This is an optimization exercise on Yosys and OpenROAD, whose aim is small area and a short achievable clock period, not a production implementation.
In this exercise RTL edits were held to simulation tests only and were not proved equivalent to the original.
Not every run is shown, and edits may drop behaviour that the tests do not exercise.
In runs 9 to 16 the design's own scripts or RTL, not TritonCTS, make the clock network.
No driver is modelled on the clock port, so clock power and skew are understated where the tree is cut down; a real chip needs a root buffer or a tree.
Power is estimated from default activity; no workload was simulated.

**flow/design.v**
```verilog
module c6288 (
  input  [15:0] a,
  input  [15:0] b,
  output [31:0] p
);
  wire pp0_0;
  wire pp0_1;
  wire pp0_2;
  wire pp0_3;
  wire pp0_4;
  wire pp0_5;
  wire pp0_6;
  wire pp0_7;
  wire pp0_8;
  wire pp0_9;
  wire pp0_10;
  wire pp0_11;
  wire pp0_12;
  wire pp0_13;
  wire pp0_14;
  wire pp0_15;
  wire pp1_0;
  wire pp1_1;
  wire pp1_2;
  wire pp1_3;
  wire pp1_4;
  wire pp1_5;
  wire pp1_6;
  wire pp1_7;
  wire pp1_8;
  wire pp1_9;
  wire pp1_10;
  wire pp1_11;
  wire pp1_12;
  wire pp1_13;
  wire pp1_14;
  wire pp1_15;
  wire pp2_0;
  wire pp2_1;
  wire pp2_2;
  wire pp2_3;
  wire pp2_4;
  wire pp2_5;
  wire pp2_6;
  wire pp2_7;
  wire pp2_8;
  wire pp2_9;
  wire pp2_10;
  wire pp2_11;
  wire pp2_12;
  wire pp2_13;
  wire pp2_14;
  wire pp2_15;
  wire pp3_0;
  wire pp3_1;
  wire pp3_2;
  wire pp3_3;
  wire pp3_4;
  wire pp3_5;
  wire pp3_6;
  wire pp3_7;
  wire pp3_8;
  wire pp3_9;
  wire pp3_10;
  wire pp3_11;
  wire pp3_12;
  wire pp3_13;
  wire pp3_14;
  wire pp3_15;
  wire pp4_0;
  wire pp4_1;
  wire pp4_2;
  wire pp4_3;
  wire pp4_4;
  wire pp4_5;
  wire pp4_6;
  wire pp4_7;
  wire pp4_8;
  wire pp4_9;
  wire pp4_10;
  wire pp4_11;
  wire pp4_12;
  wire pp4_13;
  wire pp4_14;
  wire pp4_15;
  wire pp5_0;
  wire pp5_1;
  wire pp5_2;
  wire pp5_3;
  wire pp5_4;
  wire pp5_5;
  wire pp5_6;
  wire pp5_7;
  wire pp5_8;
  wire pp5_9;
  wire pp5_10;
  wire pp5_11;
  wire pp5_12;
  wire pp5_13;
  wire pp5_14;
  wire pp5_15;
  wire pp6_0;
  wire pp6_1;
  wire pp6_2;
  wire pp6_3;
  wire pp6_4;
  wire pp6_5;
  wire pp6_6;
  wire pp6_7;
  wire pp6_8;
  wire pp6_9;
  wire pp6_10;
  wire pp6_11;
  wire pp6_12;
  wire pp6_13;
  wire pp6_14;
  wire pp6_15;
  wire pp7_0;
  wire pp7_1;
  wire pp7_2;
  wire pp7_3;
  wire pp7_4;
  wire pp7_5;
  wire pp7_6;
  wire pp7_7;
  wire pp7_8;
  wire pp7_9;
  wire pp7_10;
  wire pp7_11;
  wire pp7_12;
  wire pp7_13;
  wire pp7_14;
  wire pp7_15;
  wire pp8_0;
  wire pp8_1;
  wire pp8_2;
  wire pp8_3;
  wire pp8_4;
  wire pp8_5;
  wire pp8_6;
  wire pp8_7;
  wire pp8_8;
  wire pp8_9;
  wire pp8_10;
  wire pp8_11;
  wire pp8_12;
  wire pp8_13;
  wire pp8_14;
  wire pp8_15;
  wire pp9_0;
  wire pp9_1;
  wire pp9_2;
  wire pp9_3;
  wire pp9_4;
  wire pp9_5;
  wire pp9_6;
  wire pp9_7;
  wire pp9_8;
  wire pp9_9;
  wire pp9_10;
  wire pp9_11;
  wire pp9_12;
  wire pp9_13;
  wire pp9_14;
  wire pp9_15;
  wire pp10_0;
  wire pp10_1;
  wire pp10_2;
  wire pp10_3;
  wire pp10_4;
  wire pp10_5;
  wire pp10_6;
  wire pp10_7;
  wire pp10_8;
  wire pp10_9;
  wire pp10_10;
  wire pp10_11;
  wire pp10_12;
  wire pp10_13;
  wire pp10_14;
  wire pp10_15;
  wire pp11_0;
  wire pp11_1;
  wire pp11_2;
  wire pp11_3;
  wire pp11_4;
  wire pp11_5;
  wire pp11_6;
  wire pp11_7;
  wire pp11_8;
  wire pp11_9;
  wire pp11_10;
  wire pp11_11;
  wire pp11_12;
  wire pp11_13;
  wire pp11_14;
  wire pp11_15;
  wire pp12_0;
  wire pp12_1;
  wire pp12_2;
  wire pp12_3;
  wire pp12_4;
  wire pp12_5;
  wire pp12_6;
  wire pp12_7;
  wire pp12_8;
  wire pp12_9;
  wire pp12_10;
  wire pp12_11;
  wire pp12_12;
  wire pp12_13;
  wire pp12_14;
  wire pp12_15;
  wire pp13_0;
  wire pp13_1;
  wire pp13_2;
  wire pp13_3;
  wire pp13_4;
  wire pp13_5;
  wire pp13_6;
  wire pp13_7;
  wire pp13_8;
  wire pp13_9;
  wire pp13_10;
  wire pp13_11;
  wire pp13_12;
  wire pp13_13;
  wire pp13_14;
  wire pp13_15;
  wire pp14_0;
  wire pp14_1;
  wire pp14_2;
  wire pp14_3;
  wire pp14_4;
  wire pp14_5;
  wire pp14_6;
  wire pp14_7;
  wire pp14_8;
  wire pp14_9;
  wire pp14_10;
  wire pp14_11;
  wire pp14_12;
  wire pp14_13;
  wire pp14_14;
  wire pp14_15;
  wire pp15_0;
  wire pp15_1;
  wire pp15_2;
  wire pp15_3;
  wire pp15_4;
  wire pp15_5;
  wire pp15_6;
  wire pp15_7;
  wire pp15_8;
  wire pp15_9;
  wire pp15_10;
  wire pp15_11;
  wire pp15_12;
  wire pp15_13;
  wire pp15_14;
  wire pp15_15;
  wire hs0;
  wire hc0;
  wire s1;
  wire c1;
  wire hs2;
  wire hc2;
  wire s3;
  wire c3;
  wire s4;
  wire c4;
  wire hs5;
  wire hc5;
  wire s6;
  wire c6;
  wire s7;
  wire c7;
  wire hs8;
  wire hc8;
  wire s9;
  wire c9;
  wire s10;
  wire c10;
  wire s11;
  wire c11;
  wire hs12;
  wire hc12;
  wire s13;
  wire c13;
  wire hs14;
  wire hc14;
  wire s15;
  wire c15;
  wire s16;
  wire c16;
  wire hs17;
  wire hc17;
  wire s18;
  wire c18;
  wire s19;
  wire c19;
  wire s20;
  wire c20;
  wire hs21;
  wire hc21;
  wire s22;
  wire c22;
  wire s23;
  wire c23;
  wire s24;
  wire c24;
  wire s25;
  wire c25;
  wire s26;
  wire c26;
  wire s27;
  wire c27;
  wire s28;
  wire c28;
  wire s29;
  wire c29;
  wire s30;
  wire c30;
  wire s31;
  wire c31;
  wire s32;
  wire c32;
  wire s33;
  wire c33;
  wire s34;
  wire c34;
  wire s35;
  wire c35;
  wire s36;
  wire c36;
  wire s37;
  wire c37;
  wire s38;
  wire c38;
  wire s39;
  wire c39;
  wire s40;
  wire c40;
  wire s41;
  wire c41;
  wire s42;
  wire c42;
  wire s43;
  wire c43;
  wire s44;
  wire c44;
  wire s45;
  wire c45;
  wire s46;
  wire c46;
  wire s47;
  wire c47;
  wire s48;
  wire c48;
  wire s49;
  wire c49;
  wire s50;
  wire c50;
  wire s51;
  wire c51;
  wire s52;
  wire c52;
  wire s53;
  wire c53;
  wire s54;
  wire c54;
  wire s55;
  wire c55;
  wire hs56;
  wire hc56;
  wire s57;
  wire c57;
  wire hs58;
  wire hc58;
  wire s59;
  wire c59;
  wire s60;
  wire c60;
  wire hs61;
  wire hc61;
  wire s62;
  wire c62;
  wire s63;
  wire c63;
  wire s64;
  wire c64;
  wire s65;
  wire c65;
  wire s66;
  wire c66;
  wire s67;
  wire c67;
  wire s68;
  wire c68;
  wire s69;
  wire c69;
  wire s70;
  wire c70;
  wire s71;
  wire c71;
  wire s72;
  wire c72;
  wire s73;
  wire c73;
  wire s74;
  wire c74;
  wire s75;
  wire c75;
  wire s76;
  wire c76;
  wire s77;
  wire c77;
  wire s78;
  wire c78;
  wire s79;
  wire c79;
  wire s80;
  wire c80;
  wire s81;
  wire c81;
  wire s82;
  wire c82;
  wire s83;
  wire c83;
  wire s84;
  wire c84;
  wire s85;
  wire c85;
  wire s86;
  wire c86;
  wire s87;
  wire c87;
  wire s88;
  wire c88;
  wire s89;
  wire c89;
  wire s90;
  wire c90;
  wire s91;
  wire c91;
  wire s92;
  wire c92;
  wire s93;
  wire c93;
  wire s94;
  wire c94;
  wire s95;
  wire c95;
  wire s96;
  wire c96;
  wire s97;
  wire c97;
  wire s98;
  wire c98;
  wire s99;
  wire c99;
  wire s100;
  wire c100;
  wire s101;
  wire c101;
  wire s102;
  wire c102;
  wire s103;
  wire c103;
  wire s104;
  wire c104;
  wire s105;
  wire c105;
  wire s106;
  wire c106;
  wire s107;
  wire c107;
  wire s108;
  wire c108;
  wire s109;
  wire c109;
  wire hs110;
  wire hc110;
  wire s111;
  wire c111;
  wire hs112;
  wire hc112;
  wire s113;
  wire c113;
  wire s114;
  wire c114;
  wire s115;
  wire c115;
  wire s116;
  wire c116;
  wire s117;
  wire c117;
  wire s118;
  wire c118;
  wire s119;
  wire c119;
  wire s120;
  wire c120;
  wire s121;
  wire c121;
  wire s122;
  wire c122;
  wire s123;
  wire c123;
  wire s124;
  wire c124;
  wire s125;
  wire c125;
  wire s126;
  wire c126;
  wire s127;
  wire c127;
  wire s128;
  wire c128;
  wire s129;
  wire c129;
  wire s130;
  wire c130;
  wire s131;
  wire c131;
  wire s132;
  wire c132;
  wire s133;
  wire c133;
  wire s134;
  wire c134;
  wire s135;
  wire c135;
  wire s136;
  wire c136;
  wire s137;
  wire c137;
  wire s138;
  wire c138;
  wire s139;
  wire c139;
  wire s140;
  wire c140;
  wire s141;
  wire c141;
  wire s142;
  wire c142;
  wire s143;
  wire c143;
  wire s144;
  wire c144;
  wire s145;
  wire c145;
  wire s146;
  wire c146;
  wire s147;
  wire c147;
  wire s148;
  wire c148;
  wire s149;
  wire c149;
  wire s150;
  wire c150;
  wire s151;
  wire c151;
  wire s152;
  wire c152;
  wire s153;
  wire c153;
  wire s154;
  wire c154;
  wire s155;
  wire c155;
  wire hs156;
  wire hc156;
  wire s157;
  wire c157;
  wire s158;
  wire c158;
  wire s159;
  wire c159;
  wire s160;
  wire c160;
  wire s161;
  wire c161;
  wire s162;
  wire c162;
  wire s163;
  wire c163;
  wire s164;
  wire c164;
  wire s165;
  wire c165;
  wire s166;
  wire c166;
  wire s167;
  wire c167;
  wire s168;
  wire c168;
  wire s169;
  wire c169;
  wire s170;
  wire c170;
  wire s171;
  wire c171;
  wire s172;
  wire c172;
  wire s173;
  wire c173;
  wire s174;
  wire c174;
  wire s175;
  wire c175;
  wire s176;
  wire c176;
  wire s177;
  wire c177;
  wire s178;
  wire c178;
  wire s179;
  wire c179;
  wire s180;
  wire c180;
  wire s181;
  wire c181;
  wire hs182;
  wire hc182;
  wire s183;
  wire c183;
  wire s184;
  wire c184;
  wire s185;
  wire c185;
  wire s186;
  wire c186;
  wire s187;
  wire c187;
  wire s188;
  wire c188;
  wire s189;
  wire c189;
  wire s190;
  wire c190;
  wire s191;
  wire c191;
  wire s192;
  wire c192;
  wire s193;
  wire c193;
  wire s194;
  wire c194;
  wire s195;
  wire c195;
  wire s196;
  wire c196;
  wire s197;
  wire c197;
  wire s198;
  wire c198;
  wire s199;
  wire c199;
  wire s200;
  wire c200;
  wire s201;
  wire c201;
  wire s202;
  wire c202;
  wire s203;
  wire c203;
  wire s204;
  wire c204;
  wire s205;
  wire c205;
  wire s206;
  wire c206;
  wire s207;
  wire c207;
  wire s208;
  wire c208;
  wire s209;
  wire c209;
  assign pp0_0 = ~(a[0] & b[0]);
  assign pp0_1 = ~(a[1] & b[0]);
  assign pp0_2 = ~(a[2] & b[0]);
  assign pp0_3 = ~(a[3] & b[0]);
  assign pp0_4 = ~(a[4] & b[0]);
  assign pp0_5 = ~(a[5] & b[0]);
  assign pp0_6 = ~(a[6] & b[0]);
  assign pp0_7 = ~(a[7] & b[0]);
  assign pp0_8 = ~(a[8] & b[0]);
  assign pp0_9 = ~(a[9] & b[0]);
  assign pp0_10 = ~(a[10] & b[0]);
  assign pp0_11 = ~(a[11] & b[0]);
  assign pp0_12 = ~(a[12] & b[0]);
  assign pp0_13 = ~(a[13] & b[0]);
  assign pp0_14 = ~(a[14] & b[0]);
  assign pp0_15 = ~(a[15] & b[0]);
  assign pp1_0 = ~(a[0] & b[1]);
  assign pp1_1 = ~(a[1] & b[1]);
  assign pp1_2 = ~(a[2] & b[1]);
  assign pp1_3 = ~(a[3] & b[1]);
  assign pp1_4 = ~(a[4] & b[1]);
  assign pp1_5 = ~(a[5] & b[1]);
  assign pp1_6 = ~(a[6] & b[1]);
  assign pp1_7 = ~(a[7] & b[1]);
  assign pp1_8 = ~(a[8] & b[1]);
  assign pp1_9 = ~(a[9] & b[1]);
  assign pp1_10 = ~(a[10] & b[1]);
  assign pp1_11 = ~(a[11] & b[1]);
  assign pp1_12 = ~(a[12] & b[1]);
  assign pp1_13 = ~(a[13] & b[1]);
  assign pp1_14 = ~(a[14] & b[1]);
  assign pp1_15 = ~(a[15] & b[1]);
  assign pp2_0 = ~(a[0] & b[2]);
  assign pp2_1 = ~(a[1] & b[2]);
  assign pp2_2 = ~(a[2] & b[2]);
  assign pp2_3 = ~(a[3] & b[2]);
  assign pp2_4 = ~(a[4] & b[2]);
  assign pp2_5 = ~(a[5] & b[2]);
  assign pp2_6 = ~(a[6] & b[2]);
  assign pp2_7 = ~(a[7] & b[2]);
  assign pp2_8 = ~(a[8] & b[2]);
  assign pp2_9 = ~(a[9] & b[2]);
  assign pp2_10 = ~(a[10] & b[2]);
  assign pp2_11 = ~(a[11] & b[2]);
  assign pp2_12 = ~(a[12] & b[2]);
  assign pp2_13 = ~(a[13] & b[2]);
  assign pp2_14 = ~(a[14] & b[2]);
  assign pp2_15 = ~(a[15] & b[2]);
  assign pp3_0 = ~(a[0] & b[3]);
  assign pp3_1 = ~(a[1] & b[3]);
  assign pp3_2 = ~(a[2] & b[3]);
  assign pp3_3 = ~(a[3] & b[3]);
  assign pp3_4 = ~(a[4] & b[3]);
  assign pp3_5 = ~(a[5] & b[3]);
  assign pp3_6 = ~(a[6] & b[3]);
  assign pp3_7 = ~(a[7] & b[3]);
  assign pp3_8 = ~(a[8] & b[3]);
  assign pp3_9 = ~(a[9] & b[3]);
  assign pp3_10 = ~(a[10] & b[3]);
  assign pp3_11 = ~(a[11] & b[3]);
  assign pp3_12 = ~(a[12] & b[3]);
  assign pp3_13 = ~(a[13] & b[3]);
  assign pp3_14 = ~(a[14] & b[3]);
  assign pp3_15 = ~(a[15] & b[3]);
  assign pp4_0 = ~(a[0] & b[4]);
  assign pp4_1 = ~(a[1] & b[4]);
  assign pp4_2 = ~(a[2] & b[4]);
  assign pp4_3 = ~(a[3] & b[4]);
  assign pp4_4 = ~(a[4] & b[4]);
  assign pp4_5 = ~(a[5] & b[4]);
  assign pp4_6 = ~(a[6] & b[4]);
  assign pp4_7 = ~(a[7] & b[4]);
  assign pp4_8 = ~(a[8] & b[4]);
  assign pp4_9 = ~(a[9] & b[4]);
  assign pp4_10 = ~(a[10] & b[4]);
  assign pp4_11 = ~(a[11] & b[4]);
  assign pp4_12 = ~(a[12] & b[4]);
  assign pp4_13 = ~(a[13] & b[4]);
  assign pp4_14 = ~(a[14] & b[4]);
  assign pp4_15 = ~(a[15] & b[4]);
  assign pp5_0 = ~(a[0] & b[5]);
  assign pp5_1 = ~(a[1] & b[5]);
  assign pp5_2 = ~(a[2] & b[5]);
  assign pp5_3 = ~(a[3] & b[5]);
  assign pp5_4 = ~(a[4] & b[5]);
  assign pp5_5 = ~(a[5] & b[5]);
  assign pp5_6 = ~(a[6] & b[5]);
  assign pp5_7 = ~(a[7] & b[5]);
  assign pp5_8 = ~(a[8] & b[5]);
  assign pp5_9 = ~(a[9] & b[5]);
  assign pp5_10 = ~(a[10] & b[5]);
  assign pp5_11 = ~(a[11] & b[5]);
  assign pp5_12 = ~(a[12] & b[5]);
  assign pp5_13 = ~(a[13] & b[5]);
  assign pp5_14 = ~(a[14] & b[5]);
  assign pp5_15 = ~(a[15] & b[5]);
  assign pp6_0 = ~(a[0] & b[6]);
  assign pp6_1 = ~(a[1] & b[6]);
  assign pp6_2 = ~(a[2] & b[6]);
  assign pp6_3 = ~(a[3] & b[6]);
  assign pp6_4 = ~(a[4] & b[6]);
  assign pp6_5 = ~(a[5] & b[6]);
  assign pp6_6 = ~(a[6] & b[6]);
  assign pp6_7 = ~(a[7] & b[6]);
  assign pp6_8 = ~(a[8] & b[6]);
  assign pp6_9 = ~(a[9] & b[6]);
  assign pp6_10 = ~(a[10] & b[6]);
  assign pp6_11 = ~(a[11] & b[6]);
  assign pp6_12 = ~(a[12] & b[6]);
  assign pp6_13 = ~(a[13] & b[6]);
  assign pp6_14 = ~(a[14] & b[6]);
  assign pp6_15 = ~(a[15] & b[6]);
  assign pp7_0 = ~(a[0] & b[7]);
  assign pp7_1 = ~(a[1] & b[7]);
  assign pp7_2 = ~(a[2] & b[7]);
  assign pp7_3 = ~(a[3] & b[7]);
  assign pp7_4 = ~(a[4] & b[7]);
  assign pp7_5 = ~(a[5] & b[7]);
  assign pp7_6 = ~(a[6] & b[7]);
  assign pp7_7 = ~(a[7] & b[7]);
  assign pp7_8 = ~(a[8] & b[7]);
  assign pp7_9 = ~(a[9] & b[7]);
  assign pp7_10 = ~(a[10] & b[7]);
  assign pp7_11 = ~(a[11] & b[7]);
  assign pp7_12 = ~(a[12] & b[7]);
  assign pp7_13 = ~(a[13] & b[7]);
  assign pp7_14 = ~(a[14] & b[7]);
  assign pp7_15 = ~(a[15] & b[7]);
  assign pp8_0 = ~(a[0] & b[8]);
  assign pp8_1 = ~(a[1] & b[8]);
  assign pp8_2 = ~(a[2] & b[8]);
  assign pp8_3 = ~(a[3] & b[8]);
  assign pp8_4 = ~(a[4] & b[8]);
  assign pp8_5 = ~(a[5] & b[8]);
  assign pp8_6 = ~(a[6] & b[8]);
  assign pp8_7 = ~(a[7] & b[8]);
  assign pp8_8 = ~(a[8] & b[8]);
  assign pp8_9 = ~(a[9] & b[8]);
  assign pp8_10 = ~(a[10] & b[8]);
  assign pp8_11 = ~(a[11] & b[8]);
  assign pp8_12 = ~(a[12] & b[8]);
  assign pp8_13 = ~(a[13] & b[8]);
  assign pp8_14 = ~(a[14] & b[8]);
  assign pp8_15 = ~(a[15] & b[8]);
  assign pp9_0 = ~(a[0] & b[9]);
  assign pp9_1 = ~(a[1] & b[9]);
  assign pp9_2 = ~(a[2] & b[9]);
  assign pp9_3 = ~(a[3] & b[9]);
  assign pp9_4 = ~(a[4] & b[9]);
  assign pp9_5 = ~(a[5] & b[9]);
  assign pp9_6 = ~(a[6] & b[9]);
  assign pp9_7 = ~(a[7] & b[9]);
  assign pp9_8 = ~(a[8] & b[9]);
  assign pp9_9 = ~(a[9] & b[9]);
  assign pp9_10 = ~(a[10] & b[9]);
  assign pp9_11 = ~(a[11] & b[9]);
  assign pp9_12 = ~(a[12] & b[9]);
  assign pp9_13 = ~(a[13] & b[9]);
  assign pp9_14 = ~(a[14] & b[9]);
  assign pp9_15 = ~(a[15] & b[9]);
  assign pp10_0 = ~(a[0] & b[10]);
  assign pp10_1 = ~(a[1] & b[10]);
  assign pp10_2 = ~(a[2] & b[10]);
  assign pp10_3 = ~(a[3] & b[10]);
  assign pp10_4 = ~(a[4] & b[10]);
  assign pp10_5 = ~(a[5] & b[10]);
  assign pp10_6 = ~(a[6] & b[10]);
  assign pp10_7 = ~(a[7] & b[10]);
  assign pp10_8 = ~(a[8] & b[10]);
  assign pp10_9 = ~(a[9] & b[10]);
  assign pp10_10 = ~(a[10] & b[10]);
  assign pp10_11 = ~(a[11] & b[10]);
  assign pp10_12 = ~(a[12] & b[10]);
  assign pp10_13 = ~(a[13] & b[10]);
  assign pp10_14 = ~(a[14] & b[10]);
  assign pp10_15 = ~(a[15] & b[10]);
  assign pp11_0 = ~(a[0] & b[11]);
  assign pp11_1 = ~(a[1] & b[11]);
  assign pp11_2 = ~(a[2] & b[11]);
  assign pp11_3 = ~(a[3] & b[11]);
  assign pp11_4 = ~(a[4] & b[11]);
  assign pp11_5 = ~(a[5] & b[11]);
  assign pp11_6 = ~(a[6] & b[11]);
  assign pp11_7 = ~(a[7] & b[11]);
  assign pp11_8 = ~(a[8] & b[11]);
  assign pp11_9 = ~(a[9] & b[11]);
  assign pp11_10 = ~(a[10] & b[11]);
  assign pp11_11 = ~(a[11] & b[11]);
  assign pp11_12 = ~(a[12] & b[11]);
  assign pp11_13 = ~(a[13] & b[11]);
  assign pp11_14 = ~(a[14] & b[11]);
  assign pp11_15 = ~(a[15] & b[11]);
  assign pp12_0 = ~(a[0] & b[12]);
  assign pp12_1 = ~(a[1] & b[12]);
  assign pp12_2 = ~(a[2] & b[12]);
  assign pp12_3 = ~(a[3] & b[12]);
  assign pp12_4 = ~(a[4] & b[12]);
  assign pp12_5 = ~(a[5] & b[12]);
  assign pp12_6 = ~(a[6] & b[12]);
  assign pp12_7 = ~(a[7] & b[12]);
  assign pp12_8 = ~(a[8] & b[12]);
  assign pp12_9 = ~(a[9] & b[12]);
  assign pp12_10 = ~(a[10] & b[12]);
  assign pp12_11 = ~(a[11] & b[12]);
  assign pp12_12 = ~(a[12] & b[12]);
  assign pp12_13 = ~(a[13] & b[12]);
  assign pp12_14 = ~(a[14] & b[12]);
  assign pp12_15 = ~(a[15] & b[12]);
  assign pp13_0 = ~(a[0] & b[13]);
  assign pp13_1 = ~(a[1] & b[13]);
  assign pp13_2 = ~(a[2] & b[13]);
  assign pp13_3 = ~(a[3] & b[13]);
  assign pp13_4 = ~(a[4] & b[13]);
  assign pp13_5 = ~(a[5] & b[13]);
  assign pp13_6 = ~(a[6] & b[13]);
  assign pp13_7 = ~(a[7] & b[13]);
  assign pp13_8 = ~(a[8] & b[13]);
  assign pp13_9 = ~(a[9] & b[13]);
  assign pp13_10 = ~(a[10] & b[13]);
  assign pp13_11 = ~(a[11] & b[13]);
  assign pp13_12 = ~(a[12] & b[13]);
  assign pp13_13 = ~(a[13] & b[13]);
  assign pp13_14 = ~(a[14] & b[13]);
  assign pp13_15 = ~(a[15] & b[13]);
  assign pp14_0 = ~(a[0] & b[14]);
  assign pp14_1 = ~(a[1] & b[14]);
  assign pp14_2 = ~(a[2] & b[14]);
  assign pp14_3 = ~(a[3] & b[14]);
  assign pp14_4 = ~(a[4] & b[14]);
  assign pp14_5 = ~(a[5] & b[14]);
  assign pp14_6 = ~(a[6] & b[14]);
  assign pp14_7 = ~(a[7] & b[14]);
  assign pp14_8 = ~(a[8] & b[14]);
  assign pp14_9 = ~(a[9] & b[14]);
  assign pp14_10 = ~(a[10] & b[14]);
  assign pp14_11 = ~(a[11] & b[14]);
  assign pp14_12 = ~(a[12] & b[14]);
  assign pp14_13 = ~(a[13] & b[14]);
  assign pp14_14 = ~(a[14] & b[14]);
  assign pp14_15 = ~(a[15] & b[14]);
  assign pp15_0 = ~(a[0] & b[15]);
  assign pp15_1 = ~(a[1] & b[15]);
  assign pp15_2 = ~(a[2] & b[15]);
  assign pp15_3 = ~(a[3] & b[15]);
  assign pp15_4 = ~(a[4] & b[15]);
  assign pp15_5 = ~(a[5] & b[15]);
  assign pp15_6 = ~(a[6] & b[15]);
  assign pp15_7 = ~(a[7] & b[15]);
  assign pp15_8 = ~(a[8] & b[15]);
  assign pp15_9 = ~(a[9] & b[15]);
  assign pp15_10 = ~(a[10] & b[15]);
  assign pp15_11 = ~(a[11] & b[15]);
  assign pp15_12 = ~(a[12] & b[15]);
  assign pp15_13 = ~(a[13] & b[15]);
  assign pp15_14 = ~(a[14] & b[15]);
  assign pp15_15 = ~(a[15] & b[15]);
  mul_han u_ha0 (.a(pp0_13), .b(pp10_3), .s(hs0), .co(hc0));
  mul_fa u_fa1 (.a(pp0_14), .b(pp10_4), .c(pp11_3), .s(s1), .co(c1));
  mul_han u_ha2 (.a(pp12_2), .b(pp13_1), .s(hs2), .co(hc2));
  mul_fa u_fa3 (.a(pp0_15), .b(pp10_5), .c(pp11_4), .s(s3), .co(c3));
  mul_fa u_fa4 (.a(pp12_3), .b(pp13_2), .c(pp14_1), .s(s4), .co(c4));
  mul_han u_ha5 (.a(pp15_0), .b(pp1_14), .s(hs5), .co(hc5));
  mul_fa u_fa6 (.a(pp10_6), .b(pp11_5), .c(pp12_4), .s(s6), .co(c6));
  mul_fa u_fa7 (.a(pp13_3), .b(pp14_2), .c(pp15_1), .s(s7), .co(c7));
  mul_han u_ha8 (.a(pp1_15), .b(pp2_14), .s(hs8), .co(hc8));
  mul_fa u_fa9 (.a(pp10_7), .b(pp11_6), .c(pp12_5), .s(s9), .co(c9));
  mul_fa u_fa10 (.a(pp13_4), .b(pp14_3), .c(pp15_2), .s(s10), .co(c10));
  mul_fa u_fa11 (.a(pp10_8), .b(pp11_7), .c(pp12_6), .s(s11), .co(c11));
  mul_han u_ha12 (.a(pp0_9), .b(pp1_8), .s(hs12), .co(hc12));
  mul_fa u_fa13 (.a(pp0_10), .b(pp10_0), .c(pp1_9), .s(s13), .co(c13));
  mul_han u_ha14 (.a(pp2_8), .b(pp3_7), .s(hs14), .co(hc14));
  mul_fa u_fa15 (.a(pp0_11), .b(pp10_1), .c(pp11_0), .s(s15), .co(c15));
  mul_fa u_fa16 (.a(pp1_10), .b(pp2_9), .c(pp3_8), .s(s16), .co(c16));
  mul_han u_ha17 (.a(pp4_7), .b(pp5_6), .s(hs17), .co(hc17));
  mul_fa u_fa18 (.a(pp0_12), .b(pp10_2), .c(pp11_1), .s(s18), .co(c18));
  mul_fa u_fa19 (.a(pp12_0), .b(pp1_11), .c(pp2_10), .s(s19), .co(c19));
  mul_fa u_fa20 (.a(pp3_9), .b(pp4_8), .c(pp5_7), .s(s20), .co(c20));
  mul_han u_ha21 (.a(pp6_6), .b(pp7_5), .s(hs21), .co(hc21));
  mul_fa u_fa22 (.a(pp11_2), .b(pp12_1), .c(pp13_0), .s(s22), .co(c22));
  mul_fa u_fa23 (.a(pp1_12), .b(pp2_11), .c(pp3_10), .s(s23), .co(c23));
  mul_fa u_fa24 (.a(pp4_9), .b(pp5_8), .c(pp6_7), .s(s24), .co(c24));
  mul_fa u_fa25 (.a(pp7_6), .b(pp8_5), .c(pp9_4), .s(s25), .co(c25));
  mul_fa u_fa26 (.a(pp14_0), .b(pp1_13), .c(pp2_12), .s(s26), .co(c26));
  mul_fa u_fa27 (.a(pp3_11), .b(pp4_10), .c(pp5_9), .s(s27), .co(c27));
  mul_fa u_fa28 (.a(pp6_8), .b(pp7_7), .c(pp8_6), .s(s28), .co(c28));
  mul_fa u_fa29 (.a(pp9_5), .b(hc0), .c(hs2), .s(s29), .co(c29));
  mul_fa u_fa30 (.a(pp2_13), .b(pp3_12), .c(pp4_11), .s(s30), .co(c30));
  mul_fa u_fa31 (.a(pp5_10), .b(pp6_9), .c(pp7_8), .s(s31), .co(c31));
  mul_fa u_fa32 (.a(pp8_7), .b(pp9_6), .c(hc2), .s(s32), .co(c32));
  mul_fa u_fa33 (.a(hs5), .b(c1), .c(s3), .s(s33), .co(c33));
  mul_fa u_fa34 (.a(pp3_13), .b(pp4_12), .c(pp5_11), .s(s34), .co(c34));
  mul_fa u_fa35 (.a(pp6_10), .b(pp7_9), .c(pp8_8), .s(s35), .co(c35));
  mul_fa u_fa36 (.a(pp9_7), .b(hc5), .c(hs8), .s(s36), .co(c36));
  mul_fa u_fa37 (.a(c3), .b(c4), .c(s6), .s(s37), .co(c37));
  mul_fa u_fa38 (.a(pp2_15), .b(pp3_14), .c(pp4_13), .s(s38), .co(c38));
  mul_fa u_fa39 (.a(pp5_12), .b(pp6_11), .c(pp7_10), .s(s39), .co(c39));
  mul_fa u_fa40 (.a(pp8_9), .b(pp9_8), .c(hc8), .s(s40), .co(c40));
  mul_fa u_fa41 (.a(c6), .b(c7), .c(s10), .s(s41), .co(c41));
  mul_fa u_fa42 (.a(pp13_5), .b(pp14_4), .c(pp15_3), .s(s42), .co(c42));
  mul_fa u_fa43 (.a(pp3_15), .b(pp4_14), .c(pp5_13), .s(s43), .co(c43));
  mul_fa u_fa44 (.a(pp6_12), .b(pp7_11), .c(pp8_10), .s(s44), .co(c44));
  mul_fa u_fa45 (.a(pp9_9), .b(c10), .c(c9), .s(s45), .co(c45));
  mul_fa u_fa46 (.a(pp10_9), .b(pp11_8), .c(pp12_7), .s(s46), .co(c46));
  mul_fa u_fa47 (.a(pp13_6), .b(pp14_5), .c(pp15_4), .s(s47), .co(c47));
  mul_fa u_fa48 (.a(pp4_15), .b(pp5_14), .c(pp6_13), .s(s48), .co(c48));
  mul_fa u_fa49 (.a(pp7_12), .b(pp8_11), .c(pp9_10), .s(s49), .co(c49));
  mul_fa u_fa50 (.a(pp10_10), .b(pp11_9), .c(pp12_8), .s(s50), .co(c50));
  mul_fa u_fa51 (.a(pp13_7), .b(pp14_6), .c(pp15_5), .s(s51), .co(c51));
  mul_fa u_fa52 (.a(pp5_15), .b(pp6_14), .c(pp7_13), .s(s52), .co(c52));
  mul_fa u_fa53 (.a(pp10_11), .b(pp11_10), .c(pp12_9), .s(s53), .co(c53));
  mul_fa u_fa54 (.a(pp13_8), .b(pp14_7), .c(pp15_6), .s(s54), .co(c54));
  mul_fa u_fa55 (.a(pp10_12), .b(pp11_11), .c(pp12_10), .s(s55), .co(c55));
  mul_han u_ha56 (.a(pp0_6), .b(pp1_5), .s(hs56), .co(hc56));
  mul_fa u_fa57 (.a(pp0_7), .b(pp1_6), .c(pp2_5), .s(s57), .co(c57));
  mul_han u_ha58 (.a(pp3_4), .b(pp4_3), .s(hs58), .co(hc58));
  mul_fa u_fa59 (.a(pp0_8), .b(pp1_7), .c(pp2_6), .s(s59), .co(c59));
  mul_fa u_fa60 (.a(pp3_5), .b(pp4_4), .c(pp5_3), .s(s60), .co(c60));
  mul_han u_ha61 (.a(pp6_2), .b(pp7_1), .s(hs61), .co(hc61));
  mul_fa u_fa62 (.a(pp2_7), .b(pp3_6), .c(pp4_5), .s(s62), .co(c62));
  mul_fa u_fa63 (.a(pp5_4), .b(pp6_3), .c(pp7_2), .s(s63), .co(c63));
  mul_fa u_fa64 (.a(pp8_1), .b(pp9_0), .c(hs12), .s(s64), .co(c64));
  mul_fa u_fa65 (.a(pp4_6), .b(pp5_5), .c(pp6_4), .s(s65), .co(c65));
  mul_fa u_fa66 (.a(pp7_3), .b(pp8_2), .c(pp9_1), .s(s66), .co(c66));
  mul_fa u_fa67 (.a(hc12), .b(hs14), .c(s13), .s(s67), .co(c67));
  mul_fa u_fa68 (.a(pp6_5), .b(pp7_4), .c(pp8_3), .s(s68), .co(c68));
  mul_fa u_fa69 (.a(pp9_2), .b(hc14), .c(hs17), .s(s69), .co(c69));
  mul_fa u_fa70 (.a(c13), .b(s15), .c(s16), .s(s70), .co(c70));
  mul_fa u_fa71 (.a(pp8_4), .b(pp9_3), .c(hc17), .s(s71), .co(c71));
  mul_fa u_fa72 (.a(hs21), .b(c15), .c(c16), .s(s72), .co(c72));
  mul_fa u_fa73 (.a(s18), .b(s19), .c(s20), .s(s73), .co(c73));
  mul_fa u_fa74 (.a(hc21), .b(hs0), .c(c18), .s(s74), .co(c74));
  mul_fa u_fa75 (.a(c19), .b(c20), .c(s22), .s(s75), .co(c75));
  mul_fa u_fa76 (.a(s23), .b(s24), .c(s25), .s(s76), .co(c76));
  mul_fa u_fa77 (.a(c22), .b(c23), .c(c24), .s(s77), .co(c77));
  mul_fa u_fa78 (.a(c25), .b(s1), .c(s26), .s(s78), .co(c78));
  mul_fa u_fa79 (.a(s27), .b(s28), .c(s29), .s(s79), .co(c79));
  mul_fa u_fa80 (.a(c26), .b(c27), .c(c28), .s(s80), .co(c80));
  mul_fa u_fa81 (.a(s30), .b(s31), .c(s4), .s(s81), .co(c81));
  mul_fa u_fa82 (.a(c29), .b(s32), .c(s33), .s(s82), .co(c82));
  mul_fa u_fa83 (.a(c30), .b(c31), .c(s34), .s(s83), .co(c83));
  mul_fa u_fa84 (.a(s35), .b(s7), .c(c32), .s(s84), .co(c84));
  mul_fa u_fa85 (.a(s36), .b(c33), .c(s37), .s(s85), .co(c85));
  mul_fa u_fa86 (.a(c34), .b(c35), .c(s38), .s(s86), .co(c86));
  mul_fa u_fa87 (.a(s39), .b(s9), .c(c36), .s(s87), .co(c87));
  mul_fa u_fa88 (.a(s40), .b(c37), .c(s41), .s(s88), .co(c88));
  mul_fa u_fa89 (.a(c38), .b(c39), .c(s11), .s(s89), .co(c89));
  mul_fa u_fa90 (.a(s42), .b(s43), .c(s44), .s(s90), .co(c90));
  mul_fa u_fa91 (.a(c40), .b(c41), .c(s45), .s(s91), .co(c91));
  mul_fa u_fa92 (.a(c11), .b(c42), .c(c43), .s(s92), .co(c92));
  mul_fa u_fa93 (.a(c44), .b(s46), .c(s47), .s(s93), .co(c93));
  mul_fa u_fa94 (.a(s48), .b(s49), .c(c45), .s(s94), .co(c94));
  mul_fa u_fa95 (.a(pp8_12), .b(pp9_11), .c(c46), .s(s95), .co(c95));
  mul_fa u_fa96 (.a(c47), .b(c48), .c(c49), .s(s96), .co(c96));
  mul_fa u_fa97 (.a(s50), .b(s51), .c(s52), .s(s97), .co(c97));
  mul_fa u_fa98 (.a(pp6_15), .b(pp7_14), .c(pp8_13), .s(s98), .co(c98));
  mul_fa u_fa99 (.a(pp9_12), .b(c50), .c(c51), .s(s99), .co(c99));
  mul_fa u_fa100 (.a(c52), .b(s53), .c(s54), .s(s100), .co(c100));
  mul_fa u_fa101 (.a(pp13_9), .b(pp14_8), .c(pp15_7), .s(s101), .co(c101));
  mul_fa u_fa102 (.a(pp7_15), .b(pp8_14), .c(pp9_13), .s(s102), .co(c102));
  mul_fa u_fa103 (.a(c53), .b(c54), .c(s55), .s(s103), .co(c103));
  mul_fa u_fa104 (.a(pp10_13), .b(pp11_12), .c(pp12_11), .s(s104), .co(c104));
  mul_fa u_fa105 (.a(pp13_10), .b(pp14_9), .c(pp15_8), .s(s105), .co(c105));
  mul_fa u_fa106 (.a(pp8_15), .b(pp9_14), .c(c55), .s(s106), .co(c106));
  mul_fa u_fa107 (.a(pp10_14), .b(pp11_13), .c(pp12_12), .s(s107), .co(c107));
  mul_fa u_fa108 (.a(pp13_11), .b(pp14_10), .c(pp15_9), .s(s108), .co(c108));
  mul_fa u_fa109 (.a(pp10_15), .b(pp11_14), .c(pp12_13), .s(s109), .co(c109));
  mul_han u_ha110 (.a(pp0_4), .b(pp1_3), .s(hs110), .co(hc110));
  mul_fa u_fa111 (.a(pp0_5), .b(pp1_4), .c(pp2_3), .s(s111), .co(c111));
  mul_han u_ha112 (.a(pp3_2), .b(pp4_1), .s(hs112), .co(hc112));
  mul_fa u_fa113 (.a(pp2_4), .b(pp3_3), .c(pp4_2), .s(s113), .co(c113));
  mul_fa u_fa114 (.a(pp5_1), .b(pp6_0), .c(hs56), .s(s114), .co(c114));
  mul_fa u_fa115 (.a(pp5_2), .b(pp6_1), .c(pp7_0), .s(s115), .co(c115));
  mul_fa u_fa116 (.a(hc56), .b(hs58), .c(s57), .s(s116), .co(c116));
  mul_fa u_fa117 (.a(pp8_0), .b(hc58), .c(hs61), .s(s117), .co(c117));
  mul_fa u_fa118 (.a(c57), .b(s59), .c(s60), .s(s118), .co(c118));
  mul_fa u_fa119 (.a(hc61), .b(c59), .c(c60), .s(s119), .co(c119));
  mul_fa u_fa120 (.a(s62), .b(s63), .c(s64), .s(s120), .co(c120));
  mul_fa u_fa121 (.a(c62), .b(c63), .c(s65), .s(s121), .co(c121));
  mul_fa u_fa122 (.a(s66), .b(c64), .c(s67), .s(s122), .co(c122));
  mul_fa u_fa123 (.a(c65), .b(c66), .c(s68), .s(s123), .co(c123));
  mul_fa u_fa124 (.a(s69), .b(c67), .c(s70), .s(s124), .co(c124));
  mul_fa u_fa125 (.a(c68), .b(c69), .c(s71), .s(s125), .co(c125));
  mul_fa u_fa126 (.a(c70), .b(s72), .c(s73), .s(s126), .co(c126));
  mul_fa u_fa127 (.a(c71), .b(c72), .c(c73), .s(s127), .co(c127));
  mul_fa u_fa128 (.a(s74), .b(s75), .c(s76), .s(s128), .co(c128));
  mul_fa u_fa129 (.a(c74), .b(c75), .c(c76), .s(s129), .co(c129));
  mul_fa u_fa130 (.a(s77), .b(s78), .c(s79), .s(s130), .co(c130));
  mul_fa u_fa131 (.a(c77), .b(c78), .c(s80), .s(s131), .co(c131));
  mul_fa u_fa132 (.a(s81), .b(c79), .c(s82), .s(s132), .co(c132));
  mul_fa u_fa133 (.a(c80), .b(c81), .c(s83), .s(s133), .co(c133));
  mul_fa u_fa134 (.a(s84), .b(c82), .c(s85), .s(s134), .co(c134));
  mul_fa u_fa135 (.a(c83), .b(s86), .c(c84), .s(s135), .co(c135));
  mul_fa u_fa136 (.a(s87), .b(c85), .c(s88), .s(s136), .co(c136));
  mul_fa u_fa137 (.a(c86), .b(s89), .c(s90), .s(s137), .co(c137));
  mul_fa u_fa138 (.a(c87), .b(c88), .c(s91), .s(s138), .co(c138));
  mul_fa u_fa139 (.a(c89), .b(c90), .c(s92), .s(s139), .co(c139));
  mul_fa u_fa140 (.a(s93), .b(c91), .c(s94), .s(s140), .co(c140));
  mul_fa u_fa141 (.a(c92), .b(c93), .c(s95), .s(s141), .co(c141));
  mul_fa u_fa142 (.a(s96), .b(s97), .c(c94), .s(s142), .co(c142));
  mul_fa u_fa143 (.a(s98), .b(c95), .c(c96), .s(s143), .co(c143));
  mul_fa u_fa144 (.a(c97), .b(s99), .c(s100), .s(s144), .co(c144));
  mul_fa u_fa145 (.a(c98), .b(s101), .c(s102), .s(s145), .co(c145));
  mul_fa u_fa146 (.a(c99), .b(c100), .c(s103), .s(s146), .co(c146));
  mul_fa u_fa147 (.a(c101), .b(c102), .c(s104), .s(s147), .co(c147));
  mul_fa u_fa148 (.a(s105), .b(c103), .c(s106), .s(s148), .co(c148));
  mul_fa u_fa149 (.a(pp9_15), .b(c104), .c(c105), .s(s149), .co(c149));
  mul_fa u_fa150 (.a(s107), .b(s108), .c(c106), .s(s150), .co(c150));
  mul_fa u_fa151 (.a(pp13_12), .b(pp14_11), .c(pp15_10), .s(s151), .co(c151));
  mul_fa u_fa152 (.a(c107), .b(c108), .c(s109), .s(s152), .co(c152));
  mul_fa u_fa153 (.a(pp11_15), .b(pp12_14), .c(pp13_13), .s(s153), .co(c153));
  mul_fa u_fa154 (.a(pp14_12), .b(pp15_11), .c(c109), .s(s154), .co(c154));
  mul_fa u_fa155 (.a(pp12_15), .b(pp13_14), .c(pp14_13), .s(s155), .co(c155));
  mul_han u_ha156 (.a(pp0_3), .b(pp1_2), .s(hs156), .co(hc156));
  mul_fa u_fa157 (.a(pp2_2), .b(pp3_1), .c(pp4_0), .s(s157), .co(c157));
  mul_fa u_fa158 (.a(pp5_0), .b(hc110), .c(hs112), .s(s158), .co(c158));
  mul_fa u_fa159 (.a(hc112), .b(c111), .c(s113), .s(s159), .co(c159));
  mul_fa u_fa160 (.a(c113), .b(s115), .c(c114), .s(s160), .co(c160));
  mul_fa u_fa161 (.a(c115), .b(s117), .c(c116), .s(s161), .co(c161));
  mul_fa u_fa162 (.a(c117), .b(c118), .c(s119), .s(s162), .co(c162));
  mul_fa u_fa163 (.a(c119), .b(s121), .c(c120), .s(s163), .co(c163));
  mul_fa u_fa164 (.a(c121), .b(s123), .c(c122), .s(s164), .co(c164));
  mul_fa u_fa165 (.a(c123), .b(s125), .c(c124), .s(s165), .co(c165));
  mul_fa u_fa166 (.a(c125), .b(c126), .c(s127), .s(s166), .co(c166));
  mul_fa u_fa167 (.a(c127), .b(c128), .c(s129), .s(s167), .co(c167));
  mul_fa u_fa168 (.a(c129), .b(s131), .c(c130), .s(s168), .co(c168));
  mul_fa u_fa169 (.a(c131), .b(s133), .c(c132), .s(s169), .co(c169));
  mul_fa u_fa170 (.a(c133), .b(s135), .c(c134), .s(s170), .co(c170));
  mul_fa u_fa171 (.a(c135), .b(s137), .c(s138), .s(s171), .co(c171));
  mul_fa u_fa172 (.a(c137), .b(s139), .c(s140), .s(s172), .co(c172));
  mul_fa u_fa173 (.a(c139), .b(s141), .c(s142), .s(s173), .co(c173));
  mul_fa u_fa174 (.a(c141), .b(s143), .c(s144), .s(s174), .co(c174));
  mul_fa u_fa175 (.a(s145), .b(c143), .c(c144), .s(s175), .co(c175));
  mul_fa u_fa176 (.a(c145), .b(s147), .c(c146), .s(s176), .co(c176));
  mul_fa u_fa177 (.a(c147), .b(s149), .c(c148), .s(s177), .co(c177));
  mul_fa u_fa178 (.a(s151), .b(c149), .c(s152), .s(s178), .co(c178));
  mul_fa u_fa179 (.a(c151), .b(s153), .c(c152), .s(s179), .co(c179));
  mul_fa u_fa180 (.a(pp15_12), .b(c153), .c(s155), .s(s180), .co(c180));
  mul_fa u_fa181 (.a(pp13_15), .b(pp14_14), .c(pp15_13), .s(s181), .co(c181));
  mul_han u_ha182 (.a(pp0_2), .b(pp1_1), .s(hs182), .co(hc182));
  mul_fa u_fa183 (.a(pp2_1), .b(pp3_0), .c(hs156), .s(s183), .co(c183));
  mul_fa u_fa184 (.a(hc156), .b(hs110), .c(s157), .s(s184), .co(c184));
  mul_fa u_fa185 (.a(c157), .b(s111), .c(s158), .s(s185), .co(c185));
  mul_fa u_fa186 (.a(c158), .b(s114), .c(s159), .s(s186), .co(c186));
  mul_fa u_fa187 (.a(c159), .b(s116), .c(s160), .s(s187), .co(c187));
  mul_fa u_fa188 (.a(s118), .b(c160), .c(s161), .s(s188), .co(c188));
  mul_fa u_fa189 (.a(s120), .b(c161), .c(s162), .s(s189), .co(c189));
  mul_fa u_fa190 (.a(c162), .b(s122), .c(s163), .s(s190), .co(c190));
  mul_fa u_fa191 (.a(s124), .b(c163), .c(s164), .s(s191), .co(c191));
  mul_fa u_fa192 (.a(s126), .b(c164), .c(s165), .s(s192), .co(c192));
  mul_fa u_fa193 (.a(s128), .b(c165), .c(s166), .s(s193), .co(c193));
  mul_fa u_fa194 (.a(s130), .b(c166), .c(s167), .s(s194), .co(c194));
  mul_fa u_fa195 (.a(c167), .b(s132), .c(s168), .s(s195), .co(c195));
  mul_fa u_fa196 (.a(s134), .b(c168), .c(s169), .s(s196), .co(c196));
  mul_fa u_fa197 (.a(s136), .b(c169), .c(s170), .s(s197), .co(c197));
  mul_fa u_fa198 (.a(c136), .b(c170), .c(s171), .s(s198), .co(c198));
  mul_fa u_fa199 (.a(c138), .b(s172), .c(c171), .s(s199), .co(c199));
  mul_fa u_fa200 (.a(c140), .b(s173), .c(c172), .s(s200), .co(c200));
  mul_fa u_fa201 (.a(c142), .b(s174), .c(c173), .s(s201), .co(c201));
  mul_fa u_fa202 (.a(s146), .b(s175), .c(c174), .s(s202), .co(c202));
  mul_fa u_fa203 (.a(s148), .b(c175), .c(s176), .s(s203), .co(c203));
  mul_fa u_fa204 (.a(s150), .b(s177), .c(c176), .s(s204), .co(c204));
  mul_fa u_fa205 (.a(c150), .b(s178), .c(c177), .s(s205), .co(c205));
  mul_fa u_fa206 (.a(s154), .b(c178), .c(s179), .s(s206), .co(c206));
  mul_fa u_fa207 (.a(c154), .b(s180), .c(c179), .s(s207), .co(c207));
  mul_fa u_fa208 (.a(c155), .b(s181), .c(c180), .s(s208), .co(c208));
  mul_fa u_fa209 (.a(pp14_15), .b(pp15_14), .c(c181), .s(s209), .co(c209));
  wire [31:0] xn = {1'b1, pp15_15, s209, s208, s207, s206, c204, c203, c202, s202, c200, c199, c198, c197, c196, c195, c194, c193, c192, c191, c190, c189, c188, c187, c186, c185, c184, c183, hc182, pp2_0, pp0_1, pp0_0};
  wire [31:0] yn = {1'b1, c209, c208, c207, c206, c205, s205, s204, s203, c201, s201, s200, s199, s198, s197, s196, s195, s194, s193, s192, s191, s190, s189, s188, s187, s186, s185, s184, s183, hs182, pp1_0, 1'b1};
  wire [31:0] pg, kl;
  assign pg[0] = ~xn[0];
  assign kl[0] = xn[0];
  mul_ha u_cpa1 (.a(xn[1]), .b(yn[1]), .s(pg[1]), .co(kl[1]));
  mul_ha u_cpa2 (.a(xn[2]), .b(yn[2]), .s(pg[2]), .co(kl[2]));
  mul_ha u_cpa3 (.a(xn[3]), .b(yn[3]), .s(pg[3]), .co(kl[3]));
  mul_ha u_cpa4 (.a(xn[4]), .b(yn[4]), .s(pg[4]), .co(kl[4]));
  mul_ha u_cpa5 (.a(xn[5]), .b(yn[5]), .s(pg[5]), .co(kl[5]));
  mul_ha u_cpa6 (.a(xn[6]), .b(yn[6]), .s(pg[6]), .co(kl[6]));
  mul_ha u_cpa7 (.a(xn[7]), .b(yn[7]), .s(pg[7]), .co(kl[7]));
  mul_ha u_cpa8 (.a(xn[8]), .b(yn[8]), .s(pg[8]), .co(kl[8]));
  mul_ha u_cpa9 (.a(xn[9]), .b(yn[9]), .s(pg[9]), .co(kl[9]));
  mul_ha u_cpa10 (.a(xn[10]), .b(yn[10]), .s(pg[10]), .co(kl[10]));
  mul_ha u_cpa11 (.a(xn[11]), .b(yn[11]), .s(pg[11]), .co(kl[11]));
  mul_ha u_cpa12 (.a(xn[12]), .b(yn[12]), .s(pg[12]), .co(kl[12]));
  mul_ha u_cpa13 (.a(xn[13]), .b(yn[13]), .s(pg[13]), .co(kl[13]));
  mul_ha u_cpa14 (.a(xn[14]), .b(yn[14]), .s(pg[14]), .co(kl[14]));
  mul_ha u_cpa15 (.a(xn[15]), .b(yn[15]), .s(pg[15]), .co(kl[15]));
  mul_ha u_cpa16 (.a(xn[16]), .b(yn[16]), .s(pg[16]), .co(kl[16]));
  mul_ha u_cpa17 (.a(xn[17]), .b(yn[17]), .s(pg[17]), .co(kl[17]));
  mul_ha u_cpa18 (.a(xn[18]), .b(yn[18]), .s(pg[18]), .co(kl[18]));
  mul_ha u_cpa19 (.a(xn[19]), .b(yn[19]), .s(pg[19]), .co(kl[19]));
  mul_ha u_cpa20 (.a(xn[20]), .b(yn[20]), .s(pg[20]), .co(kl[20]));
  mul_ha u_cpa21 (.a(xn[21]), .b(yn[21]), .s(pg[21]), .co(kl[21]));
  mul_ha u_cpa22 (.a(xn[22]), .b(yn[22]), .s(pg[22]), .co(kl[22]));
  mul_ha u_cpa23 (.a(xn[23]), .b(yn[23]), .s(pg[23]), .co(kl[23]));
  mul_ha u_cpa24 (.a(xn[24]), .b(yn[24]), .s(pg[24]), .co(kl[24]));
  mul_ha u_cpa25 (.a(xn[25]), .b(yn[25]), .s(pg[25]), .co(kl[25]));
  mul_ha u_cpa26 (.a(xn[26]), .b(yn[26]), .s(pg[26]), .co(kl[26]));
  mul_ha u_cpa27 (.a(xn[27]), .b(yn[27]), .s(pg[27]), .co(kl[27]));
  mul_ha u_cpa28 (.a(xn[28]), .b(yn[28]), .s(pg[28]), .co(kl[28]));
  mul_ha u_cpa29 (.a(xn[29]), .b(yn[29]), .s(pg[29]), .co(kl[29]));
  mul_ha u_cpa30 (.a(xn[30]), .b(yn[30]), .s(pg[30]), .co(kl[30]));
  assign pg[31] = 1'b0;
  assign kl[31] = 1'b1;
  wire nc0 = kl[0] | pg[0];
  wire rg1 = kl[1] | (pg[1] & nc0);
  wire rg2 = kl[2] | (pg[2] & rg1);
  wire rg3 = kl[3] | (pg[3] & rg2);
  wire G0_5 = kl[5] | (pg[5] & kl[4]);
  wire P0_5 = pg[5] & pg[4];
  wire G0_7 = kl[7] | (pg[7] & kl[6]);
  wire P0_7 = pg[7] & pg[6];
  wire G0_9 = kl[9] | (pg[9] & kl[8]);
  wire P0_9 = pg[9] & pg[8];
  wire G0_11 = kl[11] | (pg[11] & kl[10]);
  wire P0_11 = pg[11] & pg[10];
  wire G0_13 = kl[13] | (pg[13] & kl[12]);
  wire P0_13 = pg[13] & pg[12];
  wire G0_15 = kl[15] | (pg[15] & kl[14]);
  wire P0_15 = pg[15] & pg[14];
  wire G0_17 = kl[17] | (pg[17] & kl[16]);
  wire P0_17 = pg[17] & pg[16];
  wire G0_19 = kl[19] | (pg[19] & kl[18]);
  wire P0_19 = pg[19] & pg[18];
  wire G0_21 = kl[21] | (pg[21] & kl[20]);
  wire P0_21 = pg[21] & pg[20];
  wire G0_23 = kl[23] | (pg[23] & kl[22]);
  wire P0_23 = pg[23] & pg[22];
  wire G0_25 = kl[25] | (pg[25] & kl[24]);
  wire P0_25 = pg[25] & pg[24];
  wire G0_27 = kl[27] | (pg[27] & kl[26]);
  wire P0_27 = pg[27] & pg[26];
  wire G0_29 = kl[29] | (pg[29] & kl[28]);
  wire P0_29 = pg[29] & pg[28];
  wire G0_31 = kl[31] | (pg[31] & kl[30]);
  wire P0_31 = pg[31] & pg[30];
  wire G1_6 = kl[6] | (pg[6] & G0_5);
  wire P1_6 = pg[6] & P0_5;
  wire G1_7 = G0_7 | (P0_7 & G0_5);
  wire P1_7 = P0_7 & P0_5;
  wire G1_10 = kl[10] | (pg[10] & G0_9);
  wire P1_10 = pg[10] & P0_9;
  wire G1_11 = G0_11 | (P0_11 & G0_9);
  wire P1_11 = P0_11 & P0_9;
  wire G1_14 = kl[14] | (pg[14] & G0_13);
  wire P1_14 = pg[14] & P0_13;
  wire G1_15 = G0_15 | (P0_15 & G0_13);
  wire P1_15 = P0_15 & P0_13;
  wire G1_18 = kl[18] | (pg[18] & G0_17);
  wire P1_18 = pg[18] & P0_17;
  wire G1_19 = G0_19 | (P0_19 & G0_17);
  wire P1_19 = P0_19 & P0_17;
  wire G1_22 = kl[22] | (pg[22] & G0_21);
  wire P1_22 = pg[22] & P0_21;
  wire G1_23 = G0_23 | (P0_23 & G0_21);
  wire P1_23 = P0_23 & P0_21;
  wire G1_26 = kl[26] | (pg[26] & G0_25);
  wire P1_26 = pg[26] & P0_25;
  wire G1_27 = G0_27 | (P0_27 & G0_25);
  wire P1_27 = P0_27 & P0_25;
  wire G1_30 = kl[30] | (pg[30] & G0_29);
  wire P1_30 = pg[30] & P0_29;
  wire G1_31 = G0_31 | (P0_31 & G0_29);
  wire P1_31 = P0_31 & P0_29;
  wire G2_4 = kl[4] | (pg[4] & rg3);
  wire G2_5 = G0_5 | (P0_5 & rg3);
  wire G2_6 = G1_6 | (P1_6 & rg3);
  wire G2_7 = G1_7 | (P1_7 & rg3);
  wire G2_12 = kl[12] | (pg[12] & G1_11);
  wire P2_12 = pg[12] & P1_11;
  wire G2_13 = G0_13 | (P0_13 & G1_11);
  wire P2_13 = P0_13 & P1_11;
  wire G2_14 = G1_14 | (P1_14 & G1_11);
  wire P2_14 = P1_14 & P1_11;
  wire G2_15 = G1_15 | (P1_15 & G1_11);
  wire P2_15 = P1_15 & P1_11;
  wire G2_20 = kl[20] | (pg[20] & G1_19);
  wire P2_20 = pg[20] & P1_19;
  wire G2_21 = G0_21 | (P0_21 & G1_19);
  wire P2_21 = P0_21 & P1_19;
  wire G2_22 = G1_22 | (P1_22 & G1_19);
  wire P2_22 = P1_22 & P1_19;
  wire G2_23 = G1_23 | (P1_23 & G1_19);
  wire P2_23 = P1_23 & P1_19;
  wire G2_28 = kl[28] | (pg[28] & G1_27);
  wire P2_28 = pg[28] & P1_27;
  wire G2_29 = G0_29 | (P0_29 & G1_27);
  wire P2_29 = P0_29 & P1_27;
  wire G2_30 = G1_30 | (P1_30 & G1_27);
  wire P2_30 = P1_30 & P1_27;
  wire G2_31 = G1_31 | (P1_31 & G1_27);
  wire P2_31 = P1_31 & P1_27;
  wire G3_8 = kl[8] | (pg[8] & G2_7);
  wire G3_9 = G0_9 | (P0_9 & G2_7);
  wire G3_10 = G1_10 | (P1_10 & G2_7);
  wire G3_11 = G1_11 | (P1_11 & G2_7);
  wire G3_12 = G2_12 | (P2_12 & G2_7);
  wire G3_13 = G2_13 | (P2_13 & G2_7);
  wire G3_14 = G2_14 | (P2_14 & G2_7);
  wire G3_15 = G2_15 | (P2_15 & G2_7);
  wire G3_24 = kl[24] | (pg[24] & G2_23);
  wire P3_24 = pg[24] & P2_23;
  wire G3_25 = G0_25 | (P0_25 & G2_23);
  wire P3_25 = P0_25 & P2_23;
  wire G3_26 = G1_26 | (P1_26 & G2_23);
  wire P3_26 = P1_26 & P2_23;
  wire G3_27 = G1_27 | (P1_27 & G2_23);
  wire P3_27 = P1_27 & P2_23;
  wire G3_28 = G2_28 | (P2_28 & G2_23);
  wire P3_28 = P2_28 & P2_23;
  wire G3_29 = G2_29 | (P2_29 & G2_23);
  wire P3_29 = P2_29 & P2_23;
  wire G3_30 = G2_30 | (P2_30 & G2_23);
  wire P3_30 = P2_30 & P2_23;
  wire G3_31 = G2_31 | (P2_31 & G2_23);
  wire P3_31 = P2_31 & P2_23;
  wire G4_16 = kl[16] | (pg[16] & G3_15);
  wire G4_17 = G0_17 | (P0_17 & G3_15);
  wire G4_18 = G1_18 | (P1_18 & G3_15);
  wire G4_19 = G1_19 | (P1_19 & G3_15);
  wire G4_20 = G2_20 | (P2_20 & G3_15);
  wire G4_21 = G2_21 | (P2_21 & G3_15);
  wire G4_22 = G2_22 | (P2_22 & G3_15);
  wire G4_23 = G2_23 | (P2_23 & G3_15);
  wire G4_24 = G3_24 | (P3_24 & G3_15);
  wire G4_25 = G3_25 | (P3_25 & G3_15);
  wire G4_26 = G3_26 | (P3_26 & G3_15);
  wire G4_27 = G3_27 | (P3_27 & G3_15);
  wire G4_28 = G3_28 | (P3_28 & G3_15);
  wire G4_29 = G3_29 | (P3_29 & G3_15);
  wire G4_30 = G3_30 | (P3_30 & G3_15);
  wire G4_31 = G3_31 | (P3_31 & G3_15);
  assign p[0] = pg[0];
  assign p[1] = ~(pg[1] ^ nc0);
  assign p[2] = ~(pg[2] ^ rg1);
  assign p[3] = ~(pg[3] ^ rg2);
  assign p[4] = ~(pg[4] ^ rg3);
  assign p[5] = ~(pg[5] ^ G2_4);
  assign p[6] = ~(pg[6] ^ G2_5);
  assign p[7] = ~(pg[7] ^ G2_6);
  assign p[8] = ~(pg[8] ^ G2_7);
  assign p[9] = ~(pg[9] ^ G3_8);
  assign p[10] = ~(pg[10] ^ G3_9);
  assign p[11] = ~(pg[11] ^ G3_10);
  assign p[12] = ~(pg[12] ^ G3_11);
  assign p[13] = ~(pg[13] ^ G3_12);
  assign p[14] = ~(pg[14] ^ G3_13);
  assign p[15] = ~(pg[15] ^ G3_14);
  assign p[16] = ~(pg[16] ^ G3_15);
  assign p[17] = ~(pg[17] ^ G4_16);
  assign p[18] = ~(pg[18] ^ G4_17);
  assign p[19] = ~(pg[19] ^ G4_18);
  assign p[20] = ~(pg[20] ^ G4_19);
  assign p[21] = ~(pg[21] ^ G4_20);
  assign p[22] = ~(pg[22] ^ G4_21);
  assign p[23] = ~(pg[23] ^ G4_22);
  assign p[24] = ~(pg[24] ^ G4_23);
  assign p[25] = ~(pg[25] ^ G4_24);
  assign p[26] = ~(pg[26] ^ G4_25);
  assign p[27] = ~(pg[27] ^ G4_26);
  assign p[28] = ~(pg[28] ^ G4_27);
  assign p[29] = ~(pg[29] ^ G4_28);
  assign p[30] = ~(pg[30] ^ G4_29);
  assign p[31] = ~(pg[31] ^ G4_30);
endmodule
module mul_fa (input a, input b, input c, output s, output co);
  assign s  = a ^ b ^ c;
  assign co = (a & b) | (a & c) | (b & c);
endmodule
module mul_fx (input a, input b, input c, output s, output co);
  wire t;
  mul_x2  u_x1 (.a(a), .b(b), .y(t));
  mul_x2  u_x2 (.a(t), .b(c), .y(s));
  mul_maj u_mj (.a(a), .b(b), .c(c), .y(co));
endmodule
module mul_x2 (input a, input b, output y);
  assign y = a ^ b;
endmodule
module mul_maj (input a, input b, input c, output y);
  assign y = (a & b) | (a & c) | (b & c);
endmodule
module mul_han (input a, input b, output s, output co);
  mul_xn2 u_x (.a(a), .b(b), .y(s));
  mul_or2 u_o (.a(a), .b(b), .y(co));
endmodule
module mul_xn2 (input a, input b, output y);
  assign y = ~(a ^ b);
endmodule
module mul_or2 (input a, input b, output y);
  assign y = a | b;
endmodule
module mul_ha (input a, input b, output s, output co);
  assign s  = a ^ b;
  assign co = a & b;
endmodule
module c6288_top (
  input         clk,
  input  [15:0] a,
  input  [15:0] b,
  output [31:0] p
);
  reg  [15:0] a_q;
  reg  [15:0] b_q;
  reg  [31:0] p_q;
  wire [31:0] prod;
  always @(posedge clk) begin
    a_q <= a;
    b_q <= b;
    p_q <= prod;
  end
  assign p = p_q;
  c6288 u_mul (.a(a_q), .b(b_q), .p(prod));
endmodule
```
**flow/flow/run.sh**
```bash
#!/bin/bash
set -uo pipefail
source flow/params.sh
export RES=orfs/results/sky130hd/c6288_top/base
ARGS=(MATCH_CELL_FOOTPRINT=0 "BUFFER_PORTS_ARGS=-buffer_cell $PORT_BUF" SETUP_SLACK_MARGIN=$SETUP_MARGIN $EXTRA)
bash standard.sh "${ARGS[@]}" floorplan > std_floorplan.log 2>&1 || exit 1
if [ -n "$IN_FF" ]; then
  IN_FF=$IN_FF openroad -no_init -exit flow/upsize.tcl > upsize.log 2>&1 || exit 1
fi
bash standard.sh "${ARGS[@]}" cts > std_cts.log 2>&1 || exit 1
if [ -n "$SKEW_CELLS" ]; then
  SKEW_CELLS="$SKEW_CELLS" openroad -no_init -exit flow/skew.tcl > skew.log 2>&1 || exit 1
fi
bash standard.sh "${ARGS[@]}" finish > std_finish.log 2>&1
st=$?
cp orfs/logs/sky130hd/c6288_top/base/*.log . 2>/dev/null
exit $st
```
**flow/flow/params.sh**
```bash
SETUP_MARGIN=0
PORT_BUF=sky130_fd_sc_hd__buf_1
IN_FF=sky130_fd_sc_hd__dfxtp_4
SKEW_CELLS="sky130_fd_sc_hd__clkdlybuf4s50_1 sky130_fd_sc_hd__clkbuf_4"
EXTRA=""
```
**flow/flow/skew.tcl**
```tcl
read_db $::env(RES)/4_cts.odb
set block [ord::get_db_block]
set db [ord::get_db]
array set groups {}
foreach inst [$block getInsts] {
  if {[string match {p_q*} [$inst getName]]} {
    set it [$inst findITerm CLK]
    lappend groups([[$it getNet] getName]) $it
  }
}
set k 0
foreach netname [lsort [array names groups]] {
  set src [$block findNet $netname]
  set sx 0; set sy 0; set c 0
  foreach it $groups($netname) {
    set bb [[$it getInst] getBBox]
    incr sx [$bb xMin]; incr sy [$bb yMin]; incr c
  }
  set x [expr {$sx / $c}]; set y [expr {$sy / $c}]
  foreach cell $::env(SKEW_CELLS) {
    set buf [odb::dbInst_create $block [$db findMaster $cell] "skew_buf_$k"]
    set dst [odb::dbNet_create $block "skew_clk_$k"]
    $dst setSigType CLOCK
    [$buf findITerm A] connect $src
    [$buf findITerm X] connect $dst
    $buf setLocation $x $y
    $buf setPlacementStatus PLACED
    set src $dst
    incr k
  }
  foreach it $groups($netname) {
    $it disconnect
    $it connect $src
  }
  puts "leaf $netname: $c product registers behind $::env(SKEW_CELLS)"
}
global_connect
detailed_placement
check_placement
write_db $::env(RES)/4_cts.odb
```
**flow/flow/upsize.tcl**
```tcl
# Give the operand registers a stronger flip-flop of the same type.
read_db $::env(RES)/2_floorplan.odb
set block [ord::get_db_block]
set m [[ord::get_db] findMaster $::env(IN_FF)]
set n 0
foreach inst [$block getInsts] {
  set name [$inst getName]
  if {[string match {a_q*} $name] || [string match {b_q*} $name]} {
    $inst swapMaster $m
    incr n
  }
}
puts "upsized $n registers to $::env(IN_FF)"
write_db $::env(RES)/2_floorplan.odb
```
**flow/standard.sh**
```bash
#!/bin/bash
# synth_recipe.tcl (not shown) runs the flow's synth.tcl, then flattens the netlist and writes it again
# the make line also repeats each setting of config.mk as NAME=value (left out here)
make -C /OpenROAD-flow-scripts/flow DESIGN_CONFIG=/design/flow/config.mk WORK_HOME=/design/flow/orfs CLKGATE_MAP_FILE= SYNTH_SCRIPT=/design/flow/synth_recipe.tcl "${@:-finish}"
```
**flow/config.mk**
```make
export PLATFORM = sky130hd
export DESIGN_NAME = c6288_top
export DESIGN_NICKNAME = c6288_top
export VERILOG_FILES = /design/flow/design.v
export SDC_FILE = /design/flow/constraint.sdc
export NUM_CORES = 4
export LEC_CHECK = 0
export CAP_MARGIN = 20
export CORE_MARGIN = 2
export CORE_UTILIZATION = 40
export CTS_BUF_LIST = sky130_fd_sc_hd__clkbuf_4 sky130_fd_sc_hd__clkbuf_8
export SLEW_MARGIN = 20
export SYNTH_HIERARCHICAL = 1
export SYNTH_MINIMUM_KEEP_SIZE = 0
```
**flow/constraint.sdc**
```tcl
create_clock -name core_clock -period 15.0 [get_ports {clk}]
set_input_delay 3.0000 -clock core_clock [delete_from_list [all_inputs] [get_ports {clk}]]
set_output_delay 3.0000 -clock core_clock [all_outputs]
set_load 0.01 [all_outputs]
```
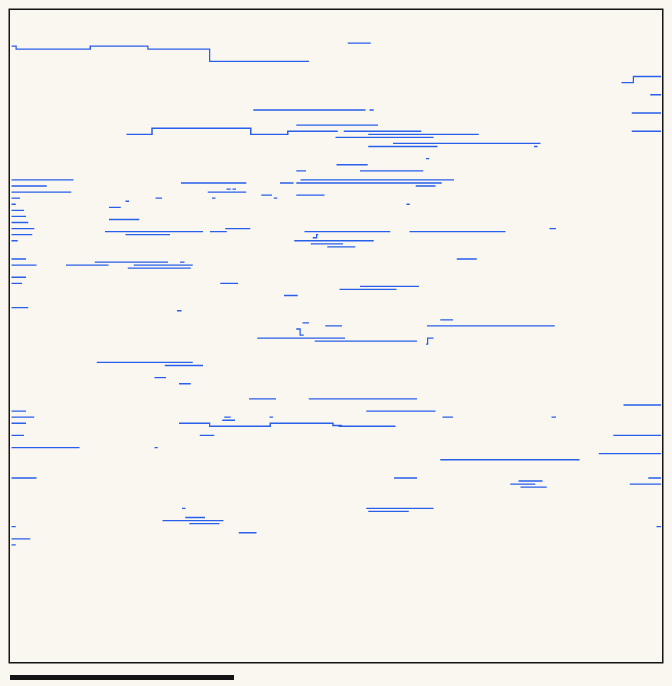
*The metal 3 layer, run 1*
Bar = 50 um.
share of all routed wire: 5.6%
wire length on this layer: 1120 um
main direction: horizontal
nets with wire on the layer: 95
longest straight run: 34.0 um
DR vias: 5649
met3 demand-to-capacity share in global routing: 0.0342

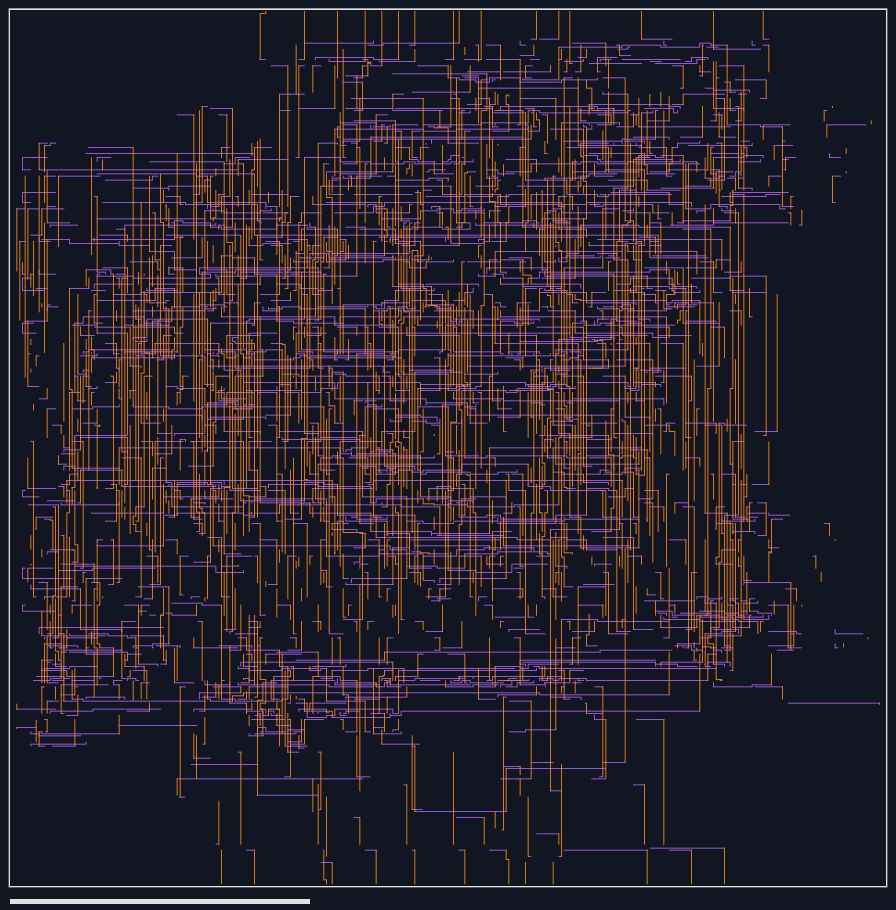
*Routed metal, one colour a layer, run 1*
Bar = 50 um. Two of the layers only.
legend:
  purple:
    layer: metal 1
    wire_length: 8030 um
  orange:
    layer: metal 2
    wire_length: 10200 um
GRT Util Overall: 0.200
final wirelength: 20000 um

==> implementation parameters, run 1 <==
Parameter                              Value

Power
  Power share of the combinational group    0.785
  Highest ir drop seen on vdd    0.000177 V
  Standby leakage power    3.09 nW
  Largest power group    combinational logic
  Internal power of the cells    1.18 mW
  Cell area power density    261 nW/um2
  Switch Pwr    1.11 mW
  Sequential cell power    287 uW
  Total power after layout    2.29 mW
  Clk. pwr    207 uW

Critical path
  R2R Setup Slk    10.39 ns
  Depth of the critical timing path with buffers and inverters included    14
  Number of cell instances on the worst register-to-register path    14
  Family with the most delay on the worst path    adder cells
  Series of cell instances along the critical path    nand2_1 > fa_1 > fa_1 > fa_1 > fa_1 > fa_1 > fa_1 > ha_1 > and3_2 > and4_2 > o2111ai_1 > o211ai_4 > nor3_2 > a311oi_2
  Kind of start point of the critical path    register
  Crit path from    a_q[4]
  Endpoint arrival time on the critical path    5.52 ns

Clocking
  Number of H-tree levels    3
  CTS Root Cell    sky130_fd_sc_hd__clkbuf_8
  Worst skew pair latency    0.99 ns
  Number of hold buffers added after CTS    0
  Clock tree from TritonCTS    done

Global routing
  Global-route wire length before repair    32700 um
  GR Overflow Total    0
  Antenna violations before repair    0
  Maximum number of pins on one net before global-route repair    17

Die
  # rows    51
  DIE HEIGHT    146 um
  Full die area    21300 um2
  Chip Width    146 um
  Floorplan core area    19600 um2

Drt
  Iter 0 DRT Violations    296
  DRC violation count after routing    0
  Residual antenna-violating net count after detailed routing    0
  DR WL/cell    18.5 um
  First drt pass iteration count    5

Logic synthesis
  Total standard cell area after synthesis    8040 um2
  Cells after Synth    791
  Synth area leaders    sky130_fd_sc_hd__fa_1 (49%), sky130_fd_sc_hd__dfxtp_1 (16%), sky130_fd_sc_hd__nand2_1 (12%)
  Most common cell in the netlist    sky130_fd_sc_hd__nand2_1
  Number of synthesized flops with an enable pin    0
  Average cell area after synthesis    10.2 um2
  Most used DFF post-synth    sky130_fd_sc_hd__dfxtp_1
  Yosys warns    7
  Synth Area in Adders    0.540
  Largest family of logic cells by synthesized area    adder cells
  Leading post-synthesis cells by instance count    sky130_fd_sc_hd__nand2_1 (266), sky130_fd_sc_hd__fa_1 (195), sky130_fd_sc_hd__dfxtp_1 (64)
  Flop and latch count out of synthesis    64
  Share of the yosys chip area belonging to registers    0.159

Timing
  Final setup skew    0.649 ns
  Count of endpoints failing hold in the final timing report    0
  Crit path setup slack, layout    10.39 ns
  Pins over their slew limit    0
  Setup_tns    0 ns
  Upper clock frequency limit    0.217 GHz
  Tightest slew margin relative to the limit    0.595
  Number of endpoints failing setup at the final stage    0
  Transition time at the pin with the least slew margin    0.607 ns
  Worst Hold Margin    0.0423 ns

Final layout
  Number of antenna repair diodes    0
  Fraction of area in clock buffers and inverters    0.0223
  Largest registers    p_q (32), a_q (16), b_q (16)
  Buffer share of cell area    0.0415
  Layout Area Growth over Synthesis    9.38%
  Net total in the final layout    1078
  Share of cells above drive strength 1    0.0951
  Post-Layout Inst Area    8790 um2
  Register fraction of the total cell area    0.159
  Fin util    0.449
  Top register by number of flip-flops    p_q

Placed design
  Worst setup slack before clock tree synthesis    9.77 ns
  Port Buf Inserts    64
  Dpl cell area    8470 um2
  Placer congestion estimate    0.838

Min path
  Worst-case hold path end point    p_q[1]
  Worst hold path type    reg2reg

Status
  Status  no timing/DRC/antenna violations
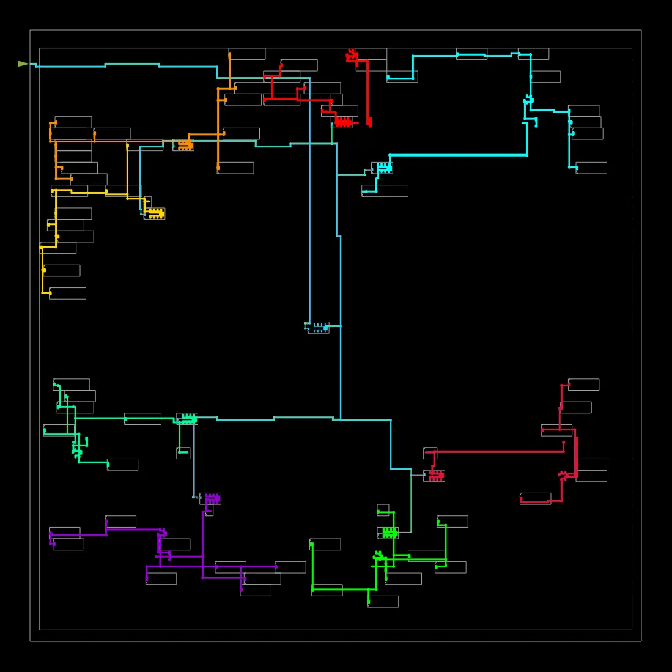
*CTS result over the die, run 1*
TritonCTS Sinks: 64
number of CTS-inserted buffers: 9

## run 1: cells in the final DEF (no fill, tap or decap), drive strengths merged, types with 2 or more instances in the layout
cell type | synthesis | layout
o211ai | 2 | 2
o21a | 2 | 2
o41ai | 2 | 2
nor2 | 14 | 14
clkdlybuf4s50 | 0 | 6
or2 | 20 | 20
a311oi | 2 | 2
nand2 | 266 | 266
o21ai | 8 | 8
a21oi | 18 | 18
a211oi | 5 | 5
mux2i | 2 | 2
buf | 12 | 64
and4 | 2 | 2
nor3 | 8 | 8
and2 | 3 | 3
clkbuf | 53 | 15
xor2 | 10 | 10
a21o | 7 | 7
clkinv | 0 | 4
xnor2 | 25 | 25
nand3 | 3 | 3
ha | 35 | 35
inv | 8 | 8
dfxtp | 64 | 64
and3 | 2 | 2
fa | 195 | 195
o21bai | 2 | 2
nand4 | 3 | 3
nand2b | 2 | 2
dlygate4sd3 | 0 | 2
clkinvlp | 0 | 2
## run 1: per-layer routing
layer,track usage,part of all wire,wire (um),vias to the layer above
met5,0,0,0,-
met4,0.0868,0.034,687,0
met3,0.0342,0.056,1120,40
met2,0.332,0.51,10200,192
met1,0.260,0.40,8030,2902
li1,-,-,-,2515
### Close-up of the layout, run 1

Bar = 10 um. Region (21, 94) to (51, 124) um. Cells in grey, sequential cells in the stronger grey; small squares are vias.
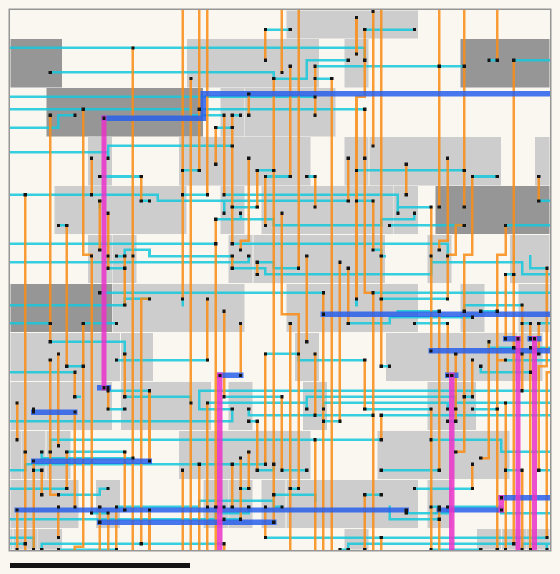

==> inputs of run 2 (changes only) <==
--- a/flow/design.v
+++ b/flow/design.v
@@ -1311,37 +1311,37 @@
   wire G4_30 = G3_30 | (P3_30 & G3_15);
   wire G4_31 = G3_31 | (P3_31 & G3_15);
   assign p[0] = pg[0];
-  assign p[1] = ~(pg[1] ^ nc0);
-  assign p[2] = ~(pg[2] ^ rg1);
-  assign p[3] = ~(pg[3] ^ rg2);
-  assign p[4] = ~(pg[4] ^ rg3);
-  assign p[5] = ~(pg[5] ^ G2_4);
-  assign p[6] = ~(pg[6] ^ G2_5);
-  assign p[7] = ~(pg[7] ^ G2_6);
-  assign p[8] = ~(pg[8] ^ G2_7);
-  assign p[9] = ~(pg[9] ^ G3_8);
-  assign p[10] = ~(pg[10] ^ G3_9);
-  assign p[11] = ~(pg[11] ^ G3_10);
-  assign p[12] = ~(pg[12] ^ G3_11);
-  assign p[13] = ~(pg[13] ^ G3_12);
-  assign p[14] = ~(pg[14] ^ G3_13);
-  assign p[15] = ~(pg[15] ^ G3_14);
-  assign p[16] = ~(pg[16] ^ G3_15);
-  assign p[17] = ~(pg[17] ^ G4_16);
-  assign p[18] = ~(pg[18] ^ G4_17);
-  assign p[19] = ~(pg[19] ^ G4_18);
-  assign p[20] = ~(pg[20] ^ G4_19);
-  assign p[21] = ~(pg[21] ^ G4_20);
-  assign p[22] = ~(pg[22] ^ G4_21);
-  assign p[23] = ~(pg[23] ^ G4_22);
-  assign p[24] = ~(pg[24] ^ G4_23);
-  assign p[25] = ~(pg[25] ^ G4_24);
-  assign p[26] = ~(pg[26] ^ G4_25);
-  assign p[27] = ~(pg[27] ^ G4_26);
-  assign p[28] = ~(pg[28] ^ G4_27);
-  assign p[29] = ~(pg[29] ^ G4_28);
-  assign p[30] = ~(pg[30] ^ G4_29);
-  assign p[31] = ~(pg[31] ^ G4_30);
+  mul_xn2 u_sum1 (.a(pg[1]), .b(nc0), .y(p[1]));
+  mul_xn2 u_sum2 (.a(pg[2]), .b(rg1), .y(p[2]));
+  mul_xn2 u_sum3 (.a(pg[3]), .b(rg2), .y(p[3]));
+  mul_xn2 u_sum4 (.a(pg[4]), .b(rg3), .y(p[4]));
+  mul_xn2 u_sum5 (.a(pg[5]), .b(G2_4), .y(p[5]));
+  mul_xn2 u_sum6 (.a(pg[6]), .b(G2_5), .y(p[6]));
+  mul_xn2 u_sum7 (.a(pg[7]), .b(G2_6), .y(p[7]));
+  mul_xn2 u_sum8 (.a(pg[8]), .b(G2_7), .y(p[8]));
+  mul_xn2 u_sum9 (.a(pg[9]), .b(G3_8), .y(p[9]));
+  mul_xn2 u_sum10 (.a(pg[10]), .b(G3_9), .y(p[10]));
+  mul_xn2 u_sum11 (.a(pg[11]), .b(G3_10), .y(p[11]));
+  mul_xn2 u_sum12 (.a(pg[12]), .b(G3_11), .y(p[12]));
+  mul_xn2 u_sum13 (.a(pg[13]), .b(G3_12), .y(p[13]));
+  mul_xn2 u_sum14 (.a(pg[14]), .b(G3_13), .y(p[14]));
+  mul_xn2 u_sum15 (.a(pg[15]), .b(G3_14), .y(p[15]));
+  mul_xn2 u_sum16 (.a(pg[16]), .b(G3_15), .y(p[16]));
+  mul_xn2 u_sum17 (.a(pg[17]), .b(G4_16), .y(p[17]));
+  mul_xn2 u_sum18 (.a(pg[18]), .b(G4_17), .y(p[18]));
+  mul_xn2 u_sum19 (.a(pg[19]), .b(G4_18), .y(p[19]));
+  mul_xn2 u_sum20 (.a(pg[20]), .b(G4_19), .y(p[20]));
+  mul_xn2 u_sum21 (.a(pg[21]), .b(G4_20), .y(p[21]));
+  mul_xn2 u_sum22 (.a(pg[22]), .b(G4_21), .y(p[22]));
+  mul_xn2 u_sum23 (.a(pg[23]), .b(G4_22), .y(p[23]));
+  mul_xn2 u_sum24 (.a(pg[24]), .b(G4_23), .y(p[24]));
+  mul_xn2 u_sum25 (.a(pg[25]), .b(G4_24), .y(p[25]));
+  mul_xn2 u_sum26 (.a(pg[26]), .b(G4_25), .y(p[26]));
+  mul_xn2 u_sum27 (.a(pg[27]), .b(G4_26), .y(p[27]));
+  mul_xn2 u_sum28 (.a(pg[28]), .b(G4_27), .y(p[28]));
+  mul_xn2 u_sum29 (.a(pg[29]), .b(G4_28), .y(p[29]));
+  mul_xn2 u_sum30 (.a(pg[30]), .b(G4_29), .y(p[30]));
+  mul_xn2 u_sum31 (.a(pg[31]), .b(G4_30), .y(p[31]));
 endmodule
 module mul_fa (input a, input b, input c, output s, output co);
   assign s  = a ^ b ^ c;
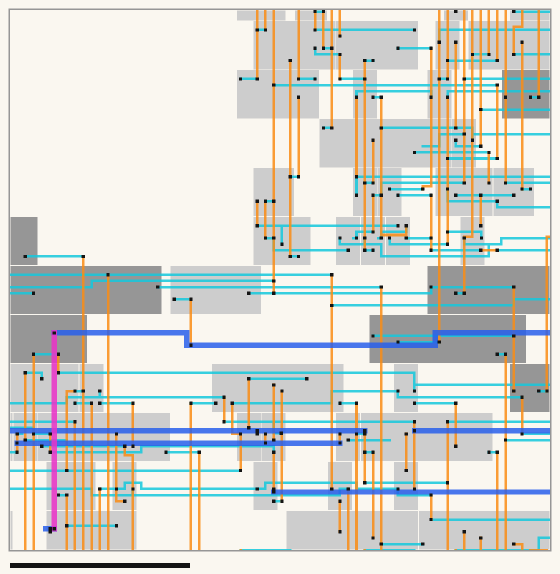
*Close-up of the layout, run 2*
Bar = 10 um. Region (21, 93) to (51, 123) um. Cells in grey, sequential cells in the stronger grey; small squares are vias.
legend:
  cyan:
    layer: metal 1
  blue:
    layer: metal 3
  orange:
    layer: metal 2
  magenta:
    layer: metal 4
sequential cells in the window: 3
cells with their middle in the window: 41
most frequent: nand2_1 (20), fa_1 (8)
netlist names of flops here include: `a_q` (3)

==> implementation parameters, run 2 <==
Parameter                              Value

Critical path
  R2R Setup Slk    10.46 ns (+0.07 ns)
  Depth of the critical timing path with buffers and inverters included    14 (unchanged)
  Buffers & Inverters on Critical Path    0
  WP data required    15.85 ns
  Reg-to-reg startpoint    b_q[10]
  Maximum single-stage delay on the critical path    0.57 ns
  Setup Crit Path Kind    reg2reg
  Highest-delay cell along the critical path    sky130_fd_sc_hd__fa_1
  Crit path from    b_q[10]
  Maximum net fanout on the critical path    16
  Series of cell instances along the critical path    nand2_1 > fa_1 > fa_1 > fa_1 > fa_1 > fa_1 > fa_1 > ha_1 > a21oi_1 > o21ai_1 > o211a_1 > o31ai_1 > a311oi_1 > xnor2_1
  Critical register-to-register path endpoint    p_q[31]
  Endpoint arrival time on the critical path    5.39 ns (-0.13 ns)
  Cell with the most instances on the worst path    sky130_fd_sc_hd__fa_1
  Worst setup endpoint    p_q[31]
  Kind of start point of the critical path    register
  Family with the most delay on the worst path    adder cells
  Crit path capture type    register
  Number of cell instances on the worst register-to-register path    14 (unchanged)

Drt
  Via/cell ratio    5.10
  DRC violation count after routing    0 (unchanged)
  First drt pass iteration count    5 (unchanged)
  Final wirelength    19400 um (-3.0%)
  Residual antenna-violating net count after detailed routing    0 (unchanged)
  Iter 0 DRT Violations    286 (-3.4%)
  DR vias    5458 (-3.4%)
  DR WL/cell    18.2 um (-1.6%)

Min path
  Critical hold path startpoint    b_q[0]
  Worst-case hold path end point    p_q[0]
  Number of cells traversed by the worst hold path    1
  Worst hold path type    reg2reg

Final layout
  Number of antenna repair diodes    0 (unchanged)
  Number of non-filler instances in the completed layout    1070
  Net total in the final layout    1058 (-1.9%)
  Layout Area Growth over Synthesis    10.0%
  Highest-count cells in the layout ignoring fill and taps    sky130_fd_sc_hd__nand2_1 (267), sky130_fd_sc_hd__fa_1 (195), sky130_fd_sc_hd__buf_1 (64)
  Largest registers    p_q (32), a_q (16), b_q (16)
  Fin util    0.447 (-0.00189)
  Top register by number of flip-flops    p_q
  Flip-flop count of the largest register after layout    32
  Share of cells above drive strength 1    0.0795 (-0.0156)
  Leading cell type in the layout, fill and taps excluded    sky130_fd_sc_hd__nand2_1

Clocking
  Post-CTS repair timing setup buffer count    0
  Worst skew pair latency    0.99 ns (about the same)
  CTS max path bufs    2
  Clock edge transition at the registers on the reported setup and hold paths    0.08 ns
  Number of hold buffers added after CTS    0 (unchanged)
  Number of H-tree levels    3 (unchanged)
  Clock tree from TritonCTS    done
  Post-cts sizing count    0
  Number of CTS-inserted buffers    9 (unchanged)
  CTS Root Cell    sky130_fd_sc_hd__clkbuf_8
  TritonCTS Sinks    64 (unchanged)

Timing
  Transition time at the pin with the least slew margin    0.931 ns (+0.324 ns)
  Final critical delay including setup and external delays    4.54 ns
  Upper clock frequency limit    0.220 GHz (+1.5%)
  Setup_tns    0 ns (unchanged)
  Final period util    0.303
  Number of endpoints failing setup at the final stage    0 (unchanged)
  Final setup skew    0.645 ns (-0.00367 ns)
  RSZ-0062 raised after global routing    false
  Worst Hold Margin    0.0167 ns (-0.0256 ns)
  Count of endpoints failing hold in the final timing report    0 (unchanged)
  Tightest slew margin relative to the limit    0.373 (-0.222)
  Pins over their slew limit    0 (unchanged)

Die
  # rows    51 (unchanged)
  Initial core utilization    0.406
  Full die area    20800 um2 (-1.9%)
  Chip Width    144 um (-0.96%)
  Total I/O pin count    65
  Floorplan core area    19400 um2 (-0.98%)
  DIE HEIGHT    144 um (-0.96%)

Logic synthesis
  Proportion of synthesized area in mux cells    0
  Simple-gate share of the synthesized area    0.161
  Compound-Gate Fraction of Synth Area    0.0492
  Largest family of logic cells by synthesized area    adder cells
  Number of distinct library cell variants in the gate-level netlist after synthesis    38
  Average cell area after synthesis    10.2 um2 (+0.18%)
  Cells after Synth    774 (-2.1%)
  Most used DFF post-synth    sky130_fd_sc_hd__dfxtp_1
  Leading post-synthesis cells by instance count    sky130_fd_sc_hd__nand2_1 (267), sky130_fd_sc_hd__fa_1 (195), sky130_fd_sc_hd__dfxtp_1 (64)
  Flop and latch count out of synthesis    64 (unchanged)
  Yosys warns    7 (unchanged)
  Share of synthesized registers carrying an async set or reset    0
  Synth area leaders    sky130_fd_sc_hd__fa_1 (50%), sky130_fd_sc_hd__dfxtp_1 (16%), sky130_fd_sc_hd__nand2_1 (13%)
  Most common cell in the netlist    sky130_fd_sc_hd__nand2_1
  Post-synthesis share of cell area spent on xor and xnor gates    0.0511
  Number of synthesized flops with an enable pin    0 (unchanged)
  Share of the yosys chip area belonging to registers    0.163 (+0.00321)
  Synth Area in Adders    0.543 (+0.00295)
  Cell type with the highest aggregate area in the netlist    sky130_fd_sc_hd__fa_1
  Total standard cell area after synthesis    7880 um2 (-2.0%)
  Fraction of post-synthesis cell area in the top cell type by area    0.495

Placed design
  Port Buf Inserts    64 (unchanged)
  Placer congestion estimate    0.841 (+0.27%)
  Dpl cell area    8330 um2 (-1.7%)
  Placed wire-length estimate    14700 um
  Number of placed instances with taps included    1040
  Worst setup slack before clock tree synthesis    9.92 ns (+0.156 ns)

Global routing
  Global-route wire length before repair    31200 um (-4.7%)
  Number of global-route vias before repair    5906
  GR Overflow Total    0 (unchanged)
  GRT Util Overall    0.200 (about the same)
  Antenna violations before repair    0 (unchanged)
  Maximum number of pins on one net before global-route repair    17 (unchanged)

Power
  Cell area power density    255 nW/um2 (-2.1%)
  Total power after layout    2.21 mW (-3.5%)
  Highest ir drop seen on vdd    0.000194 V (+9.8%)
  Standby leakage power    3.06 nW (-1.1%)

Run
  Count of maximum capacitance violations    0

Status
  Status  no timing/DRC/antenna violations
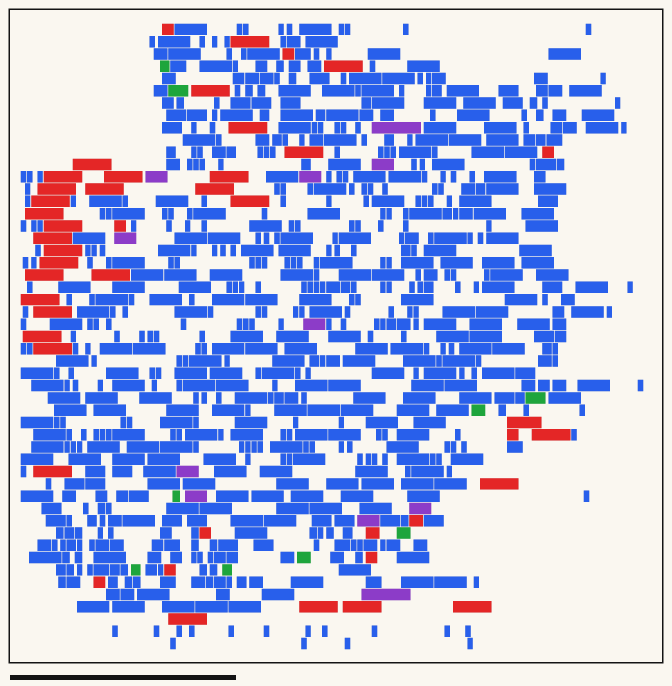
*Drive-strength map, run 2*
Bar = 50 um.
legend:
  purple:
    size: _6 and larger
    cells: 11
  green:
    size: _2 cells
    cells: 9
  blue:
    size: _0 and _1 cells
    cells: 741
  red:
    size: _3 and _4 cells
    cells: 44
Post-Layout Inst Area: 8670 um2
crit path setup slack, layout: 10.46 ns

[run 2: cell count changes after synthesis, sizes merged, moves of 3 or more]
cell,delta
o211ai,+4
xor2,-10
xnor2,+21
ha,-5
a211oi,-5
nor3,-3
a21o,+7
clkbuf,+9
buf,-11
inv,-4
[run 2: power by group]
part,internal [mW],switching (mW),leakage (nW),total (mW)
clock network,0.147,0.0885,0.167,0.236
registers,0.252,0.0368,0.551,0.289
logic,0.811,0.879,2.34,1.69
total,1.21,1.00,3.06,2.21
[run 2: cell type report]
cell class / count / area, um2
fillers: 1907 / 10700
multi-input cells: 643 / 6340
flip-flops and latches: 64 / 1400
well taps: 265 / 332
repair buffers: 64 / 240
clock buffers: 10 / 131
plain buffers: 14 / 123
clock inverters: 6 / 85.1
inverters: 4 / 15.0
[run 2: layer usage]
metal | share of wire | vias up | global-route usage
li1 | - | 2440 | -
met1 | 0.41 | 2809 | 0.260
met2 | 0.49 | 179 | 0.326
met3 | 0.068 | 30 | 0.0523
met4 | 0.023 | 0 | 0.0705
met5 | 0 | - | 0
### CTS result over the die, run 2

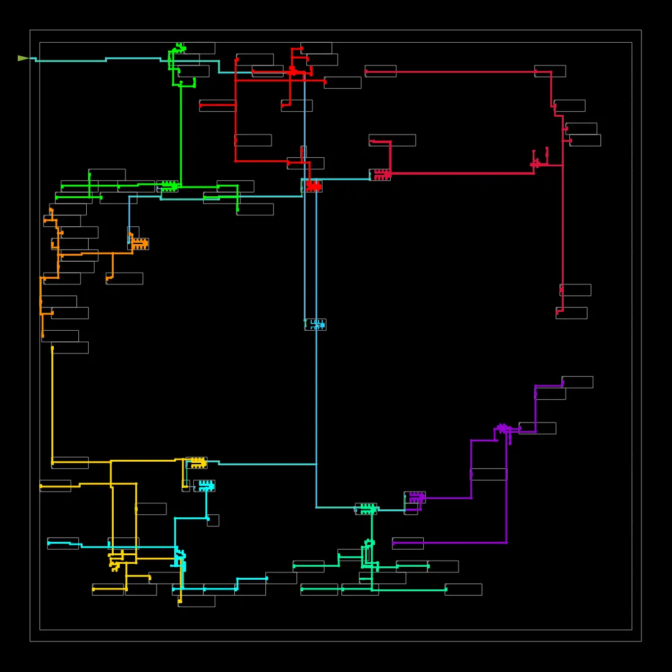

==> inputs of run 3 (changes only) <==
--- a/flow/flow/run.sh
+++ b/flow/flow/run.sh
@@ -3,6 +3,7 @@
 source flow/params.sh
 export RES=orfs/results/sky130hd/c6288_top/base
 ARGS=(MATCH_CELL_FOOTPRINT=0 "BUFFER_PORTS_ARGS=-buffer_cell $PORT_BUF" SETUP_SLACK_MARGIN=$SETUP_MARGIN $EXTRA)
+if [ -n "${CTS_OPTS:-}" ]; then ARGS+=("CTS_ARGS=$CTS_OPTS"); fi
 bash standard.sh "${ARGS[@]}" floorplan > std_floorplan.log 2>&1 || exit 1
 if [ -n "$IN_FF" ]; then
   IN_FF=$IN_FF openroad -no_init -exit flow/upsize.tcl > upsize.log 2>&1 || exit 1
==> flow/flow/params.sh (replaced) <==
SETUP_MARGIN=0
PORT_BUF=sky130_fd_sc_hd__buf_1
IN_FF=sky130_fd_sc_hd__dfxtp_4
SKEW_CELLS="sky130_fd_sc_hd__clkdlybuf4s50_1 sky130_fd_sc_hd__clkbuf_4"
EXTRA=""
CTS_OPTS="-sink_clustering_enable -repair_clock_nets -dont_use_dummy_load -buf_list {sky130_fd_sc_hd__clkbuf_4 sky130_fd_sc_hd__clkbuf_8}"
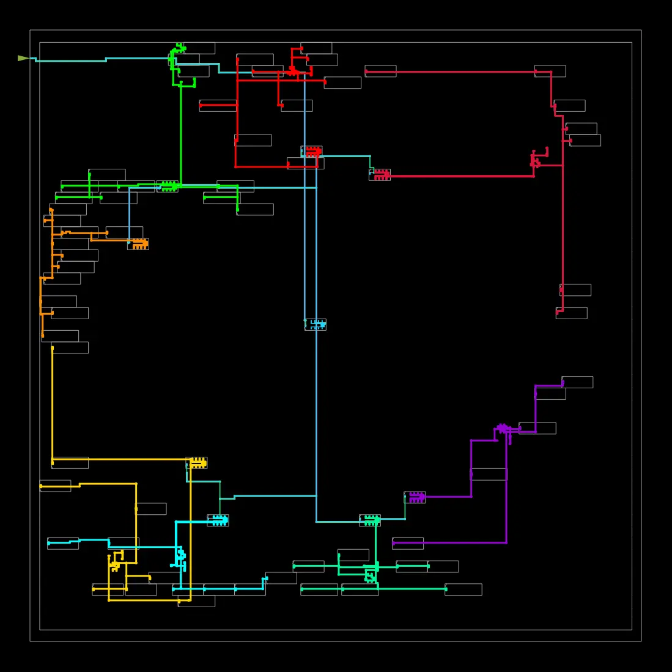
*CTS result over the die, run 3*
number of H-tree levels: 3
CTS Root Cell: sky130_fd_sc_hd__clkbuf_8
FFs & Latches: 64

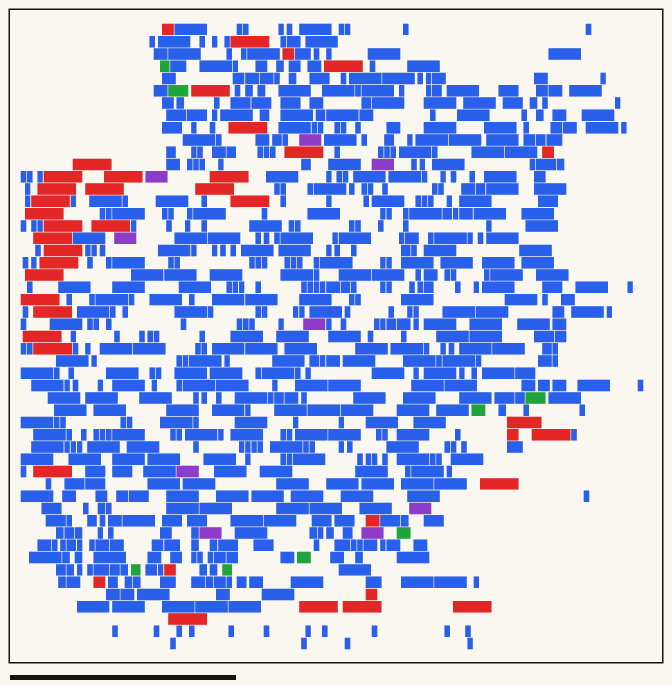
*Drive-strength map, run 3*
Bar = 50 um.
legend:
  purple:
    size: _6 and larger
    cells: 9
  red:
    size: _3 and _4 cells
    cells: 41
  blue:
    size: _0 and _1 cells
    cells: 740
  green:
    size: _2 cells
    cells: 8
Post-Layout Inst Area: 8580 um2
Layout Area Growth over Synthesis: 8.86%
number of non-clock buffers in the layout: 78
crit path setup slack, layout: 10.40 ns

==> implementation parameters, run 3 <==
Parameter                              Value

Status
  Status  no timing/DRC/antenna violations

Timing
  Final setup skew    0.654 ns (+0.00825 ns)
  Pins over their slew limit    0 (unchanged)
  RSZ-0062 raised after global routing    false
  Number of endpoints failing setup at the final stage    0 (unchanged)
  Final period util    0.306 (+0.00360)
  Final critical delay including setup and external delays    4.60 ns (+0.0540 ns)
  Upper clock frequency limit    0.218 GHz (-1.2%)
  Transition time at the pin with the least slew margin    0.981 ns (+0.0504 ns)
  Count of endpoints failing hold in the final timing report    0 (unchanged)
  Setup_tns    0 ns (unchanged)
  Tightest slew margin relative to the limit    0.339 (-0.0339)
  Worst Hold Margin    0.0234 ns (+0.00664 ns)

Final layout
  Register fraction of the total cell area    0.163 (+0.00174)
  Area of the multi-input gates    6340 um2 (unchanged)
  Fin util    0.442 (-0.00477)
  Count of clock buffers in the final design    9 (-1)
  Number of fill cells in the layout    1915 (+0.42%)
  Proportion of cell area occupied by multi-input gates    0.740 (+0.00790)
  Layout multi-input combinational cell count    643 (unchanged)
  Net total in the final layout    1058 (unchanged)
  Non-clock inverter total of the final layout    4 (unchanged)
  Register area    1400 um2 (unchanged)
  Top register by number of flip-flops    p_q
  Share of cells above drive strength 1    0.0727 (-0.00682)
  Flip-flop count of the largest register after layout    32 (unchanged)
  Leading cell type in the layout, fill and taps excluded    sky130_fd_sc_hd__nand2_1
  Largest registers    p_q (32), a_q (16), b_q (16)
  Number of non-filler instances in the completed layout    1063 (-0.65%)
  Number of antenna repair diodes    0 (unchanged)
  Buffer share of cell area    0.0423 (+0.000452)
  Fraction of area in clock buffers and inverters    0.0144 (-0.0105)
  Max-area cell class    multi-input gates
  Highest-count cells in the layout ignoring fill and taps    sky130_fd_sc_hd__nand2_1 (267), sky130_fd_sc_hd__fa_1 (195), sky130_fd_sc_hd__buf_1 (64)

Power
  Portion of total power attributed to the clock network    0.084 (-0.022)
  Cell area power density    253 nW/um2 (-0.91%)
  Switching fraction of total power    0.462 (+0.00826)
  Highest ir drop seen on vdd    0.000186 V (-4.0%)
  Internal power of the cells    1.17 mW (-3.5%)
  Sequential power share    0.133 (+0.003)
  Power share of the combinational group    0.783 (+0.020)
  Switch Pwr    1.00 mW (-0.18%)
  Total power after layout    2.17 mW (-2.0%)
  Standby leakage power    3.01 nW (-1.4%)

Global routing
  Met3 demand-to-capacity share in global routing    0.0520 (-0.000331)
  Number of global-route vias before repair    5834 (-1.2%)
  GR Overflow Total    0 (unchanged)
  Global-route wire length before repair    31000 um (-0.44%)
  Maximum number of pins on one net before global-route repair    17 (unchanged)
  Met1 routing resource usage after global routing    0.261 (+0.000705)
  Antenna violations before repair    0 (unchanged)
  GR peak layer    met2
  GRT Util Overall    0.200 (about the same)
  Global Route met2 Usage    0.325 (-0.000998)

Drt
  Via/cell ratio    5.13 (+0.47%)
  Final wirelength    19400 um (+0.11%)
  First drt pass iteration count    5 (unchanged)
  DR vias    5448 (-0.18%)
  Iter 0 DRT Violations    336 (+17%)
  DRC violation count after routing    0 (unchanged)
  DR WL/cell    18.3 um (+0.77%)
  Residual antenna-violating net count after detailed routing    0 (unchanged)

Die
  Initial core utilization    0.406 (unchanged)
  # rows    51 (unchanged)
  Floorplan core area    19400 um2 (unchanged)
  DIE HEIGHT    144 um (unchanged)
  Chip Width    144 um (unchanged)
  Full die area    20800 um2 (unchanged)
  Total number of tap cells    265 (unchanged)
  Total I/O pin count    65 (unchanged)

Clocking
  CTS max path bufs    2 (unchanged)
  Clock tree from TritonCTS    done
  Worst skew pair latency    0.98 ns (about the same)
  Number of hold buffers added after CTS    0 (unchanged)
  TritonCTS Sinks    64 (unchanged)
  Clock edge transition at the registers on the reported setup and hold paths    0.08 ns (about the same)
  Number of CTS-inserted buffers    9 (unchanged)
  Post-CTS repair timing setup buffer count    0 (unchanged)
  Post-cts sizing count    0 (unchanged)

Critical path
  Family with the most delay on the worst path    adder cells
  Setup Crit Path Kind    reg2reg
  Endpoint arrival time on the critical path    5.43 ns (+0.04 ns)
  Series of cell instances along the critical path    nand2_1 > fa_1 > fa_1 > fa_1 > fa_1 > fa_1 > fa_1 > ha_1 > a21oi_1 > o21ai_1 > o211a_1 > o31ai_1 > a311oi_1 > xnor2_1
  Maximum single-stage delay on the critical path    0.58 ns (about the same)
  R2R Setup Slk    10.40 ns (-0.05 ns)
  Kind of start point of the critical path    register
  Maximum net fanout on the critical path    16 (unchanged)
  Crit path capture type    register
  WP data required    15.84 ns (about the same)
  Cell with the most instances on the worst path    sky130_fd_sc_hd__fa_1
  Buffers & Inverters on Critical Path    0 (unchanged)
  Highest-delay cell along the critical path    sky130_fd_sc_hd__fa_1

Logic synthesis
  Leading post-synthesis cells by instance count    sky130_fd_sc_hd__nand2_1 (267), sky130_fd_sc_hd__fa_1 (195), sky130_fd_sc_hd__dfxtp_1 (64)
  Most common cell in the netlist    sky130_fd_sc_hd__nand2_1
  Cells after Synth    774 (unchanged)
  Total standard cell area after synthesis    7880 um2 (unchanged)
  Number of synthesized flops with an enable pin    0 (unchanged)
  Flop and latch count out of synthesis    64 (unchanged)
  Cell type with the highest aggregate area in the netlist    sky130_fd_sc_hd__fa_1
  Number of distinct library cell variants in the gate-level netlist after synthesis    38 (unchanged)
  Yosys warns    7 (unchanged)
  Synth area leaders    sky130_fd_sc_hd__fa_1 (50%), sky130_fd_sc_hd__dfxtp_1 (16%), sky130_fd_sc_hd__nand2_1 (13%)
  Fraction of post-synthesis cell area in the top cell type by area    0.495 (unchanged)
  Share of synthesized registers carrying an async set or reset    0 (unchanged)
  Average cell area after synthesis    10.2 um2 (unchanged)
  Most used DFF post-synth    sky130_fd_sc_hd__dfxtp_1
  Share of the yosys chip area belonging to registers    0.163 (unchanged)

Min path
  Worst hold path type    reg2reg

Placed design
  Worst setup slack before clock tree synthesis    9.92 ns (unchanged)
  Dpl cell area    8330 um2 (unchanged)
  Port Buf Inserts    64 (unchanged)
  Number of placed instances with taps included    1040 (unchanged)
  Placer congestion estimate    0.841 (unchanged)
  Placed wire-length estimate    14700 um (unchanged)

Run
  Count of maximum capacitance violations    0 (unchanged)
## run 3: per-layer routing
layer,vias up,wire length (um)
met5,-,0
met4,0,439
met3,25,1380
met2,187,9660
met1,2801,7970
li1,2435,-
## run 3: power groups by stage
stage | logic, mW | clock network [mW] | registers, mW
floorplan | 1.37 | 0 | 0.291
global placement | 1.70 | 0 | 0.293
detailed placement | 1.71 | 0 | 0.293
CTS | 1.71 | 0.125 | 0.289
global route | 1.92 | 0.201 | 0.294
finish | 1.70 | 0.183 | 0.289
## run 3: path summary, 6_finish.rpt
check | from | end | cells past startpoint
max | b_q[10] | p_q[31] | 14
max reg2reg | b_q[10] | p_q[31] | 14
min | b_q[0] | p_q[0] | 1
min reg2reg | b_q[0] | p_q[0] | 1
## run 3: logic make-up (layout without fill, tap and decap cells)
group,after synthesis,after routing,share of synthesized area
AOI/OAI and AO/OA,55,55,0.0492
DFF,64,64,0.163
and+or+nand+nor,315,315,0.161
adders and majority gates,225,225,0.543
other,2,2,0.000953
xor gates and xnor gates,46,46,0.0511
buffers and inverters,67,91,0.0324
### The metal 3 layer, run 3

Bar = 50 um.
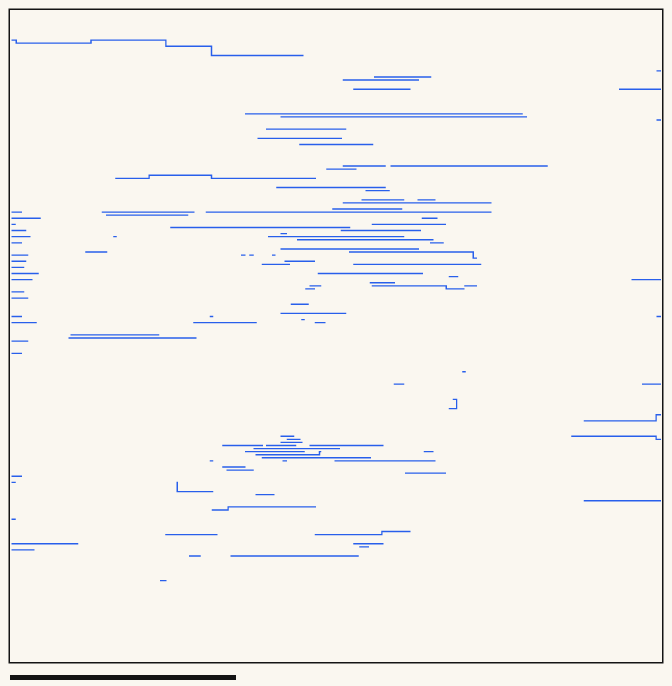

==> inputs of run 4 (changes only) <==
==> flow/flow/params.sh (replaced) <==
SETUP_MARGIN=0
PORT_BUF=sky130_fd_sc_hd__buf_1
IN_FF=sky130_fd_sc_hd__dfxtp_2
SKEW_CELLS="sky130_fd_sc_hd__clkdlybuf4s50_1 sky130_fd_sc_hd__clkbuf_4"
EXTRA=""
CTS_OPTS="-sink_clustering_enable -repair_clock_nets -dont_use_dummy_load -buf_list {sky130_fd_sc_hd__clkbuf_4 sky130_fd_sc_hd__clkbuf_8}"
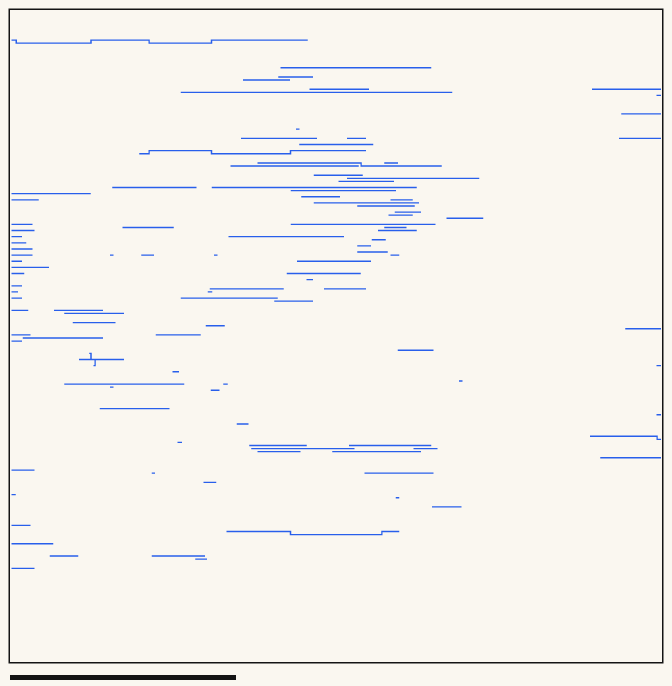
*The metal 3 layer, run 4*
Bar = 50 um.
share of all routed wire: 6.2%
main direction: horizontal
met3 demand-to-capacity share in global routing: 0.0434
final wirelength: 19500 um
DR vias: 5503

==> implementation parameters, run 4 <==
Parameter                              Value

Final layout
  Flip-flop count of the largest register after layout    32 (unchanged)
  Number of non-filler instances in the completed layout    1063 (unchanged)
  Proportion of cell area occupied by multi-input gates    0.747 (+0.00697)
  Number of fill cells in the layout    1944 (+1.5%)
  Number of antenna repair diodes    0 (unchanged)
  Largest registers    p_q (32), a_q (16), b_q (16)
  Layout Area Growth over Synthesis    7.84%
  Register fraction of the total cell area    0.155 (-0.00788)
  Fin util    0.438 (-0.00413)
  Leading cell type in the layout, fill and taps excluded    sky130_fd_sc_hd__nand2_1
  FFs & Latches    64 (unchanged)
  Layout multi-input combinational cell count    643 (unchanged)
  Number of non-clock buffers in the layout    78 (unchanged)
  Fraction of area in clock buffers and inverters    0.0146 (+0.000136)
  Non-clock inverter total of the final layout    4 (unchanged)
  Top register by number of flip-flops    p_q
  Share of cells above drive strength 1    0.0727 (unchanged)

Power
  Portion of total power attributed to the clock network    0.083 (about the same)
  Clk. pwr    180 uW (about the same)
  Power share of the combinational group    0.783 (about the same)
  Total power after layout    2.17 mW (about the same)
  Sequential power share    0.135 (+0.002)

Status
  Status  no timing/DRC/antenna violations

Die
  # rows    51 (unchanged)
  Initial core utilization    0.406 (unchanged)
  Total number of tap cells    265 (unchanged)
  Floorplan core area    19400 um2 (unchanged)
  Chip Width    144 um (unchanged)

Clocking
  Clock tree from TritonCTS    done
  TritonCTS Sinks    64 (unchanged)
  Clock edge transition at the registers on the reported setup and hold paths    0.09 ns (about the same)
  CTS max path bufs    2 (unchanged)

Min path
  Number of cells traversed by the worst hold path    1 (unchanged)
  Critical hold path startpoint    b_q[0]

Placed design
  Worst setup slack before clock tree synthesis    9.77 ns (-0.148 ns)
  Placer congestion estimate    0.828 (-1.5%)
  Number of placed instances with taps included    1040 (unchanged)

Global routing
  Maximum number of pins on one net before global-route repair    17 (unchanged)
  GR Overflow Total    0 (unchanged)
  Antenna violations before repair    0 (unchanged)
  Global Route met2 Usage    0.322 (-0.00324)
  GRT Util Overall    0.200 (-0.000643)
  Number of global-route vias before repair    5777 (-0.98%)
  Global-route wire length before repair    31000 um (-0.18%)

Logic synthesis
  Number of synthesized flops with an enable pin    0 (unchanged)
  Yosys warns    7 (unchanged)
  Share of synthesized registers carrying an async set or reset    0 (unchanged)
  Leading post-synthesis cells by instance count    sky130_fd_sc_hd__nand2_1 (267), sky130_fd_sc_hd__fa_1 (195), sky130_fd_sc_hd__dfxtp_1 (64)
  Simple-gate share of the synthesized area    0.161 (unchanged)
  Compound-Gate Fraction of Synth Area    0.0492 (unchanged)
  Fraction of post-synthesis cell area in the top cell type by area    0.495 (unchanged)
  Average cell area after synthesis    10.2 um2 (unchanged)
  Proportion of synthesized area in mux cells    0 (unchanged)
  Most used DFF post-synth    sky130_fd_sc_hd__dfxtp_1
  Share of the yosys chip area belonging to registers    0.163 (unchanged)
  Number of distinct library cell variants in the gate-level netlist after synthesis    38 (unchanged)
  Synth Area in Adders    0.543 (unchanged)

Drt
  DRC violation count after routing    0 (unchanged)
  Via/cell ratio    5.18 (+1.0%)
  Iter 0 DRT Violations    274 (-18%)
  First drt pass iteration count    5 (unchanged)
  Residual antenna-violating net count after detailed routing    0 (unchanged)
  Met2 layer wire length in the routed design    9530 um (-1.3%)
  Uppermost layer routed    met4
  Met3 Routed Length    1210 um (-12%)

Critical path
  Setup Crit Path Kind    reg2reg
  Number of cell instances on the worst register-to-register path    14 (unchanged)
  Critical register-to-register path endpoint    p_q[31]
  Reg-to-reg startpoint    b_q[10]

Run
  Count of maximum capacitance violations    0 (unchanged)

Timing
  Setup_tns    0 ns (unchanged)
  Upper clock frequency limit    0.216 GHz (-0.61%)
  Crit path setup slack, layout    10.38 ns (-0.0283 ns)
  Worst Hold Margin    0.0582 ns (+0.0348 ns)
  Final critical delay including setup and external delays    4.63 ns (+0.0283 ns)
  Number of endpoints failing setup at the final stage    0 (unchanged)
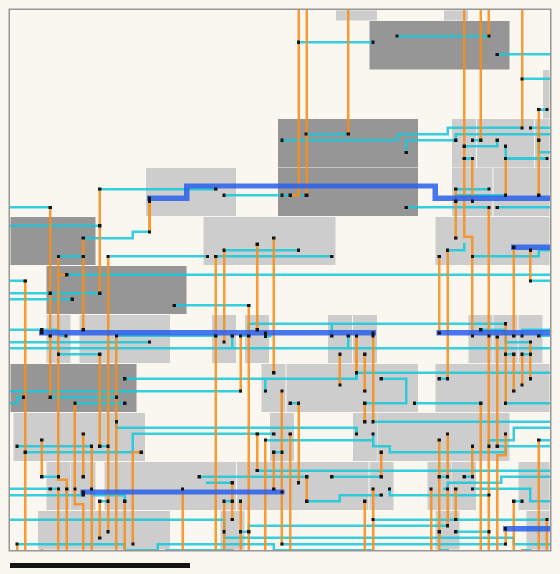
*Close-up of the layout, run 4*
Bar = 10 um. Region (21, 93) to (51, 123) um. Cells in grey, sequential cells in the stronger grey; small squares are vias.
legend:
  cyan:
    layer: metal 1
  orange:
    layer: metal 2
  blue:
    layer: metal 3
cells with their middle in the window: 39
sequential cells in the window: 6
netlist names of flops here include: `a_q` (3), `b_q` (3)
most frequent: nand2_1 (20), fa_1 (9), dfxtp_2 (6)

run 4: cell types whose count changed in the layout (fill, tap and decap cells not counted):
cell | before | now
sky130_fd_sc_hd__dfxtp_2 | 0 | 32
sky130_fd_sc_hd__dfxtp_4 | 32 | 0
run 4: worst max-delay path, stage by stage, from the launching register on:
cell                       delay (ns)
sky130_fd_sc_hd__dfxtp_2         0.54
sky130_fd_sc_hd__nand2_1         0.14
sky130_fd_sc_hd__fa_1            0.57
sky130_fd_sc_hd__fa_1            0.44
sky130_fd_sc_hd__fa_1            0.46
sky130_fd_sc_hd__fa_1            0.41
sky130_fd_sc_hd__fa_1            0.51
sky130_fd_sc_hd__fa_1            0.41
sky130_fd_sc_hd__ha_1            0.34
sky130_fd_sc_hd__a21oi_1         0.13
sky130_fd_sc_hd__o21ai_1         0.39
sky130_fd_sc_hd__o211a_1         0.22
sky130_fd_sc_hd__o31ai_1         0.11
sky130_fd_sc_hd__a311oi_1        0.36
sky130_fd_sc_hd__xnor2_1         0.11
run 4: how the worst max path moves through the flow:
stage,endpoint,slack [ns]
finish,p_q[31],10.38
global route,p_q[31],10.22
global placement,p_q[31],9.88
CTS,p_q[31],9.77
detailed placement,p_q[31],9.77
floorplan,p_q[31],9.92
### CTS result over the die, run 4

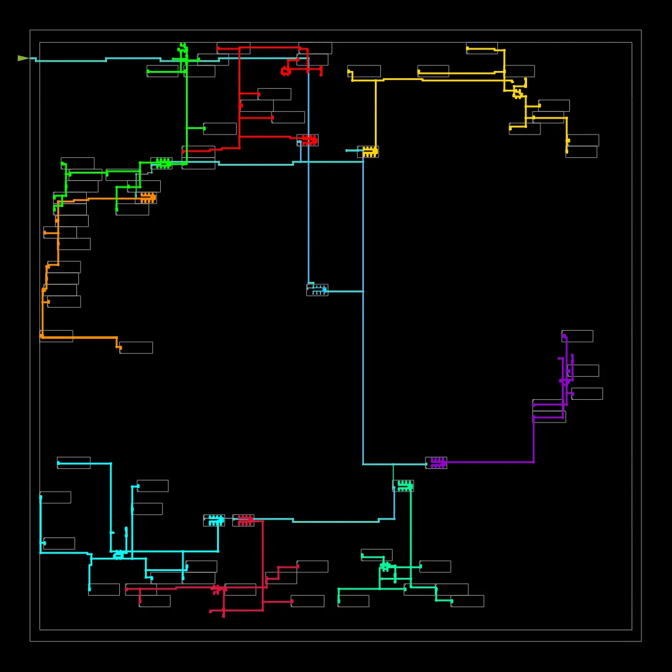

==> inputs of run 5 (changes only) <==
==> flow/flow/params.sh (replaced) <==
SETUP_MARGIN=11.0
PORT_BUF=sky130_fd_sc_hd__buf_1
IN_FF=sky130_fd_sc_hd__dfxtp_2
SKEW_CELLS="sky130_fd_sc_hd__clkdlybuf4s50_1 sky130_fd_sc_hd__clkbuf_4"
EXTRA="SKIP_CTS_REPAIR_TIMING=1 REMOVE_ABC_BUFFERS=1 SETUP_MOVE_SEQUENCE=sizeup,swap"
CTS_OPTS="-sink_clustering_enable -repair_clock_nets -dont_use_dummy_load -buf_list {sky130_fd_sc_hd__clkbuf_4 sky130_fd_sc_hd__clkbuf_8}"
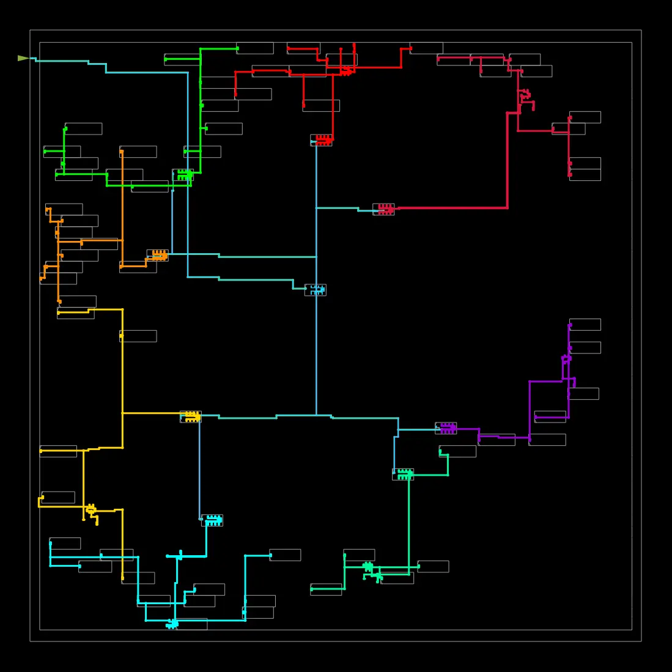
*CTS result over the die, run 5*

==> implementation parameters, run 5 <==
Parameter                              Value

Timing
  Setup_tns    0 ns (unchanged)
  Crit path setup slack, layout    10.56 ns (+0.181 ns)
  Pins over their slew limit    0
  RSZ-0062 raised after global routing    true
  Tightest slew margin relative to the limit    0.614
  Count of endpoints failing hold in the final timing report    0
  Transition time at the pin with the least slew margin    0.573 ns
  Final setup skew    0.659 ns
  Upper clock frequency limit    0.225 GHz (+4.1%)
  Final period util    0.296
  Worst Hold Margin    0.00897 ns (-0.0492 ns)
  Number of endpoints failing setup at the final stage    0 (unchanged)
  Final critical delay including setup and external delays    4.44 ns (-0.181 ns)

Die
  Initial core utilization    0.406 (unchanged)
  Chip Width    144 um (unchanged)
  DIE HEIGHT    144 um
  # rows    51 (unchanged)
  Floorplan core area    19400 um2 (unchanged)
  Full die area    20800 um2
  Total I/O pin count    65

Drt
  Via/cell ratio    5.20 (+0.40%)
  Met3 Routed Length    1250 um (+3.3%)
  DRC violation count after routing    0 (unchanged)
  WL met1    8030 um
  Uppermost layer routed    met4
  Residual antenna-violating net count after detailed routing    0 (unchanged)
  Met2 layer wire length in the routed design    9590 um (+0.68%)
  DR vias    5520 (+0.31%)
  First drt pass iteration count    5 (unchanged)
  Final wirelength    19500 um (about the same)
  Iter 0 DRT Violations    304 (+11%)
  DR WL/cell    18.3 um

Power
  Highest ir drop seen on vdd    0.000262 V
  Portion of total power attributed to the clock network    0.067 (-0.016)
  Standby leakage power    3.16 nW
  Switch Pwr    1.15 mW
  Sequential power share    0.114 (-0.021)
  Total power after layout    2.57 mW (+18%)
  Sequential cell power    293 uW
  Clk. pwr    173 uW (-4%)
  Comb pwr    2.11 mW
  Switching fraction of total power    0.448
  Largest power group    combinational logic
  Internal power of the cells    1.42 mW
  Cell area power density    287 nW/um2
  Power share of the combinational group    0.819 (+0.036)

Logic synthesis
  Number of synthesized flops with an enable pin    0 (unchanged)
  Yosys warns    7 (unchanged)
  Fraction of post-synthesis cell area in the top cell type by area    0.495 (unchanged)
  Cells after Synth    774
  Compound-Gate Fraction of Synth Area    0.0492 (unchanged)
  Synth Area in Adders    0.543 (unchanged)
  Total standard cell area after synthesis    7880 um2
  Most common cell in the netlist    sky130_fd_sc_hd__nand2_1
  Simple-gate share of the synthesized area    0.161 (unchanged)
  Share of synthesized registers carrying an async set or reset    0 (unchanged)
  Largest family of logic cells by synthesized area    adder cells
  Post-synthesis share of cell area spent on xor and xnor gates    0.0511
  Proportion of synthesized area in mux cells    0 (unchanged)
  Leading post-synthesis cells by instance count    sky130_fd_sc_hd__nand2_1 (267), sky130_fd_sc_hd__fa_1 (195), sky130_fd_sc_hd__dfxtp_1 (64)
  Average cell area after synthesis    10.2 um2 (unchanged)
  Most used DFF post-synth    sky130_fd_sc_hd__dfxtp_1
  Cell type with the highest aggregate area in the netlist    sky130_fd_sc_hd__fa_1
  Synth area leaders    sky130_fd_sc_hd__fa_1 (50%), sky130_fd_sc_hd__dfxtp_1 (16%), sky130_fd_sc_hd__nand2_1 (13%)
  Number of distinct library cell variants in the gate-level netlist after synthesis    38 (unchanged)
  Share of the yosys chip area belonging to registers    0.163 (unchanged)
  Flop and latch count out of synthesis    64

Placed design
  Worst setup slack before clock tree synthesis    9.84 ns (+0.0612 ns)
  Dpl cell area    8250 um2
  Placer congestion estimate    0.864 (+4.3%)
  Number of placed instances with taps included    1040 (unchanged)
  Placed wire-length estimate    14400 um
  Port Buf Inserts    64

Critical path
  Setup Crit Path Kind    reg2out
  Series of cell instances along the critical path    buf_2
  Family with the most delay on the worst path    flip-flops
  WP data required    12.00 ns
  Maximum net fanout on the critical path    1
  Kind of start point of the critical path    register
  Highest-delay cell along the critical path    sky130_fd_sc_hd__dfxtp_1
  R2R Setup Slk    10.73 ns
  Crit path capture type    output pin
  Endpoint arrival time on the critical path    1.44 ns
  Maximum single-stage delay on the critical path    0.33 ns (-0.24 ns)
  Buffers & Inverters on Critical Path    1 (+1)

Final layout
  Layout Area Growth over Synthesis    13.6%
  Flip-flop count of the largest register after layout    32 (unchanged)
  Register area    1420 um2
  Top register by number of flip-flops    p_q
  Highest-count cells in the layout ignoring fill and taps    sky130_fd_sc_hd__nand2_1 (253), sky130_fd_sc_hd__fa_1 (184), sky130_fd_sc_hd__xnor2_1 (44)
  Largest registers    p_q (32), a_q (16), b_q (16)
  Number of fill cells in the layout    1869 (-3.9%)
  Net total in the final layout    1057
  Area of the multi-input gates    6600 um2
  Fin util    0.461 (+0.0233)
  Number of non-filler instances in the completed layout    1062 (-0.094%)
  Number of antenna repair diodes    0 (unchanged)
  Leading cell type in the layout, fill and taps excluded    sky130_fd_sc_hd__nand2_1
  Share of cells above drive strength 1    0.181 (+0.108)

Global routing
  GRT Util Overall    0.198 (-0.00146)
  Global-route wire length before repair    30800 um (-0.38%)
  Antenna violations before repair    0 (unchanged)
  GR Overflow Total    0 (unchanged)
  Number of global-route vias before repair    5821 (+0.76%)
  Met3 demand-to-capacity share in global routing    0.0404 (-0.00298)
  Met1 routing resource usage after global routing    0.271
  Global Route met2 Usage    0.314 (-0.00798)
  Maximum number of pins on one net before global-route repair    17 (unchanged)
  GR peak layer    met2

Clocking
  Worst skew pair latency    0.99 ns
  Number of H-tree levels    3
  Clock edge transition at the registers on the reported setup and hold paths    0.11 ns (+0.02 ns)
  Clock tree from TritonCTS    done
  TritonCTS Sinks    64 (unchanged)
  CTS max path bufs    2 (unchanged)
  CTS Root Cell    sky130_fd_sc_hd__clkbuf_8
  Number of CTS-inserted buffers    9

Min path
  Worst hold path type    reg2reg

Status
  Status  no timing/DRC/antenna violations

Run
  Count of maximum capacitance violations    0 (unchanged)
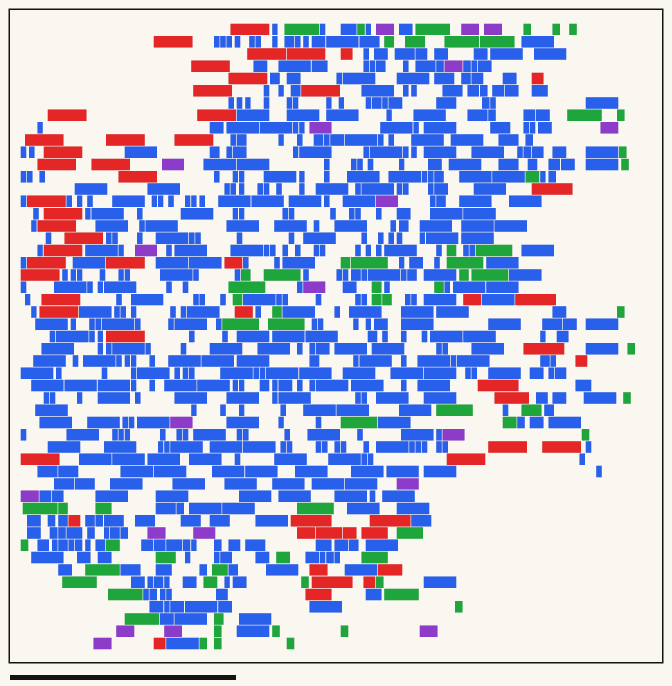
*Drive-strength map, run 5*
Bar = 50 um.
legend:
  red:
    size: _3 and _4 cells
    cells: 56
  purple:
    size: _6 and larger
    cells: 20
  green:
    size: _2 cells
    cells: 68
  blue:
    size: _0 and _1 cells
    cells: 653
Post-Layout Inst Area: 8950 um2
number of non-clock buffers in the layout: 77

[run 5: cell types whose count changed in the layout (fill, tap and decap cells not counted), moves of 10 or more]
cell,delta
sky130_fd_sc_hd__dfxtp_4,+32
sky130_fd_sc_hd__buf_6,+11
sky130_fd_sc_hd__nand2_1,-14
sky130_fd_sc_hd__buf_1,-32
sky130_fd_sc_hd__fa_1,-11
sky130_fd_sc_hd__dfxtp_1,-11
sky130_fd_sc_hd__fa_2,+11
sky130_fd_sc_hd__nand2_2,+10
sky130_fd_sc_hd__dfxtp_2,-21
sky130_fd_sc_hd__buf_2,+20
[run 5: final timing paths]
check | end | cells after the start | from
worst min-delay path | p_q[0] | 1 | a_q[0]
worst max register to register | p_q[31] | 14 | b_q[13]
worst max-delay path | p[25] | 1 | p_q[25]
worst min register to register | p_q[0] | 1 | a_q[0]
[run 5: final cells by class]
type | count | area share
multi-input combinational | 643 | 0.737
timing repair buffer | 65 | 0.0401
tap | 265 | 0.0370
inverter | 4 | 0.00168
buffer | 12 | 0.0117
clock buffer | 9 | 0.0138
sequential | 64 | 0.158
### Routed metal, one colour a layer, run 5

Bar = 50 um. Two of the layers only.
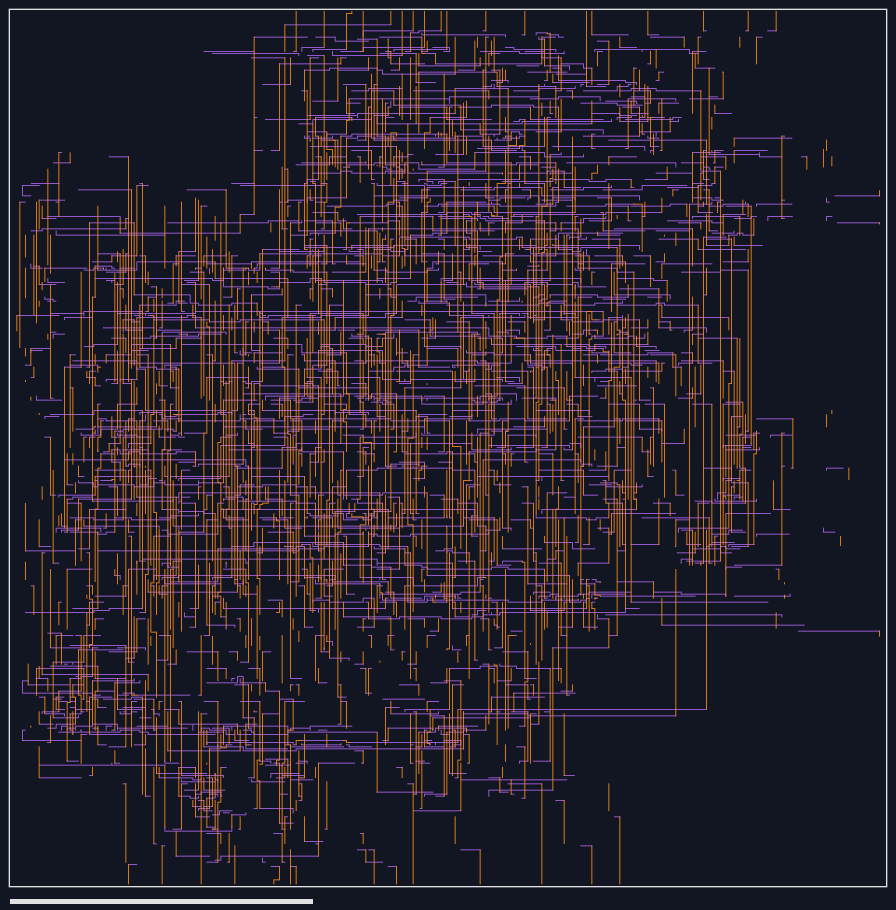

==> inputs of run 6 (changes only) <==
--- a/flow/flow/params.sh
+++ b/flow/flow/params.sh
@@ -1,4 +1,4 @@
-SETUP_MARGIN=11.0
+SETUP_MARGIN=10.7
 PORT_BUF=sky130_fd_sc_hd__buf_1
 IN_FF=sky130_fd_sc_hd__dfxtp_2
 SKEW_CELLS="sky130_fd_sc_hd__clkdlybuf4s50_1 sky130_fd_sc_hd__clkbuf_4"
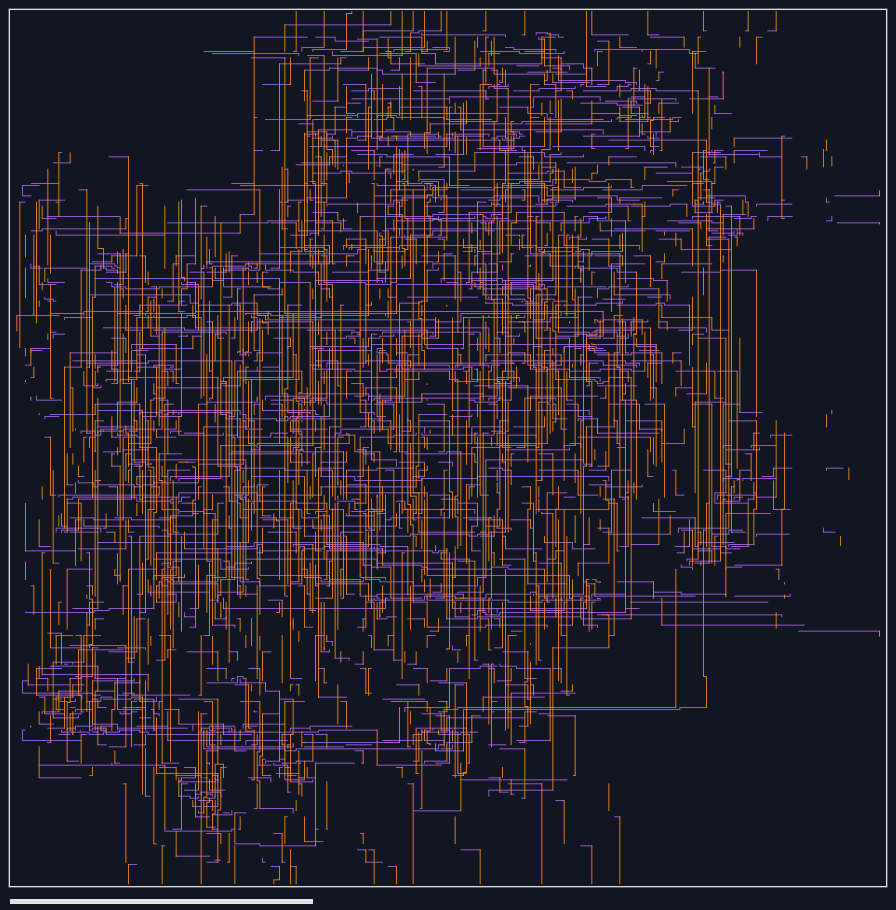
*Routed metal, one colour a layer, run 6*
Bar = 50 um. Two of the layers only.
legend:
  orange:
    layer: metal 2
    wire_length: 9490 um
  purple:
    layer: metal 1
    wire_length: 7840 um
GRT Util Overall: 0.198
final wirelength: 19300 um
DR vias: 5501
DR WL/cell: 18.2 um

==> implementation parameters, run 6 <==
Parameter                              Value

Status
  Status  no timing/DRC/antenna violations

Global routing
  Antenna violations before repair    0 (unchanged)
  GR Overflow Total    0 (unchanged)
  GR peak layer    met2
  Maximum number of pins on one net before global-route repair    17 (unchanged)
  Global-route wire length before repair    30800 um (unchanged)
  Number of global-route vias before repair    5821 (unchanged)
  Met1 routing resource usage after global routing    0.271 (unchanged)

Die
  Initial core utilization    0.406 (unchanged)
  Total I/O pin count    65 (unchanged)
  Full die area    20800 um2 (unchanged)
  DIE HEIGHT    144 um (unchanged)
  # rows    51 (unchanged)
  Chip Width    144 um (unchanged)
  Floorplan core area    19400 um2 (unchanged)

Final layout
  Leading cell type in the layout, fill and taps excluded    sky130_fd_sc_hd__nand2_1
  Fin util    0.456 (-0.00555)
  Number of fill cells in the layout    1878 (+0.48%)
  Highest-count cells in the layout ignoring fill and taps    sky130_fd_sc_hd__nand2_1 (264), sky130_fd_sc_hd__fa_1 (191), sky130_fd_sc_hd__xnor2_1 (46)
  Top register by number of flip-flops    p_q
  Post-Layout Inst Area    8840 um2 (-1.2%)
  Net total in the final layout    1057 (unchanged)
  Largest registers    p_q (32), a_q (16), b_q (16)
  Number of antenna repair diodes    0 (unchanged)
  Area of the multi-input gates    6490 um2 (-1.6%)
  Number of non-filler instances in the completed layout    1062 (unchanged)
  Register area    1420 um2 (unchanged)
  Share of cells above drive strength 1    0.152 (-0.0289)
  Layout Area Growth over Synthesis    12.2%

Logic synthesis
  Fraction of post-synthesis cell area in the top cell type by area    0.495 (unchanged)
  Share of synthesized registers carrying an async set or reset    0 (unchanged)
  Share of the yosys chip area belonging to registers    0.163 (unchanged)
  Most common cell in the netlist    sky130_fd_sc_hd__nand2_1
  Number of synthesized flops with an enable pin    0 (unchanged)
  Cell type with the highest aggregate area in the netlist    sky130_fd_sc_hd__fa_1
  Leading post-synthesis cells by instance count    sky130_fd_sc_hd__nand2_1 (267), sky130_fd_sc_hd__fa_1 (195), sky130_fd_sc_hd__dfxtp_1 (64)
  Most used DFF post-synth    sky130_fd_sc_hd__dfxtp_1
  Synth area leaders    sky130_fd_sc_hd__fa_1 (50%), sky130_fd_sc_hd__dfxtp_1 (16%), sky130_fd_sc_hd__nand2_1 (13%)
  Total standard cell area after synthesis    7880 um2 (unchanged)
  Average cell area after synthesis    10.2 um2 (unchanged)
  Flop and latch count out of synthesis    64 (unchanged)
  Number of distinct library cell variants in the gate-level netlist after synthesis    38 (unchanged)
  Yosys warns    7 (unchanged)
  Cells after Synth    774 (unchanged)

Clocking
  Clock tree from TritonCTS    done
  Worst skew pair latency    0.99 ns (about the same)
  Clock edge transition at the registers on the reported setup and hold paths    0.11 ns (about the same)
  Number of CTS-inserted buffers    9 (unchanged)
  CTS Root Cell    sky130_fd_sc_hd__clkbuf_8
  CTS max path bufs    2 (unchanged)
  TritonCTS Sinks    64 (unchanged)

Min path
  Worst-case hold path end point    p_q[0]
  Number of cells traversed by the worst hold path    1 (unchanged)
  Critical hold path startpoint    a_q[0]

Power
  Portion of total power attributed to the clock network    0.070 (+0.003)
  Power share of the combinational group    0.810 (-0.009)
  Highest ir drop seen on vdd    0.000262 V (about the same)
  Switch Pwr    1.10 mW (-4.8%)
  Internal power of the cells    1.35 mW (-4.8%)
  Standby leakage power    3.13 nW (-1.0%)
  Total power after layout    2.45 mW (-4.8%)
  Cell area power density    277 nW/um2 (-3.7%)
  Switching fraction of total power    0.448 (about the same)

Timing
  Final setup skew    0.656 ns (-0.00320 ns)
  Number of endpoints failing setup at the final stage    0 (unchanged)
  Crit path setup slack, layout    10.56 ns (+0.00580 ns)
  Worst Hold Margin    0.00385 ns (-0.00512 ns)
  RSZ-0062 raised after global routing    true
  Tightest slew margin relative to the limit    0.591 (-0.0234)
  Count of endpoints failing hold in the final timing report    0 (unchanged)
  Upper clock frequency limit    0.225 GHz (+0.13%)
  Final critical delay including setup and external delays    4.44 ns (-0.00580 ns)
  Pins over their slew limit    0 (unchanged)

Critical path
  Kind of start point of the critical path    register
  WP data required    12.00 ns (about the same)
  Setup Crit Path Kind    reg2out
  Reg-to-reg startpoint    a_q[7]
  Depth of the critical timing path with buffers and inverters included    1 (unchanged)
  Maximum net fanout on the critical path    1 (unchanged)
  Maximum single-stage delay on the critical path    0.33 ns (about the same)
  Series of cell instances along the critical path    buf_2
  Highest-delay cell along the critical path    sky130_fd_sc_hd__dfxtp_1
  Buffers & Inverters on Critical Path    1 (unchanged)
  Crit path capture type    output pin
  Number of cell instances on the worst register-to-register path    14 (unchanged)
  Endpoint arrival time on the critical path    1.44 ns (about the same)
  R2R Setup Slk    10.73 ns (about the same)
  Family with the most delay on the worst path    flip-flops
  Worst setup endpoint    p[25]
  Crit path from    p_q[25]

Drt
  Met3 Routed Length    1440 um (+15%)
  Met2 layer wire length in the routed design    9490 um (-1.1%)
  Iter 0 DRT Violations    301 (-0.99%)
  DRC violation count after routing    0 (unchanged)
  Residual antenna-violating net count after detailed routing    0 (unchanged)
  First drt pass iteration count    5 (unchanged)
  Uppermost layer routed    met4
  Via/cell ratio    5.18 (-0.34%)
  WL met1    7840 um (-2.4%)

Placed design
  Number of placed instances with taps included    1040 (unchanged)
  Dpl cell area    8250 um2 (unchanged)
  Placed wire-length estimate    14400 um (unchanged)
  Port Buf Inserts    64 (unchanged)
  Placer congestion estimate    0.864 (unchanged)
  Worst setup slack before clock tree synthesis    9.84 ns (unchanged)
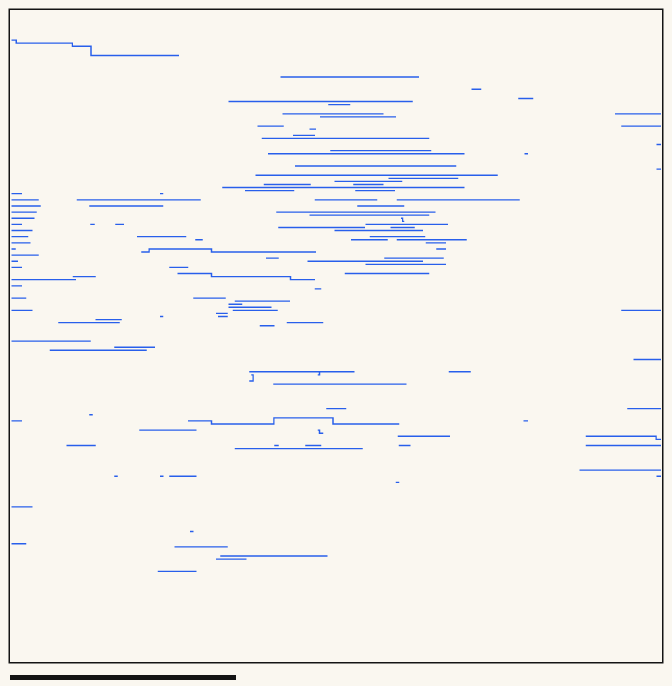
*The metal 3 layer, run 6*
Bar = 50 um.
share of all routed wire: 7.5%
longest straight run: 53.4 um
nets with wire on the layer: 93
met3 demand-to-capacity share in global routing: 0.0404

-- run 6: cell counts after synthesis --
No cell type changed its count.
-- run 6: layout make-up --
cell class | instances | share of cell area
inverters | 4 | 0.00170
repair buffers | 65 | 0.0406
clock buffers | 9 | 0.0140
plain buffers | 12 | 0.0119
well taps | 265 | 0.0375
multi-input cells | 643 | 0.734
flip-flops and latches | 64 | 0.160
-- run 6: power by group through the flow --
| stage | logic [mW] | clock network (mW) | registers (mW) |
|---|---|---|---|
| 2_1_floorplan | 1.36 | 0 | 0.304 |
| 3_3_place_gp | 1.71 | 0 | 0.294 |
| 3_5_place_dp | 1.71 | 0 | 0.294 |
| 4_1_cts | 1.72 | 0.125 | 0.291 |
| 5_1_grt | 2.20 | 0.190 | 0.297 |
| 6_report | 1.98 | 0.172 | 0.292 |
-- run 6: logic make-up after synthesis --
logic type      share of synthesized area
buf+inv                            0.0324
compound gates                     0.0492
flops                               0.163
fa+ha+maj                           0.543
simple gates                        0.161
xor+xnor                           0.0511
other cells                      0.000953
### Drive-strength map, run 6

Bar = 50 um.
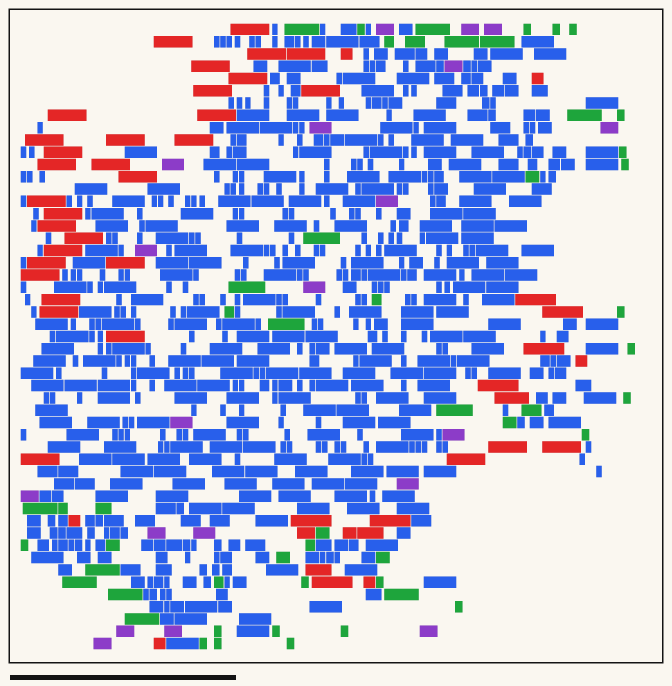

==> inputs of run 7 (changes only) <==
--- a/flow/config.mk
+++ b/flow/config.mk
@@ -7,8 +7,7 @@
 export LEC_CHECK = 0
 export CAP_MARGIN = 20
 export CORE_MARGIN = 2
-export CORE_UTILIZATION = 40
-export CTS_BUF_LIST = sky130_fd_sc_hd__clkbuf_4 sky130_fd_sc_hd__clkbuf_8
+export CORE_UTILIZATION = 65
 export SLEW_MARGIN = 20
 export SYNTH_HIERARCHICAL = 1
 export SYNTH_MINIMUM_KEEP_SIZE = 0
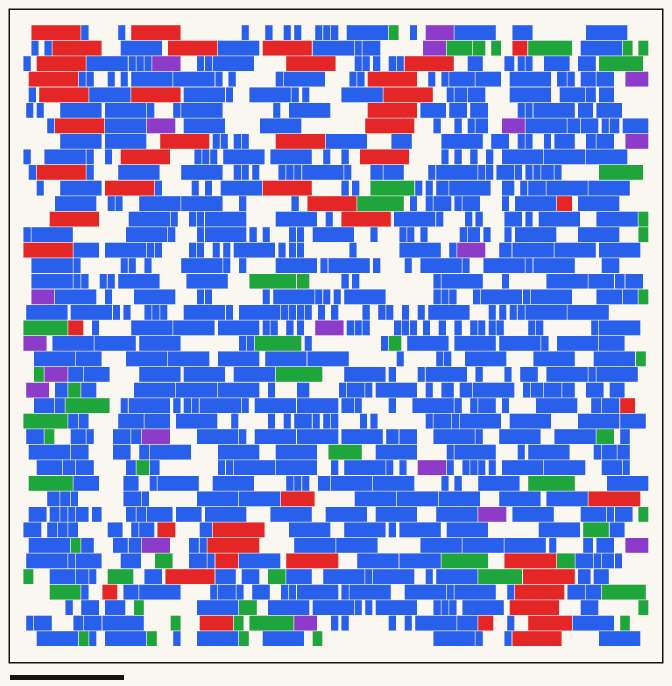
*Drive-strength map, run 7*
Bar = 20 um.
legend:
  blue:
    size: _0 and _1 cells
    cells: 677
  purple:
    size: _6 and larger
    cells: 19
  green:
    size: _2 cells
    cells: 54
  red:
    size: _3 and _4 cells
    cells: 48
Post-Layout Inst Area: 8700 um2
Layout Area Growth over Synthesis: 10.3%
crit path setup slack, layout: 10.55 ns
number of non-clock buffers in the layout: 78

==> implementation parameters, run 7 <==
Parameter                              Value

Status
  Status  no timing/DRC/antenna violations

Logic synthesis
  Leading post-synthesis cells by instance count    sky130_fd_sc_hd__nand2_1 (267), sky130_fd_sc_hd__fa_1 (195), sky130_fd_sc_hd__dfxtp_1 (64)
  Total standard cell area after synthesis    7880 um2 (unchanged)
  Most used DFF post-synth    sky130_fd_sc_hd__dfxtp_1
  Cell type with the highest aggregate area in the netlist    sky130_fd_sc_hd__fa_1
  Cells after Synth    774 (unchanged)
  Yosys warns    7 (unchanged)
  Fraction of post-synthesis cell area in the top cell type by area    0.495 (unchanged)
  Most common cell in the netlist    sky130_fd_sc_hd__nand2_1
  Average cell area after synthesis    10.2 um2 (unchanged)
  Flop and latch count out of synthesis    64 (unchanged)
  Number of synthesized flops with an enable pin    0 (unchanged)
  Share of synthesized registers carrying an async set or reset    0 (unchanged)
  Share of the yosys chip area belonging to registers    0.163 (unchanged)
  Synth area leaders    sky130_fd_sc_hd__fa_1 (50%), sky130_fd_sc_hd__dfxtp_1 (16%), sky130_fd_sc_hd__nand2_1 (13%)
  Number of distinct library cell variants in the gate-level netlist after synthesis    38 (unchanged)

Timing
  Final setup skew    0.666 ns (+0.0102 ns)
  Upper clock frequency limit    0.225 GHz (-0.35%)
  RSZ-0062 raised after global routing    true
  Final critical delay including setup and external delays    4.45 ns (+0.0156 ns)
  Number of endpoints failing setup at the final stage    0 (unchanged)
  Worst Hold Margin    0.204 ns (+0.200 ns)
  Tightest slew margin relative to the limit    0.561 (-0.0294)
  Transition time at the pin with the least slew margin    0.651 ns
  Final period util    0.297
  Pins over their slew limit    0 (unchanged)
  Count of endpoints failing hold in the final timing report    0 (unchanged)
  Setup_tns    0 ns

Critical path
  Worst setup endpoint    p[0]
  Crit path capture type    output pin
  Maximum single-stage delay on the critical path    0.33 ns (about the same)
  Critical register-to-register path endpoint    p_q[31]
  Buffers & Inverters on Critical Path    1 (unchanged)
  Setup Crit Path Kind    reg2out
  Number of cell instances on the worst register-to-register path    14 (unchanged)
  WP data required    12.00 ns (about the same)
  R2R Setup Slk    10.75 ns (+0.02 ns)
  Depth of the critical timing path with buffers and inverters included    1 (unchanged)
  Crit path from    p_q[0]
  Family with the most delay on the worst path    flip-flops
  Endpoint arrival time on the critical path    1.45 ns (about the same)
  Series of cell instances along the critical path    buf_6
  Reg-to-reg startpoint    b_q[14]
  Maximum net fanout on the critical path    1 (unchanged)
  Highest-delay cell along the critical path    sky130_fd_sc_hd__dfxtp_2
  Kind of start point of the critical path    register

Power
  Portion of total power attributed to the clock network    0.071 (about the same)
  Clk. pwr    176 uW (+2%)
  Switch Pwr    1.14 mW (+3.6%)
  Highest ir drop seen on vdd    0.000359 V (+37%)
  Sequential power share    0.117
  Largest power group    combinational logic
  Standby leakage power    3.14 nW (+0.13%)
  Sequential cell power    291 uW (about the same)
  Power share of the combinational group    0.812 (+0.002)
  Internal power of the cells    1.34 mW (-0.41%)
  Comb pwr    2.01 mW (about the same)
  Total power after layout    2.48 mW (+1.4%)
  Cell area power density    285 nW/um2 (+3.1%)
  Switching fraction of total power    0.458 (+0.00984)

Drt
  WL met1    7190 um (-8.3%)
  Iter 0 DRT Violations    285 (-5.3%)
  Residual antenna-violating net count after detailed routing    0 (unchanged)
  First drt pass iteration count    5 (unchanged)
  Met2 layer wire length in the routed design    10200 um (+7.3%)
  DRC violation count after routing    0 (unchanged)
  Met3 Routed Length    1170 um (-19%)
  Via/cell ratio    6.00 (+16%)
  Uppermost layer routed    met4

Placed design
  Port Buf Inserts    64 (unchanged)
  Placed wire-length estimate    14900 um (+3.4%)
  Dpl cell area    8110 um2 (-1.8%)
  Worst setup slack before clock tree synthesis    9.85 ns (+0.0101 ns)
  Placer congestion estimate    0.903 (+4.5%)
  Number of placed instances with taps included    922 (-11%)

Die
  Total I/O pin count    65 (unchanged)
  Full die area    13000 um2 (-38%)
  Initial core utilization    0.662 (+0.255)
  # rows    40 (-22%)
  Floorplan core area    11900 um2 (-39%)
  DIE HEIGHT    114 um (-21%)
  Chip Width    114 um (-21%)

Global routing
  Global-route wire length before repair    31100 um (+0.78%)
  Maximum number of pins on one net before global-route repair    17 (unchanged)
  Antenna violations before repair    0 (unchanged)
  GR peak layer    met2
  Met1 routing resource usage after global routing    0.403 (+0.132)
  Global Route met2 Usage    0.536
  GR Overflow Total    0 (unchanged)
  Met3 demand-to-capacity share in global routing    0.0519 (+0.0115)
  Number of global-route vias before repair    6109 (+4.9%)

Final layout
  Fin util    0.730 (+0.274)
  Number of non-filler instances in the completed layout    945 (-11%)
  Number of antenna repair diodes    0 (unchanged)
  Top register by number of flip-flops    p_q
  Share of cells above drive strength 1    0.152 (-0.000190)
  Largest registers    p_q (32), a_q (16), b_q (16)
  Net total in the final layout    1058 (+0.095%)
  Highest-count cells in the layout ignoring fill and taps    sky130_fd_sc_hd__nand2_1 (265), sky130_fd_sc_hd__fa_1 (189), sky130_fd_sc_hd__xnor2_1 (45)
  Flip-flop count of the largest register after layout    32
  Leading cell type in the layout, fill and taps excluded    sky130_fd_sc_hd__nand2_1

Run
  Count of maximum capacitance violations    0

Clocking
  TritonCTS Sinks    64 (unchanged)
  CTS max path bufs    2 (unchanged)
  Number of H-tree levels    3
  Worst skew pair latency    1.01 ns (+0.02 ns)
  Clock tree from TritonCTS    done
  Number of CTS-inserted buffers    9 (unchanged)
  Clock edge transition at the registers on the reported setup and hold paths    0.08 ns (-0.03 ns)
  CTS Root Cell    sky130_fd_sc_hd__clkbuf_8

Min path
  Worst hold path type    reg2reg
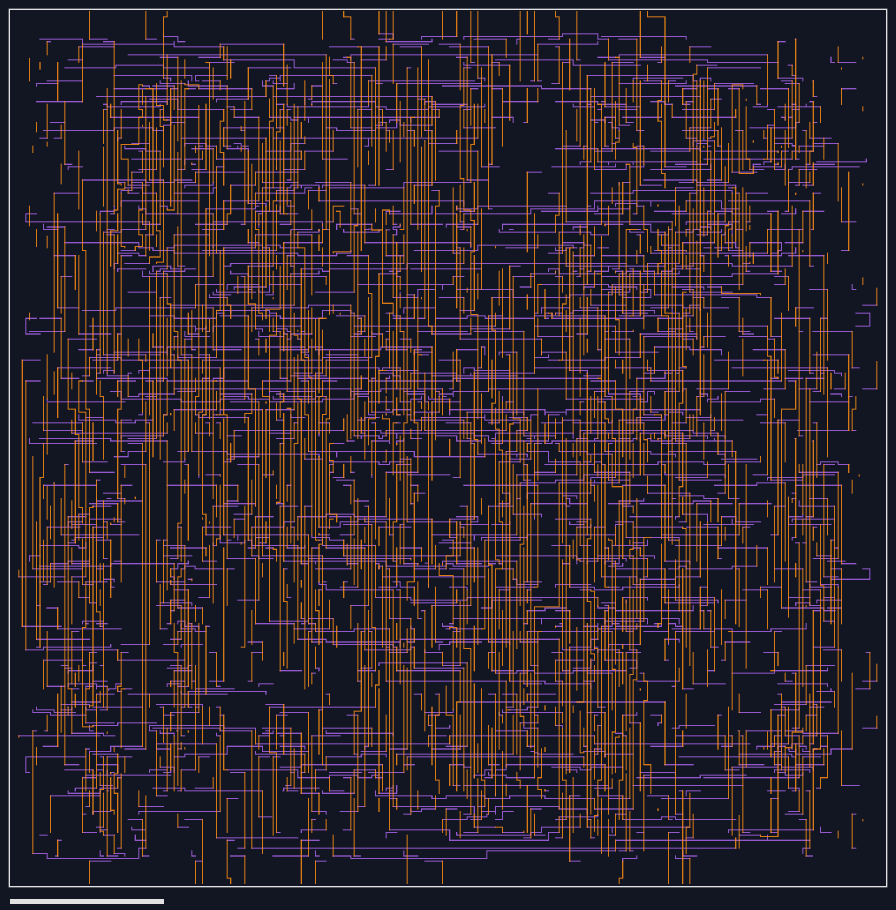
*Routed metal, one colour a layer, run 7*
Bar = 20 um. Two of the layers only.
legend:
  purple:
    layer: metal 1
    wire_length: 7190 um
  orange:
    layer: metal 2
    wire_length: 10200 um
final wirelength: 19500 um
DR vias: 5670
GRT Util Overall: 0.322
DR WL/cell: 20.6 um

[run 7: cell counts after synthesis]
No cell type changed its count.
[run 7: worst min-delay path by stage]
stage / from / to / slack [ns] / cells after the start
after CTS: b_q[0] / p_q[0] / 0.65 / 1
after global placement: b_q[0] / p_q[0] / 0.62 / 1
final: a_q[0] / p_q[2] / 0.20 / 3
after global routing: a_q[0] / p_q[2] / 0.20 / 3
after floorplan: b_q[0] / p_q[0] / 0.63 / 1
after detailed placement: b_q[0] / p_q[0] / 0.63 / 1
[run 7: cells by family (layout without fill, tap and decap cells)]
group,Yosys count,count (layout),share of synthesized area
xor+xnor,46,46,0.0511
fa+ha+maj,225,225,0.543
flops,64,64,0.163
simple gates,315,315,0.161
other cells,2,2,0.000953
compound gates,55,55,0.0492
buf+inv,67,91,0.0324
[run 7: cell type report]
| cell class | count | area, um2 |
|---|---|---|
| multi-input combinational | 643 | 6490 |
| fill | 898 | 3220 |
| sequential | 64 | 1410 |
| timing repair buffer | 66 | 363 |
| tap | 147 | 184 |
| clock buffer | 9 | 124 |
| buffer | 12 | 105 |
| inverter | 4 | 15.0 |
### Close-up of the layout, run 7

Bar = 10 um. Region (14, 71) to (44, 101) um. Cells in grey, sequential cells in the stronger grey; small squares are vias.
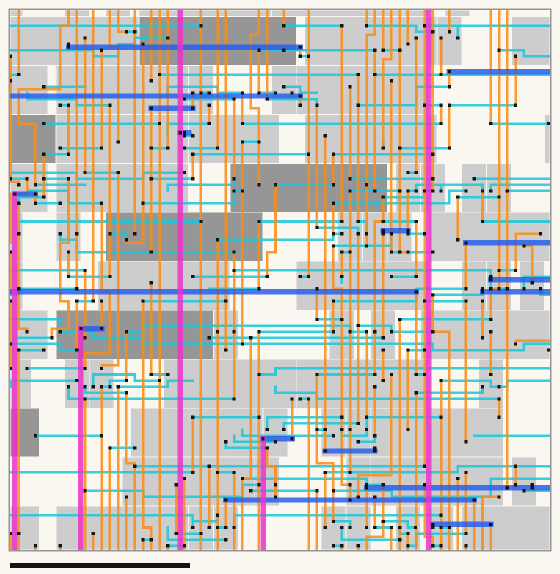

==> inputs of run 8 (changes only) <==
--- a/flow/flow/run.sh
+++ b/flow/flow/run.sh
@@ -3,7 +3,6 @@
 source flow/params.sh
 export RES=orfs/results/sky130hd/c6288_top/base
 ARGS=(MATCH_CELL_FOOTPRINT=0 "BUFFER_PORTS_ARGS=-buffer_cell $PORT_BUF" SETUP_SLACK_MARGIN=$SETUP_MARGIN $EXTRA)
-if [ -n "${CTS_OPTS:-}" ]; then ARGS+=("CTS_ARGS=$CTS_OPTS"); fi
 bash standard.sh "${ARGS[@]}" floorplan > std_floorplan.log 2>&1 || exit 1
 if [ -n "$IN_FF" ]; then
   IN_FF=$IN_FF openroad -no_init -exit flow/upsize.tcl > upsize.log 2>&1 || exit 1
==> flow/flow/params.sh (replaced) <==
SETUP_MARGIN=0
PORT_BUF=sky130_fd_sc_hd__buf_1
IN_FF=sky130_fd_sc_hd__dfxtp_4
SKEW_CELLS="sky130_fd_sc_hd__clkdlybuf4s50_1 sky130_fd_sc_hd__clkdlybuf4s15_1 sky130_fd_sc_hd__clkbuf_4"
EXTRA=""
--- a/flow/config.mk
+++ b/flow/config.mk
@@ -7,7 +7,8 @@
 export LEC_CHECK = 0
 export CAP_MARGIN = 20
 export CORE_MARGIN = 2
-export CORE_UTILIZATION = 65
+export CORE_UTILIZATION = 40
+export CTS_BUF_LIST = sky130_fd_sc_hd__clkbuf_4
 export SLEW_MARGIN = 20
 export SYNTH_HIERARCHICAL = 1
 export SYNTH_MINIMUM_KEEP_SIZE = 0
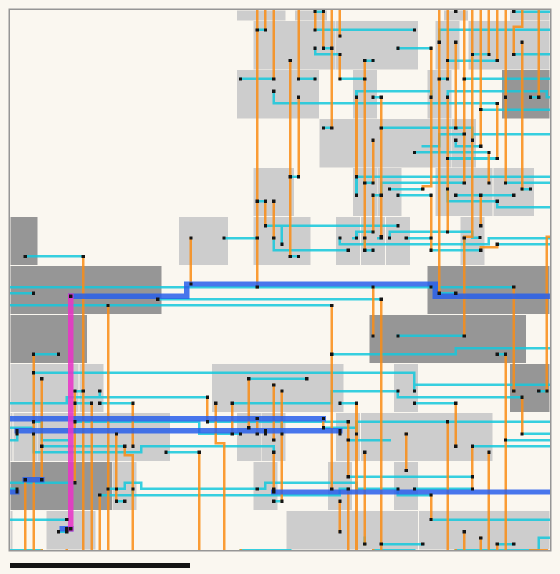
*Close-up of the layout, run 8*
Bar = 10 um. Region (21, 93) to (51, 123) um. Cells in grey, sequential cells in the stronger grey; small squares are vias.
legend:
  blue:
    layer: metal 3
  magenta:
    layer: metal 4
  orange:
    layer: metal 2
  cyan:
    layer: metal 1
most frequent: nand2_1 (20), fa_1 (8), dfxtp_4 (4)
cells with their middle in the window: 41
sequential cells in the window: 4
netlist names of flops here include: `a_q` (3), `b_q` (1)

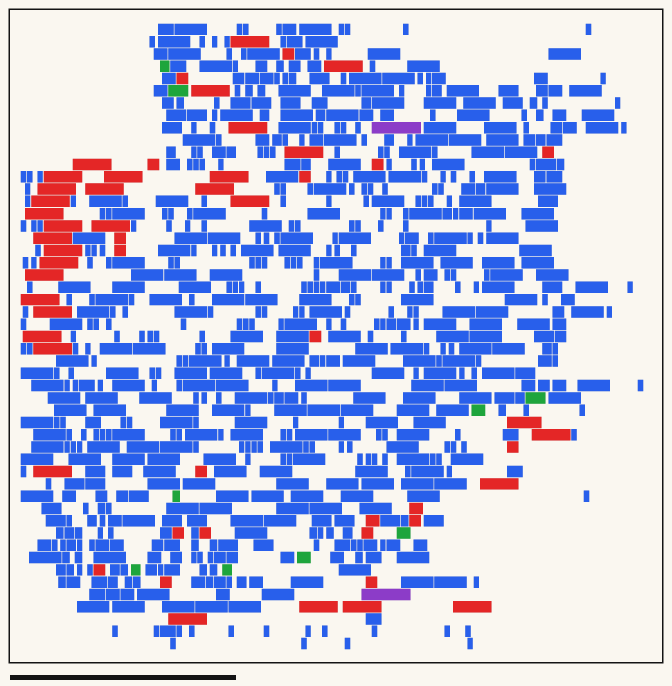
*Drive-strength map, run 8*
Bar = 50 um.
legend:
  red:
    size: _3 and _4 cells
    cells: 53
  blue:
    size: _0 and _1 cells
    cells: 752
  purple:
    size: _6 and larger
    cells: 2
  green:
    size: _2 cells
    cells: 9
Post-Layout Inst Area: 8730 um2
number of non-clock buffers in the layout: 89

==> implementation parameters, run 8 <==
Parameter                              Value

Status
  Status  no timing/DRC/antenna violations

Logic synthesis
  Yosys warns    7 (unchanged)
  Proportion of synthesized area in mux cells    0 (unchanged)
  Total standard cell area after synthesis    7880 um2 (unchanged)
  Compound-Gate Fraction of Synth Area    0.0492 (unchanged)
  Synth Area in Adders    0.543 (unchanged)
  Synth area leaders    sky130_fd_sc_hd__fa_1 (50%), sky130_fd_sc_hd__dfxtp_1 (16%), sky130_fd_sc_hd__nand2_1 (13%)
  Largest family of logic cells by synthesized area    adder cells
  Most common cell in the netlist    sky130_fd_sc_hd__nand2_1
  Share of synthesized registers carrying an async set or reset    0 (unchanged)
  Post-synthesis share of cell area spent on xor and xnor gates    0.0511 (unchanged)
  Simple-gate share of the synthesized area    0.161 (unchanged)
  Number of distinct library cell variants in the gate-level netlist after synthesis    38 (unchanged)
  Most used DFF post-synth    sky130_fd_sc_hd__dfxtp_1
  Number of synthesized flops with an enable pin    0 (unchanged)
  Cells after Synth    774 (unchanged)
  Cell type with the highest aggregate area in the netlist    sky130_fd_sc_hd__fa_1
  Flop and latch count out of synthesis    64 (unchanged)
  Fraction of post-synthesis cell area in the top cell type by area    0.495 (unchanged)

Clocking
  Worst skew pair latency    1.25 ns (+0.24 ns)
  CTS Root Cell    sky130_fd_sc_hd__clkbuf_4
  Number of CTS-inserted buffers    9 (unchanged)
  Clock edge transition at the registers on the reported setup and hold paths    0.08 ns (about the same)
  Clock tree from TritonCTS    done
  Number of H-tree levels    3 (unchanged)

Drt
  Final wirelength    19600 um (+0.41%)
  First drt pass iteration count    5 (unchanged)
  DRC violation count after routing    0 (unchanged)
  Residual antenna-violating net count after detailed routing    0 (unchanged)
  Iter 0 DRT Violations    324 (+14%)

Critical path
  Number of cell instances on the worst register-to-register path    14 (unchanged)
  Maximum single-stage delay on the critical path    0.33 ns (about the same)
  Kind of start point of the critical path    register
  Setup Crit Path Kind    reg2out
  Crit path capture type    output pin
  Family with the most delay on the worst path    flip-flops
  R2R Setup Slk    10.61 ns (-0.14 ns)
  Highest-delay cell along the critical path    sky130_fd_sc_hd__dfxtp_1
  Reg-to-reg startpoint    a_q[15]
  Depth of the critical timing path with buffers and inverters included    1 (unchanged)
  Buffers & Inverters on Critical Path    1 (unchanged)
  Endpoint arrival time on the critical path    1.74 ns (+0.29 ns)
  Worst setup endpoint    p[29]
  Crit path from    p_q[29]
  Maximum net fanout on the critical path    1 (unchanged)

Die
  Floorplan core area    19400 um2 (+63%)
  Full die area    20800 um2 (+60%)
  # rows    51 (+28%)
  Total I/O pin count    65 (unchanged)
  DIE HEIGHT    144 um (+27%)

Final layout
  Share of cells above drive strength 1    0.0784 (-0.0732)
  Layout multi-input combinational cell count    643 (unchanged)
  Number of antenna repair diodes    1 (+1)
  Largest registers    p_q (32), a_q (16), b_q (16)
  FFs & Latches    64 (unchanged)
  Number of non-filler instances in the completed layout    1082 (+14%)
  Net total in the final layout    1069 (+1.0%)
  Number of fill cells in the layout    1903 (+110%)
  Non-clock inverter total of the final layout    4 (unchanged)
  Area of the multi-input gates    6340 um2 (-2.3%)
  Flip-flop count of the largest register after layout    32 (unchanged)
  Register area    1400 um2 (-0.71%)
  Register fraction of the total cell area    0.161 (-0.00175)
  Top register by number of flip-flops    p_q
  Fin util    0.450 (-0.280)
  Layout Area Growth over Synthesis    10.7%
  Highest-count cells in the layout ignoring fill and taps    sky130_fd_sc_hd__nand2_1 (267), sky130_fd_sc_hd__fa_1 (195), sky130_fd_sc_hd__buf_1 (64)
  Buffer share of cell area    0.0542 (+0.000373)

Timing
  Upper clock frequency limit    0.211 GHz (-6.0%)
  Final critical delay including setup and external delays    4.74 ns (+0.286 ns)
  Setup_tns    0 ns (unchanged)
  Worst Hold Margin    0.0312 ns (-0.172 ns)
  Count of endpoints failing hold in the final timing report    0 (unchanged)
  Transition time at the pin with the least slew margin    0.934 ns (+0.283 ns)
  Number of endpoints failing setup at the final stage    0 (unchanged)
  Final setup skew    0.841 ns (+0.175 ns)
  Crit path setup slack, layout    10.26 ns (-0.286 ns)
  Final period util    0.316 (+0.0190)
  Tightest slew margin relative to the limit    0.371 (-0.190)
  RSZ-0062 raised after global routing    false

Power
  Total power after layout    2.22 mW (-11%)
  Highest ir drop seen on vdd    0.000189 V (-47%)
  Standby leakage power    3.08 nW (-1.7%)
  Portion of total power attributed to the clock network    0.105 (+0.034)
  Switching fraction of total power    0.456 (-0.00178)
  Sequential power share    0.130 (+0.013)
  Internal power of the cells    1.21 mW (-10%)
  Power share of the combinational group    0.765 (-0.047)
  Cell area power density    254 nW/um2 (-11%)
  Switch Pwr    1.01 mW (-11%)

Global routing
  Global-route wire length before repair    31300 um (+0.69%)
  Number of global-route vias before repair    5980 (-2.1%)
  Antenna violations before repair    1 (+1)
  Maximum number of pins on one net before global-route repair    17 (unchanged)
  GRT Util Overall    0.201 (-0.121)

Placed design
  Dpl cell area    8330 um2 (+2.8%)
  Number of placed instances with taps included    1040 (+13%)
  Placed wire-length estimate    14700 um (-1.5%)
  Port Buf Inserts    64 (unchanged)

Min path
  Critical hold path startpoint    b_q[2]
  Number of cells traversed by the worst hold path    3 (unchanged)
  Worst-case hold path end point    p_q[2]

Run
  Count of maximum capacitance violations    0 (unchanged)
run 8: cell count changes in the layout (fill, tap and decap cells not counted), moves of 7 or more:
cell and delta:
sky130_fd_sc_hd__clkbuf_8 -9, sky130_fd_sc_hd__clkbuf_4 +11, sky130_fd_sc_hd__dfxtp_2 -11, sky130_fd_sc_hd__clkdlybuf4s15_1 +7, sky130_fd_sc_hd__buf_1 +32, sky130_fd_sc_hd__buf_2 -22, sky130_fd_sc_hd__dfxtp_1 +10, sky130_fd_sc_hd__buf_6 -10
run 8: routing by layer:
metal | up-vias | wire length (um) | global-route usage
met5 | - | 0 | 0
met4 | 0 | 455 | 0.0720
met3 | 25 | 1390 | 0.0507
met2 | 196 | 9720 | 0.325
met1 | 2828 | 8020 | 0.263
li1 | 2465 | - | -
run 8: power by group through the flow:
stage / combinational (mW) / sequential (mW) / clock, mW
2_1_floorplan: 1.37 / 0.291 / 0
3_3_place_gp: 1.70 / 0.293 / 0
3_5_place_dp: 1.71 / 0.293 / 0
4_1_cts: 1.71 / 0.289 / 0.146
5_1_grt: 1.92 / 0.293 / 0.255
6_report: 1.70 / 0.288 / 0.234
### The metal 3 layer, run 8

Bar = 50 um.
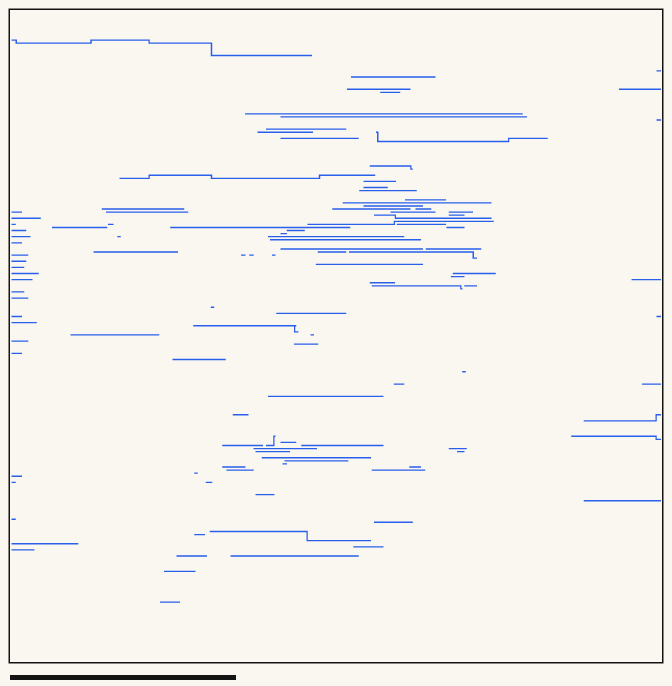

==> inputs of run 9 (changes only) <==
==> flow/flow/run.sh (replaced) <==
#!/bin/bash
set -uo pipefail
source flow/params.sh
export RES=orfs/results/sky130hd/c6288_top/base
ARGS=(MATCH_CELL_FOOTPRINT=0 "BUFFER_PORTS_ARGS=-buffer_cell $PORT_BUF" SETUP_SLACK_MARGIN=$SETUP_MARGIN $EXTRA)
if [ -n "${CTS_OPTS:-}" ]; then ARGS+=("CTS_ARGS=$CTS_OPTS"); fi
bash standard.sh "${ARGS[@]}" floorplan > std_floorplan.log 2>&1 || exit 1
if [ -n "$IN_FF" ]; then
  IN_FF=$IN_FF openroad -no_init -exit flow/upsize.tcl > upsize.log 2>&1 || exit 1
fi
bash standard.sh "${ARGS[@]}" cts > std_cts.log 2>&1 || exit 1
if [ -n "$SKEW_CELLS" ]; then
  SKEW_CELLS="$SKEW_CELLS" ROOT_CELL="${ROOT_CELL:-}" P_GROUP="${P_GROUP:-8}" IN_ROOTS="${IN_ROOTS:-2}" openroad -no_init -exit flow/${SKEW_TCL:-skew.tcl} > skew.log 2>&1 || exit 1
fi
bash standard.sh "${ARGS[@]}" finish > std_finish.log 2>&1
st=$?
cp orfs/logs/sky130hd/c6288_top/base/*.log . 2>/dev/null
exit $st
==> flow/flow/params.sh (replaced) <==
SETUP_MARGIN=10.7
PORT_BUF=sky130_fd_sc_hd__buf_1
IN_FF=sky130_fd_sc_hd__dfxtp_2
SKEW_CELLS="sky130_fd_sc_hd__clkdlybuf4s50_1 sky130_fd_sc_hd__clkbuf_8"
EXTRA="SKIP_CTS_REPAIR_TIMING=1 REMOVE_ABC_BUFFERS=1 SETUP_MOVE_SEQUENCE=sizeup,swap"
CTS_OPTS="-sink_clustering_enable -repair_clock_nets -dont_use_dummy_load -buf_list {sky130_fd_sc_hd__clkbuf_4 sky130_fd_sc_hd__clkbuf_8}"
SKEW_TCL="skew2.tcl"
ROOT_CELL="sky130_fd_sc_hd__clkbuf_16"
P_GROUP="8"
IN_ROOTS="2"
==> flow/flow/skew2.tcl (new file) <==
read_db $::env(RES)/4_cts.odb
set block [ord::get_db_block]
set db [ord::get_db]
set portnet [$block findNet clk]
set root ""
foreach it [$portnet getITerms] { set root [$it getInst] }
$root swapMaster [$db findMaster $::env(ROOT_CELL)]
set rootnet [[$root findITerm X] getNet]
puts "root [$root getName] -> [$rootnet getName]"
set leaves {}
set pflops {}
set inflops {}
foreach inst [$block getInsts] {
  set name [$inst getName]
  if {[string match {a_q*} $name] || [string match {b_q*} $name] || [string match {p_q*} $name]} {
    set it [$inst findITerm CLK]
    set drv [[$it getNet] getFirstOutput]
    if {$drv ne "NULL" && $drv ne ""} {
      set d [$drv getInst]
      if {$d ne $root} { lappend leaves $d }
    }
    $it disconnect
    if {[string match {p_q*} $name]} {
      lappend pflops $inst
    } else {
      lappend inflops $inst
    }
  }
}
# operand registers: split by position among IN_ROOTS new root buffers
set pts {}
foreach inst $inflops {
  set bb [$inst getBBox]
  lappend pts [list $inst [$bb xMin] [$bb yMin]]
}
set pts [lsort -integer -index 2 $pts]
set nr $::env(IN_ROOTS)
set per [expr {([llength $pts] + $nr - 1) / $nr}]
for {set r 0} {$r < $nr} {incr r} {
  set grp [lrange $pts [expr {$r * $per}] [expr {$r * $per + $per - 1}]]
  set sx 0; set sy 0
  foreach p $grp { incr sx [lindex $p 1]; incr sy [lindex $p 2] }
  set n [llength $grp]
  set buf [odb::dbInst_create $block [$db findMaster $::env(ROOT_CELL)] "clk_in_root_$r"]
  set dst [odb::dbNet_create $block "clk_in_$r"]
  $dst setSigType CLOCK
  [$buf findITerm A] connect $portnet
  [$buf findITerm X] connect $dst
  $buf setLocation [expr {$sx / $n}] [expr {$sy / $n}]
  $buf setPlacementStatus PLACED
  foreach p $grp { [[lindex $p 0] findITerm CLK] connect $dst }
  puts "operand root $r: $n registers"
}
set pts {}
foreach inst $pflops {
  set bb [$inst getBBox]
  lappend pts [list $inst [$bb xMin] [$bb yMin]]
}
set pts [lsort -integer -index 2 $pts]
set gsize $::env(P_GROUP)
set k 0
set g 0
for {set i 0} {$i < [llength $pts]} {incr i $gsize} {
  set grp [lsort -integer -index 1 [lrange $pts $i [expr {$i + $gsize - 1}]]]
  set sx 0; set sy 0
  foreach p $grp { incr sx [lindex $p 1]; incr sy [lindex $p 2] }
  set n [llength $grp]
  set x [expr {$sx / $n}]; set y [expr {$sy / $n}]
  set src $rootnet
  foreach cell $::env(SKEW_CELLS) {
    set buf [odb::dbInst_create $block [$db findMaster $cell] "skew_buf_$k"]
    set dst [odb::dbNet_create $block "skew_clk_$k"]
    $dst setSigType CLOCK
    [$buf findITerm A] connect $src
    [$buf findITerm X] connect $dst
    $buf setLocation $x $y
    $buf setPlacementStatus PLACED
    set src $dst
    incr k
  }
  foreach p $grp { [[lindex $p 0] findITerm CLK] connect $src }
  puts "group $g: $n product registers behind $::env(SKEW_CELLS)"
  incr g
}
# remove the CTS leaf buffers that now drive nothing
foreach d [lsort -unique $leaves] {
  set out [[$d findITerm X] getNet]
  set loads 0
  if {$out ne "NULL"} {
    foreach it [$out getITerms] { if {[$it isInputSignal]} { incr loads } }
  }
  if {$loads == 0} {
    puts "removing [$d getName]"
    odb::dbInst_destroy $d
    if {$out ne "NULL"} { odb::dbNet_destroy $out }
  }
}
global_connect
detailed_placement
check_placement
write_db $::env(RES)/4_cts.odb
--- a/flow/config.mk
+++ b/flow/config.mk
@@ -7,8 +7,7 @@
 export LEC_CHECK = 0
 export CAP_MARGIN = 20
 export CORE_MARGIN = 2
-export CORE_UTILIZATION = 40
-export CTS_BUF_LIST = sky130_fd_sc_hd__clkbuf_4
+export CORE_UTILIZATION = 65
 export SLEW_MARGIN = 20
 export SYNTH_HIERARCHICAL = 1
 export SYNTH_MINIMUM_KEEP_SIZE = 0
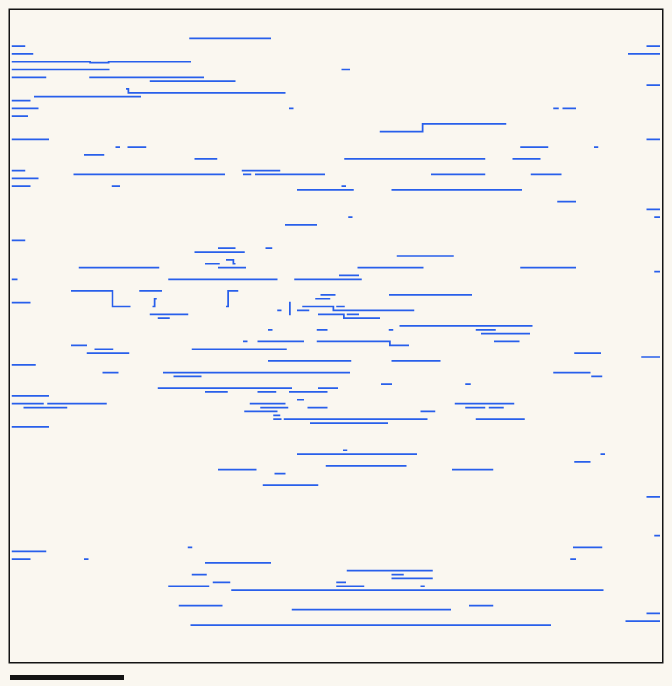
*The metal 3 layer, run 9*
Bar = 20 um.
nets with wire on the layer: 115
share of all routed wire: 6.2%
longest straight run: 64.9 um
wire length on this layer: 1210 um
DR vias: 5652
final wirelength: 19600 um

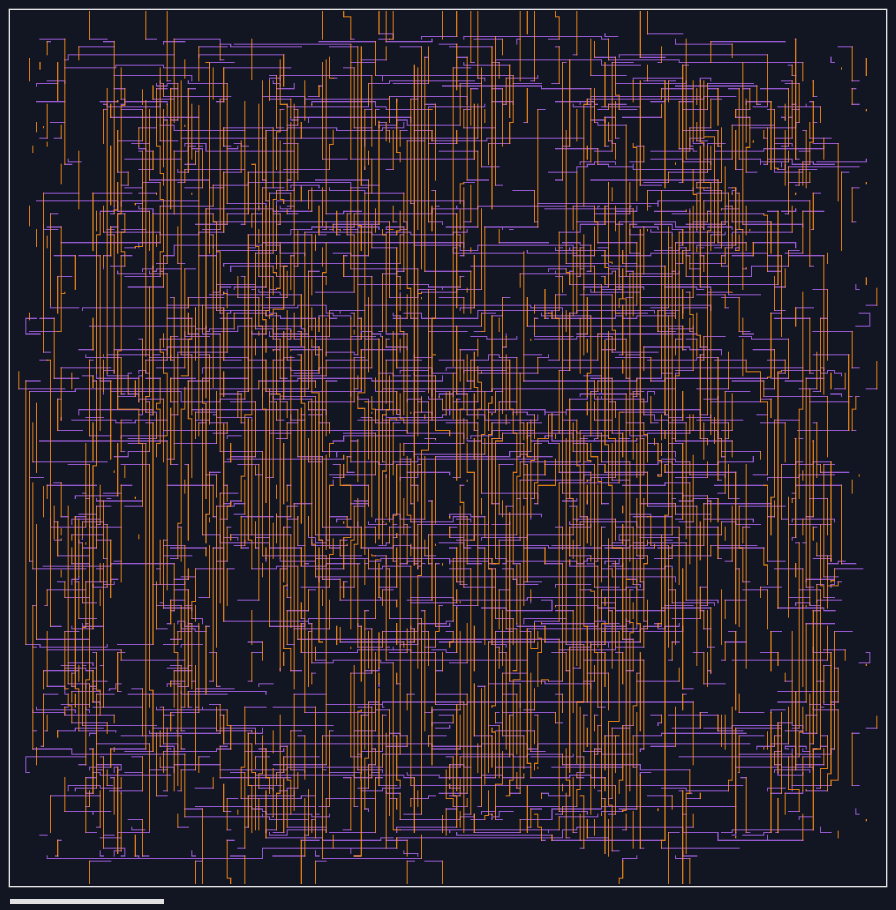
*Routed metal, one colour a layer, run 9*
Bar = 20 um. Two of the layers only.
legend:
  purple:
    layer: metal 1
    wire_length: 7330 um
  orange:
    layer: metal 2
    wire_length: 10300 um
DR WL/cell: 20.9 um
GRT Util Overall: 0.320

==> implementation parameters, run 9 <==
Parameter                              Value

Drt
  WL met1    7330 um (-8.6%)
  Met2 layer wire length in the routed design    10300 um (+5.5%)
  First drt pass iteration count    5 (unchanged)
  Via/cell ratio    6.04
  DRC violation count after routing    0 (unchanged)
  Met3 Routed Length    1210 um (-13%)
  Uppermost layer routed    met4
  Iter 0 DRT Violations    406 (+25%)
  Residual antenna-violating net count after detailed routing    0 (unchanged)

Power
  Switch Pwr    1.15 mW (+13%)
  Sequential cell power    287 uW (about the same)
  Sequential power share    0.117 (-0.013)
  Largest power group    combinational logic
  Cell area power density    287 nW/um2 (+13%)
  Comb pwr    2.01 mW (+18%)
  Power share of the combinational group    0.822 (+0.057)
  Portion of total power attributed to the clock network    0.061 (-0.044)
  Switching fraction of total power    0.469 (+0.0122)
  Internal power of the cells    1.30 mW (+7.9%)
  Standby leakage power    3.02 nW (-2.1%)
  Clk. pwr    149 uW (-36%)
  Highest ir drop seen on vdd    0.000337 V (+78%)

Final layout
  Highest-count cells in the layout ignoring fill and taps    sky130_fd_sc_hd__nand2_1 (262), sky130_fd_sc_hd__fa_1 (190), sky130_fd_sc_hd__buf_1 (56)
  Number of antenna repair diodes    0 (-1)
  Largest registers    p_q (32), a_q (16), b_q (16)
  Top register by number of flip-flops    p_q
  Flip-flop count of the largest register after layout    32 (unchanged)
  Fin util    0.716 (+0.266)
  Leading cell type in the layout, fill and taps excluded    sky130_fd_sc_hd__nand2_1
  Number of non-filler instances in the completed layout    935 (-14%)
  Share of cells above drive strength 1    0.100 (+0.0218)
  Layout Area Growth over Synthesis    8.26%
  Net total in the final layout    1048 (-2.0%)
  Number of fill cells in the layout    930 (-51%)

Critical path
  Highest-delay cell along the critical path    sky130_fd_sc_hd__dfxtp_1
  Kind of start point of the critical path    register
  Crit path from    p_q[25]
  Family with the most delay on the worst path    flip-flops
  Maximum net fanout on the critical path    1 (unchanged)
  Reg-to-reg startpoint    a_q[15]
  Buffers & Inverters on Critical Path    1 (unchanged)
  Endpoint arrival time on the critical path    1.27 ns (-0.47 ns)
  Maximum single-stage delay on the critical path    0.33 ns (about the same)
  Series of cell instances along the critical path    buf_1
  Setup Crit Path Kind    reg2out
  WP data required    12.00 ns
  Crit path capture type    output pin

Logic synthesis
  Largest family of logic cells by synthesized area    adder cells
  Number of distinct library cell variants in the gate-level netlist after synthesis    38 (unchanged)
  Cells after Synth    774 (unchanged)
  Flop and latch count out of synthesis    64 (unchanged)
  Most common cell in the netlist    sky130_fd_sc_hd__nand2_1
  Post-synthesis share of cell area spent on xor and xnor gates    0.0511 (unchanged)
  Synth Area in Adders    0.543 (unchanged)
  Number of synthesized flops with an enable pin    0 (unchanged)
  Average cell area after synthesis    10.2 um2
  Total standard cell area after synthesis    7880 um2 (unchanged)
  Leading post-synthesis cells by instance count    sky130_fd_sc_hd__nand2_1 (267), sky130_fd_sc_hd__fa_1 (195), sky130_fd_sc_hd__dfxtp_1 (64)
  Simple-gate share of the synthesized area    0.161 (unchanged)
  Cell type with the highest aggregate area in the netlist    sky130_fd_sc_hd__fa_1
  Compound-Gate Fraction of Synth Area    0.0492 (unchanged)
  Share of the yosys chip area belonging to registers    0.163
  Synth area leaders    sky130_fd_sc_hd__fa_1 (50%), sky130_fd_sc_hd__dfxtp_1 (16%), sky130_fd_sc_hd__nand2_1 (13%)
  Share of synthesized registers carrying an async set or reset    0 (unchanged)
  Yosys warns    7 (unchanged)
  Proportion of synthesized area in mux cells    0 (unchanged)
  Fraction of post-synthesis cell area in the top cell type by area    0.495 (unchanged)
  Most used DFF post-synth    sky130_fd_sc_hd__dfxtp_1

Die
  DIE HEIGHT    114 um (-21%)
  Total I/O pin count    65 (unchanged)
  Chip Width    114 um
  Floorplan core area    11900 um2 (-39%)
  Initial core utilization    0.662
  # rows    40 (-22%)
  Full die area    13000 um2 (-38%)

Placed design
  Placed wire-length estimate    14900 um (+1.6%)
  Port Buf Inserts    64 (unchanged)
  Number of placed instances with taps included    922 (-11%)
  Placer congestion estimate    0.903

Global routing
  GR peak layer    met2
  GR Overflow Total    0
  Met3 demand-to-capacity share in global routing    0.0551 (+0.00439)
  Number of global-route vias before repair    6045 (+1.1%)
  Maximum number of pins on one net before global-route repair    17 (unchanged)
  Global Route met2 Usage    0.547 (+0.222)
  Antenna violations before repair    0 (-1)
  Global-route wire length before repair    31100 um (-0.57%)
  Met1 routing resource usage after global routing    0.405 (+0.141)

Timing
  Count of endpoints failing hold in the final timing report    0 (unchanged)
  Final critical delay including setup and external delays    4.27 ns (-0.468 ns)
  Pins over their slew limit    0
  Final setup skew    0.663 ns (-0.179 ns)
  RSZ-0062 raised after global routing    true
  Setup_tns    0 ns (unchanged)
  Transition time at the pin with the least slew margin    0.656 ns (-0.278 ns)
  Tightest slew margin relative to the limit    0.558 (+0.187)
  Final period util    0.285 (-0.0312)
  Upper clock frequency limit    0.234 GHz (+11%)
  Number of endpoints failing setup at the final stage    0 (unchanged)

Clocking
  TritonCTS Sinks    64
  Worst skew pair latency    0.80 ns (-0.45 ns)
  Clock edge transition at the registers on the reported setup and hold paths    0.09 ns (about the same)

Min path
  Critical hold path startpoint    a_q[0]
  Worst hold path type    reg2reg

Status
  Status  no timing/DRC/antenna violations

Run
  Count of maximum capacitance violations    0 (unchanged)
==> run 9: cell counts after synthesis <==
Identical to the previous run, type by type.
==> run 9: final cells by class <==
cell class	count	area [um2]	share of cell area
tap	147	184	0.0216
multi-input combinational	643	6490	0.761
sequential	64	1400	0.164
timing repair buffer	66	270	0.0317
clock buffer	1	25.0	0.00293
inverter	4	15.0	0.00176
buffer	10	145	0.0170
==> run 9: path summary, 6_finish.rpt <==
| kind | to | slack (ns) | depth (start not counted) |
|---|---|---|---|
| max reg2reg | p_q[31] | 10.83 | 14 |
| max | p[25] | 10.73 | 1 |
| min reg2reg | p_q[1] | 0.18 | 3 |
| min | p_q[1] | 0.18 | 3 |
==> run 9: through the flow <==
step / instance area [um2] / setup WS [ns] / hold slack, ns / power, mW
detailed placement: 8110 / 9.85 / 0.629 / 2.02
CTS: 8230 / 9.82 / 0.649 / 2.16
floorplan: 7640 / 10.14 / 0.627 / 1.66
global route: 8530 / 10.65 / 0.193 / 2.67
global placement: 8110 / 9.96 / 0.617 / 1.98
finish: 8530 / 10.73 / 0.185 / 2.45
### Drive-strength map, run 9

Bar = 20 um.
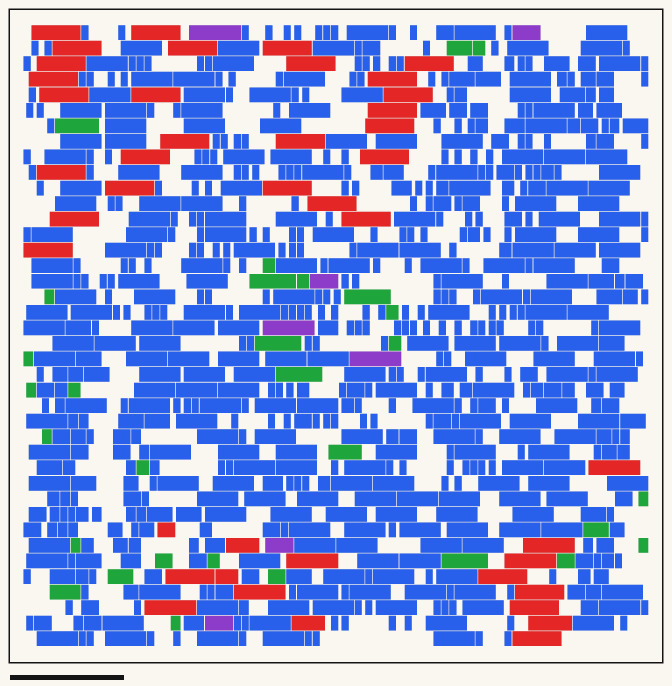

==> inputs of run 10 (changes only) <==
--- a/flow/flow/params.sh
+++ b/flow/flow/params.sh
@@ -1,4 +1,4 @@
-SETUP_MARGIN=10.7
+SETUP_MARGIN=10.9
 PORT_BUF=sky130_fd_sc_hd__buf_1
 IN_FF=sky130_fd_sc_hd__dfxtp_2
 SKEW_CELLS="sky130_fd_sc_hd__clkdlybuf4s50_1 sky130_fd_sc_hd__clkbuf_8"
@@ -7,4 +7,4 @@
 SKEW_TCL="skew2.tcl"
 ROOT_CELL="sky130_fd_sc_hd__clkbuf_16"
 P_GROUP="8"
-IN_ROOTS="2"
+IN_ROOTS="3"
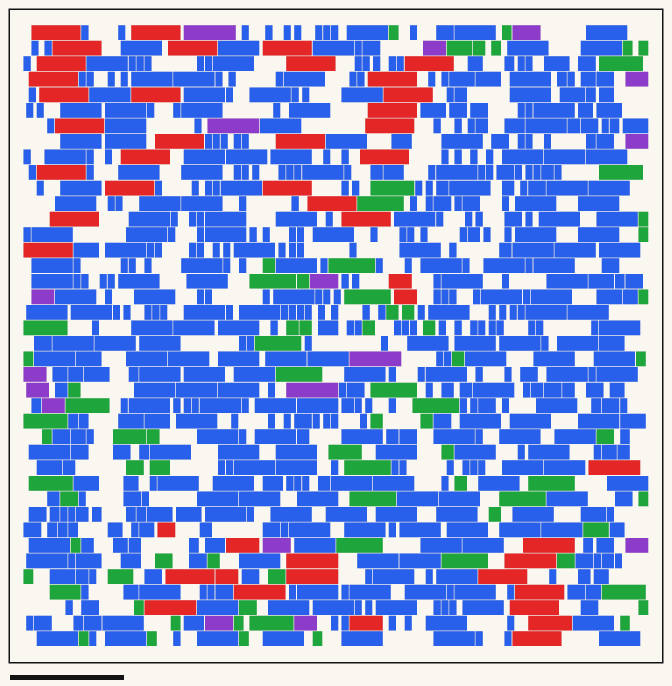
*Drive-strength map, run 10*
Bar = 20 um.
legend:
  red:
    size: _3 and _4 cells
    cells: 46
  purple:
    size: _6 and larger
    cells: 17
  blue:
    size: _0 and _1 cells
    cells: 648
  green:
    size: _2 cells
    cells: 78
Post-Layout Inst Area: 8760 um2
Layout Area Growth over Synthesis: 11.1%
crit path setup slack, layout: 10.75 ns
number of non-clock buffers in the layout: 77

==> implementation parameters, run 10 <==
Parameter                              Value

Status
  Status  no timing/DRC/antenna violations

Power
  Power share of the combinational group    0.824 (+0.002)
  Largest power group    combinational logic
  Switch Pwr    1.19 mW (+3.5%)
  Comb pwr    2.12 mW (+5%)
  Portion of total power attributed to the clock network    0.063 (+0.002)
  Highest ir drop seen on vdd    0.000342 V (+1.5%)
  Sequential power share    0.113 (-0.004)
  Switching fraction of total power    0.462 (-0.00628)
  Standby leakage power    3.13 nW (+3.9%)
  Internal power of the cells    1.38 mW (+6.2%)
  Sequential cell power    291 uW (+1%)
  Total power after layout    2.57 mW (+4.9%)
  Clk. pwr    162 uW (+9%)
  Cell area power density    293 nW/um2 (+2.2%)

Drt
  DR WL/cell    21.1 um (+0.95%)
  Met2 layer wire length in the routed design    10400 um (+1.6%)
  DRC violation count after routing    0 (unchanged)
  Uppermost layer routed    met4
  WL met1    7310 um (-0.26%)
  Iter 0 DRT Violations    337 (-17%)
  First drt pass iteration count    7 (+2)
  Met3 Routed Length    1210 um (-0.17%)
  Residual antenna-violating net count after detailed routing    0 (unchanged)
  Via/cell ratio    6.01 (-0.60%)

Die
  Total I/O pin count    65 (unchanged)
  # rows    40 (unchanged)
  Total number of tap cells    147 (unchanged)
  Floorplan core area    11900 um2 (unchanged)
  Chip Width    114 um (unchanged)
  Full die area    13000 um2 (unchanged)
  Initial core utilization    0.662 (unchanged)
  DIE HEIGHT    114 um (unchanged)

Timing
  Worst Hold Margin    0.163 ns (-0.0213 ns)
  Count of endpoints failing hold in the final timing report    0 (unchanged)
  Final critical delay including setup and external delays    4.25 ns (-0.0244 ns)
  Transition time at the pin with the least slew margin    0.664 ns (+0.00849 ns)
  Final period util    0.283 (-0.00163)
  Number of endpoints failing setup at the final stage    0 (unchanged)
  Setup_tns    0 ns (unchanged)
  Tightest slew margin relative to the limit    0.552 (-0.00572)
  Pins over their slew limit    0 (unchanged)
  Upper clock frequency limit    0.235 GHz (+0.57%)
  RSZ-0062 raised after global routing    true
  Final setup skew    0.679 ns (+0.0169 ns)

Logic synthesis
  Most common cell in the netlist    sky130_fd_sc_hd__nand2_1
  Share of synthesized registers carrying an async set or reset    0 (unchanged)
  Average cell area after synthesis    10.2 um2 (unchanged)
  Share of the yosys chip area belonging to registers    0.163 (unchanged)
  Yosys warns    7 (unchanged)
  Number of synthesized flops with an enable pin    0 (unchanged)
  Total standard cell area after synthesis    7880 um2 (unchanged)
  Cells after Synth    774 (unchanged)
  Most used DFF post-synth    sky130_fd_sc_hd__dfxtp_1
  Number of distinct library cell variants in the gate-level netlist after synthesis    38 (unchanged)
  Flop and latch count out of synthesis    64 (unchanged)
  Synth area leaders    sky130_fd_sc_hd__fa_1 (50%), sky130_fd_sc_hd__dfxtp_1 (16%), sky130_fd_sc_hd__nand2_1 (13%)
  Leading post-synthesis cells by instance count    sky130_fd_sc_hd__nand2_1 (267), sky130_fd_sc_hd__fa_1 (195), sky130_fd_sc_hd__dfxtp_1 (64)
  Cell type with the highest aggregate area in the netlist    sky130_fd_sc_hd__fa_1
  Fraction of post-synthesis cell area in the top cell type by area    0.495 (unchanged)

Final layout
  Register fraction of the total cell area    0.161 (-0.00265)
  Fin util    0.735 (+0.0189)
  Flip-flop count of the largest register after layout    32 (unchanged)
  FFs & Latches    64 (unchanged)
  Register area    1410 um2 (+0.98%)
  Fraction of area in clock buffers and inverters    0.00286 (-0.0000754)
  Count of clock buffers in the final design    1 (unchanged)
  Proportion of cell area occupied by multi-input gates    0.753 (-0.00815)
  Net total in the final layout    1049 (+0.095%)
  Layout multi-input combinational cell count    643 (unchanged)
  Max-area cell class    multi-input gates
  Leading cell type in the layout, fill and taps excluded    sky130_fd_sc_hd__nand2_1
  Non-clock inverter total of the final layout    4 (unchanged)
  Buffer share of cell area    0.0602 (+0.0115)
  Highest-count cells in the layout ignoring fill and taps    sky130_fd_sc_hd__nand2_1 (250), sky130_fd_sc_hd__fa_1 (181), sky130_fd_sc_hd__xnor2_1 (44)
  Top register by number of flip-flops    p_q
  Number of non-filler instances in the completed layout    936 (+0.11%)
  Number of fill cells in the layout    889 (-4.4%)
  Number of antenna repair diodes    0 (unchanged)
  Share of cells above drive strength 1    0.179 (+0.0785)
  Largest registers    p_q (32), a_q (16), b_q (16)
  Area of the multi-input gates    6590 um2 (+1.5%)

Global routing
  Global-route wire length before repair    31300 um (+0.42%)
  Number of global-route vias before repair    6098 (+0.88%)
  Met1 routing resource usage after global routing    0.412 (+0.00761)
  Global Route met2 Usage    0.536 (-0.0115)
  Antenna violations before repair    0 (unchanged)
  GR Overflow Total    0 (unchanged)
  GRT Util Overall    0.322 (+0.00171)
  Maximum number of pins on one net before global-route repair    17 (unchanged)
  GR peak layer    met2

Clocking
  Clock edge transition at the registers on the reported setup and hold paths    0.09 ns (about the same)
  TritonCTS Sinks    64 (unchanged)
  Worst skew pair latency    0.80 ns (about the same)

Critical path
  Setup Crit Path Kind    reg2out
  WP data required    12.00 ns (about the same)
  Crit path capture type    output pin
  Series of cell instances along the critical path    buf_2
  Endpoint arrival time on the critical path    1.25 ns (-0.02 ns)
  Maximum net fanout on the critical path    1 (unchanged)
  Kind of start point of the critical path    register
  Buffers & Inverters on Critical Path    1 (unchanged)
  Family with the most delay on the worst path    flip-flops
  Maximum single-stage delay on the critical path    0.32 ns (about the same)
  Highest-delay cell along the critical path    sky130_fd_sc_hd__dfxtp_1

Placed design
  Worst setup slack before clock tree synthesis    9.85 ns (unchanged)
  Placed wire-length estimate    14900 um (unchanged)
  Dpl cell area    8110 um2 (unchanged)
  Placer congestion estimate    0.903 (unchanged)
  Port Buf Inserts    64 (unchanged)
  Number of placed instances with taps included    922 (unchanged)

Run
  Count of maximum capacitance violations    0 (unchanged)

Min path
  Worst hold path type    reg2reg
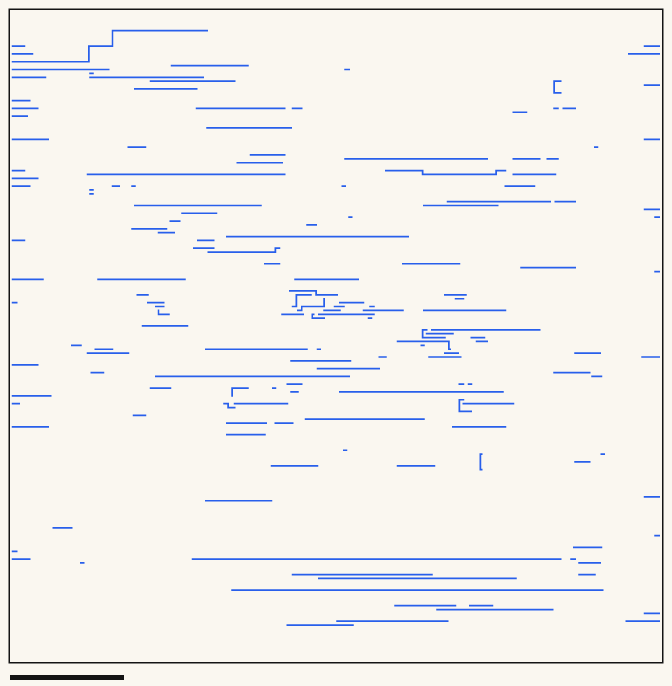
*The metal 3 layer, run 10*
Bar = 20 um.
main direction: horizontal
wire length on this layer: 1210 um
met3 demand-to-capacity share in global routing: 0.0556
DR vias: 5624
final wirelength: 19800 um

==> run 10: per-module statistics from Yosys (local to each module, per instance), a selection <==
| module | cells | copies in the design | area (um2) | flip-flops and latches |
|---|---|---|---|---|
| c6288_top | 64 | 1 | 1280 | 64 |
| mul_xn2 | 1 | 46 | 8.76 | 0 |
| mul_ha | 1 | 30 | 12.5 | 0 |
| mul_fa | 1 | 195 | 20.0 | 0 |
| mul_or2 | 1 | 15 | 6.26 | 0 |
| c6288 | 424 | 1 | 1820 | 0 |
==> run 10: path summary, 6_finish.rpt <==
| check | start | to | slack, ns | cells after the start |
|---|---|---|---|---|
| max | p_q[26] | p[26] | 10.75 | 1 |
| min | a_q[0] | p_q[2] | 0.16 | 3 |
| max reg2reg | b_q[10] | p_q[31] | 10.86 | 14 |
| min reg2reg | a_q[0] | p_q[2] | 0.16 | 3 |
==> run 10: cells by family after synthesis <==
group	count (synthesis)	share of synthesized area
XOR/XNOR	46	0.0511
adder cells (fa/ha/maj)	225	0.543
AO/OA/AOI/OAI	55	0.0492
AND/OR/NAND/NOR	315	0.161
flip-flops	64	0.163
other	2	0.000953
buffers and inverters	67	0.0324
### Close-up of the layout, run 10

Bar = 10 um. Region (14, 71) to (44, 101) um. Cells in grey, sequential cells in the stronger grey; small squares are vias.
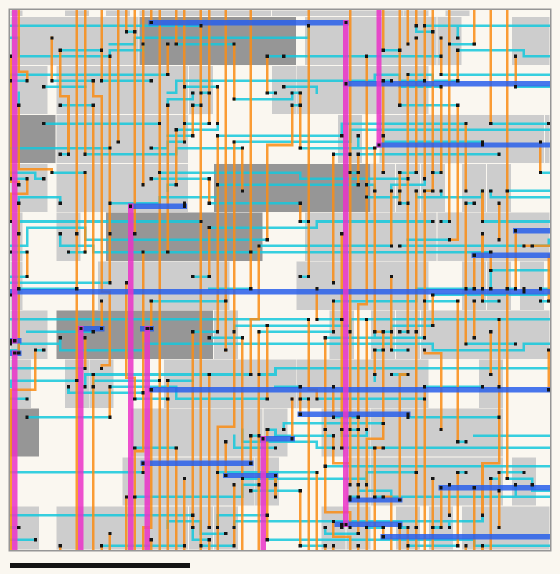

==> inputs of run 11 (changes only) <==
--- a/flow/flow/params.sh
+++ b/flow/flow/params.sh
@@ -1,4 +1,4 @@
-SETUP_MARGIN=10.9
+SETUP_MARGIN=10.5
 PORT_BUF=sky130_fd_sc_hd__buf_1
 IN_FF=sky130_fd_sc_hd__dfxtp_2
 SKEW_CELLS="sky130_fd_sc_hd__clkdlybuf4s50_1 sky130_fd_sc_hd__clkbuf_8"
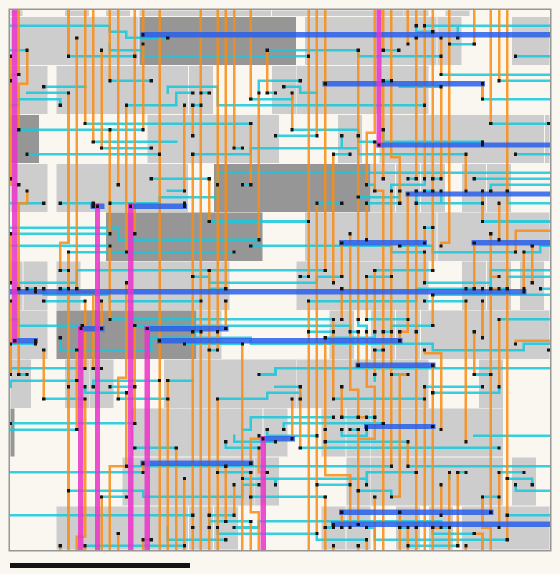
*Close-up of the layout, run 11*
Bar = 10 um. Region (14, 71) to (44, 101) um. Cells in grey, sequential cells in the stronger grey; small squares are vias.
legend:
  orange:
    layer: metal 2
  cyan:
    layer: metal 1
  blue:
    layer: metal 3
  magenta:
    layer: metal 4
netlist names of flops here include: `b_q` (3), `a_q` (1)
cells with their middle in the window: 58
most frequent: nand2_1 (34), fa_1 (19), dfxtp_4 (3)
sequential cells in the window: 4

==> implementation parameters, run 11 <==
Parameter                              Value

Logic synthesis
  Most common cell in the netlist    sky130_fd_sc_hd__nand2_1
  Largest family of logic cells by synthesized area    adder cells
  Number of synthesized flops with an enable pin    0 (unchanged)
  Flop and latch count out of synthesis    64 (unchanged)
  Most used DFF post-synth    sky130_fd_sc_hd__dfxtp_1
  Average cell area after synthesis    10.2 um2 (unchanged)
  Cell type with the highest aggregate area in the netlist    sky130_fd_sc_hd__fa_1
  Proportion of synthesized area in mux cells    0 (unchanged)
  Yosys warns    7 (unchanged)
  Synth area leaders    sky130_fd_sc_hd__fa_1 (50%), sky130_fd_sc_hd__dfxtp_1 (16%), sky130_fd_sc_hd__nand2_1 (13%)
  Share of synthesized registers carrying an async set or reset    0 (unchanged)
  Compound-Gate Fraction of Synth Area    0.0492 (unchanged)
  Number of distinct library cell variants in the gate-level netlist after synthesis    38 (unchanged)
  Post-synthesis share of cell area spent on xor and xnor gates    0.0511 (unchanged)
  Simple-gate share of the synthesized area    0.161 (unchanged)
  Synth Area in Adders    0.543 (unchanged)
  Leading post-synthesis cells by instance count    sky130_fd_sc_hd__nand2_1 (267), sky130_fd_sc_hd__fa_1 (195), sky130_fd_sc_hd__dfxtp_1 (64)
  Fraction of post-synthesis cell area in the top cell type by area    0.495 (unchanged)
  Cells after Synth    774 (unchanged)
  Share of the yosys chip area belonging to registers    0.163 (unchanged)
  Total standard cell area after synthesis    7880 um2 (unchanged)

Global routing
  Number of global-route vias before repair    6098 (unchanged)
  GRT Util Overall    0.322 (unchanged)
  Maximum number of pins on one net before global-route repair    17 (unchanged)
  Global-route wire length before repair    31300 um (unchanged)
  Antenna violations before repair    0 (unchanged)
  GR Overflow Total    0 (unchanged)

Power
  Total power after layout    2.22 mW (-14%)
  Largest power group    combinational logic
  Cell area power density    265 nW/um2 (-9.9%)
  Comb pwr    1.77 mW (-17%)
  Clk. pwr    162 uW (about the same)
  Switch Pwr    1.04 mW (-12%)
  Switching fraction of total power    0.471 (+0.00843)
  Portion of total power attributed to the clock network    0.073 (+0.010)
  Highest ir drop seen on vdd    0.000326 V (-4.4%)
  Power share of the combinational group    0.797 (-0.027)
  Standby leakage power    2.99 nW (-4.6%)
  Sequential power share    0.130 (+0.017)
  Internal power of the cells    1.17 mW (-15%)
  Sequential cell power    288 uW (about the same)

Clocking
  TritonCTS Sinks    64 (unchanged)
  Worst skew pair latency    0.80 ns (about the same)
  Clock edge transition at the registers on the reported setup and hold paths    0.08 ns (about the same)

Final layout
  Flip-flop count of the largest register after layout    32 (unchanged)
  Top register by number of flip-flops    p_q
  Largest registers    p_q (32), a_q (16), b_q (16)
  Share of cells above drive strength 1    0.0684 (-0.110)
  Highest-count cells in the layout ignoring fill and taps    sky130_fd_sc_hd__nand2_1 (267), sky130_fd_sc_hd__fa_1 (195), sky130_fd_sc_hd__buf_1 (64)
  Number of non-filler instances in the completed layout    936 (unchanged)
  Layout Area Growth over Synthesis    6.29%
  Leading cell type in the layout, fill and taps excluded    sky130_fd_sc_hd__nand2_1
  Number of antenna repair diodes    0 (unchanged)
  Number of fill cells in the layout    943 (+6.1%)
  Post-Layout Inst Area    8380 um2 (-4.3%)
  Net total in the final layout    1049 (unchanged)
  Fin util    0.703 (-0.0319)

Critical path
  Maximum net fanout on the critical path    16 (+15)
  Buffers & Inverters on Critical Path    0 (-1)
  Endpoint arrival time on the critical path    5.00 ns (+3.75 ns)
  Crit path capture type    register
  Family with the most delay on the worst path    adder cells
  Highest-delay cell along the critical path    sky130_fd_sc_hd__dfxtp_2
  Cell with the most instances on the worst path    sky130_fd_sc_hd__fa_1
  WP data required    15.66 ns (+3.66 ns)
  Setup Crit Path Kind    reg2reg
  Maximum single-stage delay on the critical path    0.60 ns (+0.28 ns)
  Kind of start point of the critical path    register
  Series of cell instances along the critical path    nand2_1 > fa_1 > fa_1 > fa_1 > fa_1 > fa_1 > ha_1 > a211o_1 > o211ai_2 > o211ai_4 > or2_4 > a311o_1 > xnor2_1

Placed design
  Placed wire-length estimate    14900 um (unchanged)
  Port Buf Inserts    64 (unchanged)
  Worst setup slack before clock tree synthesis    9.85 ns (unchanged)
  Dpl cell area    8110 um2 (unchanged)
  Number of placed instances with taps included    922 (unchanged)
  Placer congestion estimate    0.903 (unchanged)

Drt
  Iter 0 DRT Violations    322 (-4.5%)
  Via/cell ratio    5.98 (-0.52%)
  Residual antenna-violating net count after detailed routing    0 (unchanged)
  DR WL/cell    20.5 um (-3.0%)
  First drt pass iteration count    5 (-2)
  DRC violation count after routing    0 (unchanged)

Status
  Status  no timing/DRC/antenna violations

Timing
  Count of endpoints failing hold in the final timing report    0 (unchanged)
  Final critical delay including setup and external delays    4.34 ns (+0.0946 ns)
  Transition time at the pin with the least slew margin    0.634 ns (-0.0301 ns)
  RSZ-0062 raised after global routing    true
  Final period util    0.289 (+0.00631)
  Final setup skew    0.683 ns (+0.00318 ns)
  Pins over their slew limit    0 (unchanged)
  Crit path setup slack, layout    10.66 ns (-0.0946 ns)
  Tightest slew margin relative to the limit    0.573 (+0.0203)
  Setup_tns    0 ns (unchanged)
  Number of endpoints failing setup at the final stage    0 (unchanged)
  Upper clock frequency limit    0.230 GHz (-2.2%)
  Worst Hold Margin    0.186 ns (+0.0230 ns)

Die
  Floorplan core area    11900 um2 (unchanged)
  Total I/O pin count    65 (unchanged)
  # rows    40 (unchanged)
  Full die area    13000 um2 (unchanged)
  DIE HEIGHT    114 um (unchanged)
  Initial core utilization    0.662 (unchanged)
  Chip Width    114 um (unchanged)

Run
  Count of maximum capacitance violations    0 (unchanged)

Min path
  Worst hold path type    reg2reg
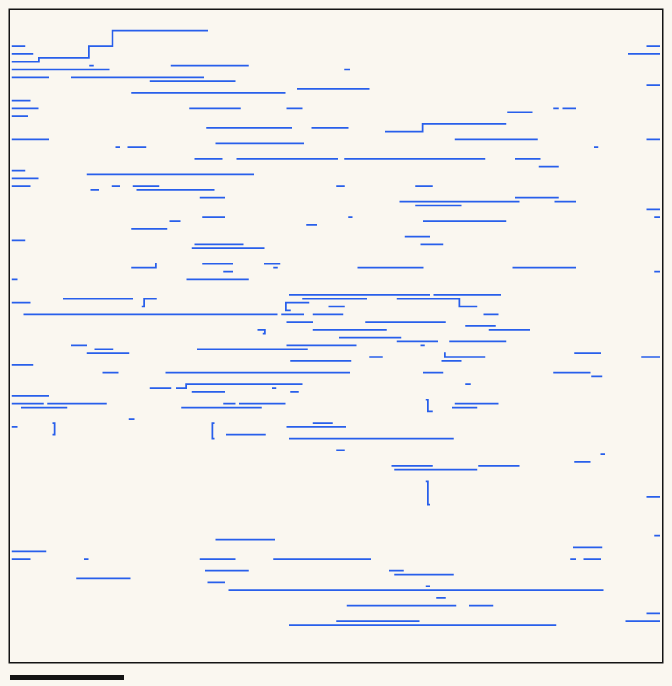
*The metal 3 layer, run 11*
Bar = 20 um.
main direction: horizontal
longest straight run: 65.3 um
wire length on this layer: 1330 um
nets with wire on the layer: 111
DR vias: 5595
final wirelength: 19200 um

run 11: Yosys stat by module, one instance, submodules excluded, a selection:
module	copies in the design	area (um2)	cells
mul_ha	30	12.5	1
mul_or2	15	6.26	1
mul_fa	195	20.0	1
c6288_top	1	1280	64
mul_xn2	46	8.76	1
c6288	1	1820	424
run 11: final cells by class:
cell class / instances / area, um2 / share of cell area
sequential: 64 / 1360 / 0.162
inverter: 4 / 15.0 / 0.00179
clock buffer: 1 / 25.0 / 0.00299
timing repair buffer: 66 / 260 / 0.0311
buffer: 11 / 170 / 0.0203
tap: 147 / 184 / 0.0220
multi-input combinational: 643 / 6360 / 0.760
run 11: per-layer routing:
layer	track usage	vias up	wire length, um
li1	-	2409	-
met1	0.412	2859	7060
met2	0.536	269	9890
met3	0.0556	58	1330
met4	0.163	0	892
met5	0	-	0
run 11: worst paths after layout:
check                             start  endpoint  slack (ns)  cells past startpoint
worst max-delay path            a_q[12]   p_q[19]       10.66                     13
worst min-delay path             b_q[0]    p_q[1]        0.19                      3
worst max register to register  a_q[12]   p_q[19]       10.66                     13
worst min register to register   b_q[0]    p_q[1]        0.19                      3
### Routed metal, one colour a layer, run 11

Bar = 20 um. Two of the layers only.
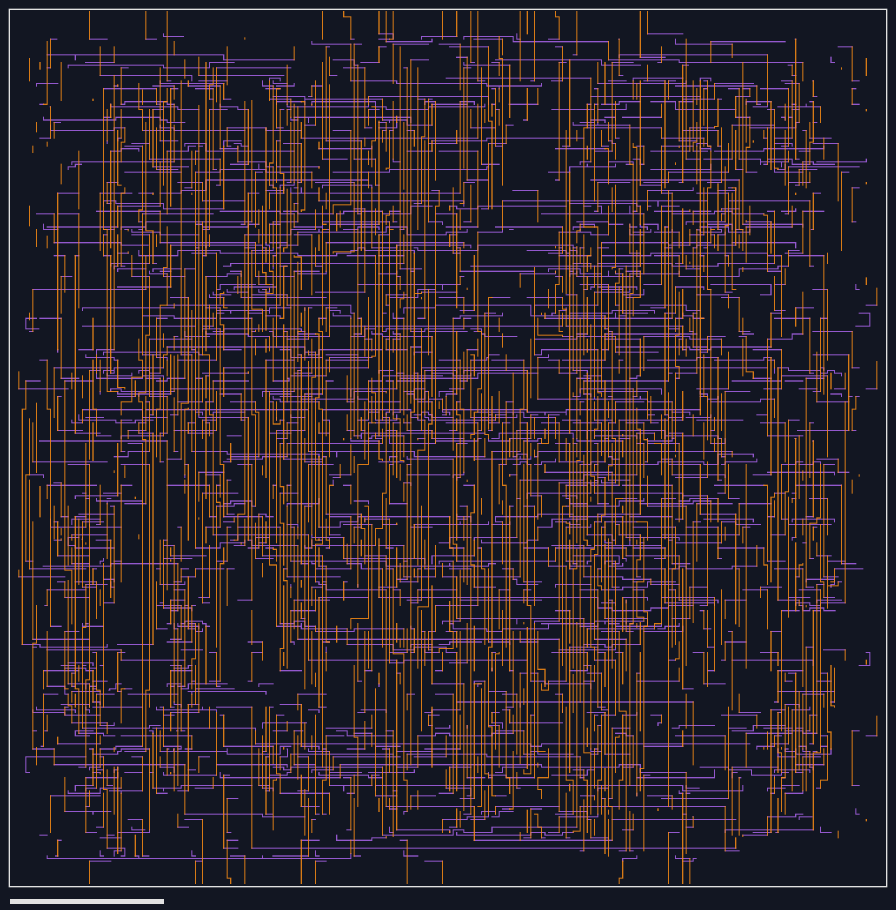

==> inputs of run 12 (changes only) <==
--- a/flow/flow/params.sh
+++ b/flow/flow/params.sh
@@ -1,4 +1,4 @@
-SETUP_MARGIN=10.5
+SETUP_MARGIN=10.7
 PORT_BUF=sky130_fd_sc_hd__buf_1
 IN_FF=sky130_fd_sc_hd__dfxtp_2
 SKEW_CELLS="sky130_fd_sc_hd__clkdlybuf4s50_1 sky130_fd_sc_hd__clkbuf_8"
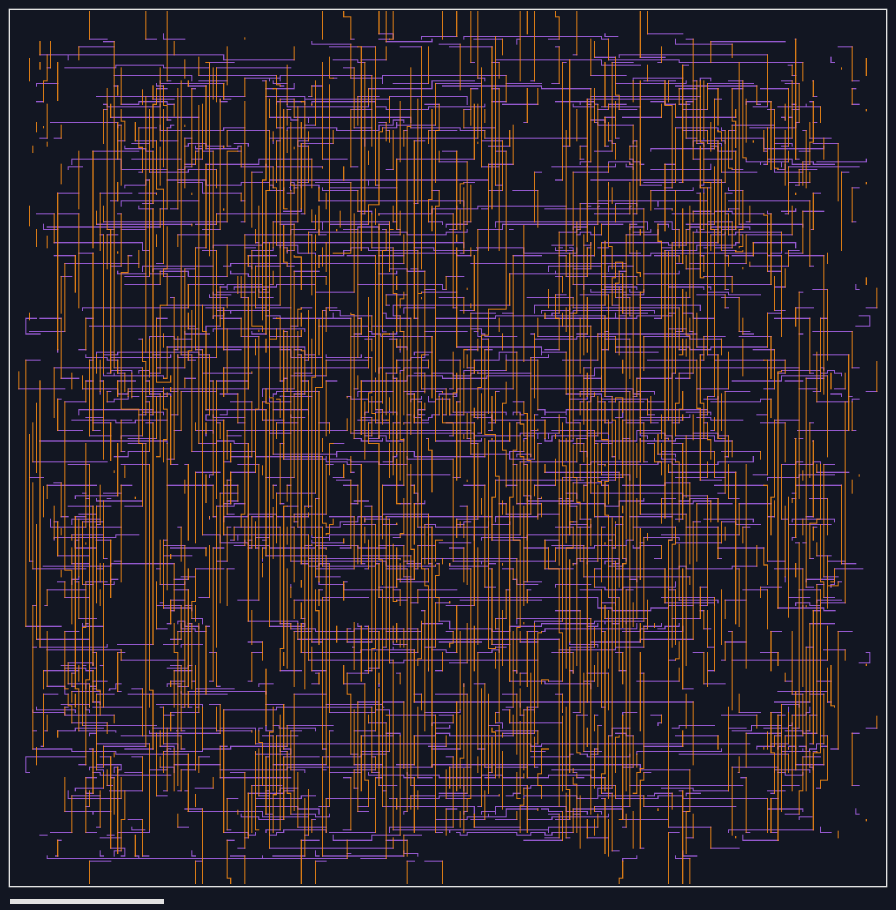
*Routed metal, one colour a layer, run 12*
Bar = 20 um. Two of the layers only.
legend:
  purple:
    layer: metal 1
    wire_length: 7100 um
  orange:
    layer: metal 2
    wire_length: 10100 um
final wirelength: 19400 um
DR WL/cell: 20.7 um
DR vias: 5615
GRT Util Overall: 0.322

==> implementation parameters, run 12 <==
Parameter                              Value

Status
  Status  no timing/DRC/antenna violations

Global routing
  Met3 demand-to-capacity share in global routing    0.0556 (unchanged)
  Number of global-route vias before repair    6098 (unchanged)
  Antenna violations before repair    0 (unchanged)
  Global Route met2 Usage    0.536 (unchanged)
  GR Overflow Total    0 (unchanged)
  Maximum number of pins on one net before global-route repair    17 (unchanged)
  Met1 routing resource usage after global routing    0.412 (unchanged)

Die
  Total I/O pin count    65 (unchanged)
  Chip Width    114 um (unchanged)
  Floorplan core area    11900 um2 (unchanged)
  Initial core utilization    0.662 (unchanged)
  DIE HEIGHT    114 um (unchanged)

Critical path
  Maximum net fanout on the critical path    1 (-15)
  Maximum single-stage delay on the critical path    0.32 ns (-0.28 ns)
  R2R Setup Slk    10.84 ns (+0.18 ns)
  Family with the most delay on the worst path    flip-flops
  Endpoint arrival time on the critical path    1.27 ns (-3.73 ns)
  Reg-to-reg startpoint    a_q[4]
  WP data required    12.00 ns (-3.66 ns)
  Highest-delay cell along the critical path    sky130_fd_sc_hd__dfxtp_1
  Crit path from    p_q[25]
  Kind of start point of the critical path    register
  Series of cell instances along the critical path    buf_1
  Number of cell instances on the worst register-to-register path    14 (+1)
  Crit path capture type    output pin
  Depth of the critical timing path with buffers and inverters included    1 (-12)
  Worst setup endpoint    p[25]
  Buffers & Inverters on Critical Path    1 (+1)

Timing
  Final period util    0.284 (-0.00497)
  Pins over their slew limit    0 (unchanged)
  Count of endpoints failing hold in the final timing report    0 (unchanged)
  Transition time at the pin with the least slew margin    0.649 ns (+0.0149 ns)
  Final critical delay including setup and external delays    4.27 ns (-0.0746 ns)
  Number of endpoints failing setup at the final stage    0 (unchanged)
  Upper clock frequency limit    0.234 GHz (+1.7%)
  Setup_tns    0 ns (unchanged)
  Tightest slew margin relative to the limit    0.563 (-0.0100)
  Final setup skew    0.672 ns (-0.0106 ns)

Drt
  Met2 layer wire length in the routed design    10100 um (+2.0%)
  Iter 0 DRT Violations    389 (+21%)
  Via/cell ratio    6.01 (+0.46%)
  Residual antenna-violating net count after detailed routing    0 (unchanged)
  DRC violation count after routing    0 (unchanged)
  Met3 Routed Length    1310 um (-0.98%)
  WL met1    7100 um (+0.54%)
  First drt pass iteration count    6 (+1)

Logic synthesis
  Flop and latch count out of synthesis    64 (unchanged)
  Simple-gate share of the synthesized area    0.161 (unchanged)
  Number of distinct library cell variants in the gate-level netlist after synthesis    38 (unchanged)
  Share of synthesized registers carrying an async set or reset    0 (unchanged)
  Cells after Synth    774 (unchanged)
  Fraction of post-synthesis cell area in the top cell type by area    0.495 (unchanged)
  Synth area leaders    sky130_fd_sc_hd__fa_1 (50%), sky130_fd_sc_hd__dfxtp_1 (16%), sky130_fd_sc_hd__nand2_1 (13%)
  Synth Area in Adders    0.543 (unchanged)
  Most common cell in the netlist    sky130_fd_sc_hd__nand2_1
  Average cell area after synthesis    10.2 um2 (unchanged)
  Compound-Gate Fraction of Synth Area    0.0492 (unchanged)
  Proportion of synthesized area in mux cells    0 (unchanged)
  Post-synthesis share of cell area spent on xor and xnor gates    0.0511 (unchanged)
  Largest family of logic cells by synthesized area    adder cells
  Total standard cell area after synthesis    7880 um2 (unchanged)
  Leading post-synthesis cells by instance count    sky130_fd_sc_hd__nand2_1 (267), sky130_fd_sc_hd__fa_1 (195), sky130_fd_sc_hd__dfxtp_1 (64)
  Yosys warns    7 (unchanged)
  Cell type with the highest aggregate area in the netlist    sky130_fd_sc_hd__fa_1
  Share of the yosys chip area belonging to registers    0.163 (unchanged)

Final layout
  Number of non-filler instances in the completed layout    935 (-0.11%)
  Post-Layout Inst Area    8520 um2 (+1.7%)
  Layout Area Growth over Synthesis    8.13%
  Share of cells above drive strength 1    0.0964 (+0.0280)
  Highest-count cells in the layout ignoring fill and taps    sky130_fd_sc_hd__nand2_1 (264), sky130_fd_sc_hd__fa_1 (192), sky130_fd_sc_hd__buf_1 (54)
  Largest registers    p_q (32), a_q (16), b_q (16)
  Leading cell type in the layout, fill and taps excluded    sky130_fd_sc_hd__nand2_1
  Number of antenna repair diodes    0 (unchanged)
  Net total in the final layout    1048 (-0.095%)

Min path
  Worst hold path type    reg2reg
  Number of cells traversed by the worst hold path    3 (unchanged)
  Critical hold path startpoint    a_q[0]
  Worst-case hold path end point    p_q[1]

Run
  Count of maximum capacitance violations    0 (unchanged)

Power
  Standby leakage power    3.02 nW (+1.2%)
  Total power after layout    2.43 mW (+9.7%)
  Highest ir drop seen on vdd    0.000334 V (+2.4%)
  Cell area power density    285 nW/um2 (+7.8%)

Clocking
  Worst skew pair latency    0.79 ns (about the same)
  Clock edge transition at the registers on the reported setup and hold paths    0.09 ns (about the same)

Placed design
  Number of placed instances with taps included    922 (unchanged)
  Placer congestion estimate    0.903 (unchanged)
  Placed wire-length estimate    14900 um (unchanged)
  Dpl cell area    8110 um2 (unchanged)
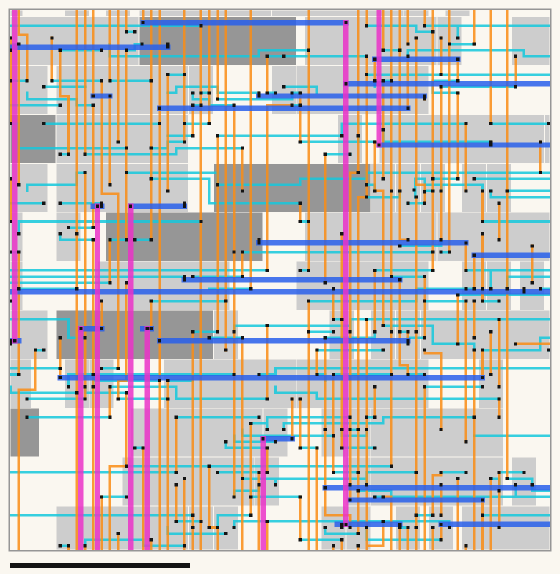
*Close-up of the layout, run 12*
Bar = 10 um. Region (14, 71) to (44, 101) um. Cells in grey, sequential cells in the stronger grey; small squares are vias.
legend:
  magenta:
    layer: metal 4
  orange:
    layer: metal 2
  blue:
    layer: metal 3
  cyan:
    layer: metal 1
netlist names of flops here include: `b_q` (3), `a_q` (1)
cells with their middle in the window: 58
most frequent: nand2_1 (34), fa_1 (19), dfxtp_4 (4)
sequential cells in the window: 4

==> run 12: power by group <==
group | internal (mW) | switching, mW | total, mW
clock | 0.0896 | 0.0724 | 0.162
sequential | 0.252 | 0.0350 | 0.287
combinational | 0.952 | 1.03 | 1.98
==> run 12: per-module statistics from Yosys, one instance, submodules excluded, a selection <==
module	cells	flip-flops and latches	times used	cell area, um2
c6288	424	0	1	1820
c6288_top	64	64	1	1280
mul_fa	1	0	195	20.0
mul_ha	1	0	30	12.5
mul_or2	1	0	15	6.26
mul_xn2	1	0	46	8.76
==> run 12: stage by stage <==
| stage | hold slack (ns) | setup slack [ns] | utilization |
|---|---|---|---|
| after floorplan | 0.627 | 10.14 | - |
| after global placement | 0.617 | 9.96 | 0.680 |
| after detailed placement | 0.629 | 9.85 | 0.680 |
| after CTS | 0.649 | 9.82 | 0.691 |
| after global routing | 0.170 | 10.66 | 0.715 |
| final | 0.169 | 10.73 | 0.715 |
==> run 12: layout make-up <==
type                    instances  area (um2)
multi-input cells             643        6460
repair buffers                 65         263
plain buffers                  11         170
well taps                     147         184
flip-flops and latches         64        1400
clock buffers                   1        25.0
inverters                       4        15.0
fillers                       932        3390
### The metal 3 layer, run 12

Bar = 20 um.
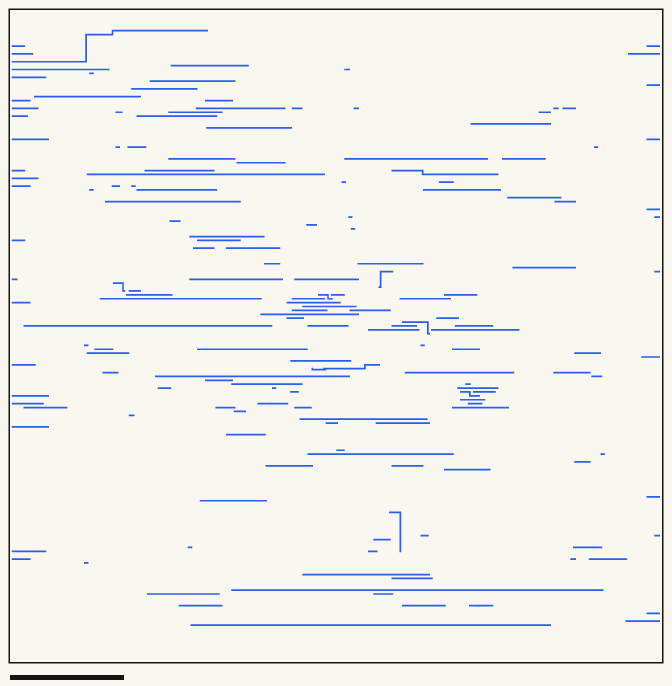

==> inputs of run 13 (changes only) <==
--- a/flow/flow/params.sh
+++ b/flow/flow/params.sh
@@ -1,4 +1,4 @@
-SETUP_MARGIN=10.7
+SETUP_MARGIN=10.6
 PORT_BUF=sky130_fd_sc_hd__buf_1
 IN_FF=sky130_fd_sc_hd__dfxtp_2
 SKEW_CELLS="sky130_fd_sc_hd__clkdlybuf4s50_1 sky130_fd_sc_hd__clkbuf_8"
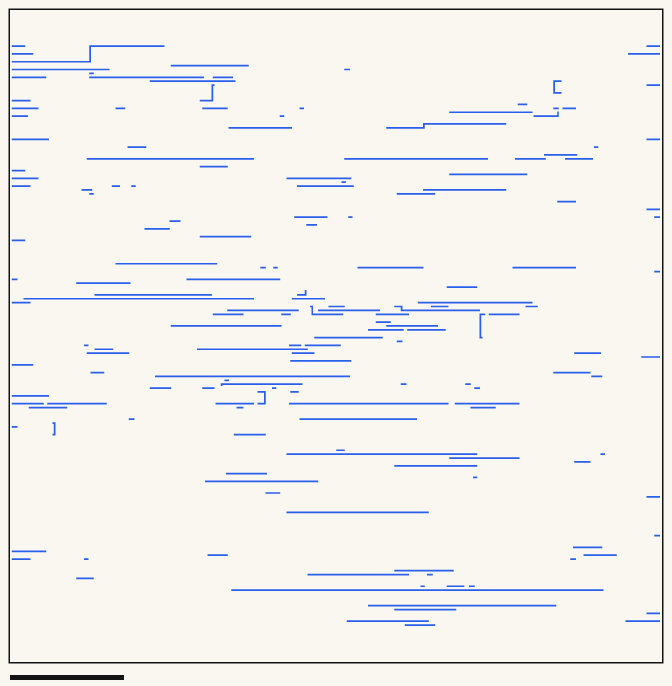
*The metal 3 layer, run 13*
Bar = 20 um.
share of all routed wire: 6.3%
nets with wire on the layer: 111
longest straight run: 64.9 um
DR vias: 5644
final wirelength: 19400 um

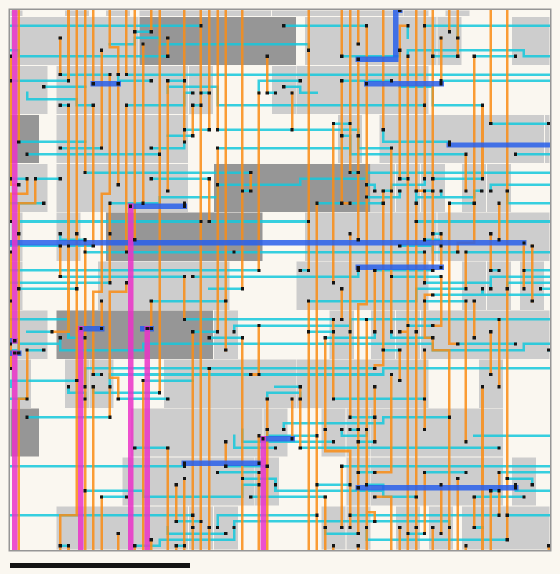
*Close-up of the layout, run 13*
Bar = 10 um. Region (14, 71) to (44, 101) um. Cells in grey, sequential cells in the stronger grey; small squares are vias.
legend:
  orange:
    layer: metal 2
  cyan:
    layer: metal 1
  magenta:
    layer: metal 4
  blue:
    layer: metal 3
most frequent: nand2_1 (34), fa_1 (19), dfxtp_4 (4)
netlist names of flops here include: `b_q` (3), `a_q` (1)
sequential cells in the window: 4
cells with their middle in the window: 58

==> implementation parameters, run 13 <==
Parameter                              Value

Power
  Highest ir drop seen on vdd    0.000337 V (+0.80%)
  Portion of total power attributed to the clock network    0.070 (+0.003)
  Cell area power density    272 nW/um2 (-4.5%)
  Power share of the combinational group    0.805 (-0.010)
  Sequential power share    0.125 (+0.007)
  Switching fraction of total power    0.473 (+0.00480)
  Total power after layout    2.30 mW (-5.4%)
  Switch Pwr    1.09 mW (-4.4%)

Logic synthesis
  Compound-Gate Fraction of Synth Area    0.0492 (unchanged)
  Flop and latch count out of synthesis    64 (unchanged)
  Post-synthesis share of cell area spent on xor and xnor gates    0.0511 (unchanged)
  Proportion of synthesized area in mux cells    0 (unchanged)
  Number of distinct library cell variants in the gate-level netlist after synthesis    38 (unchanged)
  Leading post-synthesis cells by instance count    sky130_fd_sc_hd__nand2_1 (267), sky130_fd_sc_hd__fa_1 (195), sky130_fd_sc_hd__dfxtp_1 (64)
  Cell type with the highest aggregate area in the netlist    sky130_fd_sc_hd__fa_1
  Simple-gate share of the synthesized area    0.161 (unchanged)
  Cells after Synth    774 (unchanged)
  Fraction of post-synthesis cell area in the top cell type by area    0.495 (unchanged)
  Yosys warns    7 (unchanged)
  Synth area leaders    sky130_fd_sc_hd__fa_1 (50%), sky130_fd_sc_hd__dfxtp_1 (16%), sky130_fd_sc_hd__nand2_1 (13%)
  Synth Area in Adders    0.543 (unchanged)

Timing
  Transition time at the pin with the least slew margin    0.641 ns (-0.00804 ns)
  Crit path setup slack, layout    10.70 ns (-0.0335 ns)
  Final setup skew    0.682 ns (+0.0102 ns)
  Pins over their slew limit    0 (unchanged)
  Final period util    0.287 (+0.00223)
  Count of endpoints failing hold in the final timing report    0 (unchanged)
  Final critical delay including setup and external delays    4.30 ns (+0.0335 ns)
  Worst Hold Margin    0.171 ns (+0.00198 ns)

Drt
  Residual antenna-violating net count after detailed routing    0 (unchanged)
  Via/cell ratio    6.03 (+0.41%)
  DRC violation count after routing    0 (unchanged)
  First drt pass iteration count    5 (-1)

Critical path
  Maximum net fanout on the critical path    1 (unchanged)
  Endpoint arrival time on the critical path    1.30 ns (+0.03 ns)
  Highest-delay cell along the critical path    sky130_fd_sc_hd__dfxtp_1
  Crit path capture type    output pin
  Kind of start point of the critical path    register
  Family with the most delay on the worst path    flip-flops
  WP data required    12.00 ns (about the same)
  Buffers & Inverters on Critical Path    1 (unchanged)

Final layout
  Number of non-filler instances in the completed layout    936 (+0.11%)
  Number of non-clock buffers in the layout    77 (+1.3%)
  Proportion of cell area occupied by multi-input gates    0.758 (-0.000881)
  Area of the multi-input gates    6390 um2 (-1.1%)
  Number of antenna repair diodes    0 (unchanged)
  Post-Layout Inst Area    8440 um2 (-0.97%)
  FFs & Latches    64 (unchanged)
  Fraction of area in clock buffers and inverters    0.00297 (+0.0000287)
  Buffer share of cell area    0.0510 (+0.000201)
  Highest-count cells in the layout ignoring fill and taps    sky130_fd_sc_hd__nand2_1 (267), sky130_fd_sc_hd__fa_1 (195), sky130_fd_sc_hd__buf_1 (64)
  Count of clock buffers in the final design    1 (unchanged)
  Register fraction of the total cell area    0.165 (+0.000423)
  Max-area cell class    multi-input gates
  Fin util    0.709 (-0.00693)
  Leading cell type in the layout, fill and taps excluded    sky130_fd_sc_hd__nand2_1
  Non-clock inverter total of the final layout    4 (unchanged)
  Number of fill cells in the layout    938 (+0.64%)
  Net total in the final layout    1049 (+0.095%)
  Share of cells above drive strength 1    0.0710 (-0.0255)
  Register area    1390 um2 (-0.71%)
  Layout multi-input combinational cell count    643 (unchanged)

Status
  Status  no timing/DRC/antenna violations

Die
  Chip Width    114 um (unchanged)
  Total I/O pin count    65 (unchanged)
  Total number of tap cells    147 (unchanged)
  Floorplan core area    11900 um2 (unchanged)
  Initial core utilization    0.662 (unchanged)

Global routing
  Number of global-route vias before repair    6098 (unchanged)
  Antenna violations before repair    0 (unchanged)
  GRT Util Overall    0.322 (unchanged)
  Maximum number of pins on one net before global-route repair    17 (unchanged)

Placed design
  Placer congestion estimate    0.903 (unchanged)
  Number of placed instances with taps included    922 (unchanged)
  Worst setup slack before clock tree synthesis    9.85 ns (unchanged)

Clocking
  Clock edge transition at the registers on the reported setup and hold paths    0.09 ns (about the same)

Min path
  Worst hold path type    reg2reg
run 13: cell count changes in the layout (fill, tap and decap cells not counted), sizes merged:
cell         before  now
dlygate4sd3       1    2
buf              54   64
clkbuf           18    8
run 13: worst paths after layout:
| path | from | end | slack [ns] | cells past startpoint |
|---|---|---|---|---|
| hold / removal | a_q[0] | p_q[1] | 0.17 | 3 |
| hold reg to reg | a_q[0] | p_q[1] | 0.17 | 3 |
| setup reg to reg | a_q[15] | p_q[30] | 10.78 | 14 |
| setup / recovery | p_q[22] | p[22] | 10.70 | 1 |
run 13: power by group through the flow:
stage          clock (mW)  sequential, mW  combinational, mW
6_report            0.161           0.287               1.85
2_1_floorplan           0           0.304               1.36
3_5_place_dp            0           0.292               1.73
4_1_cts             0.123           0.289               1.75
5_1_grt             0.172           0.292               2.06
3_3_place_gp            0           0.293               1.69
run 13: layer usage:
layer	track usage	up-vias	routed length, um
met1	0.412	2913	7260
met5	0	-	0
met2	0.536	260	10100
met3	0.0556	60	1230
met4	0.163	0	849
li1	-	2411	-
### Drive-strength map, run 13

Bar = 20 um.
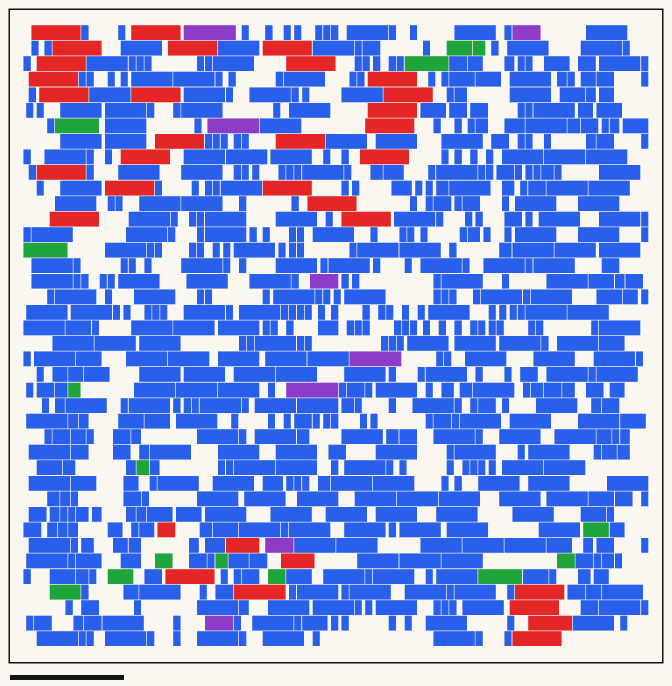

==> inputs of run 14 (changes only) <==
--- a/flow/config.mk
+++ b/flow/config.mk
@@ -8,6 +8,7 @@
 export CAP_MARGIN = 20
 export CORE_MARGIN = 2
 export CORE_UTILIZATION = 65
+export PLACE_DENSITY = 0.8
 export SLEW_MARGIN = 20
 export SYNTH_HIERARCHICAL = 1
 export SYNTH_MINIMUM_KEEP_SIZE = 0
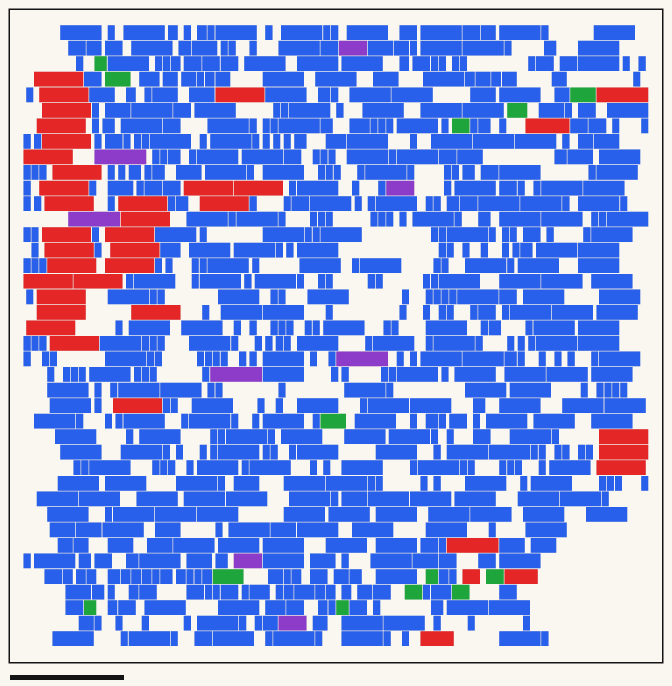
*Drive-strength map, run 14*
Bar = 20 um.
legend:
  red:
    size: _3 and _4 cells
    cells: 38
  blue:
    size: _0 and _1 cells
    cells: 730
  purple:
    size: _6 and larger
    cells: 8
  green:
    size: _2 cells
    cells: 13
crit path setup slack, layout: 10.64 ns
Layout Area Growth over Synthesis: 7.48%

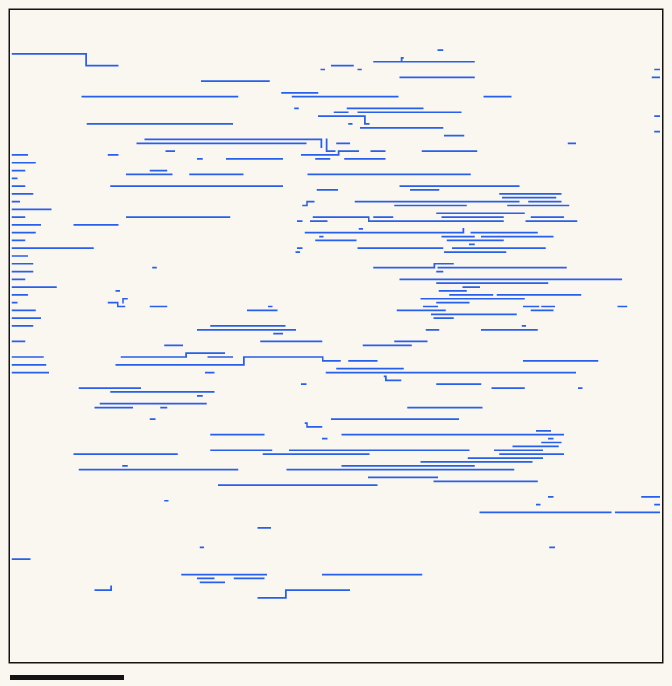
*The metal 3 layer, run 14*
Bar = 20 um.
wire length on this layer: 1810 um
share of all routed wire: 9.2%
main direction: horizontal
longest straight run: 43.5 um
final wirelength: 19700 um
DR vias: 5702
met3 demand-to-capacity share in global routing: 0.0614

==> implementation parameters, run 14 <==
Parameter                              Value

Drt
  Uppermost layer routed    met4
  Via/cell ratio    6.09 (+1.0%)
  Iter 0 DRT Violations    683
  Met2 layer wire length in the routed design    9450 um (-6.3%)
  WL met1    7800 um (+7.4%)
  Residual antenna-violating net count after detailed routing    0 (unchanged)
  First drt pass iteration count    5 (unchanged)
  DRC violation count after routing    0 (unchanged)
  Met3 Routed Length    1810 um (+47%)
  DR WL/cell    21.1 um

Critical path
  Setup Crit Path Kind    reg2reg
  R2R Setup Slk    10.64 ns (-0.14 ns)
  Maximum single-stage delay on the critical path    0.54 ns
  Crit path capture type    register
  Reg-to-reg startpoint    a_q[7]
  Family with the most delay on the worst path    adder cells
  Maximum net fanout on the critical path    16 (+15)
  WP data required    15.67 ns (+3.67 ns)
  Buffers & Inverters on Critical Path    0 (-1)
  Series of cell instances along the critical path    nand2_1 > fa_1 > fa_1 > fa_1 > fa_1 > fa_1 > fa_1 > ha_1 > nand2_1 > o21ai_4 > o211a_1 > o31ai_2 > a311oi_2 > xnor2_1
  Highest-delay cell along the critical path    sky130_fd_sc_hd__fa_1
  Endpoint arrival time on the critical path    5.03 ns (+3.73 ns)
  Cell with the most instances on the worst path    sky130_fd_sc_hd__fa_1
  Number of cell instances on the worst register-to-register path    14 (unchanged)
  Kind of start point of the critical path    register
  Critical register-to-register path endpoint    p_q[31]

Timing
  Final period util    0.290 (+0.00367)
  RSZ-0062 raised after global routing    true
  Number of endpoints failing setup at the final stage    0
  Pins over their slew limit    0 (unchanged)
  Final setup skew    0.667 ns (-0.0148 ns)
  Final critical delay including setup and external delays    4.36 ns (+0.0551 ns)
  Upper clock frequency limit    0.230 GHz
  Worst Hold Margin    0.153 ns (-0.0184 ns)
  Tightest slew margin relative to the limit    0.569
  Setup_tns    0 ns
  Transition time at the pin with the least slew margin    0.640 ns (-0.000562 ns)
  Count of endpoints failing hold in the final timing report    0 (unchanged)

Logic synthesis
  Yosys warns    7 (unchanged)
  Share of synthesized registers carrying an async set or reset    0
  Simple-gate share of the synthesized area    0.161 (unchanged)
  Compound-Gate Fraction of Synth Area    0.0492 (unchanged)
  Proportion of synthesized area in mux cells    0 (unchanged)
  Number of distinct library cell variants in the gate-level netlist after synthesis    38 (unchanged)
  Share of the yosys chip area belonging to registers    0.163
  Flop and latch count out of synthesis    64 (unchanged)
  Cell type with the highest aggregate area in the netlist    sky130_fd_sc_hd__fa_1
  Largest family of logic cells by synthesized area    adder cells
  Most used DFF post-synth    sky130_fd_sc_hd__dfxtp_1
  Total standard cell area after synthesis    7880 um2
  Most common cell in the netlist    sky130_fd_sc_hd__nand2_1
  Leading post-synthesis cells by instance count    sky130_fd_sc_hd__nand2_1 (267), sky130_fd_sc_hd__fa_1 (195), sky130_fd_sc_hd__dfxtp_1 (64)
  Synth Area in Adders    0.543 (unchanged)
  Number of synthesized flops with an enable pin    0
  Average cell area after synthesis    10.2 um2
  Fraction of post-synthesis cell area in the top cell type by area    0.495 (unchanged)
  Cells after Synth    774 (unchanged)
  Synth area leaders    sky130_fd_sc_hd__fa_1 (50%), sky130_fd_sc_hd__dfxtp_1 (16%), sky130_fd_sc_hd__nand2_1 (13%)
  Post-synthesis share of cell area spent on xor and xnor gates    0.0511 (unchanged)

Power
  Clk. pwr    155 uW (-4%)
  Switch Pwr    1.10 mW (+1.4%)
  Total power after layout    2.33 mW (+1.4%)
  Sequential power share    0.123 (-0.002)
  Internal power of the cells    1.23 mW
  Portion of total power attributed to the clock network    0.067 (-0.003)
  Switching fraction of total power    0.473 (about the same)
  Largest power group    combinational logic
  Standby leakage power    3.00 nW
  Sequential cell power    287 uW (about the same)
  Comb pwr    1.89 mW (+2%)
  Power share of the combinational group    0.810 (+0.005)
  Cell area power density    275 nW/um2 (+1.0%)
  Highest ir drop seen on vdd    0.000256 V (-24%)

Min path
  Worst hold path type    reg2reg
  Number of cells traversed by the worst hold path    3 (unchanged)
  Worst-case hold path end point    p_q[30]
  Critical hold path startpoint    a_q[15]

Die
  DIE HEIGHT    114 um
  # rows    40
  Floorplan core area    11900 um2 (unchanged)
  Total I/O pin count    65 (unchanged)
  Chip Width    114 um (unchanged)
  Initial core utilization    0.662 (unchanged)
  Full die area    13000 um2

Final layout
  Fin util    0.711 (+0.00263)
  Share of cells above drive strength 1    0.0748 (+0.00380)
  Highest-count cells in the layout ignoring fill and taps    sky130_fd_sc_hd__nand2_1 (267), sky130_fd_sc_hd__fa_1 (195), sky130_fd_sc_hd__buf_1 (64)
  Net total in the final layout    1049 (unchanged)
  Largest registers    p_q (32), a_q (16), b_q (16)
  Number of non-filler instances in the completed layout    936 (unchanged)
  Top register by number of flip-flops    p_q
  Post-Layout Inst Area    8470 um2 (+0.37%)
  Flip-flop count of the largest register after layout    32
  Leading cell type in the layout, fill and taps excluded    sky130_fd_sc_hd__nand2_1
  Number of antenna repair diodes    0 (unchanged)

Placed design
  Placed wire-length estimate    14800 um
  Port Buf Inserts    64
  Placer congestion estimate    0.878 (-2.7%)
  Worst setup slack before clock tree synthesis    9.86 ns (+0.0158 ns)
  Number of placed instances with taps included    922 (unchanged)
  Dpl cell area    8110 um2

Global routing
  Met1 routing resource usage after global routing    0.475 (+0.0628)
  Global Route met2 Usage    0.506 (-0.0302)
  Number of global-route vias before repair    6320 (+3.6%)
  Maximum number of pins on one net before global-route repair    17 (unchanged)
  Antenna violations before repair    0 (unchanged)
  GR peak layer    met2
  GR Overflow Total    0
  Global-route wire length before repair    32400 um
  GRT Util Overall    0.331 (+0.00884)

Run
  Count of maximum capacitance violations    0

Clocking
  Clock edge transition at the registers on the reported setup and hold paths    0.07 ns (-0.02 ns)
  TritonCTS Sinks    64
  Worst skew pair latency    0.79 ns

Status
  Status  no timing/DRC/antenna violations
run 14: cell counts after synthesis:
No cell type changed its count.
run 14: how the worst max path moves through the flow:
stage | startpoint | endpoint | slack (ns) | cells past startpoint
floorplan | b_q[10] | p_q[31] | 10.14 | 14
global placement | b_q[10] | p_q[31] | 9.97 | 14
detailed placement | a_q[4] | p_q[31] | 9.86 | 14
CTS | a_q[7] | p_q[31] | 9.86 | 14
global route | b_q[10] | p_q[31] | 10.49 | 14
finish | a_q[7] | p_q[31] | 10.64 | 14
run 14: layout make-up:
type / count / area, um2
buffer: 11 / 170
clock buffer: 1 / 25.0
fill: 849 / 3440
inverter: 4 / 15.0
multi-input combinational: 643 / 6410
sequential: 64 / 1400
tap: 147 / 184
timing repair buffer: 66 / 260
run 14: per-module statistics from Yosys, one instance, submodules excluded, excerpt:
module,cells,times used
mul_ha,1,30
mul_or2,1,15
mul_fa,1,195
mul_xn2,1,46
c6288_top,64,1
c6288,424,1
run 14: logic make-up after synthesis:
| kind of cell | count (synthesis) |
|---|---|
| and+or+nand+nor | 315 |
| adders and majority gates | 225 |
| DFF | 64 |
| buffers and inverters | 67 |
| AOI/OAI and AO/OA | 55 |
| other | 2 |
| xor gates and xnor gates | 46 |
### Close-up of the layout, run 14

Bar = 10 um. Region (14, 71) to (44, 101) um. Cells in grey, sequential cells in the stronger grey; small squares are vias.
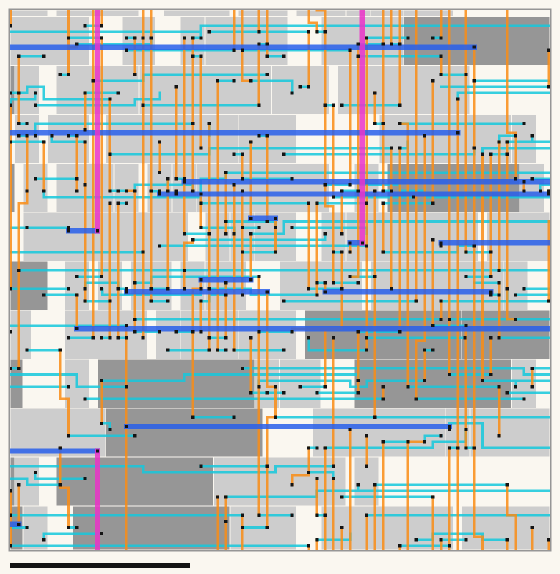

==> inputs of run 15 (changes only) <==
--- a/flow/config.mk
+++ b/flow/config.mk
@@ -7,8 +7,7 @@
 export LEC_CHECK = 0
 export CAP_MARGIN = 20
 export CORE_MARGIN = 2
-export CORE_UTILIZATION = 65
-export PLACE_DENSITY = 0.8
+export CORE_UTILIZATION = 80
 export SLEW_MARGIN = 20
 export SYNTH_HIERARCHICAL = 1
 export SYNTH_MINIMUM_KEEP_SIZE = 0
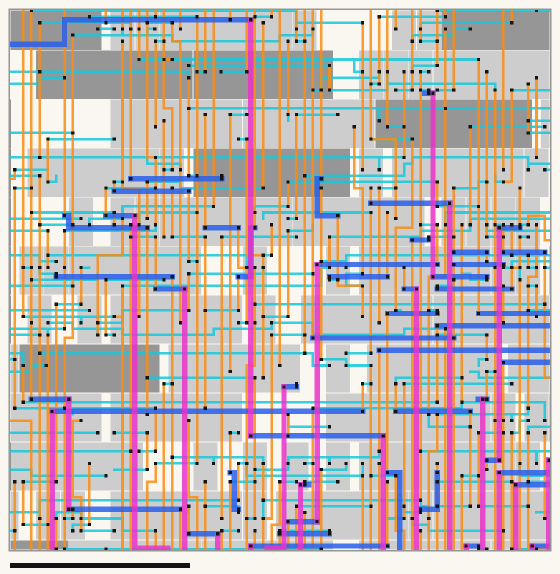
*Close-up of the layout, run 15*
Bar = 10 um. Region (11, 62) to (41, 92) um. Cells in grey, sequential cells in the stronger grey; small squares are vias.
legend:
  magenta:
    layer: metal 4
  blue:
    layer: metal 3
  orange:
    layer: metal 2
  cyan:
    layer: metal 1
cells with their middle in the window: 70
most frequent: nand2_1 (38), fa_1 (22), dfxtp_4 (5)
netlist names of flops here include: `a_q` (4), `b_q` (3)
sequential cells in the window: 7

==> implementation parameters, run 15 <==
Parameter                              Value

Status
  Status  no timing/DRC/antenna violations

Timing
  Final critical delay including setup and external delays    4.34 ns (-0.0112 ns)
  RSZ-0062 raised after global routing    true
  Tightest slew margin relative to the limit    0.556 (-0.0127)
  Final period util    0.290 (-0.000747)
  Count of endpoints failing hold in the final timing report    0 (unchanged)
  Final setup skew    0.710 ns (+0.0429 ns)
  Upper clock frequency limit    0.230 GHz (+0.26%)
  Setup_tns    0 ns (unchanged)
  Crit path setup slack, layout    10.66 ns (+0.0112 ns)
  Number of endpoints failing setup at the final stage    0 (unchanged)
  Pins over their slew limit    0 (unchanged)
  Transition time at the pin with the least slew margin    0.659 ns (+0.0189 ns)
  Worst Hold Margin    0.179 ns (+0.0260 ns)

Logic synthesis
  Flop and latch count out of synthesis    64 (unchanged)
  Cells after Synth    774 (unchanged)
  Average cell area after synthesis    10.2 um2 (unchanged)
  Share of the yosys chip area belonging to registers    0.163 (unchanged)
  Leading post-synthesis cells by instance count    sky130_fd_sc_hd__nand2_1 (267), sky130_fd_sc_hd__fa_1 (195), sky130_fd_sc_hd__dfxtp_1 (64)
  Most common cell in the netlist    sky130_fd_sc_hd__nand2_1
  Total standard cell area after synthesis    7880 um2 (unchanged)
  Number of synthesized flops with an enable pin    0 (unchanged)
  Most used DFF post-synth    sky130_fd_sc_hd__dfxtp_1
  Cell type with the highest aggregate area in the netlist    sky130_fd_sc_hd__fa_1
  Number of distinct library cell variants in the gate-level netlist after synthesis    38 (unchanged)
  Share of synthesized registers carrying an async set or reset    0 (unchanged)
  Yosys warns    7 (unchanged)
  Fraction of post-synthesis cell area in the top cell type by area    0.495 (unchanged)
  Synth area leaders    sky130_fd_sc_hd__fa_1 (50%), sky130_fd_sc_hd__dfxtp_1 (16%), sky130_fd_sc_hd__nand2_1 (13%)

Power
  Total power after layout    2.41 mW (+3.3%)
  Portion of total power attributed to the clock network    0.068 (about the same)
  Internal power of the cells    1.25 mW (+1.9%)
  Highest ir drop seen on vdd    0.000394 V (+54%)
  Switching fraction of total power    0.480 (+0.00711)
  Power share of the combinational group    0.812 (+0.002)
  Switch Pwr    1.16 mW (+4.8%)
  Comb pwr    1.96 mW (+4%)
  Sequential power share    0.120 (-0.003)
  Largest power group    combinational logic
  Standby leakage power    2.99 nW (-0.32%)
  Cell area power density    286 nW/um2 (+3.9%)
  Clk. pwr    163 uW (+5%)
  Sequential cell power    289 uW (about the same)

Global routing
  GR peak layer    met2
  Global-route wire length before repair    29900 um (-7.6%)
  Met1 routing resource usage after global routing    0.475 (about the same)
  Antenna violations before repair    0 (unchanged)
  Global Route met2 Usage    0.641 (+0.136)
  Number of global-route vias before repair    6134 (-2.9%)
  Met3 demand-to-capacity share in global routing    0.0780 (+0.0165)
  GR Overflow Total    0 (unchanged)
  Maximum number of pins on one net before global-route repair    17 (unchanged)

Placed design
  Worst setup slack before clock tree synthesis    9.86 ns (+0.00167 ns)
  Dpl cell area    8090 um2 (-0.22%)
  Number of placed instances with taps included    908 (-1.5%)
  Placed wire-length estimate    14500 um (-2.4%)
  Placer congestion estimate    0.971 (+11%)
  Port Buf Inserts    64 (unchanged)

Critical path
  Buffers & Inverters on Critical Path    1 (+1)
  Endpoint arrival time on the critical path    1.34 ns (-3.69 ns)
  Setup Crit Path Kind    reg2out
  Maximum single-stage delay on the critical path    0.34 ns (-0.20 ns)
  Series of cell instances along the critical path    buf_1
  Kind of start point of the critical path    register
  WP data required    12.00 ns (-3.67 ns)
  Highest-delay cell along the critical path    sky130_fd_sc_hd__dfxtp_1
  Family with the most delay on the worst path    flip-flops
  Crit path capture type    output pin
  Maximum net fanout on the critical path    1 (-15)

Die
  Floorplan core area    9680 um2 (-19%)
  # rows    36 (-10%)
  Total I/O pin count    65 (unchanged)
  Full die area    10700 um2 (-18%)
  Chip Width    103 um (-9.5%)
  Initial core utilization    0.814 (+0.152)
  DIE HEIGHT    103 um (-9.5%)

Final layout
  Layout Area Growth over Synthesis    6.79%
  Net total in the final layout    1048 (-0.095%)
  Top register by number of flip-flops    p_q
  Fin util    0.869 (+0.158)
  Largest registers    p_q (32), a_q (16), b_q (16)
  Share of cells above drive strength 1    0.0761 (+0.00136)
  Highest-count cells in the layout ignoring fill and taps    sky130_fd_sc_hd__nand2_1 (266), sky130_fd_sc_hd__fa_1 (194), sky130_fd_sc_hd__buf_1 (64)
  Number of antenna repair diodes    0 (unchanged)
  Leading cell type in the layout, fill and taps excluded    sky130_fd_sc_hd__nand2_1
  Number of non-filler instances in the completed layout    921 (-1.6%)
  Flip-flop count of the largest register after layout    32 (unchanged)
  Post-Layout Inst Area    8420 um2 (-0.64%)

Drt
  Residual antenna-violating net count after detailed routing    0 (unchanged)
  Final wirelength    20500 um (+4.0%)
  Iter 0 DRT Violations    541 (-21%)
  Met3 Routed Length    1870 um (+3.3%)
  Uppermost layer routed    met4
  Met2 layer wire length in the routed design    10400 um (+11%)
  DRC violation count after routing    0 (unchanged)
  WL met1    6780 um (-13%)
  First drt pass iteration count    5 (unchanged)
  Via/cell ratio    6.49 (+6.5%)
  DR WL/cell    22.3 um (+5.7%)

Min path
  Worst hold path type    reg2reg

Clocking
  Worst skew pair latency    0.83 ns (+0.04 ns)
  Clock edge transition at the registers on the reported setup and hold paths    0.10 ns (+0.03 ns)
  TritonCTS Sinks    64 (unchanged)

Run
  Count of maximum capacitance violations    0 (unchanged)
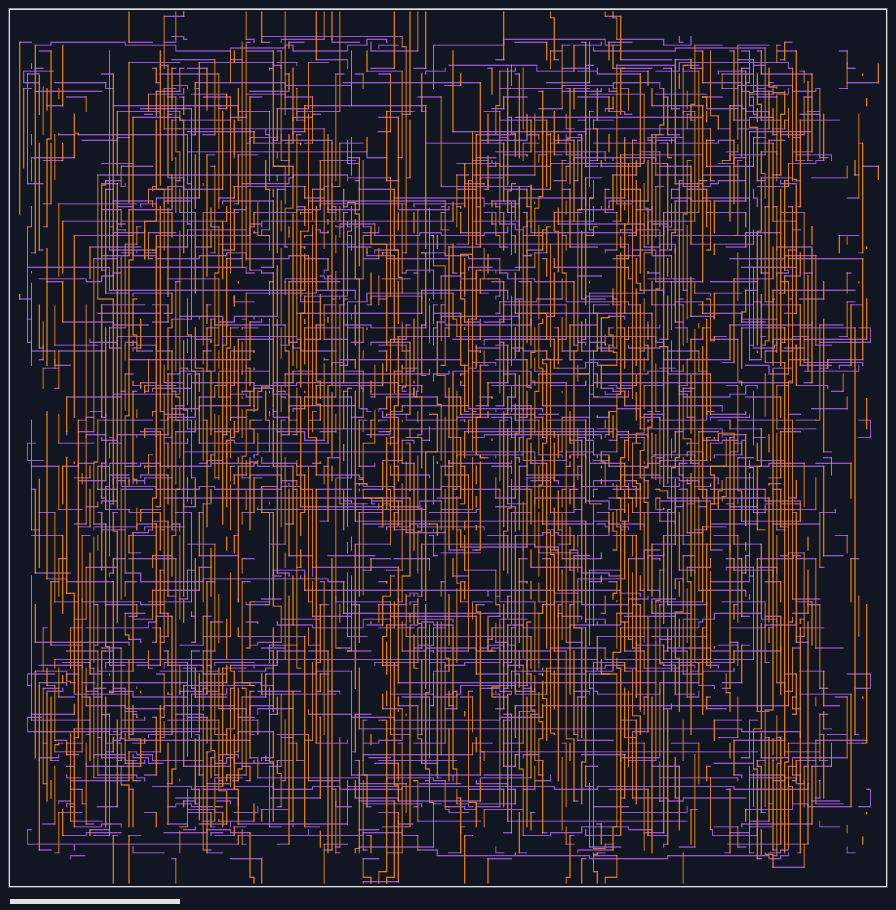
*Routed metal, one colour a layer, run 15*
Bar = 20 um. Two of the layers only.
legend:
  orange:
    layer: metal 2
    wire_length: 10400 um
  purple:
    layer: metal 1
    wire_length: 6780 um
DR vias: 5976
GRT Util Overall: 0.387

## run 15: tightest hold or removal path, stage by stage, from the launching register on
cell and delay (ns):
sky130_fd_sc_hd__dfxtp_4 0.41, sky130_fd_sc_hd__nand2_1 0.12, sky130_fd_sc_hd__ha_1 0.19, sky130_fd_sc_hd__xnor2_1 0.08
## run 15: worst paths after layout
check          start      end  slack [ns]  cells past startpoint
max          p_q[22]    p[22]       10.66                      1
min reg2reg  a_q[15]  p_q[30]        0.18                      3
max reg2reg   b_q[3]  p_q[19]       10.71                     13
min          a_q[15]  p_q[30]        0.18                      3
## run 15: cell families (layout without fill, tap and decap cells)
kind of cell             count (synthesis)  in the layout  share of synthesized area
buffers and inverters                   67             81                     0.0324
other                                    2              2                   0.000953
AO/OA/AOI/OAI                           55             55                     0.0492
XOR/XNOR                                46             46                     0.0511
adder cells (fa/ha/maj)                225            225                      0.543
AND/OR/NAND/NOR                        315            315                      0.161
flip-flops                              64             64                      0.163
## run 15: cell type report
cell class              instances  area (um2)
inverters                       4        15.0
repair buffers                 65         250
plain buffers                  11         170
clock buffers                   1        25.0
well taps                     133         166
flip-flops and latches         64        1370
fillers                       465        1270
multi-input cells             643        6420
### Drive-strength map, run 15

Bar = 20 um.
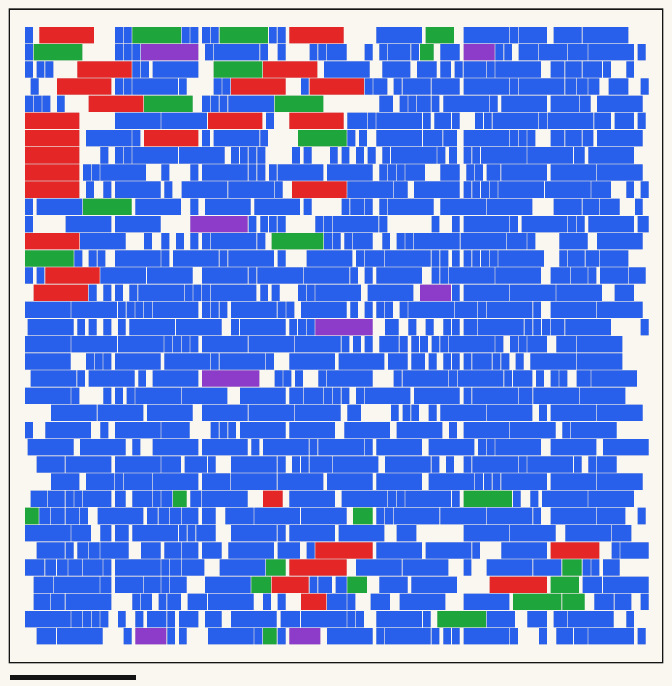

==> inputs of run 16 (changes only) <==
==> flow/flow/params.sh (replaced) <==
SETUP_MARGIN=11.0
PORT_BUF=sky130_fd_sc_hd__buf_1
IN_FF=sky130_fd_sc_hd__dfxtp_2
SKEW_CELLS="sky130_fd_sc_hd__clkdlybuf4s25_1 sky130_fd_sc_hd__clkbuf_8"
EXTRA="SKIP_CTS_REPAIR_TIMING=1 REMOVE_ABC_BUFFERS=1 SETUP_MOVE_SEQUENCE=sizeup,swap"
CTS_OPTS="-sink_clustering_enable -repair_clock_nets -dont_use_dummy_load -buf_list {sky130_fd_sc_hd__clkbuf_4 sky130_fd_sc_hd__clkbuf_8}"
SKEW_TCL="skew2.tcl"
ROOT_CELL="sky130_fd_sc_hd__clkbuf_16"
P_GROUP="8"
IN_ROOTS="3"
--- a/flow/config.mk
+++ b/flow/config.mk
@@ -7,7 +7,7 @@
 export LEC_CHECK = 0
 export CAP_MARGIN = 20
 export CORE_MARGIN = 2
-export CORE_UTILIZATION = 80
+export CORE_UTILIZATION = 65
 export SLEW_MARGIN = 20
 export SYNTH_HIERARCHICAL = 1
 export SYNTH_MINIMUM_KEEP_SIZE = 0
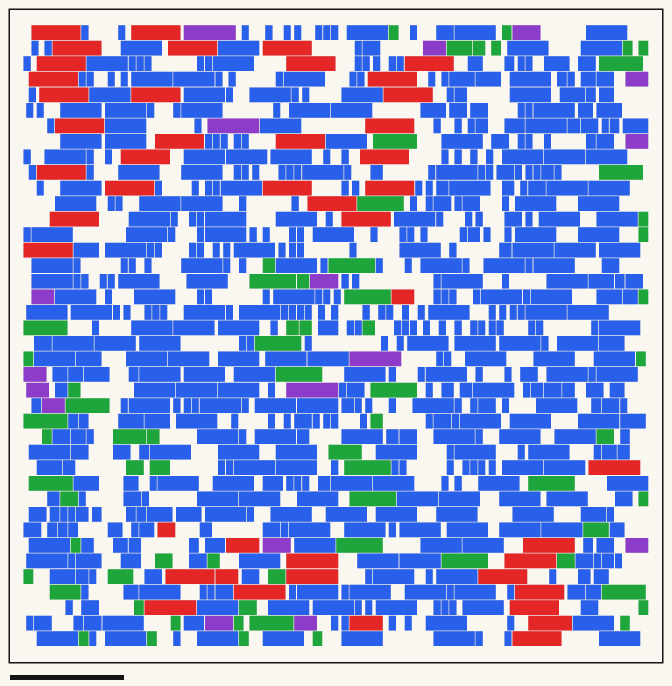
*Drive-strength map, run 16*
Bar = 20 um.
legend:
  purple:
    size: _6 and larger
    cells: 17
  red:
    size: _3 and _4 cells
    cells: 45
  green:
    size: _2 cells
    cells: 68
  blue:
    size: _0 and _1 cells
    cells: 657
Layout Area Growth over Synthesis: 10.4%
crit path setup slack, layout: 10.64 ns
number of non-clock buffers in the layout: 75
Post-Layout Inst Area: 8700 um2

==> implementation parameters, run 16 <==
Parameter                              Value

Status
  Status  no timing/DRC/antenna violations

Final layout
  Number of antenna repair diodes    0 (unchanged)
  Net total in the final layout    1047 (-0.095%)
  Highest-count cells in the layout ignoring fill and taps    sky130_fd_sc_hd__nand2_1 (259), sky130_fd_sc_hd__fa_1 (183), sky130_fd_sc_hd__xnor2_1 (44)
  Flip-flop count of the largest register after layout    32 (unchanged)
  Number of non-filler instances in the completed layout    934 (+1.4%)
  Leading cell type in the layout, fill and taps excluded    sky130_fd_sc_hd__nand2_1
  Fin util    0.731 (-0.138)
  Largest registers    p_q (32), a_q (16), b_q (16)
  Number of fill cells in the layout    899 (+93%)
  Share of cells above drive strength 1    0.165 (+0.0890)
  Top register by number of flip-flops    p_q

Global routing
  Maximum number of pins on one net before global-route repair    17 (unchanged)
  Global Route met2 Usage    0.536 (-0.106)
  Number of global-route vias before repair    6098 (-0.59%)
  Global-route wire length before repair    31300 um (+4.4%)
  Met1 routing resource usage after global routing    0.412 (-0.0625)
  Met3 demand-to-capacity share in global routing    0.0556 (-0.0224)
  Antenna violations before repair    0 (unchanged)
  GRT Util Overall    0.322 (-0.0647)
  GR Overflow Total    0 (unchanged)
  GR peak layer    met2

Timing
  Pins over their slew limit    0 (unchanged)
  Tightest slew margin relative to the limit    0.552 (-0.00334)
  Count of endpoints failing hold in the final timing report    0 (unchanged)
  Transition time at the pin with the least slew margin    0.664 ns (+0.00495 ns)
  Final period util    0.291 (+0.000967)
  Worst Hold Margin    0.172 ns (-0.00646 ns)
  RSZ-0062 raised after global routing    true
  Upper clock frequency limit    0.229 GHz (-0.33%)
  Final setup skew    0.450 ns (-0.260 ns)
  Final critical delay including setup and external delays    4.36 ns (+0.0145 ns)
  Number of endpoints failing setup at the final stage    0 (unchanged)
  Setup_tns    0 ns (unchanged)

Power
  Portion of total power attributed to the clock network    0.062 (-0.006)
  Clk. pwr    159 uW (-2%)
  Sequential power share    0.114 (-0.006)
  Switching fraction of total power    0.462 (-0.0178)
  Standby leakage power    3.12 nW (+4.2%)
  Largest power group    combinational logic
  Internal power of the cells    1.38 mW (+10%)
  Sequential cell power    291 uW (about the same)
  Power share of the combinational group    0.825 (+0.013)
  Switch Pwr    1.19 mW (+2.5%)
  Total power after layout    2.56 mW (+6.5%)
  Comb pwr    2.11 mW (+8%)
  Highest ir drop seen on vdd    0.000339 V (-14%)
  Cell area power density    294 nW/um2 (+2.9%)

Logic synthesis
  Flop and latch count out of synthesis    64 (unchanged)
  Synth area leaders    sky130_fd_sc_hd__fa_1 (50%), sky130_fd_sc_hd__dfxtp_1 (16%), sky130_fd_sc_hd__nand2_1 (13%)
  Yosys warns    7 (unchanged)
  Share of synthesized registers carrying an async set or reset    0 (unchanged)
  Average cell area after synthesis    10.2 um2 (unchanged)
  Fraction of post-synthesis cell area in the top cell type by area    0.495 (unchanged)
  Cell type with the highest aggregate area in the netlist    sky130_fd_sc_hd__fa_1
  Total standard cell area after synthesis    7880 um2 (unchanged)
  Most common cell in the netlist    sky130_fd_sc_hd__nand2_1
  Number of synthesized flops with an enable pin    0 (unchanged)
  Simple-gate share of the synthesized area    0.161 (unchanged)
  Synth Area in Adders    0.543 (unchanged)
  Share of the yosys chip area belonging to registers    0.163 (unchanged)
  Proportion of synthesized area in mux cells    0 (unchanged)
  Leading post-synthesis cells by instance count    sky130_fd_sc_hd__nand2_1 (267), sky130_fd_sc_hd__fa_1 (195), sky130_fd_sc_hd__dfxtp_1 (64)
  Most used DFF post-synth    sky130_fd_sc_hd__dfxtp_1
  Number of distinct library cell variants in the gate-level netlist after synthesis    38 (unchanged)
  Compound-Gate Fraction of Synth Area    0.0492 (unchanged)
  Largest family of logic cells by synthesized area    adder cells
  Post-synthesis share of cell area spent on xor and xnor gates    0.0511 (unchanged)
  Cells after Synth    774 (unchanged)

Die
  Floorplan core area    11900 um2 (+23%)
  Full die area    13000 um2 (+22%)
  DIE HEIGHT    114 um (+11%)
  Chip Width    114 um (+11%)
  Initial core utilization    0.662 (-0.152)
  # rows    40 (+11%)
  Total I/O pin count    65 (unchanged)

Run
  Count of maximum capacitance violations    0 (unchanged)

Clocking
  Worst skew pair latency    0.57 ns (-0.26 ns)
  TritonCTS Sinks    64 (unchanged)
  Clock edge transition at the registers on the reported setup and hold paths    0.07 ns (-0.03 ns)

Drt
  Met2 layer wire length in the routed design    10200 um (-2.1%)
  Residual antenna-violating net count after detailed routing    0 (unchanged)
  Met3 Routed Length    1210 um (-35%)
  Final wirelength    19700 um (-4.1%)
  Via/cell ratio    6.05 (-6.8%)
  DRC violation count after routing    0 (unchanged)
  DR vias    5647 (-5.5%)
  DR WL/cell    21.1 um (-5.4%)
  First drt pass iteration count    5 (unchanged)
  WL met1    7260 um (+7.1%)
  Uppermost layer routed    met4
  Iter 0 DRT Violations    306 (-43%)

Critical path
  Depth of the critical timing path with buffers and inverters included    14 (+13)
  R2R Setup Slk    10.64 ns (-0.07 ns)
  Crit path capture type    register
  Reg-to-reg startpoint    b_q[10]
  Worst setup endpoint    p_q[31]
  Crit path from    b_q[10]
  Family with the most delay on the worst path    adder cells
  Highest-delay cell along the critical path    sky130_fd_sc_hd__fa_1
  WP data required    15.44 ns (+3.44 ns)
  Critical register-to-register path endpoint    p_q[31]
  Number of cell instances on the worst register-to-register path    14 (+1)
  Setup Crit Path Kind    reg2reg
  Series of cell instances along the critical path    nand2_2 > fa_1 > fa_1 > fa_1 > fa_1 > fa_1 > fa_1 > ha_4 > nand2_2 > o21ai_4 > o211a_1 > o31ai_2 > a311oi_2 > xnor2_1
  Maximum net fanout on the critical path    16 (+15)
  Maximum single-stage delay on the critical path    0.54 ns (+0.20 ns)
  Endpoint arrival time on the critical path    4.80 ns (+3.46 ns)
  Kind of start point of the critical path    register
  Cell with the most instances on the worst path    sky130_fd_sc_hd__fa_1
  Buffers & Inverters on Critical Path    0 (-1)

Placed design
  Worst setup slack before clock tree synthesis    9.85 ns (-0.0175 ns)
  Number of placed instances with taps included    922 (+1.5%)
  Dpl cell area    8110 um2 (+0.22%)
  Placed wire-length estimate    14900 um (+3.0%)
  Port Buf Inserts    64 (unchanged)
  Placer congestion estimate    0.903 (-7.0%)

Min path
  Worst hold path type    reg2reg
  Number of cells traversed by the worst hold path    1 (-2)
  Worst-case hold path end point    p_q[0]
  Critical hold path startpoint    a_q[0]
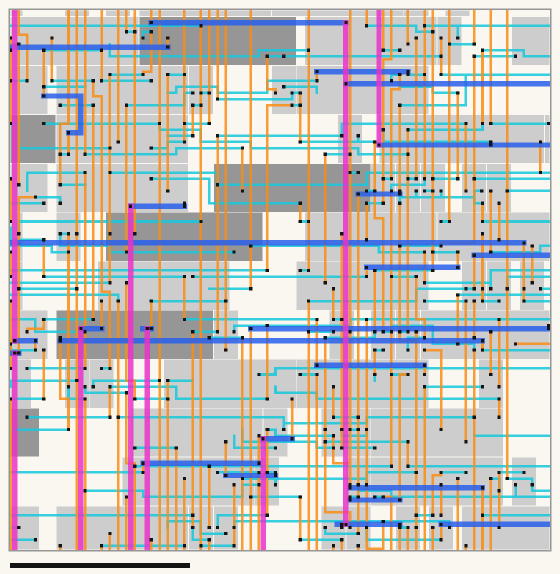
*Close-up of the layout, run 16*
Bar = 10 um. Region (14, 71) to (44, 101) um. Cells in grey, sequential cells in the stronger grey; small squares are vias.
legend:
  orange:
    layer: metal 2
  cyan:
    layer: metal 1
  magenta:
    layer: metal 4
  blue:
    layer: metal 3
netlist names of flops here include: `b_q` (3), `a_q` (1)
most frequent: nand2_1 (34), fa_1 (19), dfxtp_4 (4)
cells with their middle in the window: 58
sequential cells in the window: 4

-- run 16: cell counts after synthesis --
No cell type changed its count.
-- run 16: cell type report --
class	instances	area (um2)	share of cell area
multi-input cells	643	6560	0.754
flip-flops and latches	64	1410	0.162
plain buffers	11	170	0.0195
clock buffers	1	25.0	0.00287
well taps	147	184	0.0211
repair buffers	64	337	0.0387
inverters	4	15.0	0.00172
-- run 16: worst register-to-register path, cell delays in order (launching register included) --
cell	delay [ns]
sky130_fd_sc_hd__dfxtp_4	0.48
sky130_fd_sc_hd__nand2_2	0.10
sky130_fd_sc_hd__fa_1	0.43
sky130_fd_sc_hd__fa_1	0.51
sky130_fd_sc_hd__fa_1	0.43
sky130_fd_sc_hd__fa_1	0.48
sky130_fd_sc_hd__fa_1	0.54
sky130_fd_sc_hd__fa_1	0.46
sky130_fd_sc_hd__ha_4	0.32
sky130_fd_sc_hd__nand2_2	0.09
sky130_fd_sc_hd__o21ai_4	0.22
sky130_fd_sc_hd__o211a_1	0.18
sky130_fd_sc_hd__o31ai_2	0.09
sky130_fd_sc_hd__a311oi_2	0.24
sky130_fd_sc_hd__xnor2_1	0.10

==> what the ideal ports hide <==
Ports are ideal in the flow. The routed layouts listed here were re-timed in OpenROAD. Step 1 (the two cells are an assumption about what drives the block):
set clk [get_ports {clk}]
set_driving_cell -lib_cell sky130_fd_sc_hd__clkbuf_16 $clk
set_driving_cell -lib_cell sky130_fd_sc_hd__buf_2 [delete_from_list [all_inputs] $clk]
Step 2, shift: input delay + t, output delay - t, t = (earliest + latest rising clock arrival at the registers) / 2. This alone moves slack from input paths to output paths. a / b / c = ideal ports / drivers / drivers and shift; a / b = the first two.
run	t (ns)	setup WS [ns]	hold WS [ns]	worst setup path after step 2	clock arrival spread, ns
run 1	0.710	10.388 / 10.388 / 10.388	0.042 / 0.042 / 0.042	register to register	0.649 / 0.649
run 2	0.702	10.457 / 10.457 / 10.457	0.017 / 0.017 / 0.017	register to register	0.645 / 0.646
run 3	0.696	10.403 / 10.403 / 10.403	0.023 / 0.023 / 0.023	register to register	0.654 / 0.653
run 4	0.694	10.375 / 10.375 / 10.375	0.058 / 0.058 / 0.058	register to register	0.658 / 0.658
run 5	0.702	10.556 / 10.520 / 10.734	0.009 / 0.009 / 0.009	register to register	0.659 / 0.659
run 6	0.699	10.562 / 10.525 / 10.734	0.004 / 0.004 / 0.004	register to register	0.655 / 0.656
run 7	0.714	10.546 / 10.507 / 10.752	0.204 / 0.204 / 0.204	register to register	0.675 / 0.674
run 8	0.868	10.261 / 10.222 / 10.614	0.031 / 0.031 / 0.031	register to register	0.841 / 0.841
run 9	0.529	10.729 / 10.666 / 10.828	0.185 / 0.185 / 0.185	register to register	0.662 / 0.662
run 10	0.533	10.753 / 10.681 / 10.863	0.163 / 0.164 / 0.164	register to register	0.680 / 0.679
run 11	0.533	10.658 / 10.632 / 10.658	0.186 / 0.186 / 0.186	register to register	0.682 / 0.683
run 12	0.530	10.733 / 10.661 / 10.837	0.169 / 0.169 / 0.169	register to register	0.672 / 0.672
run 13	0.534	10.699 / 10.630 / 10.776	0.171 / 0.172 / 0.172	register to register	0.683 / 0.682
run 14	0.526	10.644 / 10.644 / 10.644	0.153 / 0.153 / 0.153	register to register	0.668 / 0.667
run 15	0.550	10.656 / 10.584 / 10.711	0.179 / 0.179 / 0.179	register to register	0.710 / 0.711
run 16	0.419	10.641 / 10.641 / 10.641	0.172 / 0.173 / 0.173	register to register	0.451 / 0.450
Clock arrivals are far apart in every run listed, so t is only a midpoint there and step 2 fits no single register.
